Background: an optimization exercise with open tools, aiming at small area. Do not read the settings as production practice.
RTL that was checked went through simulation tests only; none was proved equivalent to the original.
Some runs may be left out. An edit can pass the tests and still lose a function that they never use.
Only the layout flow was run in runs 3 and 4; the RTL was not checked for function there.
No activity file was given, so power comes from the tool's default toggle rates.

## flow/design.v

```verilog
`timescale 1ns / 1ps
module vga_theme_ctrl(clk, rst, chg, theme);
input clk, rst, chg;
output reg [3:0] theme;
reg [3:0]n_theme;
always@(posedge clk) begin
    if(rst == 1'b1) 
        theme <= 0;
    else
        theme <= n_theme;
end
always@(*) begin
    if(chg == 1'b1) begin
        n_theme = (theme == 2)? 0: theme + 1;
    end
    else begin
        n_theme = theme;
    end
end
endmodule
`timescale 1ns / 1ps
module vga_num2pixel(
    num, theme, max, 
    seg0, seg1, seg2, seg3, seg4, seg5, seg6, seg7, seg8
    );
input [3:0] num;
input [3:0] theme;
input max;
output reg [11:0] seg0, seg1, seg2, seg3, seg4, seg5, seg6, seg7, seg8;
reg [11:0] backgrond, wcolor1;
always@(*) begin
    if(max == 1) begin
        case(theme)
        0: begin
            backgrond = 12'h000;
        end
        1: begin
            backgrond = 12'hfff;
        end
        2: begin
            backgrond = 12'he7d;
        end
        default: begin
            backgrond = 12'h000;
        end
        endcase
        wcolor1 = 12'hfe8;
    end
    else begin
        case(theme)
        0: begin
            backgrond = 12'h000;
            wcolor1 = 12'hfff;
        end
        1: begin
            backgrond = 12'hfff;
            wcolor1 = 12'h000;
        end
        2: begin
            backgrond = 12'he7d;
            wcolor1 = 12'h8f0;
        end
        3: begin
            backgrond = 12'h000;
            wcolor1 = 12'h8f0;
        end
        4: begin
            backgrond = 12'hfff;
            wcolor1 = 12'h0d5;
        end
        5: begin
            backgrond = 12'he7d;
            wcolor1 = 12'h37f;
        end
        default: begin
            backgrond = 12'h000;
            wcolor1 = 12'hfff;
        end
        endcase
    end
end
always@(*) begin
    case(num)
        4'd0: begin
            seg0 = wcolor1;
            seg1 = wcolor1;
            seg2 = wcolor1;
            seg3 = wcolor1;
            seg4 = wcolor1;
            seg5 = wcolor1;
            seg6 = backgrond;
            seg7 = wcolor1;
            seg8 = wcolor1;
        end
        4'd1: begin
            seg0 = backgrond;
            seg1 = wcolor1;
            seg2 = wcolor1;
            seg3 = backgrond;
            seg4 = backgrond;
            seg5 = backgrond;
            seg6 = backgrond;
            seg7 = backgrond;
            seg8 = wcolor1;
        end
        4'd2: begin
            seg0 = wcolor1;
            seg1 = wcolor1;
            seg2 = backgrond;
            seg3 = wcolor1;
            seg4 = wcolor1;
            seg5 = backgrond;
            seg6 = wcolor1;
            seg7 = wcolor1;
            seg8 = wcolor1;
        end
        4'd3: begin
            seg0 = wcolor1;
            seg1 = wcolor1;
            seg2 = wcolor1;
            seg3 = wcolor1;
            seg4 = backgrond;
            seg5 = backgrond;
            seg6 = wcolor1;
            seg7 = wcolor1;
            seg8 = wcolor1;
        end
        4'd4: begin
            seg0 = backgrond;
            seg1 = wcolor1;
            seg2 = wcolor1;
            seg3 = backgrond;
            seg4 = backgrond;
            seg5 = wcolor1;
            seg6 = wcolor1;
            seg7 = wcolor1;
            seg8 = wcolor1;
        end
        4'd5: begin
            seg0 = wcolor1;
            seg1 = backgrond;
            seg2 = wcolor1;
            seg3 = wcolor1;
            seg4 = backgrond;
            seg5 = wcolor1;
            seg6 = wcolor1;
            seg7 = wcolor1;
            seg8 = wcolor1;
        end
        4'd6: begin
            seg0 = wcolor1;
            seg1 = backgrond;
            seg2 = wcolor1;
            seg3 = wcolor1;
            seg4 = wcolor1;
            seg5 = wcolor1;
            seg6 = wcolor1;
            seg7 = wcolor1;
            seg8 = wcolor1;
        end
        4'd7: begin
            seg0 = wcolor1;
            seg1 = wcolor1;
            seg2 = wcolor1;
            seg3 = backgrond;
            seg4 = backgrond;
            seg5 = backgrond;
            seg6 = backgrond;
            seg7 = backgrond;
            seg8 = wcolor1;
        end
        4'd8: begin
            seg0 = wcolor1;
            seg1 = wcolor1;
            seg2 = wcolor1;
            seg3 = wcolor1;
            seg4 = wcolor1;
            seg5 = wcolor1;
            seg6 = wcolor1;
            seg7 = wcolor1;
            seg8 = wcolor1;
        end
        4'd9: begin
            seg0 = wcolor1;
            seg1 = wcolor1;
            seg2 = wcolor1;
            seg3 = backgrond;
            seg4 = backgrond;
            seg5 = wcolor1;
            seg6 = wcolor1;
            seg7 = wcolor1;
            seg8 = wcolor1;
        end
        4'd10: begin
            seg0 = backgrond;
            seg1 = backgrond;
            seg2 = backgrond;
            seg3 = backgrond;
            seg4 = backgrond;
            seg5 = backgrond;
            seg6 = wcolor1;
            seg7 = wcolor1;
            seg8 = wcolor1;
        end
        4'd11: begin
            seg0 = backgrond;
            seg1 = backgrond;
            seg2 = backgrond;
            seg3 = backgrond;
            seg4 = backgrond;
            seg5 = backgrond;
            seg6 = backgrond;
            seg7 = backgrond;
            seg8 = backgrond;
        end
        default: begin
            seg0 = backgrond;
            seg1 = backgrond;
            seg2 = backgrond;
            seg3 = backgrond;
            seg4 = backgrond;
            seg5 = backgrond;
            seg6 = wcolor1;
            seg7 = wcolor1;
            seg8 = wcolor1;
        end
    endcase
end
endmodule
`timescale 1ns / 1ps
module vga_letter2pixel(
    letter, theme, ambiant, shine, clk, rst, hold, valid, steady,
    seg0, seg1, seg2, seg3, seg4, seg5, seg6, seg7, seg8, 
    seg9, sega, segb, segc, segd, sege, segf
    );
input [4:0] letter;
input [3:0]theme;
input ambiant, shine, clk, rst, hold, valid, steady;
output reg[11:0] seg0, seg1, seg2, seg3, seg4, seg5, seg6, seg7, seg8;
output reg[11:0] seg9, sega, segb, segc, segd, sege, segf;
reg [11:0] backgrond, wcolor1;
always@(posedge clk) begin
    if(rst) begin
        backgrond <= 12'h000;
        wcolor1 <= 12'hfff;
    end
    else if(!hold)
    case(theme)
        0: begin
            backgrond <= 12'h000;
            if(ambiant == 1'b1 && valid == 1'b1) begin
                wcolor1 <= (wcolor1[11:4] != 8'hff)? 12'hfff: wcolor1 - 12'h001;
            end
            else begin
                if(shine == 1'b1 && valid == 1'b1) begin
                    wcolor1 <= (wcolor1 == 12'hfff)? 12'hf00 : 12'hfff;
                end
                else begin
                    wcolor1 <= (steady == 1'b1)? 12'hfff : wcolor1;
                end
            end
        end
        1: begin
            backgrond <= 12'hfff;
            if(ambiant == 1'b1) begin
                wcolor1 <= (wcolor1[11:4] != 8'h00)? 12'h000: wcolor1 + 12'h001;
            end
            else begin
                if(shine == 1'b1) begin
                    wcolor1 <= (wcolor1 == 12'h000)? 12'hf00 : 12'h000;
                end
                else begin
                    wcolor1 <= (steady == 1'b1)? 12'h000 : wcolor1;
                end
            end
        end
        2: begin
            backgrond <= 12'he7d;
            if(ambiant == 1'b1) begin
                wcolor1 <= wcolor1 + 12'h001; 
            end
            else begin
                if(shine == 1'b1) begin
                    wcolor1 <= (wcolor1 == 12'hfff)? 12'h8f0 : 12'hfff;
                end
                else begin
                    wcolor1 <= (steady == 1'b1)? 12'hfff : wcolor1;
                end
            end
        end
        default: begin
            backgrond <= 12'h000;
            wcolor1 <= 12'hfff;
        end
    endcase
end
always@(*) begin
    case(letter)
        5'd0: begin
            seg0 = wcolor1;
            seg1 = wcolor1;
            seg2 = wcolor1;
            seg3 = backgrond;
            seg4 = backgrond;
            seg5 = wcolor1;
            seg6 = wcolor1;
            seg7 = wcolor1;
            seg8 = wcolor1;
            seg9 = wcolor1;
            sega = backgrond;
            segb = backgrond;
            segc = backgrond;
            segd = backgrond;
            sege = wcolor1;
            segf = wcolor1;
        end
        5'd1: begin
            seg0 = wcolor1;
            seg1 = wcolor1;
            seg2 = wcolor1;
            seg3 = wcolor1;
            seg4 = wcolor1;
            seg5 = wcolor1;
            seg6 = wcolor1;
            seg7 = wcolor1;
            seg8 = wcolor1;
            seg9 = wcolor1;
            sega = backgrond;
            segb = backgrond;
            segc = backgrond;
            segd = backgrond;
            sege = backgrond;
            segf = wcolor1;
        end
        5'd2: begin
            seg0 = wcolor1;
            seg1 = backgrond;
            seg2 = backgrond;
            seg3 = wcolor1;
            seg4 = wcolor1;
            seg5 = wcolor1;
            seg6 = backgrond;
            seg7 = backgrond;
            seg8 = wcolor1;
            seg9 = backgrond;
            sega = backgrond;
            segb = backgrond;
            segc = backgrond;
            segd = backgrond;
            sege = backgrond;
            segf = backgrond;
        end
        5'd4: begin
            seg0 = wcolor1;
            seg1 = backgrond;
            seg2 = backgrond;
            seg3 = wcolor1;
            seg4 = wcolor1;
            seg5 = wcolor1;
            seg6 = wcolor1;
            seg7 = wcolor1;
            seg8 = wcolor1;
            seg9 = backgrond;
            sega = backgrond;
            segb = backgrond;
            segc = backgrond;
            segd = backgrond;
            sege = backgrond;
            segf = wcolor1;
        end
        5'd6: begin
            seg0 = wcolor1;
            seg1 = backgrond;
            seg2 = wcolor1;
            seg3 = wcolor1;
            seg4 = wcolor1;
            seg5 = wcolor1;
            seg6 = backgrond;
            seg7 = wcolor1;
            seg8 = wcolor1;
            seg9 = backgrond;
            sega = backgrond;
            segb = backgrond;
            segc = backgrond;
            segd = backgrond;
            sege = backgrond;
            segf = wcolor1;
        end
        5'd8: begin
            seg0 = wcolor1;
            seg1 = backgrond;
            seg2 = backgrond;
            seg3 = wcolor1;
            seg4 = backgrond;
            seg5 = backgrond;
            seg6 = backgrond;
            seg7 = backgrond;
            seg8 = backgrond;
            seg9 = backgrond;
            sega = backgrond;
            segb = backgrond;
            segc = backgrond;
            segd = wcolor1;
            sege = wcolor1;
            segf = wcolor1;
        end
        5'd10: begin
            seg0 = backgrond;
            seg1 = backgrond;
            seg2 = backgrond;
            seg3 = backgrond;
            seg4 = wcolor1;
            seg5 = wcolor1;
            seg6 = backgrond;
            seg7 = backgrond;
            seg8 = wcolor1;
            seg9 = backgrond;
            sega = backgrond;
            segb = wcolor1;
            segc = backgrond;
            segd = wcolor1;
            sege = backgrond;
            segf = wcolor1;
        end
        5'd11: begin
            seg0 = backgrond;
            seg1 = backgrond;
            seg2 = backgrond;
            seg3 = wcolor1;
            seg4 = wcolor1;
            seg5 = wcolor1;
            seg6 = backgrond;
            seg7 = backgrond;
            seg8 = wcolor1;
            seg9 = backgrond;
            sega = backgrond;
            segb = backgrond;
            segc = backgrond;
            segd = backgrond;
            sege = backgrond;
            segf = backgrond;
        end
        5'd12: begin
            seg0 = backgrond;
            seg1 = wcolor1;
            seg2 = wcolor1;
            seg3 = backgrond;
            seg4 = wcolor1;
            seg5 = wcolor1;
            seg6 = backgrond;
            seg7 = backgrond;
            seg8 = wcolor1;
            seg9 = wcolor1;
            sega = wcolor1;
            segb = wcolor1;
            segc = backgrond;
            segd = backgrond;
            sege = backgrond;
            segf = wcolor1;
        end
        5'd14: begin
            seg0 = wcolor1;
            seg1 = wcolor1;
            seg2 = wcolor1;
            seg3 = wcolor1;
            seg4 = wcolor1;
            seg5 = wcolor1;
            seg6 = backgrond;
            seg7 = backgrond;
            seg8 = wcolor1;
            seg9 = wcolor1;
            sega = backgrond;
            segb = backgrond;
            segc = backgrond;
            segd = backgrond;
            sege = backgrond;
            segf = backgrond;
        end
        5'd15: begin
            seg0 = wcolor1;
            seg1 = wcolor1;
            seg2 = backgrond;
            seg3 = backgrond;
            seg4 = wcolor1;
            seg5 = wcolor1;
            seg6 = wcolor1;
            seg7 = wcolor1;
            seg8 = wcolor1;
            seg9 = wcolor1;
            sega = backgrond;
            segb = backgrond;
            segc = backgrond;
            segd = backgrond;
            sege = backgrond;
            segf = wcolor1;
        end
        5'd17: begin
            seg0 = wcolor1;
            seg1 = wcolor1;
            seg2 = backgrond;
            seg3 = backgrond;
            seg4 = wcolor1;
            seg5 = wcolor1;
            seg6 = wcolor1;
            seg7 = wcolor1;
            seg8 = wcolor1;
            seg9 = wcolor1;
            sega = backgrond;
            segb = backgrond;
            segc = backgrond;
            segd = wcolor1;
            sege = backgrond;
            segf = wcolor1;
        end
        5'd18: begin
            seg0 = wcolor1;
            seg1 = backgrond;
            seg2 = wcolor1;
            seg3 = wcolor1;
            seg4 = backgrond;
            seg5 = wcolor1;
            seg6 = wcolor1;
            seg7 = wcolor1;
            seg8 = wcolor1;
            seg9 = wcolor1;
            sega = backgrond;
            segb = backgrond;
            segc = backgrond;
            segd = backgrond;
            sege = backgrond;
            segf = wcolor1;
        end
        5'd19: begin
            seg0 = wcolor1;
            seg1 = backgrond;
            seg2 = backgrond;
            seg3 = backgrond;
            seg4 = backgrond;
            seg5 = backgrond;
            seg6 = backgrond;
            seg7 = backgrond;
            seg8 = backgrond;
            seg9 = backgrond;
            sega = backgrond;
            segb = backgrond;
            segc = backgrond;
            segd = backgrond;
            sege = wcolor1;
            segf = wcolor1;
        end
         5'd20: begin
            seg0 = backgrond;
            seg1 = wcolor1;
            seg2 = wcolor1;
            seg3 = wcolor1;
            seg4 = wcolor1;
            seg5 = wcolor1;
            seg6 = backgrond;
            seg7 = backgrond;
            seg8 = backgrond;
            seg9 = backgrond;
            sega = backgrond;
            segb = backgrond;
            segc = backgrond;
            segd = backgrond;
            sege = wcolor1;
            segf = wcolor1;
        end
        default: begin
            seg0 = backgrond;
            seg1 = backgrond;
            seg2 = backgrond;
            seg3 = backgrond;
            seg4 = backgrond;
            seg5 = backgrond;
            seg6 = backgrond;
            seg7 = backgrond;
            seg8 = backgrond;
            seg9 = backgrond;
            sega = backgrond;
            segb = backgrond;
            segc = backgrond;
            segd = backgrond;
            sege = backgrond;
            segf = backgrond;
        end
    endcase
end
endmodule
`timescale 1ns / 1ps
module vga_pixel_gen(
    h_cnt, v_cnt, valid, t_chg, ambiant, shine, clk, rst,  
    state, score0, score1, cnt0, cnt1,
    vgaRed, vgaGreen, vgaBlue
    );
    input [9:0] h_cnt, v_cnt;
    input valid, ambiant, shine, clk, t_chg, rst;
    input [3:0] state;
    input [3:0] score0, score1, cnt0, cnt1;
    output reg [3:0] vgaRed, vgaGreen, vgaBlue;
    wire [3:0] theme;
    wire max;
    reg [3:0] pass;
    assign max = (score0 == 9 && score1 == 9)? 1'b1 : 1'b0;
    always@(*) begin
        case(state)
            4'd3: pass = (score1 > 1 || (score1 == 1 && score0 >= 5))? theme + 3 : theme;
            4'd4: pass = (score1 >= 4 && score0 >= 0)? theme + 3 : theme;
            4'd5: pass = (score1 > 8 || (score1 == 8 && score0 >= 5))? theme + 3 : theme;
            default: pass = theme;
        endcase
    end
    wire [9:0] DRH0, DRH1, DRH2, DRH3, DV0, DV1, DV2, DV3, DV4, DV5;
    wire [9:0] DLH0, DLH1, DLH2, DLH3;
    wire [9:0] DCH0, DCH1, DCH2, DCH3, DCV0, DCV1, DCV2, DCV3, DCV4, DCV5;
    wire [9:0] DTH0, DTH1, DTH2, DTH3, DTV0, DTV1, DTV2, DTV3, DTV4, DTV5;
    wire [9:0] DDH0, DDH1, DDH2, DDH3;
    wire [9:0] S0H0, S0H1, S0H2, S0H3, S0V0, S0V1, S0V2, S0V3, S0V4, S0V5;
    wire [9:0] S1H0, S1H1, S1H2;
    wire [9:0] S2H0, S2H1, S2H2, S2H3;
    wire [9:0] S3H0, S3H1, S3H2, S3H3, S3H1a;
    wire [9:0] S4H0, S4H1, S4H2;
    wire [9:0] T0H0, T0H1, T0H2, T0H3, T0V0, T0V1, T0V2, T0V3, T0V4, T0V5;
    wire [9:0] T1H0, T1H1, T1H2, T1H3;
    wire [9:0] T2H0, T2H1, T2H2, T2H3, T2H1a, T2H1b, T2H1c, T2H1d, T2H1e, T2H1f;
    wire [9:0] T2H1g, T2H1h, T2H1i, T2H1j, T2H1k, T2V0a, T2V0b, T2V0c, T2V0d, T2V0e;  
    wire [9:0] T2Va1, T2Vb1, T2Vc1, T2Vd1, T2Ve1; 
    wire [9:0] T3H0, T3H1, T3H2;
    wire [9:0] B0H0, B0H1, B0H2, B0H3, B1H0, B1H1, B1H2, B1H3, B2H0, B2H1, B2H2, B2H3;
    wire [9:0] B3H0, B3H1, B3H2, B3H2a, B3H2b, B3H3, B0H2a, B6H2a;
    wire [9:0] B4H0, B4H1, B4H2, B5H0, B5H1, B5H2, B5H3, B6H0, B6H1, B6H2, B6H3;
    wire [9:0] B7H0, B7H1, B7H2, B7H3, B8H0, B8H1, B8H2, B9H0, B9H1, B9H2;
    wire [9:0] B0V0, B0V1, B0V2, B0V3, B0V4, B0V5;
    wire [9:0] P0H0, P0H1, P0H2, P0H3, P1H0, P1H1,P1H1a, P1H2, P1H3, P2H0, P2H1, P2H2;
    wire [9:0] P3H0, P3H1, P3H2, P3H3, P4H0, P4H1, P4H2, P4H3;
    wire [9:0] P5H0, P5H1, P5H2, P5H3, P6H0, P6H1, P6H2, P6H3, P7H0, P7H1, P7H2, P7H3;
    wire [9:0] P8H0, P8H1, P8H2, P8H3, P9H0, P9H1, P9H2, P9H3;
    wire [9:0] PaH0, PaH1, PaH2,PaH1a, PaH3, PbH0, PbH1, PbH2, PbH3;
    wire [9:0] P0V0, P0V1, P0V2, P0V3, P0V4, P0V5;  
    wire [9:0] Y0H0, Y0H1, Y0H2, Y0H3, Y1H0, Y1H1, Y1H2, Y1H3, Y2H0, Y2H1, Y2H2, Y2H3;
    wire [9:0] F0H0, F0H1, F0H2, F0H3, F1H0, F1H1, F1H2, F1H3, F2H0, F2H1, F2H2, F2H3;
    wire [9:0] F3H0, F3H1, F3H2, F3H3, F0V0, F0V1, F0V2, F0V3, F0V4, F0V5;
    wire [9:0] G0H0, G0H1,G0H1a, G0H2, G0H3, G1H0, G1H1, G1H2, G1H3;
    wire [9:0] G0V0, G0V1, G0V2, G0V3, G0V4, G0V5;
    wire [11:0] seg_sr [8:0];
    wire [11:0] seg_sl [8:0];
    wire [11:0] seg_cnt0 [8:0];
    wire [11:0] seg_cnt1 [8:0];
    wire [11:0] seg_la [15:0];
    wire [11:0] seg_las [15:0];
    wire [11:0] seg_laa [15:0];
    wire [11:0] seg_lb [15:0];
    wire [11:0] seg_lbs [15:0]; 
    wire [11:0] seg_lc [15:0];
    wire [11:0] seg_le [15:0];
    wire [11:0] seg_les [15:0];
    wire [11:0] seg_lea [15:0];
    wire [11:0] seg_lg [15:0];
    wire [11:0] seg_li [15:0];
    wire [11:0] seg_lk [15:0];
    wire [11:0] seg_lks [15:0];
    wire [11:0] seg_ll [15:0];
    wire [11:0] seg_lls [15:0];
    wire [11:0] seg_lm [15:0];
    wire [11:0] seg_lo [15:0];
    wire [11:0] seg_loa [15:0];
    wire [11:0] seg_lp [15:0];
    wire [11:0] seg_lpa [15:0];
    wire [11:0] seg_lr [15:0];
    wire [11:0] seg_lra [15:0];
    wire [11:0] seg_ls [15:0];
    wire [11:0] seg_lss [15:0];
    wire [11:0] seg_lsa [15:0];
    wire [11:0] seg_lt [15:0];
    wire [11:0] seg_lts [15:0];
    wire [11:0] seg_lta [15:0];
    reg [11:0] backgrond;
    assign DRH0 = 340;  
    assign DRH1 = 350;  
    assign DRH2 = 380;
    assign DRH3 = 390;
    assign DV0 = 190;
    assign DV1 = 200;
    assign DV2 = 230;
    assign DV3 = 240;
    assign DV4 = 270;
    assign DV5 = 280;
    assign DLH0 = 340 - 65;  
    assign DLH1 = 350 - 65;  
    assign DLH2 = 380 - 65;
    assign DLH3 = 390 - 65;
    assign DCH0 = 270;  
    assign DCH1 = 290;  
    assign DCH2 = 350;
    assign DCH3 = 370;
    assign DCV0 = 150;
    assign DCV1 = 170;
    assign DCV2 = 230;
    assign DCV3 = 250;
    assign DCV4 = 310;
    assign DCV5 = 330;
    assign DTH0 = 570;  
    assign DTH1 = 576;  
    assign DTH2 = 594;
    assign DTH3 = 600;
    assign DTV0 = 340;
    assign DTV1 = 346;
    assign DTV2 = 364;
    assign DTV3 = 370;
    assign DTV4 = 394;
    assign DTV5 = 400;
    assign DDH0 = 570 - 40;  
    assign DDH1 = 576 - 40;  
    assign DDH2 = 594 - 40;
    assign DDH3 = 600 - 40;
    assign S0H0 = 135;  
    assign S0H1 = 138;  
    assign S0H2 = 152; 
    assign S0H3 = 155;
    assign S0V0 = 150;
    assign S0V1 = 153;
    assign S0V2 = 169;
    assign S0V3 = 172;
    assign S0V4 = 187;
    assign S0V5 = 190;
    assign S1H0 = 160;  
    assign S1H1 = 163;  
    assign S1H2 = 180;
    assign S2H0 = 185;  
    assign S2H1 = 188;  
    assign S2H2 = 202;
    assign S2H3 = 205;
    assign S3H0 = 210;  
    assign S3H1 = 213;  
    assign S3H1a = 224;
    assign S3H2 = 227;
    assign S3H3 = 230;  
    assign S4H0 = 235;  
    assign S4H1 = 238;  
    assign S4H2 = 255;
    assign T0H0 = 423;  
    assign T0H1 = 432;  
    assign T0H2 = 435; 
    assign T0H3 = 444;
    assign T0V0 = 360;
    assign T0V1 = 363;
    assign T0V2 = 378;
    assign T0V3 = 381;
    assign T0V4 = 397;
    assign T0V5 = 400;
    assign T1H0 = 449;  
    assign T1H1 = 458;  
    assign T1H2 = 461;
    assign T1H3 = 470;
    assign T2H0 = 476;  
    assign T2H1 = 479;  
    assign T2H2 = 491;
    assign T2H3 = 494;
    assign T2H1a = 480;
    assign T2H1b = 481;
    assign T2H1c = 482;
    assign T2H1d = 483;
    assign T2H1e = 484;
    assign T2H1f = 485;
    assign T2H1g = 486;
    assign T2H1h = 487;
    assign T2H1i = 488;
    assign T2H1j = 489;
    assign T2H1k = 490;
    assign T2V0a = 363;
    assign T2Va1 = 364;
    assign T2V0b = 366;
    assign T2Vb1 = 367;
    assign T2V0c = 369;
    assign T2Vc1 = 370;
    assign T2v0d = 372;
    assign T2Vd1 = 373;
    assign T2V0e = 375;
    assign T2Ve1 = 376;
    assign T3H0 = 500;  
    assign T3H1 = 503;  
    assign T3H2 = 520;
    assign B0H0 = 130;  
    assign B0H1 = 135;  
    assign B0H2 = 155;
    assign B0H3 = 160;
    assign B0H2a = 157;
    assign B0V0 = 170;
    assign B0V1 = 175;
    assign B0V2 = 197;
    assign B0V3 = 202;
    assign B0V4 = 225;
    assign B0V5 = 230;
    assign B1H0 = 168;  
    assign B1H1 = 173;  
    assign B1H2 = 193;
    assign B1H3 = 198;
    assign B2H0 = 206;  
    assign B2H1 = 211;  
    assign B2H2 = 231;
    assign B2H3 = 236;
    assign B3H0 = 244;  
    assign B3H1 = 249;  
    assign B3H2 = 269;
    assign B3H3 = 274;
    assign B3H2a = 262;
    assign B3H2b = 267;
    assign B4H0 = 282;  
    assign B4H1 = 287;  
    assign B4H2 = 312; 
    assign B5H0 = 320;  
    assign B5H1 = 332;  
    assign B5H2 = 338;
    assign B5H3 = 350;    
    assign B6H0 = 358;  
    assign B6H1 = 363;  
    assign B6H2 = 382;
    assign B6H3 = 388;
    assign B6H2a = 384;
    assign B7H0 = 393;  
    assign B7H1 = 398;  
    assign B7H2 = 418;
    assign B7H3 = 423; 
    assign B8H0 = 431;  
    assign B8H1 = 436;  
    assign B8H2 = 461;
    assign B9H0 = 468;  
    assign B9H1 = 473;  
    assign B9H2 = 498; 
    assign P0H0 = 155;  
    assign P0H1 = 158;  
    assign P0H2 = 172;
    assign P0H3 = 175;
    assign P0V0 = 360;
    assign P0V1 = 363;
    assign P0V2 = 378;
    assign P0V3 = 381;
    assign P0V4 = 397;
    assign P0V5 = 400;
    assign P1H0 = 180;  
    assign P1H1 = 183;  
    assign P1H1a = 194;
    assign P1H2 = 197;
    assign P1H3 = 200;
    assign P2H0 = 205;  
    assign P2H1 = 208;  
    assign P2H2 = 225;
    assign P3H0 = 230;  
    assign P3H1 = 233;  
    assign P3H2 = 247;
    assign P3H3 = 250;
    assign P4H0 = 255;  
    assign P4H1 = 258;  
    assign P4H2 = 272;
    assign P4H3 = 275;
    assign P5H0 = 295;  
    assign P5H1 = 303;  
    assign P5H2 = 307;
    assign P5H3 = 315;
    assign P6H0 = 320;  
    assign P6H1 = 323;  
    assign P6H2 = 337;
    assign P6H3 = 340;
    assign P7H0 = 360;  
    assign P7H1 = 363;  
    assign P7H2 = 377;
    assign P7H3 = 380;
    assign P8H0 = 385;  
    assign P8H1 = 393;  
    assign P8H2 = 397;
    assign P8H3 = 405;
    assign P9H0 = 410;  
    assign P9H1 = 413;  
    assign P9H2 = 427;
    assign P9H3 = 430;
    assign PaH0 = 435;  
    assign PaH1 = 438;  
    assign PaH1a = 449;
    assign PaH2 = 452;
    assign PaH3 = 455;
    assign PbH0 = 460;  
    assign PbH1 = 468;  
    assign PbH2 = 472;
    assign PbH3 = 480;
    assign Y0H0 = 155;  
    assign Y0H1 = 161;  
    assign Y0H2 = 189;
    assign Y0H3 = 195;
    assign Y1H0 = 205;  
    assign Y1H1 = 211;  
    assign Y1H2 = 239;
    assign Y1H3 = 245;
    assign Y2H0 = 255;  
    assign Y2H1 = 261;  
    assign Y2H2 = 289;
    assign Y2H3 = 295;
    assign F0H0 = 325;  
    assign F0H1 = 331;  
    assign F0H2 = 359;
    assign F0H3 = 365;
    assign F0V0 = 200;
    assign F0V1 = 206;
    assign F0V2 = 237;
    assign F0V3 = 243;
    assign F0V4 = 274;
    assign F0V5 = 280;
    assign F1H0 = 375;  
    assign F1H1 = 381;  
    assign F1H2 = 409;
    assign F1H3 = 415;
    assign F2H0 = 425;  
    assign F2H1 = 431;  
    assign F2H2 = 459;
    assign F2H3 = 465;
    assign F3H0 = 475;  
    assign F3H1 = 481;  
    assign F3H2 = 509;
    assign F3H3 = 515;
    assign G0H0 = 270;  
    assign G0H1 = 276;  
    assign G0H1a = 290;
    assign G0H2 = 304;
    assign G0H3 = 310;
    assign G0V0 = 250;
    assign G0V1 = 256;
    assign G0V2 = 287;
    assign G0V3 = 293;
    assign G0V4 = 324;
    assign G0V5 = 330;
    assign G1H0 = 330;  
    assign G1H1 = 336;  
    assign G1H2 = 364;
    assign G1H3 = 370;
    vga_theme_ctrl theme_ctrl(.clk(clk), .rst(rst), .chg(t_chg), .theme(theme)); 
    always@(posedge clk) begin
    if(rst)
        backgrond <= 12'h000;
    else
    case(theme)
        4'd0: begin
            if(cnt0 <= 5 && cnt1 == 0 && shine == 1) begin
                    backgrond <= (backgrond == 12'h000)? 12'hf00 : 12'h000;
            end
            else begin
                backgrond <= 12'h000;
            end
        end
        4'd1: begin
            if(cnt0 <= 5 && cnt1 == 0 && shine == 1) begin
                    backgrond <= (backgrond == 12'hfff)? 12'hf00 : 12'hfff;
            end
            else begin
                backgrond <= 12'hfff;
            end
        end
        4'd2: begin
            if(cnt0 <= 5 && cnt1 == 0 && shine == 1) begin
                backgrond <= (backgrond == 12'he7d)? 12'hf00 : 12'he7d;
            end
            else begin
                backgrond <= 12'he7d;
            end
        end
        default: begin
            backgrond <= 12'h000;
        end
    endcase
    end
    vga_num2pixel n2p_sr(
        .num(score0), .theme(pass), .max(max), 
        .seg0(seg_sr[0]),.seg1(seg_sr[1]), .seg2(seg_sr[2]),
        .seg3(seg_sr[3]), .seg4(seg_sr[4]), .seg5(seg_sr[5]), .seg6(seg_sr[6]),
        .seg7(seg_sr[7]), .seg8(seg_sr[8])
        );
     vga_num2pixel n2p_sl(
        .num(score1), .theme(pass), .max(max), 
        .seg0(seg_sl[0]), .seg1(seg_sl[1]), .seg2(seg_sl[2]),
        .seg3(seg_sl[3]), .seg4(seg_sl[4]), .seg5(seg_sl[5]), .seg6(seg_sl[6]),
        .seg7(seg_sl[7]), .seg8(seg_sl[8])
        );
     vga_num2pixel n2p_cnt0(
        .num(cnt0), .theme(theme), .max(1'b0), 
        .seg0(seg_cnt0[0]),.seg1(seg_cnt0[1]), .seg2(seg_cnt0[2]),
        .seg3(seg_cnt0[3]), .seg4(seg_cnt0[4]), .seg5(seg_cnt0[5]), .seg6(seg_cnt0[6]),
        .seg7(seg_cnt0[7]), .seg8(seg_cnt0[8])
        );
     vga_num2pixel n2p_cnt1(
        .num(cnt1), .theme(theme), .max(1'b0), 
        .seg0(seg_cnt1[0]),.seg1(seg_cnt1[1]), .seg2(seg_cnt1[2]),
        .seg3(seg_cnt1[3]), .seg4(seg_cnt1[4]), .seg5(seg_cnt1[5]), .seg6(seg_cnt1[6]),
        .seg7(seg_cnt1[7]), .seg8(seg_cnt1[8])
        );
    vga_letter2pixel l2p_ls(
        .letter(5'd18), .theme(theme), .steady(1'b1), 
        .ambiant(1'b0), .shine(1'b0), .clk(clk), .rst(rst), .hold(t_chg), .valid(valid),
        .seg0(seg_ls[0]), .seg1(seg_ls[1]), .seg2(seg_ls[2]), .seg3(seg_ls[3]),
        .seg4(seg_ls[4]), .seg5(seg_ls[5]), .seg6(seg_ls[6]), .seg7(seg_ls[7]),
        .seg8(seg_ls[8]), .seg9(seg_ls[9]), .sega(seg_ls[10]), .segb(seg_ls[11]),
        .segc(seg_ls[12]), .segd(seg_ls[13]), .sege(seg_ls[14]), .segf(seg_ls[15])
    );
    vga_letter2pixel l2p_lc(
        .letter(5'd2), .theme(theme), .steady(1'b1), 
        .ambiant(1'b0), .shine(1'b0), .clk(clk), .rst(rst), .hold(t_chg), .valid(valid),
        .seg0(seg_lc[0]), .seg1(seg_lc[1]), .seg2(seg_lc[2]), .seg3(seg_lc[3]),
        .seg4(seg_lc[4]), .seg5(seg_lc[5]), .seg6(seg_lc[6]), .seg7(seg_lc[7]),
        .seg8(seg_lc[8]), .seg9(seg_lc[9]), .sega(seg_lc[10]), .segb(seg_lc[11]),
        .segc(seg_lc[12]), .segd(seg_lc[13]), .sege(seg_lc[14]), .segf(seg_lc[15])
    );
    vga_letter2pixel l2p_lo(
        .letter(5'd14), .theme(theme), .steady(1'b1), 
        .ambiant(1'b0), .shine(1'b0), .clk(clk), .rst(rst), .hold(t_chg), .valid(valid),
        .seg0(seg_lo[0]), .seg1(seg_lo[1]), .seg2(seg_lo[2]), .seg3(seg_lo[3]),
        .seg4(seg_lo[4]), .seg5(seg_lo[5]), .seg6(seg_lo[6]), .seg7(seg_lo[7]),
        .seg8(seg_lo[8]), .seg9(seg_lo[9]), .sega(seg_lo[10]), .segb(seg_lo[11]),
        .segc(seg_lo[12]), .segd(seg_lo[13]), .sege(seg_lo[14]), .segf(seg_lo[15])
    );
    vga_letter2pixel l2p_lr(
        .letter(5'd17), .theme(theme), .steady(1'b1), 
        .ambiant(1'b0), .shine(1'b0), .clk(clk), .rst(rst), .hold(t_chg), .valid(valid),
        .seg0(seg_lr[0]), .seg1(seg_lr[1]), .seg2(seg_lr[2]), .seg3(seg_lr[3]),
        .seg4(seg_lr[4]), .seg5(seg_lr[5]), .seg6(seg_lr[6]), .seg7(seg_lr[7]),
        .seg8(seg_lr[8]), .seg9(seg_lr[9]), .sega(seg_lr[10]), .segb(seg_lr[11]),
        .segc(seg_lr[12]), .segd(seg_lr[13]), .sege(seg_lr[14]), .segf(seg_lr[15])
    );
    vga_letter2pixel l2p_le(
        .letter(5'd4), .theme(theme), .steady(1'b1), 
        .ambiant(1'b0), .shine(1'b0), .clk(clk), .rst(rst), .hold(t_chg), .valid(valid),
        .seg0(seg_le[0]), .seg1(seg_le[1]), .seg2(seg_le[2]), .seg3(seg_le[3]),
        .seg4(seg_le[4]), .seg5(seg_le[5]), .seg6(seg_le[6]), .seg7(seg_le[7]),
        .seg8(seg_le[8]), .seg9(seg_le[9]), .sega(seg_le[10]), .segb(seg_le[11]),
        .segc(seg_le[12]), .segd(seg_le[13]), .sege(seg_le[14]), .segf(seg_le[15])
    );
    vga_letter2pixel l2p_lt(
        .letter(5'd19), .theme(theme), .steady(1'b1), 
        .ambiant(1'b0), .shine(1'b0), .clk(clk), .rst(rst), .hold(t_chg), .valid(valid),
        .seg0(seg_lt[0]), .seg1(seg_lt[1]), .seg2(seg_lt[2]), .seg3(seg_lt[3]),
        .seg4(seg_lt[4]), .seg5(seg_lt[5]), .seg6(seg_lt[6]), .seg7(seg_lt[7]),
        .seg8(seg_lt[8]), .seg9(seg_lt[9]), .sega(seg_lt[10]), .segb(seg_lt[11]),
        .segc(seg_lt[12]), .segd(seg_lt[13]), .sege(seg_lt[14]), .segf(seg_lt[15])
    );
    vga_letter2pixel l2p_li(
        .letter(5'd8), .theme(theme), .steady(1'b1), 
        .ambiant(1'b0), .shine(1'b0), .clk(clk), .rst(rst), .hold(t_chg), .valid(valid),
        .seg0(seg_li[0]), .seg1(seg_li[1]), .seg2(seg_li[2]), .seg3(seg_li[3]),
        .seg4(seg_li[4]), .seg5(seg_li[5]), .seg6(seg_li[6]), .seg7(seg_li[7]),
        .seg8(seg_li[8]), .seg9(seg_li[9]), .sega(seg_li[10]), .segb(seg_li[11]),
        .segc(seg_li[12]), .segd(seg_li[13]), .sege(seg_li[14]), .segf(seg_li[15])
    );
    vga_letter2pixel l2p_lm(
        .letter(5'd12), .theme(theme), .steady(1'b1), 
        .ambiant(1'b0), .shine(1'b0), .clk(clk), .rst(rst), .hold(t_chg),  .valid(valid),
        .seg0(seg_lm[0]), .seg1(seg_lm[1]), .seg2(seg_lm[2]), .seg3(seg_lm[3]),
        .seg4(seg_lm[4]), .seg5(seg_lm[5]), .seg6(seg_lm[6]), .seg7(seg_lm[7]),
        .seg8(seg_lm[8]), .seg9(seg_lm[9]), .sega(seg_lm[10]), .segb(seg_lm[11]),
        .segc(seg_lm[12]), .segd(seg_lm[13]), .sege(seg_lm[14]), .segf(seg_lm[15])
    );
    vga_letter2pixel l2p_lp(
        .letter(5'd15), .theme(theme), .steady(1'b1), 
        .ambiant(1'b0), .shine(1'b0), .clk(clk), .rst(rst), .hold(t_chg),  .valid(valid),
        .seg0(seg_lp[0]), .seg1(seg_lp[1]), .seg2(seg_lp[2]), .seg3(seg_lp[3]),
        .seg4(seg_lp[4]), .seg5(seg_lp[5]), .seg6(seg_lp[6]), .seg7(seg_lp[7]),
        .seg8(seg_lp[8]), .seg9(seg_lp[9]), .sega(seg_lp[10]), .segb(seg_lp[11]),
        .segc(seg_lp[12]), .segd(seg_lp[13]), .sege(seg_lp[14]), .segf(seg_lp[15])
    );
    vga_letter2pixel l2p_ll(
        .letter(5'd11), .theme(theme), .steady(1'b1), 
        .ambiant(1'b0), .shine(1'b0), .clk(clk), .rst(rst), .hold(t_chg),  .valid(valid),
        .seg0(seg_ll[0]), .seg1(seg_ll[1]), .seg2(seg_ll[2]), .seg3(seg_ll[3]),
        .seg4(seg_ll[4]), .seg5(seg_ll[5]), .seg6(seg_ll[6]), .seg7(seg_ll[7]),
        .seg8(seg_ll[8]), .seg9(seg_ll[9]), .sega(seg_ll[10]), .segb(seg_ll[11]),
        .segc(seg_ll[12]), .segd(seg_ll[13]), .sege(seg_ll[14]), .segf(seg_ll[15])
    );
    vga_letter2pixel l2p_la(
        .letter(5'd0), .theme(theme), .steady(1'b1), 
        .ambiant(1'b0), .shine(1'b0), .clk(clk), .rst(rst), .hold(t_chg),  .valid(valid),
        .seg0(seg_la[0]), .seg1(seg_la[1]), .seg2(seg_la[2]), .seg3(seg_la[3]),
        .seg4(seg_la[4]), .seg5(seg_la[5]), .seg6(seg_la[6]), .seg7(seg_la[7]),
        .seg8(seg_la[8]), .seg9(seg_la[9]), .sega(seg_la[10]), .segb(seg_la[11]),
        .segc(seg_la[12]), .segd(seg_la[13]), .sege(seg_la[14]), .segf(seg_la[15])
    );
    vga_letter2pixel l2p_lg(
        .letter(5'd6), .theme(theme), .steady(1'b1), 
        .ambiant(1'b0), .shine(1'b0), .clk(clk), .rst(rst), .hold(t_chg),  .valid(valid),
        .seg0(seg_lg[0]), .seg1(seg_lg[1]), .seg2(seg_lg[2]), .seg3(seg_lg[3]),
        .seg4(seg_lg[4]), .seg5(seg_lg[5]), .seg6(seg_lg[6]), .seg7(seg_lg[7]),
        .seg8(seg_lg[8]), .seg9(seg_lg[9]), .sega(seg_lg[10]), .segb(seg_lg[11]),
        .segc(seg_lg[12]), .segd(seg_lg[13]), .sege(seg_lg[14]), .segf(seg_lg[15])
    );
    vga_letter2pixel l2p_lbs(
        .letter(5'd1), .theme(theme), .steady(1'b0), 
        .ambiant(1'b0), .shine(shine), .clk(clk), .rst(rst), .hold(t_chg), .valid(valid),
        .seg0(seg_lbs[0]), .seg1(seg_lbs[1]), .seg2(seg_lbs[2]), .seg3(seg_lbs[3]),
        .seg4(seg_lbs[4]), .seg5(seg_lbs[5]), .seg6(seg_lbs[6]), .seg7(seg_lbs[7]),
        .seg8(seg_lbs[8]), .seg9(seg_lbs[9]), .sega(seg_lbs[10]), .segb(seg_lbs[11]),
        .segc(seg_lbs[12]), .segd(seg_lbs[13]), .sege(seg_lbs[14]), .segf(seg_lbs[15])
    );
    vga_letter2pixel l2p_las(
        .letter(5'd0), .theme(theme), .steady(1'b0),
        .ambiant(1'b0), .shine(shine), .clk(clk), .rst(rst), .hold(t_chg), .valid(valid),
        .seg0(seg_las[0]), .seg1(seg_las[1]), .seg2(seg_las[2]), .seg3(seg_las[3]),
        .seg4(seg_las[4]), .seg5(seg_las[5]), .seg6(seg_las[6]), .seg7(seg_las[7]),
        .seg8(seg_las[8]), .seg9(seg_las[9]), .sega(seg_las[10]), .segb(seg_las[11]),
        .segc(seg_las[12]), .segd(seg_las[13]), .sege(seg_las[14]), .segf(seg_las[15])
    );
    vga_letter2pixel l2p_lss(
        .letter(5'd18), .theme(theme), .steady(1'b0), 
        .ambiant(1'b0), .shine(shine), .clk(clk), .rst(rst), .hold(t_chg), .valid(valid),
        .seg0(seg_lss[0]), .seg1(seg_lss[1]), .seg2(seg_lss[2]), .seg3(seg_lss[3]),
        .seg4(seg_lss[4]), .seg5(seg_lss[5]), .seg6(seg_lss[6]), .seg7(seg_lss[7]),
        .seg8(seg_lss[8]), .seg9(seg_lss[9]), .sega(seg_lss[10]), .segb(seg_lss[11]),
        .segc(seg_lss[12]), .segd(seg_lss[13]), .sege(seg_lss[14]), .segf(seg_lss[15])
    );
     vga_letter2pixel l2p_lks(
        .letter(5'd10), .theme(theme), .steady(1'b0),
        .ambiant(1'b0), .shine(shine), .clk(clk), .rst(rst), .hold(t_chg), .valid(valid),
        .seg0(seg_lks[0]), .seg1(seg_lks[1]), .seg2(seg_lks[2]), .seg3(seg_lks[3]),
        .seg4(seg_lks[4]), .seg5(seg_lks[5]), .seg6(seg_lks[6]), .seg7(seg_lks[7]),
        .seg8(seg_lks[8]), .seg9(seg_lks[9]), .sega(seg_lks[10]), .segb(seg_lks[11]),
        .segc(seg_lks[12]), .segd(seg_lks[13]), .sege(seg_lks[14]), .segf(seg_lks[15])
    );
    vga_letter2pixel l2p_les(
        .letter(5'd4), .theme(theme), .steady(1'b0),
        .ambiant(1'b0), .shine(shine), .clk(clk), .rst(rst), .hold(t_chg), .valid(valid),
        .seg0(seg_les[0]), .seg1(seg_les[1]), .seg2(seg_les[2]), .seg3(seg_les[3]),
        .seg4(seg_les[4]), .seg5(seg_les[5]), .seg6(seg_les[6]), .seg7(seg_les[7]),
        .seg8(seg_les[8]), .seg9(seg_les[9]), .sega(seg_les[10]), .segb(seg_les[11]),
        .segc(seg_les[12]), .segd(seg_les[13]), .sege(seg_les[14]), .segf(seg_les[15])
    );
    vga_letter2pixel l2p_lts(
        .letter(5'd19), .theme(theme), .steady(1'b0),
        .ambiant(1'b0), .shine(shine), .clk(clk), .rst(rst), .hold(t_chg), .valid(valid),
        .seg0(seg_lts[0]), .seg1(seg_lts[1]), .seg2(seg_lts[2]), .seg3(seg_lts[3]),
        .seg4(seg_lts[4]), .seg5(seg_lts[5]), .seg6(seg_lts[6]), .seg7(seg_lts[7]),
        .seg8(seg_lts[8]), .seg9(seg_lts[9]), .sega(seg_lts[10]), .segb(seg_lts[11]),
        .segc(seg_lts[12]), .segd(seg_lts[13]), .sege(seg_lts[14]), .segf(seg_lts[15])
    );
    vga_letter2pixel l2p_lls(
        .letter(5'd11), .theme(theme), .steady(1'b0),
        .ambiant(1'b0), .shine(shine), .clk(clk), .rst(rst), .hold(t_chg), .valid(valid),
        .seg0(seg_lls[0]), .seg1(seg_lls[1]), .seg2(seg_lls[2]), .seg3(seg_lls[3]),
        .seg4(seg_lls[4]), .seg5(seg_lls[5]), .seg6(seg_lls[6]), .seg7(seg_lls[7]),
        .seg8(seg_lls[8]), .seg9(seg_lls[9]), .sega(seg_lls[10]), .segb(seg_lls[11]),
        .segc(seg_lls[12]), .segd(seg_lls[13]), .sege(seg_lls[14]), .segf(seg_lls[15])
    );
    vga_letter2pixel l2p_lpa(
        .letter(5'd15), .theme(theme), .steady(1'b0),
        .ambiant(ambiant), .shine(1'b0), .clk(clk), .rst(rst), .hold(t_chg), .valid(valid),
        .seg0(seg_lpa[0]), .seg1(seg_lpa[1]), .seg2(seg_lpa[2]), .seg3(seg_lpa[3]),
        .seg4(seg_lpa[4]), .seg5(seg_lpa[5]), .seg6(seg_lpa[6]), .seg7(seg_lpa[7]),
        .seg8(seg_lpa[8]), .seg9(seg_lpa[9]), .sega(seg_lpa[10]), .segb(seg_lpa[11]),
        .segc(seg_lpa[12]), .segd(seg_lpa[13]), .sege(seg_lpa[14]), .segf(seg_lpa[15])
    );
    vga_letter2pixel l2p_lra(
        .letter(5'd17), .theme(theme), .steady(1'b0),
        .ambiant(ambiant), .shine(1'b0), .clk(clk), .rst(rst), .hold(t_chg), .valid(valid),
        .seg0(seg_lra[0]), .seg1(seg_lra[1]), .seg2(seg_lra[2]), .seg3(seg_lra[3]),
        .seg4(seg_lra[4]), .seg5(seg_lra[5]), .seg6(seg_lra[6]), .seg7(seg_lra[7]),
        .seg8(seg_lra[8]), .seg9(seg_lra[9]), .sega(seg_lra[10]), .segb(seg_lra[11]),
        .segc(seg_lra[12]), .segd(seg_lra[13]), .sege(seg_lra[14]), .segf(seg_lra[15])
    );
    vga_letter2pixel l2p_lea(
        .letter(5'd4), .theme(theme), .steady(1'b0),
        .ambiant(ambiant), .shine(1'b0), .clk(clk), .rst(rst), .hold(t_chg), .valid(valid),
        .seg0(seg_lea[0]), .seg1(seg_lea[1]), .seg2(seg_lea[2]), .seg3(seg_lea[3]),
        .seg4(seg_lea[4]), .seg5(seg_lea[5]), .seg6(seg_lea[6]), .seg7(seg_lea[7]),
        .seg8(seg_lea[8]), .seg9(seg_lea[9]), .sega(seg_lea[10]), .segb(seg_lea[11]),
        .segc(seg_lea[12]), .segd(seg_lea[13]), .sege(seg_lea[14]), .segf(seg_lea[15])
    );
    vga_letter2pixel l2p_lsa(
        .letter(5'd18), .theme(theme), .steady(1'b0),
        .ambiant(ambiant), .shine(1'b0), .clk(clk), .rst(rst), .hold(t_chg), .valid(valid),
        .seg0(seg_lsa[0]), .seg1(seg_lsa[1]), .seg2(seg_lsa[2]), .seg3(seg_lsa[3]),
        .seg4(seg_lsa[4]), .seg5(seg_lsa[5]), .seg6(seg_lsa[6]), .seg7(seg_lsa[7]),
        .seg8(seg_lsa[8]), .seg9(seg_lsa[9]), .sega(seg_lsa[10]), .segb(seg_lsa[11]),
        .segc(seg_lsa[12]), .segd(seg_lsa[13]), .sege(seg_lsa[14]), .segf(seg_lsa[15])
    );
    vga_letter2pixel l2p_lta(
        .letter(5'd19), .theme(theme), .steady(1'b0),
        .ambiant(ambiant), .shine(1'b0), .clk(clk), .rst(rst), .hold(t_chg), .valid(valid),
        .seg0(seg_lta[0]), .seg1(seg_lta[1]), .seg2(seg_lta[2]), .seg3(seg_lta[3]),
        .seg4(seg_lta[4]), .seg5(seg_lta[5]), .seg6(seg_lta[6]), .seg7(seg_lta[7]),
        .seg8(seg_lta[8]), .seg9(seg_lta[9]), .sega(seg_lta[10]), .segb(seg_lta[11]),
        .segc(seg_lta[12]), .segd(seg_lta[13]), .sege(seg_lta[14]), .segf(seg_lta[15])
    );
    vga_letter2pixel l2p_loa(
        .letter(5'd14), .theme(theme), .steady(1'b0),
        .ambiant(ambiant), .shine(1'b0), .clk(clk), .rst(rst), .hold(t_chg), .valid(valid),
        .seg0(seg_loa[0]), .seg1(seg_loa[1]), .seg2(seg_loa[2]), .seg3(seg_loa[3]),
        .seg4(seg_loa[4]), .seg5(seg_loa[5]), .seg6(seg_loa[6]), .seg7(seg_loa[7]),
        .seg8(seg_loa[8]), .seg9(seg_loa[9]), .sega(seg_loa[10]), .segb(seg_loa[11]),
        .segc(seg_loa[12]), .segd(seg_loa[13]), .sege(seg_loa[14]), .segf(seg_loa[15])
    );
    vga_letter2pixel l2p_laa(
        .letter(5'd0), .theme(theme), .steady(1'b0),
        .ambiant(ambiant), .shine(1'b0), .clk(clk), .rst(rst), .hold(t_chg), .valid(valid),
        .seg0(seg_laa[0]), .seg1(seg_laa[1]), .seg2(seg_laa[2]), .seg3(seg_laa[3]),
        .seg4(seg_laa[4]), .seg5(seg_laa[5]), .seg6(seg_laa[6]), .seg7(seg_laa[7]),
        .seg8(seg_laa[8]), .seg9(seg_laa[9]), .sega(seg_laa[10]), .segb(seg_laa[11]),
        .segc(seg_laa[12]), .segd(seg_laa[13]), .sege(seg_laa[14]), .segf(seg_laa[15])
    );
    always @(*) begin
        if(!valid)
            {vgaRed, vgaGreen, vgaBlue} = 12'h0;
          else begin
            case(state)
            4'd0: begin
                if(v_cnt < B0V0) begin
                    {vgaRed, vgaGreen, vgaBlue} = backgrond;
                end
                else if(v_cnt < B0V1)begin
                    if(h_cnt >= B0H0 && h_cnt < B0H2a) begin
                        {vgaRed, vgaGreen, vgaBlue} = seg_lbs[0];
                    end
                    else if(h_cnt >= B1H0 && h_cnt < B1H3) begin
                        {vgaRed, vgaGreen, vgaBlue} = seg_las[0];
                    end
                    else if(h_cnt >= B2H0 && h_cnt < B2H3) begin
                        {vgaRed, vgaGreen, vgaBlue} = seg_lss[0];
                    end
                    else if((h_cnt >= B3H0 && h_cnt < B3H1)||(h_cnt >= B3H2 && h_cnt < B3H3)) begin
                        {vgaRed, vgaGreen, vgaBlue} = seg_lks[5];
                    end
                    else if(h_cnt >= B4H0 && h_cnt < B4H2) begin
                        {vgaRed, vgaGreen, vgaBlue} = seg_les[0];
                    end
                    else if(h_cnt >= B5H0 && h_cnt < B5H3) begin
                        {vgaRed, vgaGreen, vgaBlue} = seg_lts[0];
                    end
                    else if(h_cnt >= B6H0 && h_cnt < B6H2a) begin
                        {vgaRed, vgaGreen, vgaBlue} = seg_lbs[0];
                    end
                    else if(h_cnt >= B7H0 && h_cnt < B7H3) begin
                        {vgaRed, vgaGreen, vgaBlue} = seg_las[0];
                    end
                    else if(h_cnt >= B8H0 && h_cnt < B8H1) begin
                        {vgaRed, vgaGreen, vgaBlue} = seg_lls[5];
                    end
                    else if(h_cnt >= B9H0 && h_cnt < B9H1) begin
                        {vgaRed, vgaGreen, vgaBlue} = seg_lls[5];
                    end
                    else begin
                        {vgaRed, vgaGreen, vgaBlue} = backgrond;
                    end
                end
                else if(v_cnt < B0V2) begin
                    if((h_cnt >= B0H0 && h_cnt < B0H1)||(h_cnt >= B0H2 && h_cnt < B0H3)) begin
                        {vgaRed, vgaGreen, vgaBlue} = seg_lbs[1];
                    end
                    else if((h_cnt >= B1H0 && h_cnt < B1H1)||(h_cnt >= B1H2 && h_cnt < B1H3)) begin
                        {vgaRed, vgaGreen, vgaBlue} = seg_las[1];
                    end
                    else if(h_cnt >= B2H0 && h_cnt < B2H1) begin
                        {vgaRed, vgaGreen, vgaBlue} = seg_lss[5];
                    end
                    else if((h_cnt >= B3H0 && h_cnt < B3H1)||(h_cnt >= B3H2 && h_cnt < B3H3)) begin
                        {vgaRed, vgaGreen, vgaBlue} = seg_lks[4];
                    end
                    else if(h_cnt >= B4H0 && h_cnt < B4H1) begin
                        {vgaRed, vgaGreen, vgaBlue} = seg_les[5];
                    end
                    else if(h_cnt >= B5H1 && h_cnt < B5H2) begin
                        {vgaRed, vgaGreen, vgaBlue} = seg_lts[14];
                    end
                    else if((h_cnt >= B6H0 && h_cnt < B6H1)||(h_cnt >= B6H2 && h_cnt < B6H3)) begin
                        {vgaRed, vgaGreen, vgaBlue} = seg_lbs[1];
                    end
                    else if((h_cnt >= B7H0 && h_cnt < B7H1)||(h_cnt >= B7H2 && h_cnt < B7H3)) begin
                        {vgaRed, vgaGreen, vgaBlue} = seg_las[1];
                    end
                    else if(h_cnt >= B8H0 && h_cnt < B8H1) begin
                        {vgaRed, vgaGreen, vgaBlue} = seg_lls[4];
                    end
                    else if(h_cnt >= B9H0 && h_cnt < B9H1) begin
                        {vgaRed, vgaGreen, vgaBlue} = seg_lls[4];
                    end
                    else begin
                        {vgaRed, vgaGreen, vgaBlue} = backgrond;
                    end
                end
                else if(v_cnt < B0V3) begin
                    if(h_cnt >= B0H0 && h_cnt < B0H2a) begin
                        {vgaRed, vgaGreen, vgaBlue} = seg_lbs[3];
                    end
                    else if(h_cnt >= B1H0 && h_cnt < B1H3) begin
                        {vgaRed, vgaGreen, vgaBlue} = seg_las[15];
                    end
                    else if(h_cnt >= B2H0 && h_cnt < B2H3) begin
                        {vgaRed, vgaGreen, vgaBlue} = seg_lss[15];
                    end
                    else if(h_cnt >= B3H0 && h_cnt < B3H3) begin
                        {vgaRed, vgaGreen, vgaBlue} = seg_lks[15];
                    end
                    else if(h_cnt >= B4H0 && h_cnt < B4H2) begin
                        {vgaRed, vgaGreen, vgaBlue} = seg_les[15];
                    end
                    else if(h_cnt >= B5H1 && h_cnt < B5H2) begin
                        {vgaRed, vgaGreen, vgaBlue} = seg_lts[15];
                    end
                    else if(h_cnt >= B6H0 && h_cnt < B6H3) begin
                        {vgaRed, vgaGreen, vgaBlue} = seg_lbs[15];
                    end
                    else if(h_cnt >= B7H0 && h_cnt < B7H3) begin
                        {vgaRed, vgaGreen, vgaBlue} = seg_las[15];
                    end
                    else if(h_cnt >= B8H0 && h_cnt < B8H1) begin
                        {vgaRed, vgaGreen, vgaBlue} = seg_lls[8];
                    end
                    else if(h_cnt >= B9H0 && h_cnt < B9H1) begin
                        {vgaRed, vgaGreen, vgaBlue} = seg_lls[8];
                    end
                    else begin
                        {vgaRed, vgaGreen, vgaBlue} = backgrond;
                    end
                end
                else if(v_cnt < B0V4) begin
                    if((h_cnt >= B0H0 && h_cnt < B0H1)||(h_cnt >= B0H2 && h_cnt < B0H3)) begin
                        {vgaRed, vgaGreen, vgaBlue} = seg_lbs[2];
                    end
                    else if((h_cnt >= B1H0 && h_cnt < B1H1)||(h_cnt >= B1H2 && h_cnt < B1H3)) begin
                        {vgaRed, vgaGreen, vgaBlue} = seg_las[2];
                    end
                    else if(h_cnt >= B2H2 && h_cnt < B2H3) begin
                        {vgaRed, vgaGreen, vgaBlue} = seg_lss[2];
                    end
                    else if((h_cnt >= B3H0 && h_cnt < B3H1)||(h_cnt >= B3H2a && h_cnt < B3H2b)) begin
                        {vgaRed, vgaGreen, vgaBlue} = seg_lks[4];
                    end
                    else if(h_cnt >= B4H0 && h_cnt < B4H1) begin
                        {vgaRed, vgaGreen, vgaBlue} = seg_les[4];
                    end
                    else if(h_cnt >= B5H1 && h_cnt < B5H2) begin
                        {vgaRed, vgaGreen, vgaBlue} = seg_lts[14];
                    end
                    else if((h_cnt >= B6H0 && h_cnt < B6H1)||(h_cnt >= B6H2 && h_cnt < B6H3)) begin
                        {vgaRed, vgaGreen, vgaBlue} = seg_lbs[2];
                    end
                    else if((h_cnt >= B7H0 && h_cnt < B7H1)||(h_cnt >= B7H2 && h_cnt < B7H3)) begin
                        {vgaRed, vgaGreen, vgaBlue} = seg_las[2];
                    end
                    else if(h_cnt >= B8H0 && h_cnt < B8H1) begin
                        {vgaRed, vgaGreen, vgaBlue} = seg_lls[4];
                    end
                    else if(h_cnt >= B9H0 && h_cnt < B9H1) begin
                        {vgaRed, vgaGreen, vgaBlue} = seg_lls[4];
                    end
                    else begin
                        {vgaRed, vgaGreen, vgaBlue} = backgrond;
                    end
                end
                else if(v_cnt < B0V5) begin
                    if(h_cnt >= B0H0 && h_cnt < B0H2a) begin
                        {vgaRed, vgaGreen, vgaBlue} = seg_lbs[3];
                    end
                    else if((h_cnt >= B1H0 && h_cnt < B1H1)||(h_cnt >= B1H2 && h_cnt < B1H3)) begin
                        {vgaRed, vgaGreen, vgaBlue} = seg_las[2];
                    end
                    else if(h_cnt >= B2H0 && h_cnt < B2H3) begin
                        {vgaRed, vgaGreen, vgaBlue} = seg_lss[3];
                    end
                    else if((h_cnt >= B3H0 && h_cnt < B3H1)||(h_cnt >= B3H2a && h_cnt < B3H2b)) begin
                        {vgaRed, vgaGreen, vgaBlue} = seg_lks[4];
                    end
                    else if(h_cnt >= B4H0 && h_cnt < B4H2) begin
                        {vgaRed, vgaGreen, vgaBlue} = seg_les[3];
                    end
                    else if(h_cnt >= B5H1 && h_cnt < B5H2) begin
                        {vgaRed, vgaGreen, vgaBlue} = seg_lts[14];
                    end
                    else if(h_cnt >= B6H0 && h_cnt < B6H2a) begin
                        {vgaRed, vgaGreen, vgaBlue} = seg_lbs[3];
                    end
                    else if((h_cnt >= B7H0 && h_cnt < B7H1)||(h_cnt >= B7H2 && h_cnt < B7H3)) begin
                        {vgaRed, vgaGreen, vgaBlue} = seg_las[2];
                    end
                    else if(h_cnt >= B8H0 && h_cnt < B8H2) begin
                        {vgaRed, vgaGreen, vgaBlue} = seg_lls[3];
                    end
                    else if(h_cnt >= B9H0 && h_cnt < B9H2) begin
                        {vgaRed, vgaGreen, vgaBlue} = seg_lls[3];
                    end
                    else begin
                        {vgaRed, vgaGreen, vgaBlue} = backgrond;
                    end
                end
                else if(v_cnt < P0V0) begin
                    {vgaRed, vgaGreen, vgaBlue} = backgrond;
                end
                else if(v_cnt < P0V1) begin
                    if(h_cnt >= P0H0 && h_cnt < P0H3) begin
                        {vgaRed, vgaGreen, vgaBlue} = seg_lpa[0];
                    end
                    else if(h_cnt >= P1H0 && h_cnt < P1H3) begin
                        {vgaRed, vgaGreen, vgaBlue} = seg_lra[0];
                    end
                    else if(h_cnt >= P2H0 && h_cnt < P2H2) begin
                        {vgaRed, vgaGreen, vgaBlue} = seg_lea[0];
                    end
                    else if(h_cnt >= P3H0 && h_cnt < P3H3) begin
                        {vgaRed, vgaGreen, vgaBlue} = seg_lsa[0];
                    end
                    else if(h_cnt >= P4H0 && h_cnt < P4H3) begin
                        {vgaRed, vgaGreen, vgaBlue} = seg_lsa[0];
                    end
                    else if(h_cnt >= P5H0 && h_cnt < P5H3) begin
                        {vgaRed, vgaGreen, vgaBlue} = seg_lta[0];
                    end
                    else if(h_cnt >= P6H0 && h_cnt < P6H3) begin
                        {vgaRed, vgaGreen, vgaBlue} = seg_loa[0];
                    end
                    else if(h_cnt >= P7H0 && h_cnt < P7H3) begin
                        {vgaRed, vgaGreen, vgaBlue} = seg_lsa[0];
                    end
                    else if(h_cnt >= P8H0 && h_cnt < P8H3) begin
                        {vgaRed, vgaGreen, vgaBlue} = seg_lta[0];
                    end
                    else if(h_cnt >= P9H0 && h_cnt < P9H3) begin
                        {vgaRed, vgaGreen, vgaBlue} = seg_laa[0];
                    end
                    else if(h_cnt >= PaH0 && h_cnt < PaH3) begin
                        {vgaRed, vgaGreen, vgaBlue} = seg_lra[0];
                    end
                    else if(h_cnt >= PbH0 && h_cnt < PbH3) begin
                        {vgaRed, vgaGreen, vgaBlue} = seg_lta[0];
                    end
                    else begin
                        {vgaRed, vgaGreen, vgaBlue} = backgrond;
                    end
                end
                else if(v_cnt < P0V2) begin
                    if((h_cnt >= P0H0 && h_cnt < P0H1)||(h_cnt >= P0H2 && h_cnt < P0H3)) begin
                        {vgaRed, vgaGreen, vgaBlue} = seg_lpa[5];
                    end
                    else if((h_cnt >= P1H0 && h_cnt < P1H1)||(h_cnt >= P1H2 && h_cnt < P1H3)) begin
                        {vgaRed, vgaGreen, vgaBlue} = seg_lra[5];
                    end
                    else if(h_cnt >= P2H0 && h_cnt < P2H1) begin
                        {vgaRed, vgaGreen, vgaBlue} = seg_lea[5];
                    end
                    else if(h_cnt >= P3H0 && h_cnt < P3H1) begin
                        {vgaRed, vgaGreen, vgaBlue} = seg_lsa[5];
                    end
                    else if(h_cnt >= P4H0 && h_cnt < P4H1) begin
                        {vgaRed, vgaGreen, vgaBlue} = seg_lsa[5];
                    end
                    else if(h_cnt >= P5H1 && h_cnt < P5H2) begin
                        {vgaRed, vgaGreen, vgaBlue} = seg_lta[0];
                    end
                    else if((h_cnt >= P6H0 && h_cnt < P6H1)||(h_cnt >= P6H2 && h_cnt < P6H3)) begin
                        {vgaRed, vgaGreen, vgaBlue} = seg_loa[0];
                    end
                    else if(h_cnt >= P7H0 && h_cnt < P7H1) begin
                        {vgaRed, vgaGreen, vgaBlue} = seg_lsa[0];
                    end
                    else if(h_cnt >= P8H1 && h_cnt < P8H2) begin
                        {vgaRed, vgaGreen, vgaBlue} = seg_lta[0];
                    end
                    else if((h_cnt >= P9H0 && h_cnt < P9H1)||(h_cnt >= P9H2 && h_cnt < P9H3)) begin
                        {vgaRed, vgaGreen, vgaBlue} = seg_laa[0];
                    end
                    else if((h_cnt >= PaH0 && h_cnt < PaH1)||(h_cnt >= PaH2 && h_cnt < PaH3)) begin
                        {vgaRed, vgaGreen, vgaBlue} = seg_lra[0];
                    end
                    else if(h_cnt >= PbH1 && h_cnt < PbH2) begin
                        {vgaRed, vgaGreen, vgaBlue} = seg_lta[0];
                    end
                    else begin
                        {vgaRed, vgaGreen, vgaBlue} = backgrond;
                    end
                end
                else if(v_cnt < P0V3) begin
                    if(h_cnt >= P0H0 && h_cnt < P0H3) begin
                        {vgaRed, vgaGreen, vgaBlue} = seg_lpa[15];
                    end
                    else if(h_cnt >= P1H0 && h_cnt < P1H3) begin
                        {vgaRed, vgaGreen, vgaBlue} = seg_lra[15];
                    end
                    else if(h_cnt >= P2H0 && h_cnt < P2H2) begin
                        {vgaRed, vgaGreen, vgaBlue} = seg_lea[15];
                    end
                    else if(h_cnt >= P3H0 && h_cnt < P3H3) begin
                        {vgaRed, vgaGreen, vgaBlue} = seg_lsa[15];
                    end
                    else if(h_cnt >= P4H0 && h_cnt < P4H3) begin
                        {vgaRed, vgaGreen, vgaBlue} = seg_lsa[15];
                    end
                    else if(h_cnt >= P5H1 && h_cnt < P5H2) begin
                        {vgaRed, vgaGreen, vgaBlue} = seg_lta[0];
                    end
                    else if((h_cnt >= P6H0 && h_cnt < P6H1)||(h_cnt >= P6H2 && h_cnt < P6H3)) begin
                        {vgaRed, vgaGreen, vgaBlue} = seg_loa[0];
                    end
                    else if(h_cnt >= P7H0 && h_cnt < P7H3) begin
                        {vgaRed, vgaGreen, vgaBlue} = seg_lsa[0];
                    end
                    else if(h_cnt >= P8H1 && h_cnt < P8H2) begin
                        {vgaRed, vgaGreen, vgaBlue} = seg_lta[0];
                    end
                    else if(h_cnt >= P9H0 && h_cnt < P9H3) begin
                        {vgaRed, vgaGreen, vgaBlue} = seg_laa[0];
                    end
                    else if(h_cnt >= PaH0 && h_cnt < PaH3) begin
                        {vgaRed, vgaGreen, vgaBlue} = seg_lra[0];
                    end
                    else if(h_cnt >= PbH1 && h_cnt < PbH2) begin
                        {vgaRed, vgaGreen, vgaBlue} = seg_lta[0];
                    end
                    else begin
                        {vgaRed, vgaGreen, vgaBlue} = backgrond;
                    end
                end
                else if(v_cnt < P0V4) begin
                    if(h_cnt >= P0H0 && h_cnt < P0H1) begin
                        {vgaRed, vgaGreen, vgaBlue} = seg_lpa[4];
                    end
                    else if((h_cnt >= P1H0 && h_cnt < P1H1)||(h_cnt >= P1H1a && h_cnt < P1H2)) begin
                        {vgaRed, vgaGreen, vgaBlue} = seg_lra[4];
                    end
                    else if(h_cnt >= P2H0 && h_cnt < P2H1) begin
                        {vgaRed, vgaGreen, vgaBlue} = seg_lea[4];
                    end
                    else if(h_cnt >= P3H2 && h_cnt < P3H3) begin
                        {vgaRed, vgaGreen, vgaBlue} = seg_lsa[2];
                    end
                    else if(h_cnt >= P4H2 && h_cnt < P4H3) begin
                        {vgaRed, vgaGreen, vgaBlue} = seg_lsa[2];
                    end
                    else if(h_cnt >= P5H1 && h_cnt < P5H2) begin
                        {vgaRed, vgaGreen, vgaBlue} = seg_lta[0];
                    end
                    else if((h_cnt >= P6H0 && h_cnt < P6H1)||(h_cnt >= P6H2 && h_cnt < P6H3)) begin
                        {vgaRed, vgaGreen, vgaBlue} = seg_loa[0];
                    end
                    else if(h_cnt >= P7H2 && h_cnt < P7H3) begin
                        {vgaRed, vgaGreen, vgaBlue} = seg_lsa[0];
                    end
                    else if(h_cnt >= P8H1 && h_cnt < P8H2) begin
                        {vgaRed, vgaGreen, vgaBlue} = seg_lta[0];
                    end
                    else if((h_cnt >= P9H0 && h_cnt < P9H1)||(h_cnt >= P9H2 && h_cnt < P9H3)) begin
                        {vgaRed, vgaGreen, vgaBlue} = seg_laa[0];
                    end
                    else if((h_cnt >= PaH0 && h_cnt < PaH1)||(h_cnt >= PaH1a && h_cnt < PaH2)) begin
                        {vgaRed, vgaGreen, vgaBlue} = seg_lra[0];
                    end
                    else if(h_cnt >= PbH1 && h_cnt < PbH2) begin
                        {vgaRed, vgaGreen, vgaBlue} = seg_lta[0];
                    end
                    else begin
                        {vgaRed, vgaGreen, vgaBlue} = backgrond;
                    end
                end
                else if(v_cnt < P0V5) begin
                    if(h_cnt >= P0H0 && h_cnt < P0H1) begin
                        {vgaRed, vgaGreen, vgaBlue} = seg_lpa[4];
                    end
                    else if((h_cnt >= P1H0 && h_cnt < P1H1)||(h_cnt >= P1H1a && h_cnt < P1H2)) begin
                        {vgaRed, vgaGreen, vgaBlue} = seg_lra[4];
                    end
                    else if(h_cnt >= P2H0 && h_cnt < P2H2) begin
                        {vgaRed, vgaGreen, vgaBlue} = seg_lea[3];
                    end
                    else if(h_cnt >= P3H0 && h_cnt < P3H3) begin
                        {vgaRed, vgaGreen, vgaBlue} = seg_lsa[3];
                    end
                    else if(h_cnt >= P4H0 && h_cnt < P4H3) begin
                        {vgaRed, vgaGreen, vgaBlue} = seg_lsa[3];
                    end
                    else if(h_cnt >= P5H1 && h_cnt < P5H2) begin
                        {vgaRed, vgaGreen, vgaBlue} = seg_lta[0];
                    end
                    else if(h_cnt >= P6H0 && h_cnt < P6H3) begin
                        {vgaRed, vgaGreen, vgaBlue} = seg_loa[0];
                    end
                    else if(h_cnt >= P7H0 && h_cnt < P7H3) begin
                        {vgaRed, vgaGreen, vgaBlue} = seg_lsa[0];
                    end
                    else if(h_cnt >= P8H1 && h_cnt < P8H2) begin
                        {vgaRed, vgaGreen, vgaBlue} = seg_lta[0];
                    end
                    else if((h_cnt >= P9H0 && h_cnt < P9H1)||(h_cnt >= P9H2 && h_cnt < P9H3)) begin
                        {vgaRed, vgaGreen, vgaBlue} = seg_laa[0];
                    end
                    else if((h_cnt >= PaH0 && h_cnt < PaH1)||(h_cnt >= PaH1a && h_cnt < PaH2)) begin
                        {vgaRed, vgaGreen, vgaBlue} = seg_lra[0];
                    end
                    else if(h_cnt >= PbH1 && h_cnt < PbH2) begin
                        {vgaRed, vgaGreen, vgaBlue} = seg_lta[0];
                    end
                    else begin
                        {vgaRed, vgaGreen, vgaBlue} = backgrond;
                    end
                end
                else begin
                    {vgaRed, vgaGreen, vgaBlue} = backgrond;
                end
            end
            4'd1: begin
                {vgaRed, vgaGreen, vgaBlue} = backgrond;
            end
            4'd2: begin
                if(v_cnt < DCV0) begin
                    {vgaRed, vgaGreen, vgaBlue} = backgrond;
                end
                else if(v_cnt < DCV1) begin
                    if(h_cnt >= DCH0 && h_cnt < DCH3) begin
                        {vgaRed, vgaGreen, vgaBlue} = seg_cnt0[0];
                    end
                    else begin
                        {vgaRed, vgaGreen, vgaBlue} = backgrond;
                    end
                end
                else if(v_cnt < DCV2) begin
                    if(h_cnt >= DCH0 && h_cnt < DCH1) begin
                        {vgaRed, vgaGreen, vgaBlue} = seg_cnt0[5];
                    end
                    else if(h_cnt >= DCH2 && h_cnt < DCH3) begin
                        {vgaRed, vgaGreen, vgaBlue} = seg_cnt0[1];
                    end
                    else begin
                        {vgaRed, vgaGreen, vgaBlue} = backgrond;
                    end
                end
                else if(v_cnt < DCV3) begin
                   if(h_cnt >= DCH0 && h_cnt < DCH1) begin
                        {vgaRed, vgaGreen, vgaBlue} = seg_cnt0[7];
                   end
                   else if(h_cnt >= DCH1 && h_cnt < DCH2) begin
                        {vgaRed, vgaGreen, vgaBlue} = seg_cnt0[6];
                    end
                    else if(h_cnt >= DCH2 && h_cnt < DCH3) begin
                        {vgaRed, vgaGreen, vgaBlue} = seg_cnt0[8];
                   end
                    else begin
                        {vgaRed, vgaGreen, vgaBlue} = backgrond;
                    end
                end
                else if(v_cnt < DCV4) begin
                    if(h_cnt >= DCH0 && h_cnt < DCH1) begin
                        {vgaRed, vgaGreen, vgaBlue} = seg_cnt0[4];
                    end
                    else if(h_cnt >= DCH2 && h_cnt < DCH3) begin
                        {vgaRed, vgaGreen, vgaBlue} = seg_cnt0[2];
                    end
                    else begin
                        {vgaRed, vgaGreen, vgaBlue} = backgrond;
                    end
                end
                else if(v_cnt < DCV5) begin
                    if(h_cnt >= DCH0 && h_cnt < DCH3) begin
                        {vgaRed, vgaGreen, vgaBlue} = seg_cnt0[3];
                    end
                    else begin
                        {vgaRed, vgaGreen, vgaBlue} = backgrond;
                    end
                end
                else begin
                    {vgaRed, vgaGreen, vgaBlue} = backgrond;
                end
            end
            4'd3, 4'd4, 4'd5, 4'd6: begin
                if(h_cnt < S0H0) begin
                    {vgaRed, vgaGreen, vgaBlue} = backgrond;
                end
                else if(h_cnt < S0H1) begin
                    if(v_cnt >= S0V0 && v_cnt < S0V3) begin
                        {vgaRed, vgaGreen, vgaBlue} = seg_ls[5];
                    end
                    else begin
                        {vgaRed, vgaGreen, vgaBlue} = backgrond;
                    end
                end
                else if(h_cnt < S0H2) begin
                    if(v_cnt >= S0V0 && v_cnt < S0V1) begin
                        {vgaRed, vgaGreen, vgaBlue} = seg_ls[0];
                    end
                    else if(v_cnt >= S0V2 && v_cnt < S0V3) begin
                        {vgaRed, vgaGreen, vgaBlue} = seg_ls[15];
                    end
                    else if(v_cnt >= S0V4 && v_cnt < S0V5) begin
                        {vgaRed, vgaGreen, vgaBlue} = seg_ls[3];
                    end
                    else begin
                        {vgaRed, vgaGreen, vgaBlue} = backgrond;
                    end
                end
                else if(h_cnt < S0H3)begin
                    if(v_cnt >= S0V2 && v_cnt < S0V5) begin
                        {vgaRed, vgaGreen, vgaBlue} = seg_ls[2];
                    end
                    else begin
                        {vgaRed, vgaGreen, vgaBlue} = backgrond;
                    end
                end
                else if(h_cnt < S1H0) begin
                    {vgaRed, vgaGreen, vgaBlue} = backgrond;
                end
                else if(h_cnt < S1H1) begin
                    if(v_cnt >= S0V0 && v_cnt < S0V5) begin
                        {vgaRed, vgaGreen, vgaBlue} = seg_lc[5];
                    end
                    else begin
                        {vgaRed, vgaGreen, vgaBlue} = backgrond;
                    end
                end
                else if(h_cnt < S1H2) begin
                    if(v_cnt >= S0V0 && v_cnt < S0V1) begin
                        {vgaRed, vgaGreen, vgaBlue} = seg_lc[0];
                    end
                    else if(v_cnt >= S0V4 && v_cnt < S0V5) begin
                        {vgaRed, vgaGreen, vgaBlue} = seg_lc[3];
                    end
                    else begin
                        {vgaRed, vgaGreen, vgaBlue} = backgrond;
                    end
                end
                else if(h_cnt < S2H0) begin
                    {vgaRed, vgaGreen, vgaBlue} = backgrond;
                end
                else if(h_cnt < S2H1) begin
                    if(v_cnt >= S0V0 && v_cnt < S0V5) begin
                        {vgaRed, vgaGreen, vgaBlue} = seg_lo[5];
                    end
                    else begin
                        {vgaRed, vgaGreen, vgaBlue} = backgrond;
                    end
                end
                else if(h_cnt < S2H2) begin
                     if(v_cnt >= S0V0 && v_cnt < S0V1) begin
                        {vgaRed, vgaGreen, vgaBlue} = seg_lo[0];
                    end
                    else if(v_cnt >= S0V4 && v_cnt < S0V5) begin
                        {vgaRed, vgaGreen, vgaBlue} = seg_lo[3];
                    end
                    else begin
                        {vgaRed, vgaGreen, vgaBlue} = backgrond;
                    end
                end
                else if(h_cnt < S2H3) begin
                    if(v_cnt >= S0V0 && v_cnt < S0V5) begin
                        {vgaRed, vgaGreen, vgaBlue} = seg_lo[1];
                    end
                    else begin
                        {vgaRed, vgaGreen, vgaBlue} = backgrond;
                    end
                end
                else if(h_cnt < S3H0) begin
                    {vgaRed, vgaGreen, vgaBlue} = backgrond;
                end
                else if(h_cnt < S3H1) begin
                    if(v_cnt >= S0V0 && v_cnt < S0V5) begin
                        {vgaRed, vgaGreen, vgaBlue} = seg_lr[5];
                    end
                    else begin
                        {vgaRed, vgaGreen, vgaBlue} = backgrond;
                    end
                end
                else if(h_cnt < S3H1a) begin
                    if(v_cnt >= S0V0 && v_cnt < S0V1) begin
                        {vgaRed, vgaGreen, vgaBlue} = seg_lr[0];
                    end
                    else if(v_cnt >= S0V2 && v_cnt < S0V3) begin
                        {vgaRed, vgaGreen, vgaBlue} = seg_lr[15];
                    end
                    else begin
                        {vgaRed, vgaGreen, vgaBlue} = backgrond;
                    end
                end
                else if(h_cnt < S3H2) begin
                    if(v_cnt >= S0V0 && v_cnt < S0V1) begin
                        {vgaRed, vgaGreen, vgaBlue} = seg_lr[0];
                    end
                    else if(v_cnt >= S0V2 && v_cnt < S0V5) begin
                        {vgaRed, vgaGreen, vgaBlue} = seg_lr[15];
                    end
                    else begin
                        {vgaRed, vgaGreen, vgaBlue} = backgrond;
                    end
                end
                else if(h_cnt < S3H3) begin
                    if(v_cnt >= S0V0 && v_cnt < S0V3) begin
                        {vgaRed, vgaGreen, vgaBlue} = seg_lr[1];
                    end
                    else begin
                        {vgaRed, vgaGreen, vgaBlue} = backgrond;
                    end
                end
                else if(h_cnt < S4H0) begin
                    {vgaRed, vgaGreen, vgaBlue} = backgrond;
                end
                else if(h_cnt < S4H1) begin
                    if(v_cnt >= S0V0 && v_cnt < S0V5) begin
                        {vgaRed, vgaGreen, vgaBlue} = seg_le[5];
                    end
                    else begin
                        {vgaRed, vgaGreen, vgaBlue} = backgrond;
                    end
                end
                else if(h_cnt < S4H2) begin
                     if(v_cnt >= S0V0 && v_cnt < S0V1) begin
                        {vgaRed, vgaGreen, vgaBlue} = seg_le[0];
                    end
                    else if(v_cnt >= S0V2 && v_cnt < S0V3) begin
                        {vgaRed, vgaGreen, vgaBlue} = seg_le[15];
                    end
                    else if(v_cnt >= S0V4 && v_cnt < S0V5) begin
                        {vgaRed, vgaGreen, vgaBlue} = seg_le[3];
                    end
                    else begin
                        {vgaRed, vgaGreen, vgaBlue} = backgrond;
                    end
                end
                else if(h_cnt < DLH0) begin
                    {vgaRed, vgaGreen, vgaBlue} = backgrond;
                end
                else if(h_cnt < DLH1) begin
                    if(v_cnt >= DV0 && v_cnt < DV2) begin
                        {vgaRed, vgaGreen, vgaBlue} = seg_sl[5];
                    end
                    else if(v_cnt >= DV2 && v_cnt < DV3) begin
                        {vgaRed, vgaGreen, vgaBlue} = seg_sl[7];
                    end
                    else if(v_cnt >= DV3 && v_cnt < DV5) begin
                        {vgaRed, vgaGreen, vgaBlue} = seg_sl[4];
                    end
                    else begin
                        {vgaRed, vgaGreen, vgaBlue} = backgrond;
                    end
                end
                else if(h_cnt < DLH2) begin
                    if(v_cnt >= DV0 && v_cnt < DV1) begin
                        {vgaRed, vgaGreen, vgaBlue} = seg_sl[0];
                    end
                    else if(v_cnt >= DV2 && v_cnt < DV3) begin
                        {vgaRed, vgaGreen, vgaBlue} = seg_sl[6];
                    end
                    else if(v_cnt >= DV4 && v_cnt < DV5) begin
                        {vgaRed, vgaGreen, vgaBlue} = seg_sl[3];
                    end
                    else begin
                        {vgaRed, vgaGreen, vgaBlue} = backgrond;
                    end
                end
                else if(h_cnt < DLH3) begin
                    if(v_cnt >= DV0 && v_cnt < DV2) begin
                         {vgaRed, vgaGreen, vgaBlue} = seg_sl[1];
                    end
                    else if(v_cnt >= DV2 && v_cnt < DV3) begin
                         {vgaRed, vgaGreen, vgaBlue} = seg_sl[8];
                    end
                    else if(v_cnt >= DV3 && v_cnt < DV5) begin
                         {vgaRed, vgaGreen, vgaBlue} =seg_sl[2];
                    end
                    else begin
                        {vgaRed, vgaGreen, vgaBlue} = backgrond;
                    end
                end
                else if(h_cnt < DRH0) begin
                    {vgaRed, vgaGreen, vgaBlue} = backgrond;
                end
                else if(h_cnt < DRH1) begin
                    if(v_cnt >= DV0 && v_cnt < DV2) begin
                        {vgaRed, vgaGreen, vgaBlue} = seg_sr[5];
                    end
                    else if(v_cnt >= DV2 && v_cnt < DV3) begin
                        {vgaRed, vgaGreen, vgaBlue} = seg_sr[7];
                    end
                    else if(v_cnt >= DV3 && v_cnt < DV5) begin
                        {vgaRed, vgaGreen, vgaBlue} = seg_sr[4];
                    end
                    else begin
                        {vgaRed, vgaGreen, vgaBlue} = backgrond;
                    end
                end
                else if(h_cnt < DRH2) begin
                    if(v_cnt >= DV0 && v_cnt < DV1) begin
                        {vgaRed, vgaGreen, vgaBlue} = seg_sr[0];
                    end
                    else if(v_cnt >= DV2 && v_cnt < DV3) begin
                        {vgaRed, vgaGreen, vgaBlue} = seg_sr[6];
                    end
                    else if(v_cnt >= DV4 && v_cnt < DV5) begin
                        {vgaRed, vgaGreen, vgaBlue} = seg_sr[3];
                    end
                    else begin
                         {vgaRed, vgaGreen, vgaBlue} = backgrond;
                    end
                end
                else if(h_cnt < DRH3) begin
                    if(v_cnt >= DV0 && v_cnt < DV2) begin
                        {vgaRed, vgaGreen, vgaBlue} = seg_sr[1];
                    end
                    else if(v_cnt >= DV2 && v_cnt < DV3) begin
                        {vgaRed, vgaGreen, vgaBlue} = seg_sr[8];
                    end
                    else if(v_cnt >= DV3 && v_cnt < DV5) begin
                        {vgaRed, vgaGreen, vgaBlue} =seg_sr[2];
                    end
                    else begin
                        {vgaRed, vgaGreen, vgaBlue} = backgrond;
                    end
                end
                else if(h_cnt < T0H0) begin
                    {vgaRed, vgaGreen, vgaBlue} = backgrond;
                end
                else if(h_cnt < T0H1) begin
                    if(v_cnt >= T0V0 && v_cnt < T0V1) begin
                        {vgaRed, vgaGreen, vgaBlue} = seg_lt[0];
                    end
                    else begin
                        {vgaRed, vgaGreen, vgaBlue} = backgrond;
                    end
                end
                else if(h_cnt < T0H2) begin
                    if(v_cnt >= T0V0 && v_cnt < T0V5) begin
                        {vgaRed, vgaGreen, vgaBlue} = seg_lt[15];
                    end
                    else begin
                        {vgaRed, vgaGreen, vgaBlue} = backgrond;
                    end
                end
                else if(h_cnt < T0H3)begin
                    if(v_cnt >= T0V0 && v_cnt < T0V1) begin
                        {vgaRed, vgaGreen, vgaBlue} = seg_lt[0];
                    end
                    else begin
                        {vgaRed, vgaGreen, vgaBlue} = backgrond;
                    end
                end
                else if(h_cnt < T1H0) begin
                    {vgaRed, vgaGreen, vgaBlue} = backgrond;
                end
                else if(h_cnt < T1H1) begin
                    if(v_cnt >= T0V0 && v_cnt < T0V1) begin
                        {vgaRed, vgaGreen, vgaBlue} = seg_li[0];
                    end
                    else if(v_cnt >= T0V4 && v_cnt < T0V5) begin
                        {vgaRed, vgaGreen, vgaBlue} = seg_li[0];
                    end
                    else begin
                        {vgaRed, vgaGreen, vgaBlue} = backgrond;
                    end
                end
                else if(h_cnt < T1H2) begin
                    if(v_cnt >= T0V0 && v_cnt < T0V5) begin
                        {vgaRed, vgaGreen, vgaBlue} = seg_li[15];
                    end
                    else begin
                        {vgaRed, vgaGreen, vgaBlue} = backgrond;
                    end
                end
                else if(h_cnt < T1H3) begin
                    if(v_cnt >= T0V0 && v_cnt < T0V1) begin
                        {vgaRed, vgaGreen, vgaBlue} = seg_li[0];
                    end
                    else if(v_cnt >= T0V4 && v_cnt < T0V5) begin
                        {vgaRed, vgaGreen, vgaBlue} = seg_li[0];
                    end
                    else begin
                        {vgaRed, vgaGreen, vgaBlue} = backgrond;
                    end
                end
                else if(h_cnt < T2H0) begin
                    {vgaRed, vgaGreen, vgaBlue} = backgrond;
                end
                else if(h_cnt < T2H1) begin
                    if(v_cnt >= T0V0 && v_cnt < T0V5) begin
                        {vgaRed, vgaGreen, vgaBlue} = seg_lm[5];
                    end
                    else begin
                        {vgaRed, vgaGreen, vgaBlue} = backgrond;
                    end
                end
                else if(h_cnt < T2H1a) begin
                    if(v_cnt >= T0V0 && v_cnt <= T2V0a) begin
                        {vgaRed, vgaGreen, vgaBlue} = seg_lm[10];
                    end
                    else begin
                        {vgaRed, vgaGreen, vgaBlue} = backgrond;
                    end 
                end
                else if(h_cnt < T2H1b) begin
                    if(v_cnt >= T2V0a && v_cnt <= T2Va1) begin
                        {vgaRed, vgaGreen, vgaBlue} = seg_lm[10];
                    end
                    else begin
                        {vgaRed, vgaGreen, vgaBlue} = backgrond;
                    end
                end
                else if(h_cnt < T2H1c) begin
                    if(v_cnt >= T2Va1 && v_cnt <= T2V0b) begin
                        {vgaRed, vgaGreen, vgaBlue} = seg_lm[10];
                    end
                    else begin
                        {vgaRed, vgaGreen, vgaBlue} = backgrond;
                    end 
                end
                else if(h_cnt < T2H1d) begin
                    if(v_cnt >= T2V0b && v_cnt <= T2Vb1) begin
                        {vgaRed, vgaGreen, vgaBlue} = seg_lm[10];
                    end
                    else begin
                        {vgaRed, vgaGreen, vgaBlue} = backgrond;
                    end
                end
                else if(h_cnt < T2H1e) begin
                    if(v_cnt >= T2Vb1 && v_cnt <= T2V0c) begin
                        {vgaRed, vgaGreen, vgaBlue} = seg_lm[10];
                    end
                    else begin
                        {vgaRed, vgaGreen, vgaBlue} = backgrond;
                    end 
                end
                else if(h_cnt < T2H1f) begin
                    if(v_cnt >= T2Vb1 && v_cnt <= T2V0c) begin
                        {vgaRed, vgaGreen, vgaBlue} = seg_lm[10];
                    end
                    else begin
                        {vgaRed, vgaGreen, vgaBlue} = backgrond;
                    end
                end
                else if(h_cnt < T2H1g) begin
                    if(v_cnt >= T2Vb1 && v_cnt <= T2V0c) begin
                        {vgaRed, vgaGreen, vgaBlue} = seg_lm[10];
                    end
                    else begin
                        {vgaRed, vgaGreen, vgaBlue} = backgrond;
                    end 
                end
                else if(h_cnt < T2H1h) begin
                    if(v_cnt >= T2V0b && v_cnt <= T2Vb1) begin
                        {vgaRed, vgaGreen, vgaBlue} = seg_lm[10];
                    end
                    else begin
                        {vgaRed, vgaGreen, vgaBlue} = backgrond;
                    end
                end
                else if(h_cnt < T2H1i) begin
                    if(v_cnt >= T2Va1 && v_cnt <= T2V0b) begin
                        {vgaRed, vgaGreen, vgaBlue} = seg_lm[10];
                    end
                    else begin
                        {vgaRed, vgaGreen, vgaBlue} = backgrond;
                    end 
                end
                else if(h_cnt < T2H1j) begin
                    if(v_cnt >= T2V0a && v_cnt <= T2Va1) begin
                        {vgaRed, vgaGreen, vgaBlue} = seg_lm[10];
                    end
                    else begin
                        {vgaRed, vgaGreen, vgaBlue} = backgrond;
                    end
                end
                else if(h_cnt < T2H1k) begin
                    if(v_cnt >= T0V0 && v_cnt <= T2V0a) begin
                        {vgaRed, vgaGreen, vgaBlue} = seg_lm[10];
                    end
                    else begin
                        {vgaRed, vgaGreen, vgaBlue} = backgrond;
                    end
                end
                else if(h_cnt < T2H2) begin
                    if(v_cnt >= T0V0 && v_cnt <= T2V0a) begin
                        {vgaRed, vgaGreen, vgaBlue} = seg_lm[10];
                    end
                    else begin
                        {vgaRed, vgaGreen, vgaBlue} = backgrond;
                    end
                end
                else if(h_cnt < T2H3) begin
                    if(v_cnt >= T0V0 && v_cnt < T0V5) begin
                        {vgaRed, vgaGreen, vgaBlue} = seg_lm[1];
                    end
                    else begin
                        {vgaRed, vgaGreen, vgaBlue} = backgrond;
                    end
                end
                else if(h_cnt < T3H0) begin
                    {vgaRed, vgaGreen, vgaBlue} = backgrond;
                end
                else if(h_cnt < T3H1) begin
                    if(v_cnt >= T0V0 && v_cnt < T0V5) begin
                        {vgaRed, vgaGreen, vgaBlue} = seg_le[5];
                    end
                    else begin
                        {vgaRed, vgaGreen, vgaBlue} = backgrond;
                    end
                end
                else if(h_cnt < T3H2) begin
                    if(v_cnt >= T0V0 && v_cnt < T0V1) begin
                        {vgaRed, vgaGreen, vgaBlue} = seg_le[0];
                    end
                    else if(v_cnt >= T0V2 && v_cnt < T0V3) begin
                        {vgaRed, vgaGreen, vgaBlue} = seg_le[15];
                    end
                    else if(v_cnt >= T0V4 && v_cnt < T0V5) begin
                        {vgaRed, vgaGreen, vgaBlue} = seg_le[3];
                    end
                    else begin
                        {vgaRed, vgaGreen, vgaBlue} = backgrond;
                    end
                end
                else if(h_cnt < DDH0) begin
                {vgaRed, vgaGreen, vgaBlue} = backgrond;
                end
                else if(h_cnt < DDH1) begin
                    if(v_cnt >= DTV0 && v_cnt < DTV2) begin
                        {vgaRed, vgaGreen, vgaBlue} = seg_cnt1[5];
                    end
                    else if(v_cnt >= DTV2 && v_cnt < DTV3) begin
                        {vgaRed, vgaGreen, vgaBlue} = seg_cnt1[7];
                    end
                    else if(v_cnt >= DTV3 && v_cnt < DTV5) begin
                        {vgaRed, vgaGreen, vgaBlue} = seg_cnt1[4];
                    end
                    else begin
                        {vgaRed, vgaGreen, vgaBlue} = backgrond;
                    end
                end
                else if(h_cnt < DDH2) begin
                    if(v_cnt >= DTV0 && v_cnt < DTV1) begin
                        {vgaRed, vgaGreen, vgaBlue} = seg_cnt1[0];
                    end
                    else if(v_cnt >= DTV2 && v_cnt < DTV3) begin
                        {vgaRed, vgaGreen, vgaBlue} = seg_cnt1[6];
                    end
                    else if(v_cnt >= DTV4 && v_cnt < DTV5) begin
                        {vgaRed, vgaGreen, vgaBlue} = seg_cnt1[3];
                    end
                    else begin
                        {vgaRed, vgaGreen, vgaBlue} = backgrond;
                    end
                end
                else if(h_cnt < DDH3) begin
                    if(v_cnt >= DTV0 && v_cnt < DTV2) begin
                         {vgaRed, vgaGreen, vgaBlue} = seg_cnt1[1];
                    end
                    else if(v_cnt >= DTV2 && v_cnt < DTV3) begin
                         {vgaRed, vgaGreen, vgaBlue} = seg_cnt1[8];
                    end
                    else if(v_cnt >= DTV3 && v_cnt < DTV5) begin
                         {vgaRed, vgaGreen, vgaBlue} =seg_cnt1[2];
                    end
                    else begin
                        {vgaRed, vgaGreen, vgaBlue} = backgrond;
                    end
                end
                else if(h_cnt < DTH0) begin
                    {vgaRed, vgaGreen, vgaBlue} = backgrond;
                end
                else if(h_cnt < DTH1) begin
                    if(v_cnt >= DTV0 && v_cnt < DTV2) begin
                        {vgaRed, vgaGreen, vgaBlue} = seg_cnt0[5];
                    end
                    else if(v_cnt >= DTV2 && v_cnt < DTV3) begin
                        {vgaRed, vgaGreen, vgaBlue} = seg_cnt0[7];
                    end
                    else if(v_cnt >= DTV3 && v_cnt < DTV5) begin
                        {vgaRed, vgaGreen, vgaBlue} = seg_cnt0[4];
                    end
                    else begin
                        {vgaRed, vgaGreen, vgaBlue} = backgrond;
                    end
                end
                else if(h_cnt < DTH2) begin
                    if(v_cnt >= DTV0 && v_cnt < DTV1) begin
                        {vgaRed, vgaGreen, vgaBlue} = seg_cnt0[0];
                    end
                    else if(v_cnt >= DTV2 && v_cnt < DTV3) begin
                        {vgaRed, vgaGreen, vgaBlue} = seg_cnt0[6];
                    end
                    else if(v_cnt >= DTV4 && v_cnt < DTV5) begin
                        {vgaRed, vgaGreen, vgaBlue} = seg_cnt0[3];
                    end
                    else begin
                         {vgaRed, vgaGreen, vgaBlue} = backgrond;
                    end
                end
                else if(h_cnt < DTH3) begin
                    if(v_cnt >= DTV0 && v_cnt < DTV2) begin
                        {vgaRed, vgaGreen, vgaBlue} = seg_cnt0[1];
                    end
                    else if(v_cnt >= DTV2 && v_cnt < DTV3) begin
                        {vgaRed, vgaGreen, vgaBlue} = seg_cnt0[8];
                    end
                    else if(v_cnt >= DTV3 && v_cnt < DTV5) begin
                        {vgaRed, vgaGreen, vgaBlue} =seg_cnt0[2];
                    end
                    else begin
                        {vgaRed, vgaGreen, vgaBlue} = backgrond;
                    end
                end
                else begin
                    {vgaRed, vgaGreen, vgaBlue} = backgrond;
                end
            end
            4'd7: begin
                if(v_cnt < F0V0) begin
                    {vgaRed, vgaGreen, vgaBlue} = 12'hfd0;
                end
                else if(v_cnt < F0V1) begin
                    if((h_cnt >= Y0H0 && h_cnt < Y0H1)||(h_cnt >= Y0H2 && h_cnt < Y0H3)) begin
                        {vgaRed, vgaGreen, vgaBlue} = 12'h000;
                    end
                    else if(h_cnt >= Y1H0 && h_cnt < Y1H3)begin
                        {vgaRed, vgaGreen, vgaBlue} = 12'h000;
                    end
                    else if((h_cnt >= Y2H0 && h_cnt < Y2H1)||(h_cnt >= Y2H2 && h_cnt < Y2H3)) begin
                        {vgaRed, vgaGreen, vgaBlue} = 12'h000;
                    end
                    else if(h_cnt >= F0H0 && h_cnt < F0H3)begin
                        {vgaRed, vgaGreen, vgaBlue} = seg_lp[0];
                    end
                    else if(h_cnt >= F1H0 && h_cnt < F1H3) begin
                        {vgaRed, vgaGreen, vgaBlue} = seg_la[0];
                    end
                    else if(h_cnt >= F2H0 && h_cnt < F2H3) begin
                        {vgaRed, vgaGreen, vgaBlue} = seg_ls[0];
                    end
                    else if(h_cnt >= F3H0 && h_cnt < F3H3) begin
                        {vgaRed, vgaGreen, vgaBlue} = seg_ls[0];
                    end
                    else begin
                        {vgaRed, vgaGreen, vgaBlue} = 12'hfd0;
                    end
                end
                else if(v_cnt < F0V2) begin
                    if((h_cnt >= Y0H0 && h_cnt < Y0H1)||(h_cnt >= Y0H2 && h_cnt < Y0H3)) begin
                        {vgaRed, vgaGreen, vgaBlue} = 12'h000;
                    end
                    else if((h_cnt >= Y1H0 && h_cnt < Y1H1)||(h_cnt >= Y1H2 && h_cnt < Y1H3))begin
                        {vgaRed, vgaGreen, vgaBlue} = 12'h000;
                    end
                    else if((h_cnt >= Y2H0 && h_cnt < Y2H1)||(h_cnt >= Y2H2 && h_cnt < Y2H3)) begin
                        {vgaRed, vgaGreen, vgaBlue} = 12'h000;
                    end
                    else if((h_cnt >= F0H0 && h_cnt < F0H1)||(h_cnt >= F0H2 && h_cnt <F0H3))begin
                        {vgaRed, vgaGreen, vgaBlue} = seg_lp[5];
                    end
                    else if((h_cnt >= F1H0 && h_cnt < F1H1)||(h_cnt >= F1H2 && h_cnt <F1H3)) begin
                        {vgaRed, vgaGreen, vgaBlue} = seg_la[5];
                    end
                    else if(h_cnt >= F2H0 && h_cnt < F2H1) begin
                        {vgaRed, vgaGreen, vgaBlue} = seg_ls[5];
                    end
                    else if(h_cnt >= F3H0 && h_cnt < F3H1) begin
                        {vgaRed, vgaGreen, vgaBlue} = seg_ls[5];
                    end
                    else begin
                        {vgaRed, vgaGreen, vgaBlue} = 12'hfd0;
                    end
                end
                else if(v_cnt < F0V3) begin
                    if(h_cnt >= Y0H0 && h_cnt < Y0H3) begin
                        {vgaRed, vgaGreen, vgaBlue} = 12'h000;
                    end
                    else if((h_cnt >= Y1H0 && h_cnt < Y1H1)||(h_cnt >= Y1H2 && h_cnt < Y1H3))begin
                        {vgaRed, vgaGreen, vgaBlue} = 12'h000;
                    end
                    else if((h_cnt >= Y2H0 && h_cnt < Y2H1)||(h_cnt >= Y2H2 && h_cnt < Y2H3)) begin
                        {vgaRed, vgaGreen, vgaBlue} = 12'h000;
                    end
                    else if(h_cnt >= F0H0 && h_cnt < F0H3)begin
                        {vgaRed, vgaGreen, vgaBlue} = seg_lp[0];
                    end
                    else if(h_cnt >= F1H0 && h_cnt < F1H3) begin
                        {vgaRed, vgaGreen, vgaBlue} = seg_la[0];
                    end
                    else if(h_cnt >= F2H0 && h_cnt < F2H3) begin
                        {vgaRed, vgaGreen, vgaBlue} = seg_ls[0];
                    end
                    else if(h_cnt >= F3H0 && h_cnt < F3H3) begin
                        {vgaRed, vgaGreen, vgaBlue} = seg_ls[0];
                    end
                    else begin
                        {vgaRed, vgaGreen, vgaBlue} = 12'hfd0;
                    end
                end
                else if(v_cnt < F0V4) begin
                    if(h_cnt >= Y0H2 && h_cnt < Y0H3) begin
                        {vgaRed, vgaGreen, vgaBlue} = 12'h000;
                    end
                    else if((h_cnt >= Y1H0 && h_cnt < Y1H1)||(h_cnt >= Y1H2 && h_cnt < Y1H3))begin
                        {vgaRed, vgaGreen, vgaBlue} = 12'h000;
                    end
                    else if((h_cnt >= Y2H0 && h_cnt < Y2H1)||(h_cnt >= Y2H2 && h_cnt < Y2H3)) begin
                        {vgaRed, vgaGreen, vgaBlue} = 12'h000;
                    end
                    else if(h_cnt >= F0H0 && h_cnt < F0H1)begin
                        {vgaRed, vgaGreen, vgaBlue} = seg_lp[5];
                    end
                    else if((h_cnt >= F1H0 && h_cnt < F1H1)||(h_cnt >= F1H2 && h_cnt <F1H3)) begin
                        {vgaRed, vgaGreen, vgaBlue} = seg_la[5];
                    end
                    else if(h_cnt >= F2H2 && h_cnt < F2H3) begin
                        {vgaRed, vgaGreen, vgaBlue} = seg_ls[5];
                    end
                    else if(h_cnt >= F3H2 && h_cnt < F3H3) begin
                        {vgaRed, vgaGreen, vgaBlue} = seg_ls[5];
                    end
                    else begin
                        {vgaRed, vgaGreen, vgaBlue} = 12'hfd0;
                    end
                end
                else if(v_cnt < F0V5) begin
                    if(h_cnt >= Y0H0 && h_cnt < Y0H3) begin
                        {vgaRed, vgaGreen, vgaBlue} = 12'h000;
                    end
                    else if(h_cnt >= Y1H0 && h_cnt < Y1H3)begin
                        {vgaRed, vgaGreen, vgaBlue} = 12'h000;
                    end
                    else if(h_cnt >= Y2H0 && h_cnt < Y2H3) begin
                        {vgaRed, vgaGreen, vgaBlue} = 12'h000;
                    end
                    else if(h_cnt >= F0H0 && h_cnt < F0H1)begin
                        {vgaRed, vgaGreen, vgaBlue} = seg_lp[5];
                    end
                    else if((h_cnt >= F1H0 && h_cnt < F1H1)||(h_cnt >= F1H2 && h_cnt <F1H3)) begin
                        {vgaRed, vgaGreen, vgaBlue} = seg_la[5];
                    end
                    else if(h_cnt >= F2H0 && h_cnt < F2H3) begin
                        {vgaRed, vgaGreen, vgaBlue} = seg_ls[5];
                    end
                    else if(h_cnt >= F3H0 && h_cnt < F3H3) begin
                        {vgaRed, vgaGreen, vgaBlue} = seg_ls[5];
                    end
                    else begin
                        {vgaRed, vgaGreen, vgaBlue} = 12'hfd0;
                    end
                end
                else begin
                    {vgaRed, vgaGreen, vgaBlue} = 12'hfd0;
                end
            end
            4'd8: begin
                if(v_cnt < F0V0) begin
                    {vgaRed, vgaGreen, vgaBlue} = 12'h000;
                end
                else if(v_cnt < F0V1) begin
                    if((h_cnt >= Y0H0 && h_cnt < Y0H1)||(h_cnt >= Y0H2 && h_cnt < Y0H3)) begin
                        {vgaRed, vgaGreen, vgaBlue} = 12'hfff;
                    end
                    else if(h_cnt >= Y1H0 && h_cnt < Y1H3)begin
                        {vgaRed, vgaGreen, vgaBlue} = 12'hfff;
                    end
                    else if((h_cnt >= Y2H0 && h_cnt < Y2H1)||(h_cnt >= Y2H2 && h_cnt < Y2H3)) begin
                        {vgaRed, vgaGreen, vgaBlue} = 12'hfff;
                    end
                    else if(h_cnt >= F0H0 && h_cnt < F0H1)begin
                        {vgaRed, vgaGreen, vgaBlue} = seg_ll[5];
                    end
                    else if(h_cnt >= F1H0 && h_cnt < F1H3) begin
                        {vgaRed, vgaGreen, vgaBlue} = seg_lo[0];
                    end
                    else if(h_cnt >= F2H0 && h_cnt < F2H3) begin
                        {vgaRed, vgaGreen, vgaBlue} = seg_ls[0];
                    end
                    else if(h_cnt >= F3H0 && h_cnt < F3H3) begin
                        {vgaRed, vgaGreen, vgaBlue} = seg_le[0];
                    end
                    else begin
                        {vgaRed, vgaGreen, vgaBlue} = 12'h000;
                    end
                end
                else if(v_cnt < F0V2) begin
                    if((h_cnt >= Y0H0 && h_cnt < Y0H1)||(h_cnt >= Y0H2 && h_cnt < Y0H3)) begin
                        {vgaRed, vgaGreen, vgaBlue} = 12'hfff;
                    end
                    else if((h_cnt >= Y1H0 && h_cnt < Y1H1)||(h_cnt >= Y1H2 && h_cnt < Y1H3))begin
                        {vgaRed, vgaGreen, vgaBlue} = 12'hfff;
                    end
                    else if((h_cnt >= Y2H0 && h_cnt < Y2H1)||(h_cnt >= Y2H2 && h_cnt < Y2H3)) begin
                        {vgaRed, vgaGreen, vgaBlue} = 12'hfff;
                    end
                    else if(h_cnt >= F0H0 && h_cnt < F0H1)begin
                        {vgaRed, vgaGreen, vgaBlue} = seg_ll[5];
                    end
                    else if((h_cnt >= F1H0 && h_cnt < F1H1)||(h_cnt >= F1H2 && h_cnt <F1H3)) begin
                        {vgaRed, vgaGreen, vgaBlue} = seg_lo[5];
                    end
                    else if(h_cnt >= F2H0 && h_cnt < F2H1) begin
                        {vgaRed, vgaGreen, vgaBlue} = seg_ls[5];
                    end
                    else if(h_cnt >= F3H0 && h_cnt < F3H1) begin
                        {vgaRed, vgaGreen, vgaBlue} = seg_le[5];
                    end
                    else begin
                        {vgaRed, vgaGreen, vgaBlue} = 12'h000;
                    end
                end
                else if(v_cnt < F0V3) begin
                    if(h_cnt >= Y0H0 && h_cnt < Y0H3) begin
                        {vgaRed, vgaGreen, vgaBlue} = 12'hfff;
                    end
                    else if((h_cnt >= Y1H0 && h_cnt < Y1H1)||(h_cnt >= Y1H2 && h_cnt < Y1H3))begin
                        {vgaRed, vgaGreen, vgaBlue} = 12'hfff;
                    end
                    else if((h_cnt >= Y2H0 && h_cnt < Y2H1)||(h_cnt >= Y2H2 && h_cnt < Y2H3)) begin
                        {vgaRed, vgaGreen, vgaBlue} = 12'hfff;
                    end
                    else if(h_cnt >= F0H0 && h_cnt < F0H1)begin
                        {vgaRed, vgaGreen, vgaBlue} = seg_ll[5];
                    end
                    else if((h_cnt >= F1H0 && h_cnt < F1H1)||(h_cnt >= F1H2 && h_cnt <F1H3)) begin
                        {vgaRed, vgaGreen, vgaBlue} = seg_lo[0];
                    end
                    else if(h_cnt >= F2H0 && h_cnt < F2H3) begin
                        {vgaRed, vgaGreen, vgaBlue} = seg_ls[0];
                    end
                    else if(h_cnt >= F3H0 && h_cnt < F3H3) begin
                        {vgaRed, vgaGreen, vgaBlue} = seg_le[0];
                    end
                    else begin
                        {vgaRed, vgaGreen, vgaBlue} = 12'h000;
                    end
                end
                else if(v_cnt < F0V4) begin
                    if(h_cnt >= Y0H2 && h_cnt < Y0H3) begin
                        {vgaRed, vgaGreen, vgaBlue} = 12'hfff;
                    end
                    else if((h_cnt >= Y1H0 && h_cnt < Y1H1)||(h_cnt >= Y1H2 && h_cnt < Y1H3))begin
                        {vgaRed, vgaGreen, vgaBlue} = 12'hfff;
                    end
                    else if((h_cnt >= Y2H0 && h_cnt < Y2H1)||(h_cnt >= Y2H2 && h_cnt < Y2H3)) begin
                        {vgaRed, vgaGreen, vgaBlue} = 12'hfff;
                    end
                    else if(h_cnt >= F0H0 && h_cnt < F0H1)begin
                        {vgaRed, vgaGreen, vgaBlue} = seg_ll[4];
                    end
                    else if((h_cnt >= F1H0 && h_cnt < F1H1)||(h_cnt >= F1H2 && h_cnt <F1H3)) begin
                        {vgaRed, vgaGreen, vgaBlue} = seg_lo[5];
                    end
                    else if(h_cnt >= F2H2 && h_cnt < F2H3) begin
                        {vgaRed, vgaGreen, vgaBlue} = seg_ls[2];
                    end
                    else if(h_cnt >= F3H0 && h_cnt < F3H1) begin
                        {vgaRed, vgaGreen, vgaBlue} = seg_le[4];
                    end
                    else begin
                        {vgaRed, vgaGreen, vgaBlue} = 12'h000;
                    end
                end
                else if(v_cnt < F0V5) begin
                    if(h_cnt >= Y0H0 && h_cnt < Y0H3) begin
                        {vgaRed, vgaGreen, vgaBlue} = 12'hfff;
                    end
                    else if(h_cnt >= Y1H0 && h_cnt < Y1H3)begin
                        {vgaRed, vgaGreen, vgaBlue} = 12'hfff;
                    end
                    else if(h_cnt >= Y2H0 && h_cnt < Y2H3) begin
                        {vgaRed, vgaGreen, vgaBlue} = 12'hfff;
                    end
                    else if(h_cnt >= F0H0 && h_cnt < F0H3)begin
                        {vgaRed, vgaGreen, vgaBlue} = seg_ll[3];
                    end
                    else if(h_cnt >= F1H0 && h_cnt < F1H3) begin
                        {vgaRed, vgaGreen, vgaBlue} = seg_lo[3];
                    end
                    else if(h_cnt >= F2H0 && h_cnt < F2H3) begin
                        {vgaRed, vgaGreen, vgaBlue} = seg_ls[3];
                    end
                    else if(h_cnt >= F3H0 && h_cnt < F3H3) begin
                        {vgaRed, vgaGreen, vgaBlue} = seg_le[3];
                    end
                    else begin
                        {vgaRed, vgaGreen, vgaBlue} = 12'h000;
                    end
                end
                else begin
                    {vgaRed, vgaGreen, vgaBlue} = 12'h000;
                end
            end
            4'd10: begin
                if(v_cnt < G0V0) begin
                    {vgaRed, vgaGreen, vgaBlue} = backgrond;
                end
                else if(v_cnt < G0V1) begin
                    if(h_cnt >= G0H0 && h_cnt < G0H3) begin
                        {vgaRed, vgaGreen, vgaBlue} = seg_lg[0];
                    end
                    else if(h_cnt >= G1H0 && h_cnt < G1H3) begin
                        {vgaRed, vgaGreen, vgaBlue} = seg_lo[0];
                    end
                    else begin
                        {vgaRed, vgaGreen, vgaBlue} = backgrond;
                    end
                end
                else if(v_cnt < G0V2) begin
                    if(h_cnt >= G0H0 && h_cnt < G0H1) begin
                        {vgaRed, vgaGreen, vgaBlue} = seg_lg[0];
                    end
                    else if((h_cnt >= G1H0 && h_cnt < G1H1)||(h_cnt >= G1H2 && h_cnt < G1H3)) begin
                        {vgaRed, vgaGreen, vgaBlue} = seg_lo[0];
                    end
                    else begin
                        {vgaRed, vgaGreen, vgaBlue} = backgrond;
                    end
                end
                else if(v_cnt < G0V3) begin
                    if((h_cnt >= G0H0 && h_cnt < G0H1)||(h_cnt >= G0H1a && h_cnt < G0H3)) begin
                        {vgaRed, vgaGreen, vgaBlue} = seg_lg[0];
                    end
                    else if((h_cnt >= G1H0 && h_cnt < G1H1)||(h_cnt >= G1H2 && h_cnt < G1H3)) begin
                        {vgaRed, vgaGreen, vgaBlue} = seg_lo[0];
                    end
                    else begin
                        {vgaRed, vgaGreen, vgaBlue} = backgrond;
                    end
                end
                else if(v_cnt < G0V4) begin
                    if((h_cnt >= G0H0 && h_cnt < G0H1)||(h_cnt >= G0H2 && h_cnt < G0H3)) begin
                        {vgaRed, vgaGreen, vgaBlue} = seg_lg[0];
                    end
                    else if((h_cnt >= G1H0 && h_cnt < G1H1)||(h_cnt >= G1H2 && h_cnt < G1H3)) begin
                        {vgaRed, vgaGreen, vgaBlue} = seg_lo[0];
                    end
                    else begin
                        {vgaRed, vgaGreen, vgaBlue} = backgrond;
                    end
                end
                else if(v_cnt < G0V5) begin
                    if(h_cnt >= G0H0 && h_cnt < G0H3) begin
                        {vgaRed, vgaGreen, vgaBlue} = seg_lg[0];
                    end
                    else if(h_cnt >= G1H0 && h_cnt < G1H3) begin
                        {vgaRed, vgaGreen, vgaBlue} = seg_lo[0];
                    end
                    else begin
                        {vgaRed, vgaGreen, vgaBlue} = backgrond;
                    end
                end
                else begin
                    {vgaRed, vgaGreen, vgaBlue} = backgrond;
                end
            end
            4'd12: begin
                {vgaRed, vgaGreen, vgaBlue} = backgrond;
            end
            4'd11: begin
                {vgaRed, vgaGreen, vgaBlue} = backgrond;
            end
            default: begin
                {vgaRed, vgaGreen, vgaBlue} = backgrond;
            end 
            endcase
        end 
    end
endmodule
```

## flow/run.sh

```bash
#!/bin/bash
# synth_recipe.tcl (not shown) runs the flow's synth.tcl, then flattens the netlist and writes it again
# the make line also repeats each setting of config.mk as NAME=value (left out here)
make -C /OpenROAD-flow-scripts/flow DESIGN_CONFIG=/design/flow/config.mk WORK_HOME=/design/flow/orfs CLKGATE_MAP_FILE= SYNTH_SCRIPT=/design/flow/synth_recipe.tcl finish
```

## flow/config.mk

```make
export PLATFORM = sky130hd
export DESIGN_NAME = vga_pixel_gen
export DESIGN_NICKNAME = vga_pixel_gen
export VERILOG_FILES = /design/flow/design.v
export SDC_FILE = /design/flow/constraint.sdc
export NUM_CORES = 4
export LEC_CHECK = 0
export CAP_MARGIN = 20
export CORE_MARGIN = 2
export CORE_UTILIZATION = 30
export SLEW_MARGIN = 20
```

## flow/constraint.sdc

```tcl
create_clock -name core_clock -period 12.0 [get_ports {clk}]
set_input_delay 2.4000 -clock core_clock [delete_from_list [all_inputs] [get_ports {clk}]]
set_output_delay 2.4000 -clock core_clock [all_outputs]
set_load 0.01 [all_outputs]
```

==> results_dict.tcl, run 1 <==
set metrics [dict create \
    status "finished clean" \
    crit_end "vgaRed[3]" \
    crit_start "h_cnt[0]" \
    cp_num_buf_inv 5 \
    synth_area_leaders "o21ai_0, a21oi_1, dfxtp_1" \
    buf_share 0.0770 \
    multiInputCombCellCount 4609 \
    critical_path.max_stage_delay_ps 1130 \
    pg_comb_w 0.00190 \
    synthesis.nets 5407 \
    crit_family "buffers and inverters" \
    cts.path.max_buffers 2 \
    syn_inst 5342 \
    worstSkewPairLatency_ps 510 \
    slew_violations 0 \
    synth_area_sq_mm 0.0328 \
    yosysUniqueCellTypes 118 \
    die_w_um 335 \
    grt_max_degree 100 \
    power_leakage_nw 12.5 \
    gp_congestion 1.16 \
    cts-root-buf "clkbuf_16" \
    multi_input_area_sq_mm 0.0281 \
    ir_drop_mv 0.108 \
    clk-power_w 0.000560 \
    crit_cells 17 \
    cap_viol_max_count 0 \
    finalSetupViolCount 0 \
    start_kind "primary input" \
    finalCriticalPeriod_ps 11110 \
    antenna_left 0 \
    worstHoldStart "l2p_loa.wcolor1[10]" \
    cts_tree "built" \
    synth.most_common_cell "o21ai_0" \
    wl_met3_um 28600 \
    cp.arrival_ps 8710 \
    synthSimpleGateAreaFrac 0.290 \
    synth_seq_area_share 0.0738 \
    r2r-end "l2p_lta.wcolor1[6]" \
    clkPwrFrac 0.184 \
    switching_share 0.563 \
    cts_max_level 4 \
    fin_skew_ps 19.8 \
    fp.dieH_um 335 \
    cts_post_setup_buffers_inserted 0 \
    antenna_found_initial 16 \
    synth_edf_count 0 \
    path_clk_slew_ps 60 \
    ctsHoldBuffers 0 \
    routed.top_layer "met5" \
    grt_pass1_wl_um 328000 \
    holdPathStages 1 \
    inv_count 70 \
    muxShareOfSynthArea 0.0234 \
    viasPerCell 7.39 \
    intPower_w 0.00133 \
    cp.required_ps 9600 \
    io_pins 58 \
    min_period_over_period 0.926 \
    row_count 121 \
    design.core.area_sq_mm 0.109 \
    finish.instance_area_sq_mm 0.0360 \
    hp-class "reg -> reg" \
    seq_share 0.0675 \
    layout_common_cells "o21ai_0, a21oi_1, nand2_1, nor2_1, buf_4" \
    tightest_slew_ps 1340 \
    critical_path_class "in -> out" \
    hold_violations 0 \
    tns_ps 0 \
    synth_top_area_share 0.0863 \
    synth_xor_area_frac 0.00530 \
    synth_top_family_by_area "compound AO/OA/AOI/OAI gates" \
    endpoint_kind "output pin" \
    buffers 354 \
    drtIter0Drc 8563 \
    grt-busiest-layer "met2" \
    relSlewSlack 0.0991 \
    final_common_cell "o21ai_0" \
    reg2regPathDepth 10 \
    taps 1414 \
    slowest_stage "clkdlybuf4s50_1" \
    synth_area_per_cell_sq_um 6.14 \
    finish.net_count 5238 \
    fin_ws_ps 890 \
    synth_compound_area_frac 0.525 \
    crit_chain "clkdlybuf4s50_1 -> buf_4 -> nor2_1 -> nor3_1 -> nor2_1 -> buf_4 -> nor2_1 -> a211oi_1 -> o22ai_1 -> a31o_2 -> nand4_1 -> a31oi_1 -> nor3_1 -> o21bai_1 -> buf_4 -> o2111ai_1 -> clkdlybuf4s50_1" \
    final-clk-cell-share 0.0169 \
    placed_area_sq_mm 0.0353 \
    wl_met2_um 94900 \
    synthTopCellsByCount "o21ai_0, a21oi_1, nand2_1, nor2_1, clkbuf_1" \
    dominant_cells "multi-input combinational cells" \
    cts_sinks 121 \
    start_util 0.302 \
    timing.rr.start "theme_ctrl.theme[1]" \
    hpwl_um 177000 \
    hold_end "l2p_loa.wcolor1[10]" \
    n_fill_cell 12139 \
    nFlopsAndLatches 121 \
    power.density_mw_per_mm2 84.7 \
    area_growth_pct 9.66 \
    grt_remaining_overflow 0 \
    pg_seq_w 0.000592 \
    clock_buffers 19 \
    synth-main-ff-cell "dfxtp_1" \
    synthArstFlopShare 0 \
    place_inst 6566 \
    portBuffers 57 \
    cts_made_buffers 17 \
    p_total_w 0.00305 \
    reg2reg_slack_ps 7050 \
    rsz0062_at_grt "no" \
    synth-warning-count 6 \
    seqPwrFrac 0.194 \
    regArea_sq_mm 0.00243 \
    yosysTopAreaCell "o21ai_0" \
    drc 0 \
    die-area_sq_mm 0.112 \
    wl_met1_um 89400 \
    path_max_fanout 22 \
    first_pass_iters 8 \
    power.group.top "combinational logic" \
    switchingPower_w 0.00172 \
    num_antenna_cells 9 \
    pre_cts_ws_ps 1210 \
    drive_gt1_frac 0.0970 \
    pwr-share-comb 0.622 \
    fmax_mhz 90.0 \
    ys_seq_elements 121 \
    holdWs_ps 564 \
    grt_pass1_vias 43956 \
]
Run 1, signal wires on met3:
(1 px per um)
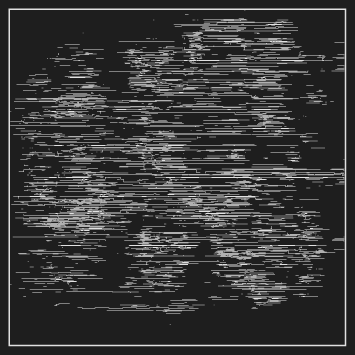
1122 nets have wire on it. The layer carries 28.6 mm of wire. The layer holds 12% of the routed length. The wires run mostly horizontal. The longest straight run is 163 um.
vias: 48814
grt met3 use: 0.111
Routed WL: 233000 um

Run 1, routing congestion:
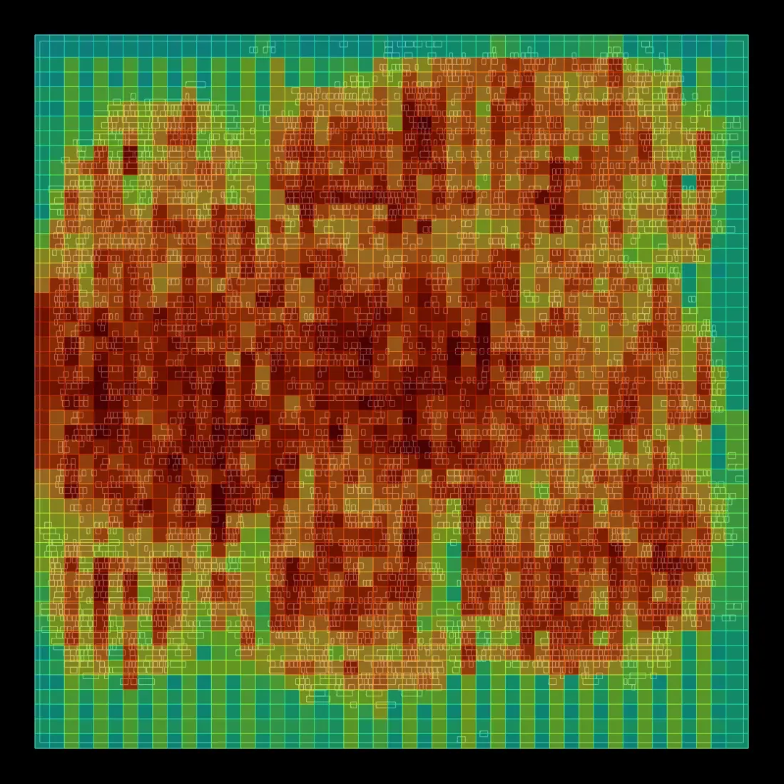
met1 GRT Util: 0.499
Final Util: 0.331
GR Util met2: 0.575

Run 1, wiring heat map:
(1 px per um) The die is cut into 33 by 33 equal tiles; dark blue is low, red is high, scaled to the fullest tile. Values are wire area over tile area, all layers added.
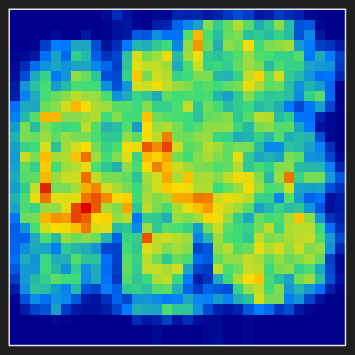
The mean over all tiles is 0.37. The fullest tile reaches 0.95. 41% of the tiles are over half the peak. 15% of the tiles are nearly empty. The emptiest ninth of the die: bottom left.
All-Layer GR Usage: 0.395
DR WL/cell: 35.2 um

Run 1, gate families picked out:
(1.5 px per um)
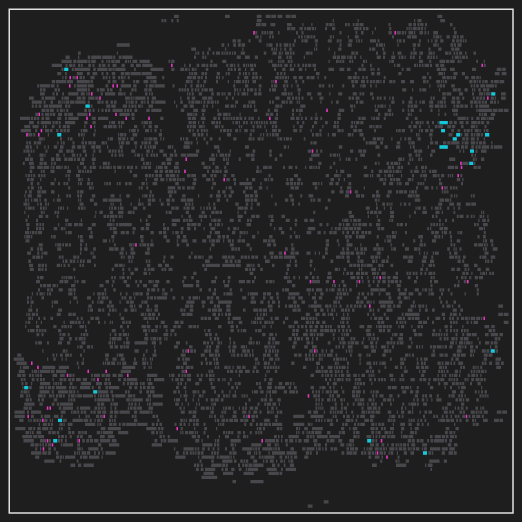
Key: cyan = xor and xnor cells [cells 19, where widely spread]; magenta = inv cells [cells 70, where widely spread]
multi-input gate share of total cell area: 0.782
Layout Cells excl Fill: 6609

## Run 2: files that changed since run 1, shown whole
==> flow/design.v <==
`timescale 1ns / 1ps
module vga_theme_ctrl(clk, rst, chg, theme);
input clk, rst, chg;
output reg [1:0] theme;
always @(posedge clk) begin
    if (rst)
        theme <= 2'd0;
    else if (chg)
        theme <= (theme == 2'd2) ? 2'd0 : theme + 2'd1;
end
endmodule
`timescale 1ns / 1ps
module vga_num2pixel(num, on);
input [3:0] num;
output reg [8:0] on;    
always @(*) begin
    case (num)
        4'd0:  on = 9'b110111111;
        4'd1:  on = 9'b100000110;
        4'd2:  on = 9'b111011011;
        4'd3:  on = 9'b111001111;
        4'd4:  on = 9'b111100110;
        4'd5:  on = 9'b111101101;
        4'd6:  on = 9'b111111101;
        4'd7:  on = 9'b100000111;
        4'd8:  on = 9'b111111111;
        4'd9:  on = 9'b111100111;
        4'd11: on = 9'b000000000;
        default: on = 9'b111000000;
    endcase
end
endmodule
`timescale 1ns / 1ps
module vga_letter2pixel(clk, rst, hold, theme, valid, shine, ambiant, sfg, hfg, afg);
input clk, rst, hold, valid, shine, ambiant;
input [1:0] theme;
output reg sfg;
output reg [1:0] hfg;
output reg [11:0] afg;
always @(posedge clk) begin
    if (rst) begin
        sfg <= 1'b0;
        hfg <= 2'd0;
        afg <= 12'hfff;
    end
    else if (!hold) begin
        sfg <= (theme == 2'd1);
        case (theme)
            2'd0: begin
                if (shine && valid)
                    hfg <= (hfg == 2'd0) ? 2'd1 : 2'd0;
                if (ambiant && valid)
                    afg <= (afg[11:4] != 8'hff) ? 12'hfff : afg - 12'h001;
            end
            2'd1: begin
                if (shine)
                    hfg <= (hfg == 2'd2) ? 2'd1 : 2'd2;
                if (ambiant)
                    afg <= (afg[11:4] != 8'h00) ? 12'h000 : afg + 12'h001;
            end
            2'd2: begin
                if (shine)
                    hfg <= (hfg == 2'd0) ? 2'd3 : 2'd0;
                if (ambiant)
                    afg <= afg + 12'h001;
            end
            default: begin
                hfg <= 2'd0;
                afg <= 12'hfff;
            end
        endcase
    end
end
endmodule
`timescale 1ns / 1ps
module vga_pixel_gen(
    h_cnt, v_cnt, valid, t_chg, ambiant, shine, clk, rst,
    state, score0, score1, cnt0, cnt1,
    vgaRed, vgaGreen, vgaBlue
    );
    input [9:0] h_cnt, v_cnt;
    input valid, ambiant, shine, clk, t_chg, rst;
    input [3:0] state;
    input [3:0] score0, score1, cnt0, cnt1;
    output reg [3:0] vgaRed, vgaGreen, vgaBlue;
    wire [1:0] theme;
    vga_theme_ctrl theme_ctrl(.clk(clk), .rst(rst), .chg(t_chg), .theme(theme));
    reg [1:0] bgc;
    wire blink = (cnt0 <= 4'd5) && (cnt1 == 4'd0) && shine;
    always @(posedge clk) begin
        if (rst)
            bgc <= 2'd0;
        else if (theme == 2'd3)
            bgc <= 2'd0;
        else if (blink)
            bgc <= (bgc == theme) ? 2'd3 : theme;
        else
            bgc <= theme;
    end
    wire sfg;
    wire [1:0] hfg;
    wire [11:0] afg;
    vga_letter2pixel letters(.clk(clk), .rst(rst), .hold(t_chg), .theme(theme),
        .valid(valid), .shine(shine), .ambiant(ambiant),
        .sfg(sfg), .hfg(hfg), .afg(afg));
    reg [11:0] bg_col, base_col, norm_col, pass_col, h_col;
    always @(*) begin
        case (bgc)
            2'd0: bg_col = 12'h000;
            2'd1: bg_col = 12'hfff;
            2'd2: bg_col = 12'he7d;
            default: bg_col = 12'hf00;
        endcase
        case (theme)
            2'd0: begin base_col = 12'h000; norm_col = 12'hfff; pass_col = 12'h8f0; end
            2'd1: begin base_col = 12'hfff; norm_col = 12'h000; pass_col = 12'h0d5; end
            2'd2: begin base_col = 12'he7d; norm_col = 12'h8f0; pass_col = 12'h37f; end
            default: begin base_col = 12'h000; norm_col = 12'hfff; pass_col = 12'hfff; end
        endcase
        case (hfg)
            2'd0: h_col = 12'hfff;
            2'd1: h_col = 12'hf00;
            2'd2: h_col = 12'h000;
            default: h_col = 12'h8f0;
        endcase
    end
    wire [11:0] s_col = sfg ? 12'h000 : 12'hfff;
    reg pass;
    always @(*) begin
        case (state)
            4'd3: pass = (score1 > 4'd1) || (score1 == 4'd1 && score0 >= 4'd5);
            4'd4: pass = (score1 >= 4'd4);
            4'd5: pass = (score1 > 4'd8) || (score1 == 4'd8 && score0 >= 4'd5);
            default: pass = 1'b0;
        endcase
    end
    wire max = (score0 == 4'd9) && (score1 == 4'd9);
    wire [11:0] score_fg = max ? 12'hfe8 : (pass ? pass_col : norm_col);
    wire [11:0] score_bg = (max && pass) ? 12'h000 : base_col;
    wire [8:0] on_s0, on_s1, on_c0, on_c1;
    vga_num2pixel n_s0(.num(score0), .on(on_s0));
    vga_num2pixel n_s1(.num(score1), .on(on_s1));
    vga_num2pixel n_c0(.num(cnt0), .on(on_c0));
    vga_num2pixel n_c1(.num(cnt1), .on(on_c1));
    wire t_hfg =
        (v_cnt >= 10'd170 && v_cnt < 10'd175 && h_cnt >= 10'd130 && h_cnt < 10'd157) ||
        (v_cnt >= 10'd170 && v_cnt < 10'd175 && h_cnt >= 10'd168 && h_cnt < 10'd198) ||
        (v_cnt >= 10'd170 && v_cnt < 10'd175 && h_cnt >= 10'd206 && h_cnt < 10'd236) ||
        (v_cnt >= 10'd170 && v_cnt < 10'd175 && h_cnt >= 10'd282 && h_cnt < 10'd312) ||
        (v_cnt >= 10'd170 && v_cnt < 10'd175 && h_cnt >= 10'd320 && h_cnt < 10'd350) ||
        (v_cnt >= 10'd170 && v_cnt < 10'd175 && h_cnt >= 10'd358 && h_cnt < 10'd384) ||
        (v_cnt >= 10'd170 && v_cnt < 10'd175 && h_cnt >= 10'd393 && h_cnt < 10'd423) ||
        (v_cnt >= 10'd170 && v_cnt < 10'd197 && h_cnt >= 10'd244 && h_cnt < 10'd249) ||
        (v_cnt >= 10'd170 && v_cnt < 10'd197 && h_cnt >= 10'd269 && h_cnt < 10'd274) ||
        (v_cnt >= 10'd170 && v_cnt < 10'd225 && h_cnt >= 10'd431 && h_cnt < 10'd436) ||
        (v_cnt >= 10'd170 && v_cnt < 10'd225 && h_cnt >= 10'd468 && h_cnt < 10'd473) ||
        (v_cnt >= 10'd175 && v_cnt < 10'd197 && h_cnt >= 10'd130 && h_cnt < 10'd135) ||
        (v_cnt >= 10'd175 && v_cnt < 10'd197 && h_cnt >= 10'd155 && h_cnt < 10'd160) ||
        (v_cnt >= 10'd175 && v_cnt < 10'd197 && h_cnt >= 10'd168 && h_cnt < 10'd173) ||
        (v_cnt >= 10'd175 && v_cnt < 10'd197 && h_cnt >= 10'd193 && h_cnt < 10'd198) ||
        (v_cnt >= 10'd175 && v_cnt < 10'd197 && h_cnt >= 10'd206 && h_cnt < 10'd211) ||
        (v_cnt >= 10'd175 && v_cnt < 10'd197 && h_cnt >= 10'd282 && h_cnt < 10'd287) ||
        (v_cnt >= 10'd175 && v_cnt < 10'd197 && h_cnt >= 10'd358 && h_cnt < 10'd363) ||
        (v_cnt >= 10'd175 && v_cnt < 10'd197 && h_cnt >= 10'd382 && h_cnt < 10'd388) ||
        (v_cnt >= 10'd175 && v_cnt < 10'd197 && h_cnt >= 10'd393 && h_cnt < 10'd398) ||
        (v_cnt >= 10'd175 && v_cnt < 10'd197 && h_cnt >= 10'd418 && h_cnt < 10'd423) ||
        (v_cnt >= 10'd175 && v_cnt < 10'd230 && h_cnt >= 10'd332 && h_cnt < 10'd338) ||
        (v_cnt >= 10'd197 && v_cnt < 10'd202 && h_cnt >= 10'd130 && h_cnt < 10'd157) ||
        (v_cnt >= 10'd197 && v_cnt < 10'd202 && h_cnt >= 10'd168 && h_cnt < 10'd198) ||
        (v_cnt >= 10'd197 && v_cnt < 10'd202 && h_cnt >= 10'd206 && h_cnt < 10'd236) ||
        (v_cnt >= 10'd197 && v_cnt < 10'd202 && h_cnt >= 10'd244 && h_cnt < 10'd274) ||
        (v_cnt >= 10'd197 && v_cnt < 10'd202 && h_cnt >= 10'd282 && h_cnt < 10'd312) ||
        (v_cnt >= 10'd197 && v_cnt < 10'd202 && h_cnt >= 10'd358 && h_cnt < 10'd388) ||
        (v_cnt >= 10'd197 && v_cnt < 10'd202 && h_cnt >= 10'd393 && h_cnt < 10'd423) ||
        (v_cnt >= 10'd202 && v_cnt < 10'd225 && h_cnt >= 10'd130 && h_cnt < 10'd135) ||
        (v_cnt >= 10'd202 && v_cnt < 10'd225 && h_cnt >= 10'd155 && h_cnt < 10'd160) ||
        (v_cnt >= 10'd202 && v_cnt < 10'd225 && h_cnt >= 10'd231 && h_cnt < 10'd236) ||
        (v_cnt >= 10'd202 && v_cnt < 10'd225 && h_cnt >= 10'd282 && h_cnt < 10'd287) ||
        (v_cnt >= 10'd202 && v_cnt < 10'd225 && h_cnt >= 10'd358 && h_cnt < 10'd363) ||
        (v_cnt >= 10'd202 && v_cnt < 10'd225 && h_cnt >= 10'd382 && h_cnt < 10'd388) ||
        (v_cnt >= 10'd202 && v_cnt < 10'd230 && h_cnt >= 10'd168 && h_cnt < 10'd173) ||
        (v_cnt >= 10'd202 && v_cnt < 10'd230 && h_cnt >= 10'd193 && h_cnt < 10'd198) ||
        (v_cnt >= 10'd202 && v_cnt < 10'd230 && h_cnt >= 10'd244 && h_cnt < 10'd249) ||
        (v_cnt >= 10'd202 && v_cnt < 10'd230 && h_cnt >= 10'd262 && h_cnt < 10'd267) ||
        (v_cnt >= 10'd202 && v_cnt < 10'd230 && h_cnt >= 10'd393 && h_cnt < 10'd398) ||
        (v_cnt >= 10'd202 && v_cnt < 10'd230 && h_cnt >= 10'd418 && h_cnt < 10'd423) ||
        (v_cnt >= 10'd225 && v_cnt < 10'd230 && h_cnt >= 10'd130 && h_cnt < 10'd157) ||
        (v_cnt >= 10'd225 && v_cnt < 10'd230 && h_cnt >= 10'd206 && h_cnt < 10'd236) ||
        (v_cnt >= 10'd225 && v_cnt < 10'd230 && h_cnt >= 10'd282 && h_cnt < 10'd312) ||
        (v_cnt >= 10'd225 && v_cnt < 10'd230 && h_cnt >= 10'd358 && h_cnt < 10'd384) ||
        (v_cnt >= 10'd225 && v_cnt < 10'd230 && h_cnt >= 10'd431 && h_cnt < 10'd461) ||
        (v_cnt >= 10'd225 && v_cnt < 10'd230 && h_cnt >= 10'd468 && h_cnt < 10'd498);
    wire t_afg =
        (v_cnt >= 10'd360 && v_cnt < 10'd363 && h_cnt >= 10'd155 && h_cnt < 10'd175) ||
        (v_cnt >= 10'd360 && v_cnt < 10'd363 && h_cnt >= 10'd180 && h_cnt < 10'd200) ||
        (v_cnt >= 10'd360 && v_cnt < 10'd363 && h_cnt >= 10'd205 && h_cnt < 10'd225) ||
        (v_cnt >= 10'd360 && v_cnt < 10'd363 && h_cnt >= 10'd230 && h_cnt < 10'd250) ||
        (v_cnt >= 10'd360 && v_cnt < 10'd363 && h_cnt >= 10'd255 && h_cnt < 10'd275) ||
        (v_cnt >= 10'd360 && v_cnt < 10'd363 && h_cnt >= 10'd295 && h_cnt < 10'd315) ||
        (v_cnt >= 10'd360 && v_cnt < 10'd363 && h_cnt >= 10'd320 && h_cnt < 10'd340) ||
        (v_cnt >= 10'd360 && v_cnt < 10'd363 && h_cnt >= 10'd360 && h_cnt < 10'd380) ||
        (v_cnt >= 10'd360 && v_cnt < 10'd363 && h_cnt >= 10'd385 && h_cnt < 10'd405) ||
        (v_cnt >= 10'd360 && v_cnt < 10'd363 && h_cnt >= 10'd410 && h_cnt < 10'd430) ||
        (v_cnt >= 10'd360 && v_cnt < 10'd363 && h_cnt >= 10'd435 && h_cnt < 10'd455) ||
        (v_cnt >= 10'd360 && v_cnt < 10'd363 && h_cnt >= 10'd460 && h_cnt < 10'd480) ||
        (v_cnt >= 10'd363 && v_cnt < 10'd378 && h_cnt >= 10'd155 && h_cnt < 10'd158) ||
        (v_cnt >= 10'd363 && v_cnt < 10'd378 && h_cnt >= 10'd172 && h_cnt < 10'd175) ||
        (v_cnt >= 10'd363 && v_cnt < 10'd378 && h_cnt >= 10'd180 && h_cnt < 10'd183) ||
        (v_cnt >= 10'd363 && v_cnt < 10'd378 && h_cnt >= 10'd197 && h_cnt < 10'd200) ||
        (v_cnt >= 10'd363 && v_cnt < 10'd378 && h_cnt >= 10'd205 && h_cnt < 10'd208) ||
        (v_cnt >= 10'd363 && v_cnt < 10'd378 && h_cnt >= 10'd230 && h_cnt < 10'd233) ||
        (v_cnt >= 10'd363 && v_cnt < 10'd378 && h_cnt >= 10'd255 && h_cnt < 10'd258) ||
        (v_cnt >= 10'd363 && v_cnt < 10'd378 && h_cnt >= 10'd360 && h_cnt < 10'd363) ||
        (v_cnt >= 10'd363 && v_cnt < 10'd378 && h_cnt >= 10'd410 && h_cnt < 10'd413) ||
        (v_cnt >= 10'd363 && v_cnt < 10'd378 && h_cnt >= 10'd427 && h_cnt < 10'd430) ||
        (v_cnt >= 10'd363 && v_cnt < 10'd378 && h_cnt >= 10'd435 && h_cnt < 10'd438) ||
        (v_cnt >= 10'd363 && v_cnt < 10'd378 && h_cnt >= 10'd452 && h_cnt < 10'd455) ||
        (v_cnt >= 10'd363 && v_cnt < 10'd397 && h_cnt >= 10'd320 && h_cnt < 10'd323) ||
        (v_cnt >= 10'd363 && v_cnt < 10'd397 && h_cnt >= 10'd337 && h_cnt < 10'd340) ||
        (v_cnt >= 10'd363 && v_cnt < 10'd400 && h_cnt >= 10'd303 && h_cnt < 10'd307) ||
        (v_cnt >= 10'd363 && v_cnt < 10'd400 && h_cnt >= 10'd393 && h_cnt < 10'd397) ||
        (v_cnt >= 10'd363 && v_cnt < 10'd400 && h_cnt >= 10'd468 && h_cnt < 10'd472) ||
        (v_cnt >= 10'd378 && v_cnt < 10'd381 && h_cnt >= 10'd155 && h_cnt < 10'd175) ||
        (v_cnt >= 10'd378 && v_cnt < 10'd381 && h_cnt >= 10'd180 && h_cnt < 10'd200) ||
        (v_cnt >= 10'd378 && v_cnt < 10'd381 && h_cnt >= 10'd205 && h_cnt < 10'd225) ||
        (v_cnt >= 10'd378 && v_cnt < 10'd381 && h_cnt >= 10'd230 && h_cnt < 10'd250) ||
        (v_cnt >= 10'd378 && v_cnt < 10'd381 && h_cnt >= 10'd255 && h_cnt < 10'd275) ||
        (v_cnt >= 10'd378 && v_cnt < 10'd381 && h_cnt >= 10'd360 && h_cnt < 10'd380) ||
        (v_cnt >= 10'd378 && v_cnt < 10'd381 && h_cnt >= 10'd410 && h_cnt < 10'd430) ||
        (v_cnt >= 10'd378 && v_cnt < 10'd381 && h_cnt >= 10'd435 && h_cnt < 10'd455) ||
        (v_cnt >= 10'd381 && v_cnt < 10'd397 && h_cnt >= 10'd205 && h_cnt < 10'd208) ||
        (v_cnt >= 10'd381 && v_cnt < 10'd397 && h_cnt >= 10'd247 && h_cnt < 10'd250) ||
        (v_cnt >= 10'd381 && v_cnt < 10'd397 && h_cnt >= 10'd272 && h_cnt < 10'd275) ||
        (v_cnt >= 10'd381 && v_cnt < 10'd397 && h_cnt >= 10'd377 && h_cnt < 10'd380) ||
        (v_cnt >= 10'd381 && v_cnt < 10'd400 && h_cnt >= 10'd155 && h_cnt < 10'd158) ||
        (v_cnt >= 10'd381 && v_cnt < 10'd400 && h_cnt >= 10'd180 && h_cnt < 10'd183) ||
        (v_cnt >= 10'd381 && v_cnt < 10'd400 && h_cnt >= 10'd194 && h_cnt < 10'd197) ||
        (v_cnt >= 10'd381 && v_cnt < 10'd400 && h_cnt >= 10'd410 && h_cnt < 10'd413) ||
        (v_cnt >= 10'd381 && v_cnt < 10'd400 && h_cnt >= 10'd427 && h_cnt < 10'd430) ||
        (v_cnt >= 10'd381 && v_cnt < 10'd400 && h_cnt >= 10'd435 && h_cnt < 10'd438) ||
        (v_cnt >= 10'd381 && v_cnt < 10'd400 && h_cnt >= 10'd449 && h_cnt < 10'd452) ||
        (v_cnt >= 10'd397 && v_cnt < 10'd400 && h_cnt >= 10'd205 && h_cnt < 10'd225) ||
        (v_cnt >= 10'd397 && v_cnt < 10'd400 && h_cnt >= 10'd230 && h_cnt < 10'd250) ||
        (v_cnt >= 10'd397 && v_cnt < 10'd400 && h_cnt >= 10'd255 && h_cnt < 10'd275) ||
        (v_cnt >= 10'd397 && v_cnt < 10'd400 && h_cnt >= 10'd320 && h_cnt < 10'd340) ||
        (v_cnt >= 10'd397 && v_cnt < 10'd400 && h_cnt >= 10'd360 && h_cnt < 10'd380);
    wire b_c0_0 =
        (v_cnt >= 10'd150 && v_cnt < 10'd170 && h_cnt >= 10'd270 && h_cnt < 10'd370);
    wire b_c0_1 =
        (v_cnt >= 10'd170 && v_cnt < 10'd230 && h_cnt >= 10'd350 && h_cnt < 10'd370);
    wire b_c0_2 =
        (v_cnt >= 10'd250 && v_cnt < 10'd310 && h_cnt >= 10'd350 && h_cnt < 10'd370);
    wire b_c0_3 =
        (v_cnt >= 10'd310 && v_cnt < 10'd330 && h_cnt >= 10'd270 && h_cnt < 10'd370);
    wire b_c0_4 =
        (v_cnt >= 10'd250 && v_cnt < 10'd310 && h_cnt >= 10'd270 && h_cnt < 10'd290);
    wire b_c0_5 =
        (v_cnt >= 10'd170 && v_cnt < 10'd230 && h_cnt >= 10'd270 && h_cnt < 10'd290);
    wire b_c0_6 =
        (v_cnt >= 10'd230 && v_cnt < 10'd250 && h_cnt >= 10'd290 && h_cnt < 10'd350);
    wire b_c0_7 =
        (v_cnt >= 10'd230 && v_cnt < 10'd250 && h_cnt >= 10'd270 && h_cnt < 10'd290);
    wire b_c0_8 =
        (v_cnt >= 10'd230 && v_cnt < 10'd250 && h_cnt >= 10'd350 && h_cnt < 10'd370);
    wire s_sfg =
        (v_cnt >= 10'd150 && v_cnt < 10'd153 && h_cnt >= 10'd135 && h_cnt < 10'd152) ||
        (v_cnt >= 10'd150 && v_cnt < 10'd153 && h_cnt >= 10'd160 && h_cnt < 10'd180) ||
        (v_cnt >= 10'd150 && v_cnt < 10'd153 && h_cnt >= 10'd185 && h_cnt < 10'd205) ||
        (v_cnt >= 10'd150 && v_cnt < 10'd153 && h_cnt >= 10'd210 && h_cnt < 10'd230) ||
        (v_cnt >= 10'd150 && v_cnt < 10'd153 && h_cnt >= 10'd235 && h_cnt < 10'd255) ||
        (v_cnt >= 10'd153 && v_cnt < 10'd169 && h_cnt >= 10'd135 && h_cnt < 10'd138) ||
        (v_cnt >= 10'd153 && v_cnt < 10'd169 && h_cnt >= 10'd210 && h_cnt < 10'd213) ||
        (v_cnt >= 10'd153 && v_cnt < 10'd169 && h_cnt >= 10'd227 && h_cnt < 10'd230) ||
        (v_cnt >= 10'd153 && v_cnt < 10'd169 && h_cnt >= 10'd235 && h_cnt < 10'd238) ||
        (v_cnt >= 10'd153 && v_cnt < 10'd187 && h_cnt >= 10'd160 && h_cnt < 10'd163) ||
        (v_cnt >= 10'd153 && v_cnt < 10'd187 && h_cnt >= 10'd185 && h_cnt < 10'd188) ||
        (v_cnt >= 10'd153 && v_cnt < 10'd187 && h_cnt >= 10'd202 && h_cnt < 10'd205) ||
        (v_cnt >= 10'd169 && v_cnt < 10'd172 && h_cnt >= 10'd135 && h_cnt < 10'd155) ||
        (v_cnt >= 10'd169 && v_cnt < 10'd172 && h_cnt >= 10'd210 && h_cnt < 10'd230) ||
        (v_cnt >= 10'd169 && v_cnt < 10'd172 && h_cnt >= 10'd235 && h_cnt < 10'd255) ||
        (v_cnt >= 10'd172 && v_cnt < 10'd187 && h_cnt >= 10'd152 && h_cnt < 10'd155) ||
        (v_cnt >= 10'd172 && v_cnt < 10'd187 && h_cnt >= 10'd235 && h_cnt < 10'd238) ||
        (v_cnt >= 10'd172 && v_cnt < 10'd190 && h_cnt >= 10'd210 && h_cnt < 10'd213) ||
        (v_cnt >= 10'd172 && v_cnt < 10'd190 && h_cnt >= 10'd224 && h_cnt < 10'd227) ||
        (v_cnt >= 10'd187 && v_cnt < 10'd190 && h_cnt >= 10'd138 && h_cnt < 10'd155) ||
        (v_cnt >= 10'd187 && v_cnt < 10'd190 && h_cnt >= 10'd160 && h_cnt < 10'd180) ||
        (v_cnt >= 10'd187 && v_cnt < 10'd190 && h_cnt >= 10'd185 && h_cnt < 10'd205) ||
        (v_cnt >= 10'd187 && v_cnt < 10'd190 && h_cnt >= 10'd235 && h_cnt < 10'd255) ||
        (v_cnt >= 10'd360 && v_cnt < 10'd363 && h_cnt >= 10'd423 && h_cnt < 10'd444) ||
        (v_cnt >= 10'd360 && v_cnt < 10'd363 && h_cnt >= 10'd449 && h_cnt < 10'd470) ||
        (v_cnt >= 10'd360 && v_cnt < 10'd363 && h_cnt >= 10'd476 && h_cnt < 10'd480) ||
        (v_cnt >= 10'd360 && v_cnt < 10'd363 && h_cnt >= 10'd489 && h_cnt < 10'd494) ||
        (v_cnt >= 10'd360 && v_cnt < 10'd363 && h_cnt >= 10'd500 && h_cnt < 10'd520) ||
        (v_cnt >= 10'd363 && v_cnt < 10'd364 && h_cnt >= 10'd476 && h_cnt < 10'd481) ||
        (v_cnt >= 10'd363 && v_cnt < 10'd364 && h_cnt >= 10'd488 && h_cnt < 10'd494) ||
        (v_cnt >= 10'd363 && v_cnt < 10'd378 && h_cnt >= 10'd500 && h_cnt < 10'd503) ||
        (v_cnt >= 10'd363 && v_cnt < 10'd397 && h_cnt >= 10'd458 && h_cnt < 10'd461) ||
        (v_cnt >= 10'd363 && v_cnt < 10'd400 && h_cnt >= 10'd432 && h_cnt < 10'd435) ||
        (v_cnt >= 10'd364 && v_cnt < 10'd365 && h_cnt >= 10'd480 && h_cnt < 10'd482) ||
        (v_cnt >= 10'd364 && v_cnt < 10'd365 && h_cnt >= 10'd487 && h_cnt < 10'd489) ||
        (v_cnt >= 10'd364 && v_cnt < 10'd400 && h_cnt >= 10'd476 && h_cnt < 10'd479) ||
        (v_cnt >= 10'd364 && v_cnt < 10'd400 && h_cnt >= 10'd491 && h_cnt < 10'd494) ||
        (v_cnt >= 10'd365 && v_cnt < 10'd366 && h_cnt >= 10'd481 && h_cnt < 10'd482) ||
        (v_cnt >= 10'd365 && v_cnt < 10'd366 && h_cnt >= 10'd487 && h_cnt < 10'd488) ||
        (v_cnt >= 10'd366 && v_cnt < 10'd367 && h_cnt >= 10'd481 && h_cnt < 10'd483) ||
        (v_cnt >= 10'd366 && v_cnt < 10'd367 && h_cnt >= 10'd486 && h_cnt < 10'd488) ||
        (v_cnt >= 10'd367 && v_cnt < 10'd368 && h_cnt >= 10'd482 && h_cnt < 10'd487) ||
        (v_cnt >= 10'd368 && v_cnt < 10'd370 && h_cnt >= 10'd483 && h_cnt < 10'd486) ||
        (v_cnt >= 10'd378 && v_cnt < 10'd381 && h_cnt >= 10'd500 && h_cnt < 10'd520) ||
        (v_cnt >= 10'd381 && v_cnt < 10'd397 && h_cnt >= 10'd500 && h_cnt < 10'd503) ||
        (v_cnt >= 10'd397 && v_cnt < 10'd400 && h_cnt >= 10'd449 && h_cnt < 10'd470) ||
        (v_cnt >= 10'd397 && v_cnt < 10'd400 && h_cnt >= 10'd500 && h_cnt < 10'd520);
    wire s_sr_0 =
        (v_cnt >= 10'd190 && v_cnt < 10'd200 && h_cnt >= 10'd350 && h_cnt < 10'd380);
    wire s_sr_1 =
        (v_cnt >= 10'd190 && v_cnt < 10'd230 && h_cnt >= 10'd380 && h_cnt < 10'd390);
    wire s_sr_2 =
        (v_cnt >= 10'd240 && v_cnt < 10'd280 && h_cnt >= 10'd380 && h_cnt < 10'd390);
    wire s_sr_3 =
        (v_cnt >= 10'd270 && v_cnt < 10'd280 && h_cnt >= 10'd350 && h_cnt < 10'd380);
    wire s_sr_4 =
        (v_cnt >= 10'd240 && v_cnt < 10'd280 && h_cnt >= 10'd340 && h_cnt < 10'd350);
    wire s_sr_5 =
        (v_cnt >= 10'd190 && v_cnt < 10'd230 && h_cnt >= 10'd340 && h_cnt < 10'd350);
    wire s_sr_6 =
        (v_cnt >= 10'd230 && v_cnt < 10'd240 && h_cnt >= 10'd350 && h_cnt < 10'd380);
    wire s_sr_7 =
        (v_cnt >= 10'd230 && v_cnt < 10'd240 && h_cnt >= 10'd340 && h_cnt < 10'd350);
    wire s_sr_8 =
        (v_cnt >= 10'd230 && v_cnt < 10'd240 && h_cnt >= 10'd380 && h_cnt < 10'd390);
    wire s_sl_0 =
        (v_cnt >= 10'd190 && v_cnt < 10'd200 && h_cnt >= 10'd285 && h_cnt < 10'd315);
    wire s_sl_1 =
        (v_cnt >= 10'd190 && v_cnt < 10'd230 && h_cnt >= 10'd315 && h_cnt < 10'd325);
    wire s_sl_2 =
        (v_cnt >= 10'd240 && v_cnt < 10'd280 && h_cnt >= 10'd315 && h_cnt < 10'd325);
    wire s_sl_3 =
        (v_cnt >= 10'd270 && v_cnt < 10'd280 && h_cnt >= 10'd285 && h_cnt < 10'd315);
    wire s_sl_4 =
        (v_cnt >= 10'd240 && v_cnt < 10'd280 && h_cnt >= 10'd275 && h_cnt < 10'd285);
    wire s_sl_5 =
        (v_cnt >= 10'd190 && v_cnt < 10'd230 && h_cnt >= 10'd275 && h_cnt < 10'd285);
    wire s_sl_6 =
        (v_cnt >= 10'd230 && v_cnt < 10'd240 && h_cnt >= 10'd285 && h_cnt < 10'd315);
    wire s_sl_7 =
        (v_cnt >= 10'd230 && v_cnt < 10'd240 && h_cnt >= 10'd275 && h_cnt < 10'd285);
    wire s_sl_8 =
        (v_cnt >= 10'd230 && v_cnt < 10'd240 && h_cnt >= 10'd315 && h_cnt < 10'd325);
    wire s_cnt0_0 =
        (v_cnt >= 10'd340 && v_cnt < 10'd346 && h_cnt >= 10'd576 && h_cnt < 10'd594);
    wire s_cnt0_1 =
        (v_cnt >= 10'd340 && v_cnt < 10'd364 && h_cnt >= 10'd594 && h_cnt < 10'd600);
    wire s_cnt0_2 =
        (v_cnt >= 10'd370 && v_cnt < 10'd400 && h_cnt >= 10'd594 && h_cnt < 10'd600);
    wire s_cnt0_3 =
        (v_cnt >= 10'd394 && v_cnt < 10'd400 && h_cnt >= 10'd576 && h_cnt < 10'd594);
    wire s_cnt0_4 =
        (v_cnt >= 10'd370 && v_cnt < 10'd400 && h_cnt >= 10'd570 && h_cnt < 10'd576);
    wire s_cnt0_5 =
        (v_cnt >= 10'd340 && v_cnt < 10'd364 && h_cnt >= 10'd570 && h_cnt < 10'd576);
    wire s_cnt0_6 =
        (v_cnt >= 10'd364 && v_cnt < 10'd370 && h_cnt >= 10'd576 && h_cnt < 10'd594);
    wire s_cnt0_7 =
        (v_cnt >= 10'd364 && v_cnt < 10'd370 && h_cnt >= 10'd570 && h_cnt < 10'd576);
    wire s_cnt0_8 =
        (v_cnt >= 10'd364 && v_cnt < 10'd370 && h_cnt >= 10'd594 && h_cnt < 10'd600);
    wire s_cnt1_0 =
        (v_cnt >= 10'd340 && v_cnt < 10'd346 && h_cnt >= 10'd536 && h_cnt < 10'd554);
    wire s_cnt1_1 =
        (v_cnt >= 10'd340 && v_cnt < 10'd364 && h_cnt >= 10'd554 && h_cnt < 10'd560);
    wire s_cnt1_2 =
        (v_cnt >= 10'd370 && v_cnt < 10'd400 && h_cnt >= 10'd554 && h_cnt < 10'd560);
    wire s_cnt1_3 =
        (v_cnt >= 10'd394 && v_cnt < 10'd400 && h_cnt >= 10'd536 && h_cnt < 10'd554);
    wire s_cnt1_4 =
        (v_cnt >= 10'd370 && v_cnt < 10'd400 && h_cnt >= 10'd530 && h_cnt < 10'd536);
    wire s_cnt1_5 =
        (v_cnt >= 10'd340 && v_cnt < 10'd364 && h_cnt >= 10'd530 && h_cnt < 10'd536);
    wire s_cnt1_6 =
        (v_cnt >= 10'd364 && v_cnt < 10'd370 && h_cnt >= 10'd536 && h_cnt < 10'd554);
    wire s_cnt1_7 =
        (v_cnt >= 10'd364 && v_cnt < 10'd370 && h_cnt >= 10'd530 && h_cnt < 10'd536);
    wire s_cnt1_8 =
        (v_cnt >= 10'd364 && v_cnt < 10'd370 && h_cnt >= 10'd554 && h_cnt < 10'd560);
    wire w_sfg =
        (v_cnt >= 10'd200 && v_cnt < 10'd206 && h_cnt >= 10'd325 && h_cnt < 10'd365) ||
        (v_cnt >= 10'd200 && v_cnt < 10'd206 && h_cnt >= 10'd375 && h_cnt < 10'd415) ||
        (v_cnt >= 10'd200 && v_cnt < 10'd206 && h_cnt >= 10'd425 && h_cnt < 10'd465) ||
        (v_cnt >= 10'd200 && v_cnt < 10'd206 && h_cnt >= 10'd475 && h_cnt < 10'd515) ||
        (v_cnt >= 10'd206 && v_cnt < 10'd237 && h_cnt >= 10'd325 && h_cnt < 10'd331) ||
        (v_cnt >= 10'd206 && v_cnt < 10'd237 && h_cnt >= 10'd359 && h_cnt < 10'd365) ||
        (v_cnt >= 10'd206 && v_cnt < 10'd237 && h_cnt >= 10'd375 && h_cnt < 10'd381) ||
        (v_cnt >= 10'd206 && v_cnt < 10'd237 && h_cnt >= 10'd409 && h_cnt < 10'd415) ||
        (v_cnt >= 10'd206 && v_cnt < 10'd237 && h_cnt >= 10'd425 && h_cnt < 10'd431) ||
        (v_cnt >= 10'd206 && v_cnt < 10'd237 && h_cnt >= 10'd475 && h_cnt < 10'd481) ||
        (v_cnt >= 10'd237 && v_cnt < 10'd243 && h_cnt >= 10'd325 && h_cnt < 10'd365) ||
        (v_cnt >= 10'd237 && v_cnt < 10'd243 && h_cnt >= 10'd375 && h_cnt < 10'd415) ||
        (v_cnt >= 10'd237 && v_cnt < 10'd243 && h_cnt >= 10'd425 && h_cnt < 10'd465) ||
        (v_cnt >= 10'd237 && v_cnt < 10'd243 && h_cnt >= 10'd475 && h_cnt < 10'd515) ||
        (v_cnt >= 10'd243 && v_cnt < 10'd274 && h_cnt >= 10'd459 && h_cnt < 10'd465) ||
        (v_cnt >= 10'd243 && v_cnt < 10'd274 && h_cnt >= 10'd509 && h_cnt < 10'd515) ||
        (v_cnt >= 10'd243 && v_cnt < 10'd280 && h_cnt >= 10'd325 && h_cnt < 10'd331) ||
        (v_cnt >= 10'd243 && v_cnt < 10'd280 && h_cnt >= 10'd375 && h_cnt < 10'd381) ||
        (v_cnt >= 10'd243 && v_cnt < 10'd280 && h_cnt >= 10'd409 && h_cnt < 10'd415) ||
        (v_cnt >= 10'd274 && v_cnt < 10'd280 && h_cnt >= 10'd425 && h_cnt < 10'd465) ||
        (v_cnt >= 10'd274 && v_cnt < 10'd280 && h_cnt >= 10'd475 && h_cnt < 10'd515);
    wire w_c000 =
        (v_cnt >= 10'd200 && v_cnt < 10'd206 && h_cnt >= 10'd205 && h_cnt < 10'd245) ||
        (v_cnt >= 10'd200 && v_cnt < 10'd237 && h_cnt >= 10'd155 && h_cnt < 10'd161) ||
        (v_cnt >= 10'd200 && v_cnt < 10'd237 && h_cnt >= 10'd189 && h_cnt < 10'd195) ||
        (v_cnt >= 10'd200 && v_cnt < 10'd274 && h_cnt >= 10'd255 && h_cnt < 10'd261) ||
        (v_cnt >= 10'd200 && v_cnt < 10'd274 && h_cnt >= 10'd289 && h_cnt < 10'd295) ||
        (v_cnt >= 10'd206 && v_cnt < 10'd274 && h_cnt >= 10'd205 && h_cnt < 10'd211) ||
        (v_cnt >= 10'd206 && v_cnt < 10'd274 && h_cnt >= 10'd239 && h_cnt < 10'd245) ||
        (v_cnt >= 10'd237 && v_cnt < 10'd243 && h_cnt >= 10'd155 && h_cnt < 10'd195) ||
        (v_cnt >= 10'd243 && v_cnt < 10'd274 && h_cnt >= 10'd189 && h_cnt < 10'd195) ||
        (v_cnt >= 10'd274 && v_cnt < 10'd280 && h_cnt >= 10'd155 && h_cnt < 10'd195) ||
        (v_cnt >= 10'd274 && v_cnt < 10'd280 && h_cnt >= 10'd205 && h_cnt < 10'd245) ||
        (v_cnt >= 10'd274 && v_cnt < 10'd280 && h_cnt >= 10'd255 && h_cnt < 10'd295);
    wire l_sfg =
        (v_cnt >= 10'd200 && v_cnt < 10'd206 && h_cnt >= 10'd375 && h_cnt < 10'd415) ||
        (v_cnt >= 10'd200 && v_cnt < 10'd206 && h_cnt >= 10'd425 && h_cnt < 10'd465) ||
        (v_cnt >= 10'd200 && v_cnt < 10'd206 && h_cnt >= 10'd475 && h_cnt < 10'd515) ||
        (v_cnt >= 10'd200 && v_cnt < 10'd274 && h_cnt >= 10'd325 && h_cnt < 10'd331) ||
        (v_cnt >= 10'd206 && v_cnt < 10'd237 && h_cnt >= 10'd425 && h_cnt < 10'd431) ||
        (v_cnt >= 10'd206 && v_cnt < 10'd237 && h_cnt >= 10'd475 && h_cnt < 10'd481) ||
        (v_cnt >= 10'd206 && v_cnt < 10'd274 && h_cnt >= 10'd375 && h_cnt < 10'd381) ||
        (v_cnt >= 10'd206 && v_cnt < 10'd274 && h_cnt >= 10'd409 && h_cnt < 10'd415) ||
        (v_cnt >= 10'd237 && v_cnt < 10'd243 && h_cnt >= 10'd425 && h_cnt < 10'd465) ||
        (v_cnt >= 10'd237 && v_cnt < 10'd243 && h_cnt >= 10'd475 && h_cnt < 10'd515) ||
        (v_cnt >= 10'd243 && v_cnt < 10'd274 && h_cnt >= 10'd459 && h_cnt < 10'd465) ||
        (v_cnt >= 10'd243 && v_cnt < 10'd274 && h_cnt >= 10'd475 && h_cnt < 10'd481) ||
        (v_cnt >= 10'd274 && v_cnt < 10'd280 && h_cnt >= 10'd325 && h_cnt < 10'd365) ||
        (v_cnt >= 10'd274 && v_cnt < 10'd280 && h_cnt >= 10'd375 && h_cnt < 10'd415) ||
        (v_cnt >= 10'd274 && v_cnt < 10'd280 && h_cnt >= 10'd425 && h_cnt < 10'd465) ||
        (v_cnt >= 10'd274 && v_cnt < 10'd280 && h_cnt >= 10'd475 && h_cnt < 10'd515);
    wire l_cfff =
        (v_cnt >= 10'd200 && v_cnt < 10'd206 && h_cnt >= 10'd205 && h_cnt < 10'd245) ||
        (v_cnt >= 10'd200 && v_cnt < 10'd237 && h_cnt >= 10'd155 && h_cnt < 10'd161) ||
        (v_cnt >= 10'd200 && v_cnt < 10'd237 && h_cnt >= 10'd189 && h_cnt < 10'd195) ||
        (v_cnt >= 10'd200 && v_cnt < 10'd274 && h_cnt >= 10'd255 && h_cnt < 10'd261) ||
        (v_cnt >= 10'd200 && v_cnt < 10'd274 && h_cnt >= 10'd289 && h_cnt < 10'd295) ||
        (v_cnt >= 10'd206 && v_cnt < 10'd274 && h_cnt >= 10'd205 && h_cnt < 10'd211) ||
        (v_cnt >= 10'd206 && v_cnt < 10'd274 && h_cnt >= 10'd239 && h_cnt < 10'd245) ||
        (v_cnt >= 10'd237 && v_cnt < 10'd243 && h_cnt >= 10'd155 && h_cnt < 10'd195) ||
        (v_cnt >= 10'd243 && v_cnt < 10'd274 && h_cnt >= 10'd189 && h_cnt < 10'd195) ||
        (v_cnt >= 10'd274 && v_cnt < 10'd280 && h_cnt >= 10'd155 && h_cnt < 10'd195) ||
        (v_cnt >= 10'd274 && v_cnt < 10'd280 && h_cnt >= 10'd205 && h_cnt < 10'd245) ||
        (v_cnt >= 10'd274 && v_cnt < 10'd280 && h_cnt >= 10'd255 && h_cnt < 10'd295);
    wire g_sfg =
        (v_cnt >= 10'd250 && v_cnt < 10'd256 && h_cnt >= 10'd270 && h_cnt < 10'd310) ||
        (v_cnt >= 10'd250 && v_cnt < 10'd256 && h_cnt >= 10'd330 && h_cnt < 10'd370) ||
        (v_cnt >= 10'd256 && v_cnt < 10'd324 && h_cnt >= 10'd270 && h_cnt < 10'd276) ||
        (v_cnt >= 10'd256 && v_cnt < 10'd324 && h_cnt >= 10'd330 && h_cnt < 10'd336) ||
        (v_cnt >= 10'd256 && v_cnt < 10'd324 && h_cnt >= 10'd364 && h_cnt < 10'd370) ||
        (v_cnt >= 10'd287 && v_cnt < 10'd293 && h_cnt >= 10'd290 && h_cnt < 10'd310) ||
        (v_cnt >= 10'd293 && v_cnt < 10'd324 && h_cnt >= 10'd304 && h_cnt < 10'd310) ||
        (v_cnt >= 10'd324 && v_cnt < 10'd330 && h_cnt >= 10'd270 && h_cnt < 10'd310) ||
        (v_cnt >= 10'd324 && v_cnt < 10'd330 && h_cnt >= 10'd330 && h_cnt < 10'd370);
    wire [8:0] s_sr = {s_sr_8, s_sr_7, s_sr_6, s_sr_5, s_sr_4, s_sr_3, s_sr_2, s_sr_1, s_sr_0};
    wire [8:0] s_sl = {s_sl_8, s_sl_7, s_sl_6, s_sl_5, s_sl_4, s_sl_3, s_sl_2, s_sl_1, s_sl_0};
    wire [8:0] s_c0 = {s_cnt0_8, s_cnt0_7, s_cnt0_6, s_cnt0_5, s_cnt0_4, s_cnt0_3, s_cnt0_2, s_cnt0_1, s_cnt0_0};
    wire [8:0] s_c1 = {s_cnt1_8, s_cnt1_7, s_cnt1_6, s_cnt1_5, s_cnt1_4, s_cnt1_3, s_cnt1_2, s_cnt1_1, s_cnt1_0};
    wire [8:0] b_c0 = {b_c0_8, b_c0_7, b_c0_6, b_c0_5, b_c0_4, b_c0_3, b_c0_2, b_c0_1, b_c0_0};
    wire s_score_in = |s_sr || |s_sl;
    wire s_score_on = |(s_sr & on_s0) || |(s_sl & on_s1);
    wire s_cnt_in = |s_c0 || |s_c1;
    wire s_cnt_on = |(s_c0 & on_c0) || |(s_c1 & on_c1);
    wire b_cnt_in = |b_c0;
    wire b_cnt_on = |(b_c0 & on_c0);
    always @(*) begin
        if (!valid)
            {vgaRed, vgaGreen, vgaBlue} = 12'h000;
        else begin
            case (state)
                4'd0: {vgaRed, vgaGreen, vgaBlue} = t_hfg ? h_col : (t_afg ? afg : bg_col);
                4'd2: {vgaRed, vgaGreen, vgaBlue} = b_cnt_in ? (b_cnt_on ? norm_col : base_col) : bg_col;
                4'd3, 4'd4, 4'd5, 4'd6:
                      {vgaRed, vgaGreen, vgaBlue} = s_sfg ? s_col :
                                                    s_score_in ? (s_score_on ? score_fg : score_bg) :
                                                    s_cnt_in ? (s_cnt_on ? norm_col : base_col) : bg_col;
                4'd7: {vgaRed, vgaGreen, vgaBlue} = w_sfg ? s_col : (w_c000 ? 12'h000 : 12'hfd0);
                4'd8: {vgaRed, vgaGreen, vgaBlue} = l_sfg ? s_col : (l_cfff ? 12'hfff : 12'h000);
                4'd10: {vgaRed, vgaGreen, vgaBlue} = g_sfg ? s_col : bg_col;
                default: {vgaRed, vgaGreen, vgaBlue} = bg_col;
            endcase
        end
    end
endmodule
Run 2, signal wires on met3:
(2 px per um)
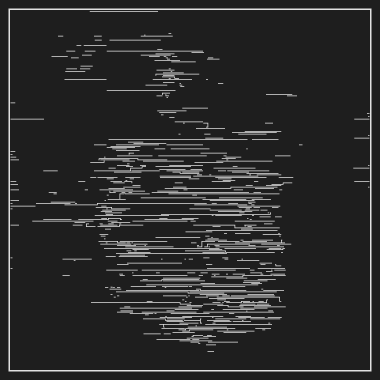
The wires run mostly horizontal. The layer holds 11% of the routed length. The longest straight run is 69.2 um. 295 nets have wire on it. The layer carries 4930 um of wire.
grt met3 use: 0.0500
vias: 11944
Routed WL: 44800 um

Run 2, routing congestion:
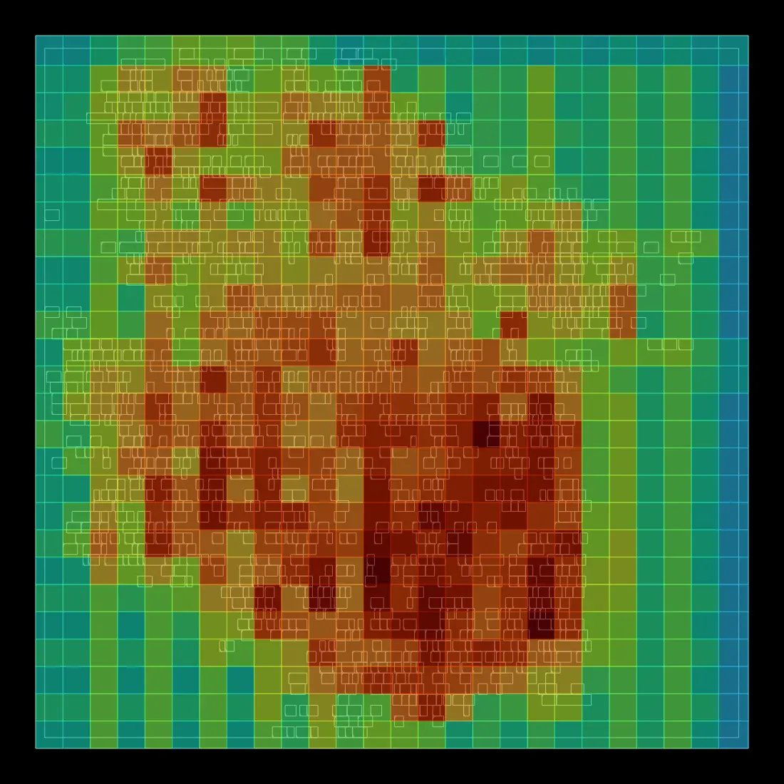
grt peak-use layer: met2
DR WL/cell: 25.6 um
Final Util: 0.325
All-Layer GR Usage: 0.263

==> run 2 against run 1 <==
Against the previous run:
- clock skew decreased by 19 ps
- design area shrank 72%
- fmax grew 9.2%
- first-iteration DRC count down 75%
- critical path type unchanged
- sequential power decreased by 87%
- sequential share of layout area decreased by 2.9 points
- area after synthesis down 72%
- largest power group unchanged
- synthesized cell count fell by 74%
- combinational power decreased by 82%
- still clean on timing, DRC and antenna
- highest routed layer is now met4
- largest cell class unchanged
- die area decreased by 71%
==> results_dict.tcl, run 2 <==
set metrics [dict create \
    reg2reg_slack_ps 9130 \
    yosysUniqueCellTypes 111 \
    fin_ws_ps 1830 \
    cp.required_ps 9600 \
    grt_util_met2 0.389 \
    fin_skew_ps 1.03 \
    cts-root-buf "clkbuf_16" \
    row_count 64 \
    buffers 80 \
    cts_max_level 1 \
    routed.top_layer "met4" \
    die_w_um 180 \
    holdPathStages 2 \
    critical_path.max_stage_delay_ps 1030 \
    finalSetupViolCount 0 \
    power.group.top "combinational logic" \
    tns_ps 0 \
    multi_input_area_share 0.816 \
    power_leakage_nw 3.36 \
    taps 396 \
    io_pins 58 \
    r2r-end "letters.afg[2]" \
    muxShareOfSynthArea 0.0284 \
    slew_violations 0 \
    synthTopCellsByCount "nand2_1, nor2_1, o21ai_0, a21oi_1, nand3_1" \
    path_max_fanout 29 \
    synthSimpleGateAreaFrac 0.390 \
    clock_buffers 4 \
    layout_common_cells "nand2_1, nor2_1, o21ai_0, a21oi_1, nand3_1" \
    multi_input_area_sq_mm 0.00809 \
    synth_edf_count 0 \
    cp.arrival_ps 7770 \
    switching_share 0.534 \
    final_cells 1751 \
    synth_area_sq_mm 0.00929 \
    crit_cells 12 \
    finalCriticalPeriod_ps 10170 \
    switchingPower_w 0.000259 \
    synth_top_area_share 0.0525 \
    worstHoldStart "letters.hfg[0]" \
    synth.most_common_cell "nand2_1" \
    hpwl_um 34100 \
    placed_area_sq_mm 0.00983 \
    power.density_mw_per_mm2 48.9 \
    design.core.area_sq_mm 0.0305 \
    grt_max_degree 45 \
    wl_met1_um 19100 \
    worstSkewPairLatency_ps 250 \
    yosysTopAreaCell "ha_1" \
    ctsHoldBuffers 0 \
    ir_drop_mv 0.0433 \
    pwr-share-comb 0.694 \
    cts_post_setup_buffers_inserted 0 \
    pg_comb_w 0.000336 \
    antenna_found_initial 0 \
    synth_top_family_by_area "compound AO/OA/AOI/OAI gates" \
    rsz0062_at_grt "no" \
    grt_pass1_vias 11059 \
    grt_pass1_wl_um 68200 \
    viasPerCell 6.82 \
    pre_cts_ws_ps 2020 \
    seqPwrFrac 0.163 \
    start_kind "primary input" \
    endpoint_kind "output pin" \
    die-area_sq_mm 0.0324 \
    hold_violations 0 \
    seq_share 0.0384 \
    cts.path.max_buffers 2 \
    crit_end "vgaBlue[0]" \
    holdWs_ps 498 \
    status "finished clean" \
    gp_congestion 1.11 \
    relSlewSlack 0.317 \
    area_growth_pct 6.62 \
    cp_num_buf_inv 3 \
    first_pass_iters 6 \
    crit_family "buffers and inverters" \
    portBuffers 57 \
    finish.instance_area_sq_mm 0.00991 \
    synth_area_leaders "ha_1, nand2_1, o21ai_0" \
    cts_sinks 19 \
    synth_area_per_cell_sq_um 6.69 \
    dominant_cells "multi-input combinational cells" \
    grt_remaining_overflow 0 \
    clk-power_w 0.0000691 \
    cts_tree "built" \
    synth_compound_area_frac 0.392 \
    place_inst 1747 \
    synth-warning-count 4 \
    reg2regPathDepth 8 \
    synthesis.nets 1474 \
    synth_xor_area_frac 0.00660 \
    start_util 0.305 \
    pg_seq_w 0.0000792 \
    hold_end "letters.hfg[0]" \
    multiInputCombCellCount 1212 \
    final_common_cell "nand2_1" \
    drc 0 \
    synth-main-ff-cell "dfxtp_1" \
    clkPwrFrac 0.143 \
    drtIter0Drc 2174 \
    final-clk-cell-share 0.00796 \
    timing.rr.start "theme_ctrl.theme[1]" \
    hp-class "reg -> reg" \
    intPower_w 0.000226 \
    fmax_mhz 98.3 \
    p_total_w 0.000485 \
    path_clk_slew_ps 50 \
    fp.dieH_um 180 \
    met1_usage 0.367 \
    num_antenna_cells 0 \
    synth_seq_area_share 0.0409 \
]
==> run 3: too many edits to list; what changed since run 2 <==
flow/design.v: 489 -> 2659 lines; modules unchanged: 0
  vga_theme_ctrl: edited, 10 -> 7 lines
  vga_pixel_logic: new, 2606 lines
  vga_letter2pixel: edited, 41 -> 14 lines
  vga_pixel_gen: edited, 414 -> 29 lines
  removed: vga_num2pixel
==> module vga_pixel_gen as of run 3 <==
module vga_pixel_gen(
    h_cnt, v_cnt, valid, t_chg, ambiant, shine, clk, rst,
    state, score0, score1, cnt0, cnt1,
    vgaRed, vgaGreen, vgaBlue
    );
    input [9:0] h_cnt, v_cnt;
    input valid, ambiant, shine, clk, t_chg, rst;
    input [3:0] state;
    input [3:0] score0, score1, cnt0, cnt1;
    output [3:0] vgaRed, vgaGreen, vgaBlue;
    wire [1:0] theme, theme_d;
    vga_theme_ctrl theme_ctrl(.clk(clk), .theme_d(theme_d), .theme(theme));
    reg [1:0] bgc;
    wire [1:0] bgc_d;
    always @(posedge clk)
        bgc <= bgc_d;
    wire sfg, sfg_d;
    wire [1:0] hfg, hfg_d;
    wire [11:0] afg, afg_d;
    vga_letter2pixel letters(.clk(clk), .sfg_d(sfg_d), .hfg_d(hfg_d), .afg_d(afg_d),
        .sfg(sfg), .hfg(hfg), .afg(afg));
    vga_pixel_logic logic_(
        .h_cnt(h_cnt), .v_cnt(v_cnt), .valid(valid), .t_chg(t_chg),
        .ambiant(ambiant), .shine(shine), .rst(rst), .state(state),
        .score0(score0), .score1(score1), .cnt0(cnt0), .cnt1(cnt1),
        .theme(theme), .bgc(bgc), .sfg(sfg), .hfg(hfg), .afg(afg),
        .theme_d(theme_d), .bgc_d(bgc_d), .sfg_d(sfg_d), .hfg_d(hfg_d), .afg_d(afg_d),
        .vgaRed(vgaRed), .vgaGreen(vgaGreen), .vgaBlue(vgaBlue));
endmodule
==> module vga_letter2pixel as of run 3 <==
module vga_letter2pixel(clk, sfg_d, hfg_d, afg_d, sfg, hfg, afg);
input clk;
input sfg_d;
input [1:0] hfg_d;
input [11:0] afg_d;
output reg sfg;
output reg [1:0] hfg;
output reg [11:0] afg;
always @(posedge clk) begin
    sfg <= sfg_d;
    hfg <= hfg_d;
    afg <= afg_d;
end
endmodule
==> module vga_theme_ctrl as of run 3 <==
module vga_theme_ctrl(clk, theme_d, theme);
input clk;
input [1:0] theme_d;
output reg [1:0] theme;
always @(posedge clk)
    theme <= theme_d;
endmodule
==> flow/flow/run.sh (new file) <==
#!/bin/bash
# Own layout flow: the standard flow, with two changes:
#  - synthesis is the standard synthesis script, but Yosys's abc call maps
#    with an area-oriented script (flow/abc_area_map.script) instead of ORFS's
#    delay-oriented one; registers, names, flattening and renaming unchanged.
#  - port buffers use the smallest buffer (sky130_fd_sc_hd__buf_1).
# Each tool's output goes to a log file of its own in this folder.
set -euo pipefail
W=$(pwd)
cat > "$W/own_synth.tcl" <<EOT
proc abc {args} {
  puts "own flow: abc mapping script replaced by '$W/flow/abc_area_map.script'"
  set i [lsearch -exact \$args -script]
  if {\$i >= 0} { lset args [expr {\$i + 1}] {$W/flow/abc_area_map.script} }
  yosys abc {*}\$args
}
source {$W/synth_recipe.tcl}
EOT
sed "s#SYNTH_SCRIPT=[^ ]*#SYNTH_SCRIPT=$W/own_synth.tcl#" standard.sh > own_standard.sh
grep -q "own_synth.tcl" own_standard.sh
bash own_standard.sh synth > "$W/log_synth.txt" 2>&1
bash own_standard.sh "BUFFER_PORTS_ARGS=-buffer_cell sky130_fd_sc_hd__buf_1" finish > "$W/log_layout.txt" 2>&1
test -f out/final.def
==> flow/flow/abc_area_map.script (new file) <==
strash
dch -f
amap -F 4 -A 10
topo
==> flow/standard.sh (new file) <==
#!/bin/bash
# synth_recipe.tcl (not shown) runs the flow's synth.tcl, then flattens the netlist and writes it again
# the make line also repeats each setting of config.mk as NAME=value (left out here)
make -C /OpenROAD-flow-scripts/flow DESIGN_CONFIG=/design/flow/config.mk WORK_HOME=/design/flow/orfs CLKGATE_MAP_FILE= SYNTH_SCRIPT=/design/flow/synth_recipe.tcl "${@:-finish}"
--- a/flow/config.mk
+++ b/flow/config.mk
@@ -9,3 +9,4 @@
 export CORE_MARGIN = 2
 export CORE_UTILIZATION = 30
+export CTS_BUF_LIST = sky130_fd_sc_hd__clkbuf_4
 export SLEW_MARGIN = 20
removed: flow/run.sh
Run 3, wiring heat map:
(3 px per um) The die is cut into 26 by 26 equal tiles; dark blue is low, red is high, scaled to the fullest tile. Values are wire area over tile area, all layers added.
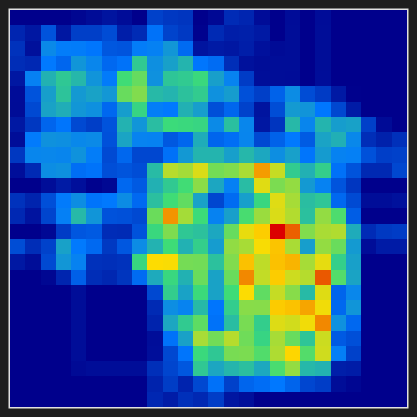
Routed WL: 24200 um
All-Layer GR Usage: 0.265

Run 3, gate families picked out:
(4 px per um)
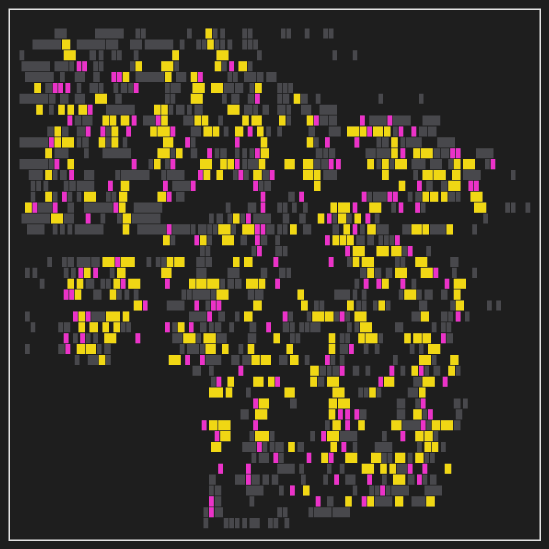
Key: yellow = aoi and oai cells [cells 260]; magenta = inv cells [cells 160, where widely spread]
Layout Cells excl Fill: 1159
commonest non-fill, non-tap cell in the layout: nor2_1
multi-input gate share of total cell area: 0.721

==> run 3 against run 2 <==
Against the previous run:
- final cell count decreased by 34%
- sequential share of layout area rose by 3.1 points
- fmax decreased by 2.1%
- design area is 45% lower
- clock power fell by about 50%
- clock-buffer cell count did not move
- hold slack improved by 8.5 ps
- sequential power decreased by 7.3%
- still clean on timing, DRC and antenna
==> results_dict.tcl, run 3 <==
set metrics [dict create \
    cts-root-buf "clkbuf_4" \
    fp.dieH_um 132 \
    finalSetupViolCount 0 \
    synth_area_leaders "nor2_1, clkinv_1, o21ai_0" \
    multiInputCombCellCount 698 \
    p_total_w 0.000282 \
    finalCriticalPeriod_ps 10390 \
    ctsHoldBuffers 0 \
    row_count 46 \
    synth_area_per_cell_sq_um 5.64 \
    cts_sinks 19 \
    synth-warning-count 3 \
    viasPerCell 6.25 \
    buffers 62 \
    reg2reg_slack_ps 9490 \
    slew_violations 0 \
    grt_pass1_wl_um 37600 \
    crit_cells 23 \
    muxShareOfSynthArea 0 \
    synthesis.nets 949 \
    hp-class "reg -> reg" \
    rsz0062_at_grt "no" \
    design.core.area_sq_mm 0.0160 \
    io_pins 58 \
    grt-busiest-layer "met2" \
    synth_seq_area_share 0.0769 \
    status "finished clean" \
    dominant_cells "multi-input combinational cells" \
    synth-main-ff-cell "dfxtp_1" \
    clk-power_w 0.0000348 \
    vias 7248 \
    synth_area_sq_mm 0.00494 \
    critical_path.max_stage_delay_ps 510 \
    holdWs_ps 506 \
    intPower_w 0.000132 \
    portBuffers 57 \
    routedWlPerCell_um 20.9 \
    power_leakage_nw 1.70 \
    grt_remaining_overflow 0 \
    use_met3 0.0511 \
    pwr-share-comb 0.617 \
    reg2regPathDepth 11 \
    synthSimpleGateAreaFrac 0.331 \
    fin_ws_ps 1610 \
    die-area_sq_mm 0.0175 \
    tns_ps 0 \
    yosysTopAreaCell "nor2_1" \
    pg_comb_w 0.000174 \
    fin_util 0.343 \
    synth_edf_count 0 \
    endpoint_kind "output pin" \
    finish.instance_area_sq_mm 0.00550 \
    timing.rr.start "letters.afg[0]" \
    grt_util_met2 0.412 \
    power.density_mw_per_mm2 51.4 \
    place_inst 1155 \
    placed_area_sq_mm 0.00547 \
    final-clk-cell-share 0.00546 \
    holdPathStages 1 \
    num_antenna_cells 0 \
    synth_compound_area_frac 0.404 \
    synth_xor_area_frac 0 \
    cts_max_level 1 \
    synth_top_family_by_area "compound AO/OA/AOI/OAI gates" \
    die_w_um 132 \
    yosysUniqueCellTypes 45 \
    fin_skew_ps 2.85 \
    ir_drop_mv 0.0624 \
    switching_share 0.532 \
    synth.most_common_cell "nor2_1" \
    cts_tree "built" \
    drtIter0Drc 1104 \
    synthTopCellsByCount "nor2_1, clkinv_1, o21ai_0, nor3_1, nand2_1" \
    taps 216 \
    grt_pass1_vias 6724 \
    crit_end "vgaBlue[1]" \
    cp_num_buf_inv 7 \
    crit_family "buffers and inverters" \
    clock_buffers 4 \
    synth_top_area_share 0.150 \
    worstHoldStart "letters.afg[7]" \
    cts.path.max_buffers 2 \
    path_clk_slew_ps 110 \
    switchingPower_w 0.000150 \
    met1_usage 0.366 \
    antenna_found_initial 0 \
]
## Run 4: large edit since run 3, in outline
flow/design.v: 2659 -> 2395 lines; modules unchanged: 3
  vga_pixel_logic: edited, 2606 -> 2342 lines
==> flow/flow/abc_area_map.script (replaced) <==
&get -n
&dch -f
&nf -p -R 1000 -C 32 -F 8
&put
--- a/flow/config.mk
+++ b/flow/config.mk
@@ -8,5 +8,5 @@
 export CAP_MARGIN = 20
 export CORE_MARGIN = 2
-export CORE_UTILIZATION = 30
+export CORE_UTILIZATION = 50
 export CTS_BUF_LIST = sky130_fd_sc_hd__clkbuf_4
 export SLEW_MARGIN = 20
Run 4, placed standard cells:
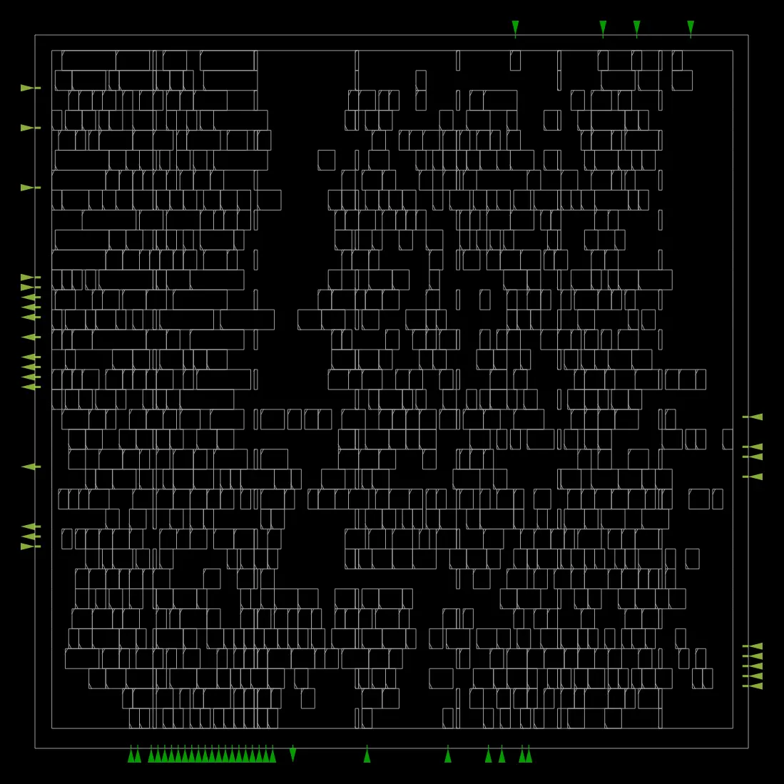
Well Taps: 108
Layout Cells excl Fill: 898
flip-flop and latch count: 19

Run 4, wiring heat map:
(4 px per um) The die is cut into 19 by 19 equal tiles; dark blue is low, red is high, scaled to the fullest tile. Values are wire area over tile area, all layers added.
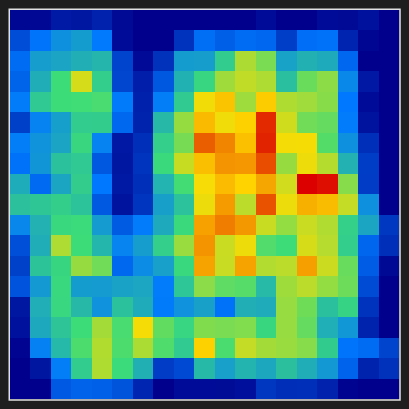
The mean over all tiles is 0.41. The fullest tile reaches 1.1. 32% of the tiles are over half the peak. The densest ninth of the die: middle.
DR WL/cell: 23.4 um
Routed WL: 21000 um
All-Layer GR Usage: 0.420

==> run 4 against run 3 <==
Against the previous run:
- still clean on timing, DRC and antenna
- core utilization up 21 points
- critical path depth up 1
- global-route usage up 15 points
- first-iteration DRC count up 13%
- synthesized cell count down 18%
- hold slack worse by 29 ps
- critical endpoint is now vgaGreen[3]
==> results_dict.tcl, run 4 <==
set metrics [dict create \
    row_count 34 \
    grt_pass1_wl_um 32800 \
    synthArstFlopShare 0 \
    ctsHoldBuffers 0 \
    synth_edf_count 0 \
    top_register "letters.afg" \
    finish.instance_area_sq_mm 0.00479 \
    timing.rr.start "letters.afg[0]" \
    wl_met2_um 8850 \
    endpoint_kind "output pin" \
    wl_met3_um 2860 \
    tns_ps 0 \
    cap_viol_max_count 0 \
    synth.most_common_cell "nand2_1" \
    grt_pass1_vias 6358 \
    critical_path.max_stage_delay_ps 680 \
    clock_buffers 3 \
    dominant_cells "multi-input combinational cells" \
    path_clk_slew_ps 100 \
    synthSimpleGateAreaFrac 0.408 \
    met1_usage 0.512 \
    crit_cells 24 \
    placed_area_sq_mm 0.00476 \
    fin_ws_ps 1790 \
    viasPerCell 7.69 \
    crit_end "vgaGreen[3]" \
    cts_tree "built" \
    grt_util_met2 0.671 \
    yosysTopAreaCell "o21ai_0" \
    switching_share 0.522 \
    clk-power_w 0.0000329 \
    synth_top_area_share 0.0965 \
    num_antenna_cells 0 \
    ir_drop_mv 0.0679 \
    inv_count 21 \
    vias 6904 \
    final_common_cell "nand2_1" \
    cts_sinks 19 \
    synth_area_sq_mm 0.00436 \
    cts.path.max_buffers 2 \
    syn_inst 722 \
    status "finished clean" \
    drtIter0Drc 1242 \
    finalCriticalPeriod_ps 10210 \
    fp.dieH_um 97.3 \
    rsz0062_at_grt "no" \
    power_leakage_nw 1.62 \
    r2r-end "letters.afg[7]" \
    area_growth_pct 9.88 \
    synth_area_leaders "o21ai_0, dfxtp_1, nand2_1" \
    pwr-share-comb 0.580 \
    io_pins 58 \
    slew_violations 0 \
    buffers 64 \
    cts_resized 0 \
    crit_start "h_cnt[2]" \
    synth_seq_area_share 0.0873 \
    reg2regPathDepth 10 \
    synthTopCellsByCount "nand2_1, nor2_1, o21ai_0, a21oi_1, nand3_1" \
    synth_xor_area_frac 0.00402 \
    die-area_sq_mm 0.00947 \
    crit_family "compound AO/OA/AOI/OAI gates" \
    pg_comb_w 0.000156 \
    synth_area_per_cell_sq_um 6.03 \
    wl_met1_um 7330 \
    place_inst 894 \
    synth_top_family_by_area "compound AO/OA/AOI/OAI gates" \
    antenna_found_initial 0 \
    cp_num_buf_inv 4 \
    pg_seq_w 0.0000800 \
    cts-root-buf "clkbuf_4" \
    synth_compound_area_frac 0.426 \
    first_pass_iters 9 \
    yosysUniqueCellTypes 55 \
    synthesis.nets 787 \
    use_met3 0.0719 \
    cp.required_ps 9600 \
    power.density_mw_per_mm2 56.1 \
    fin_util 0.557 \
    hold_end "theme_ctrl.theme[0]" \
    synth-main-ff-cell "dfxtp_1" \
    start_kind "primary input" \
    grt_remaining_overflow 0 \
    finalSetupViolCount 0 \
    fin_skew_ps 6.02 \
    switchingPower_w 0.000140 \
    p_total_w 0.000268 \
    slowest_stage "o21ai_0" \
    multi_input_area_share 0.814 \
    design.core.area_sq_mm 0.00859 \
    muxShareOfSynthArea 0.00230 \
    hp-class "reg -> reg" \
    final-clk-cell-share 0.00575 \
    portBuffers 57 \
    holdPathStages 2 \
    grt-busiest-layer "met2" \
    worstHoldStart "theme_ctrl.theme[0]" \
    die_w_um 97.3 \
    cp.arrival_ps 7810 \
    pre_cts_ws_ps 2150 \
    reg2reg_slack_ps 9660 \
    intPower_w 0.000128 \
    cts_max_level 1 \
    synth-warning-count 3 \
    holdWs_ps 477 \
    multiInputCombCellCount 682 \
]

==> notes/layouts.md <==
Pictures saved along the way, in no particular order.

Placed standard cells.
panel A
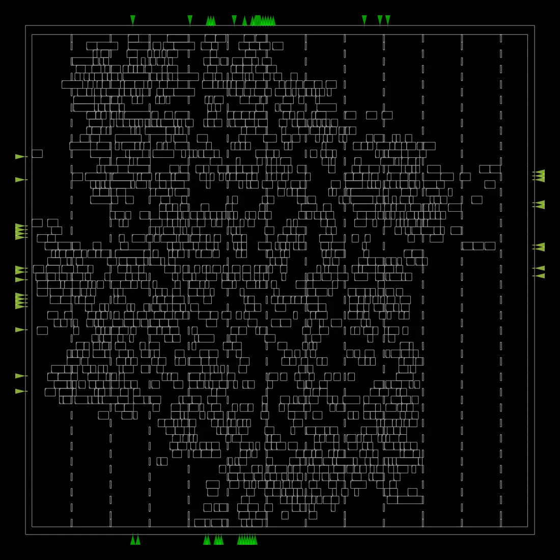
panel B
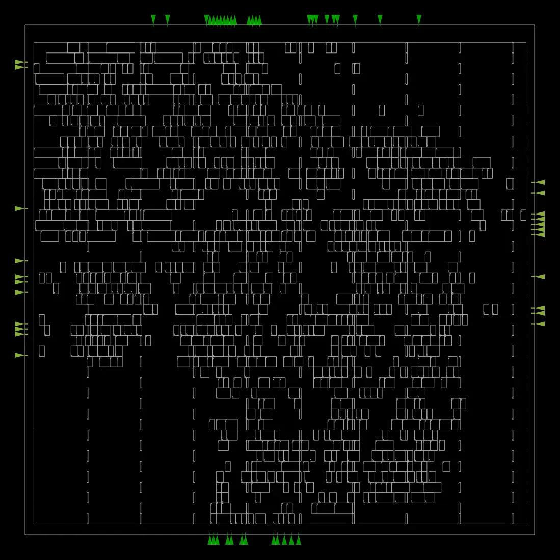
panel C
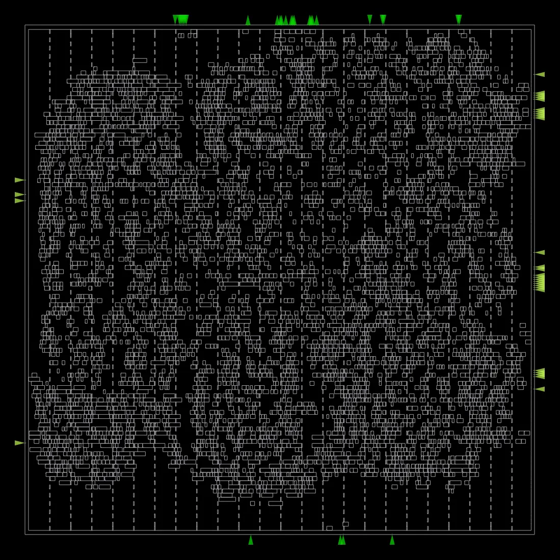
For run 3, see panel B.
For run 1, see panel C.
For run 2, see panel A.
- most cells: panel C


==> notes/layouts.md <==
Pictures saved along the way, in no particular order.

A small window of the routed layout.
image #1
Window x 34 to 64, y 34 to 64 um. Cells in gray, sequential cells in the stronger gray; small squares are vias.
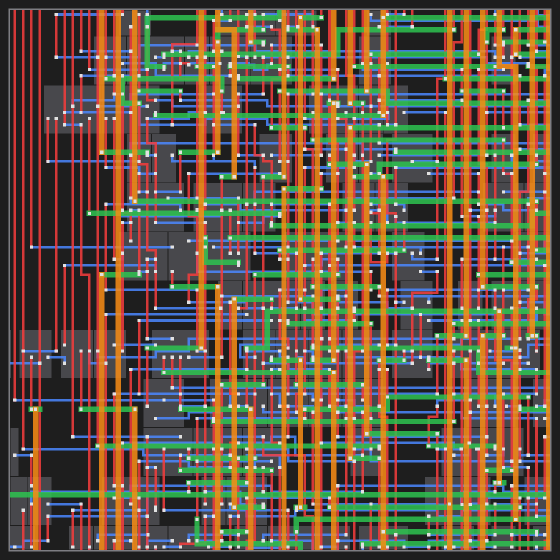
image #2
Window x 75 to 105, y 75 to 105 um. Cells in gray, sequential cells in the stronger gray; small squares are vias.
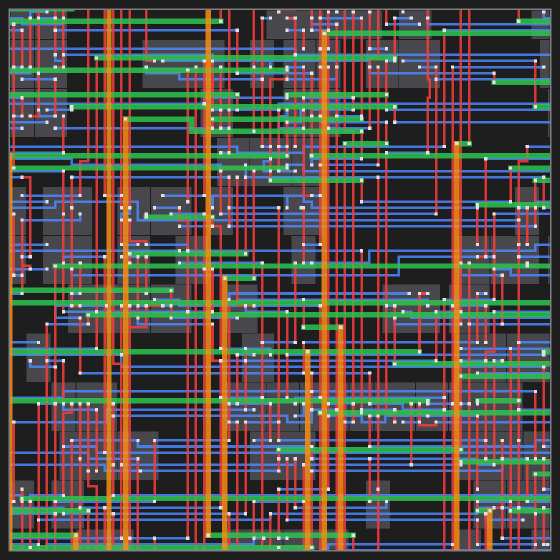
image #3
Window x 51 to 81, y 51 to 81 um. Cells in gray, sequential cells in the stronger gray; small squares are vias.
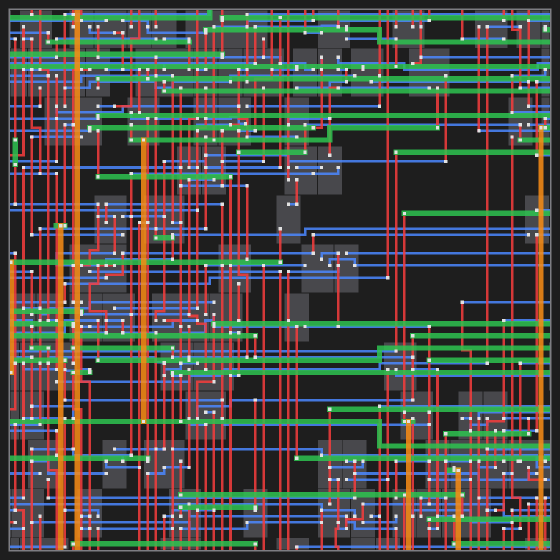
image #4
Window x 152 to 182, y 152 to 182 um. Cells in gray, sequential cells in the stronger gray; small squares are vias.
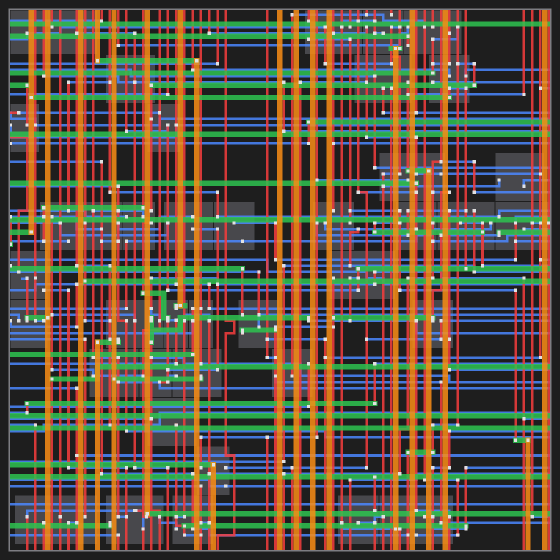
| picture | from |
|---|---|
| image #4 | run 1 |
| image #2 | run 2 |
| image #3 | run 3 |
| image #1 | run 4 |

Key to image #2:
Key: green = metal 3; blue = metal 1; red = metal 2; orange = metal 4
Most frequent: o21ai_0 (8), nor3_1 (7), nor2_1 (7). Sequential cells in the window: 0. 61 logic cells have their middle in the window.

-- afterwards: timing with drivers on the ports --
How much do the figures lean on ideal ports? The routed layouts below were timed once more, with nothing changed but the port constraints. Step 1 assumes that a clkbuf_16 drives the clock port and a buf_2 every other input. Step 2 adds t to the input delays and takes it off the output delays; t is the mean of the earliest and latest rising clock arrival at the registers after step 1. Input paths then give back, and output paths get back, about the clock's delay inside the block. Three values: ideal, step 1, step 2; two values: the first two.
| run | t (ns) | slack for setup (ns) | worst hold slack (ns) | worst setup path after step 2 | slew at the worst register clock pin (ns) |
|---|---|---|---|---|---|
| run 1 | 0.568 | 0.890 / 0.770 / 0.770 | 0.564 / 0.564 / 0.564 | input to output | 0.07 / 0.07 |
| run 2 | 0.281 | 1.827 / 1.801 / 1.801 | 0.498 / 0.498 / 0.498 | input to output | 0.05 / 0.05 |
| run 3 | 0.311 | 1.613 / 1.591 / 1.591 | 0.506 / 0.506 / 0.506 | input to output | 0.11 / 0.11 |
| run 4 | 0.322 | 1.794 / 1.770 / 1.770 | 0.477 / 0.477 / 0.477 | input to output | 0.11 / 0.11 |
After both steps every run listed still meets setup and hold. The setup slack of run 1, which loses most, moves by -0.120 ns with the drivers and by -0.120 ns with both steps.
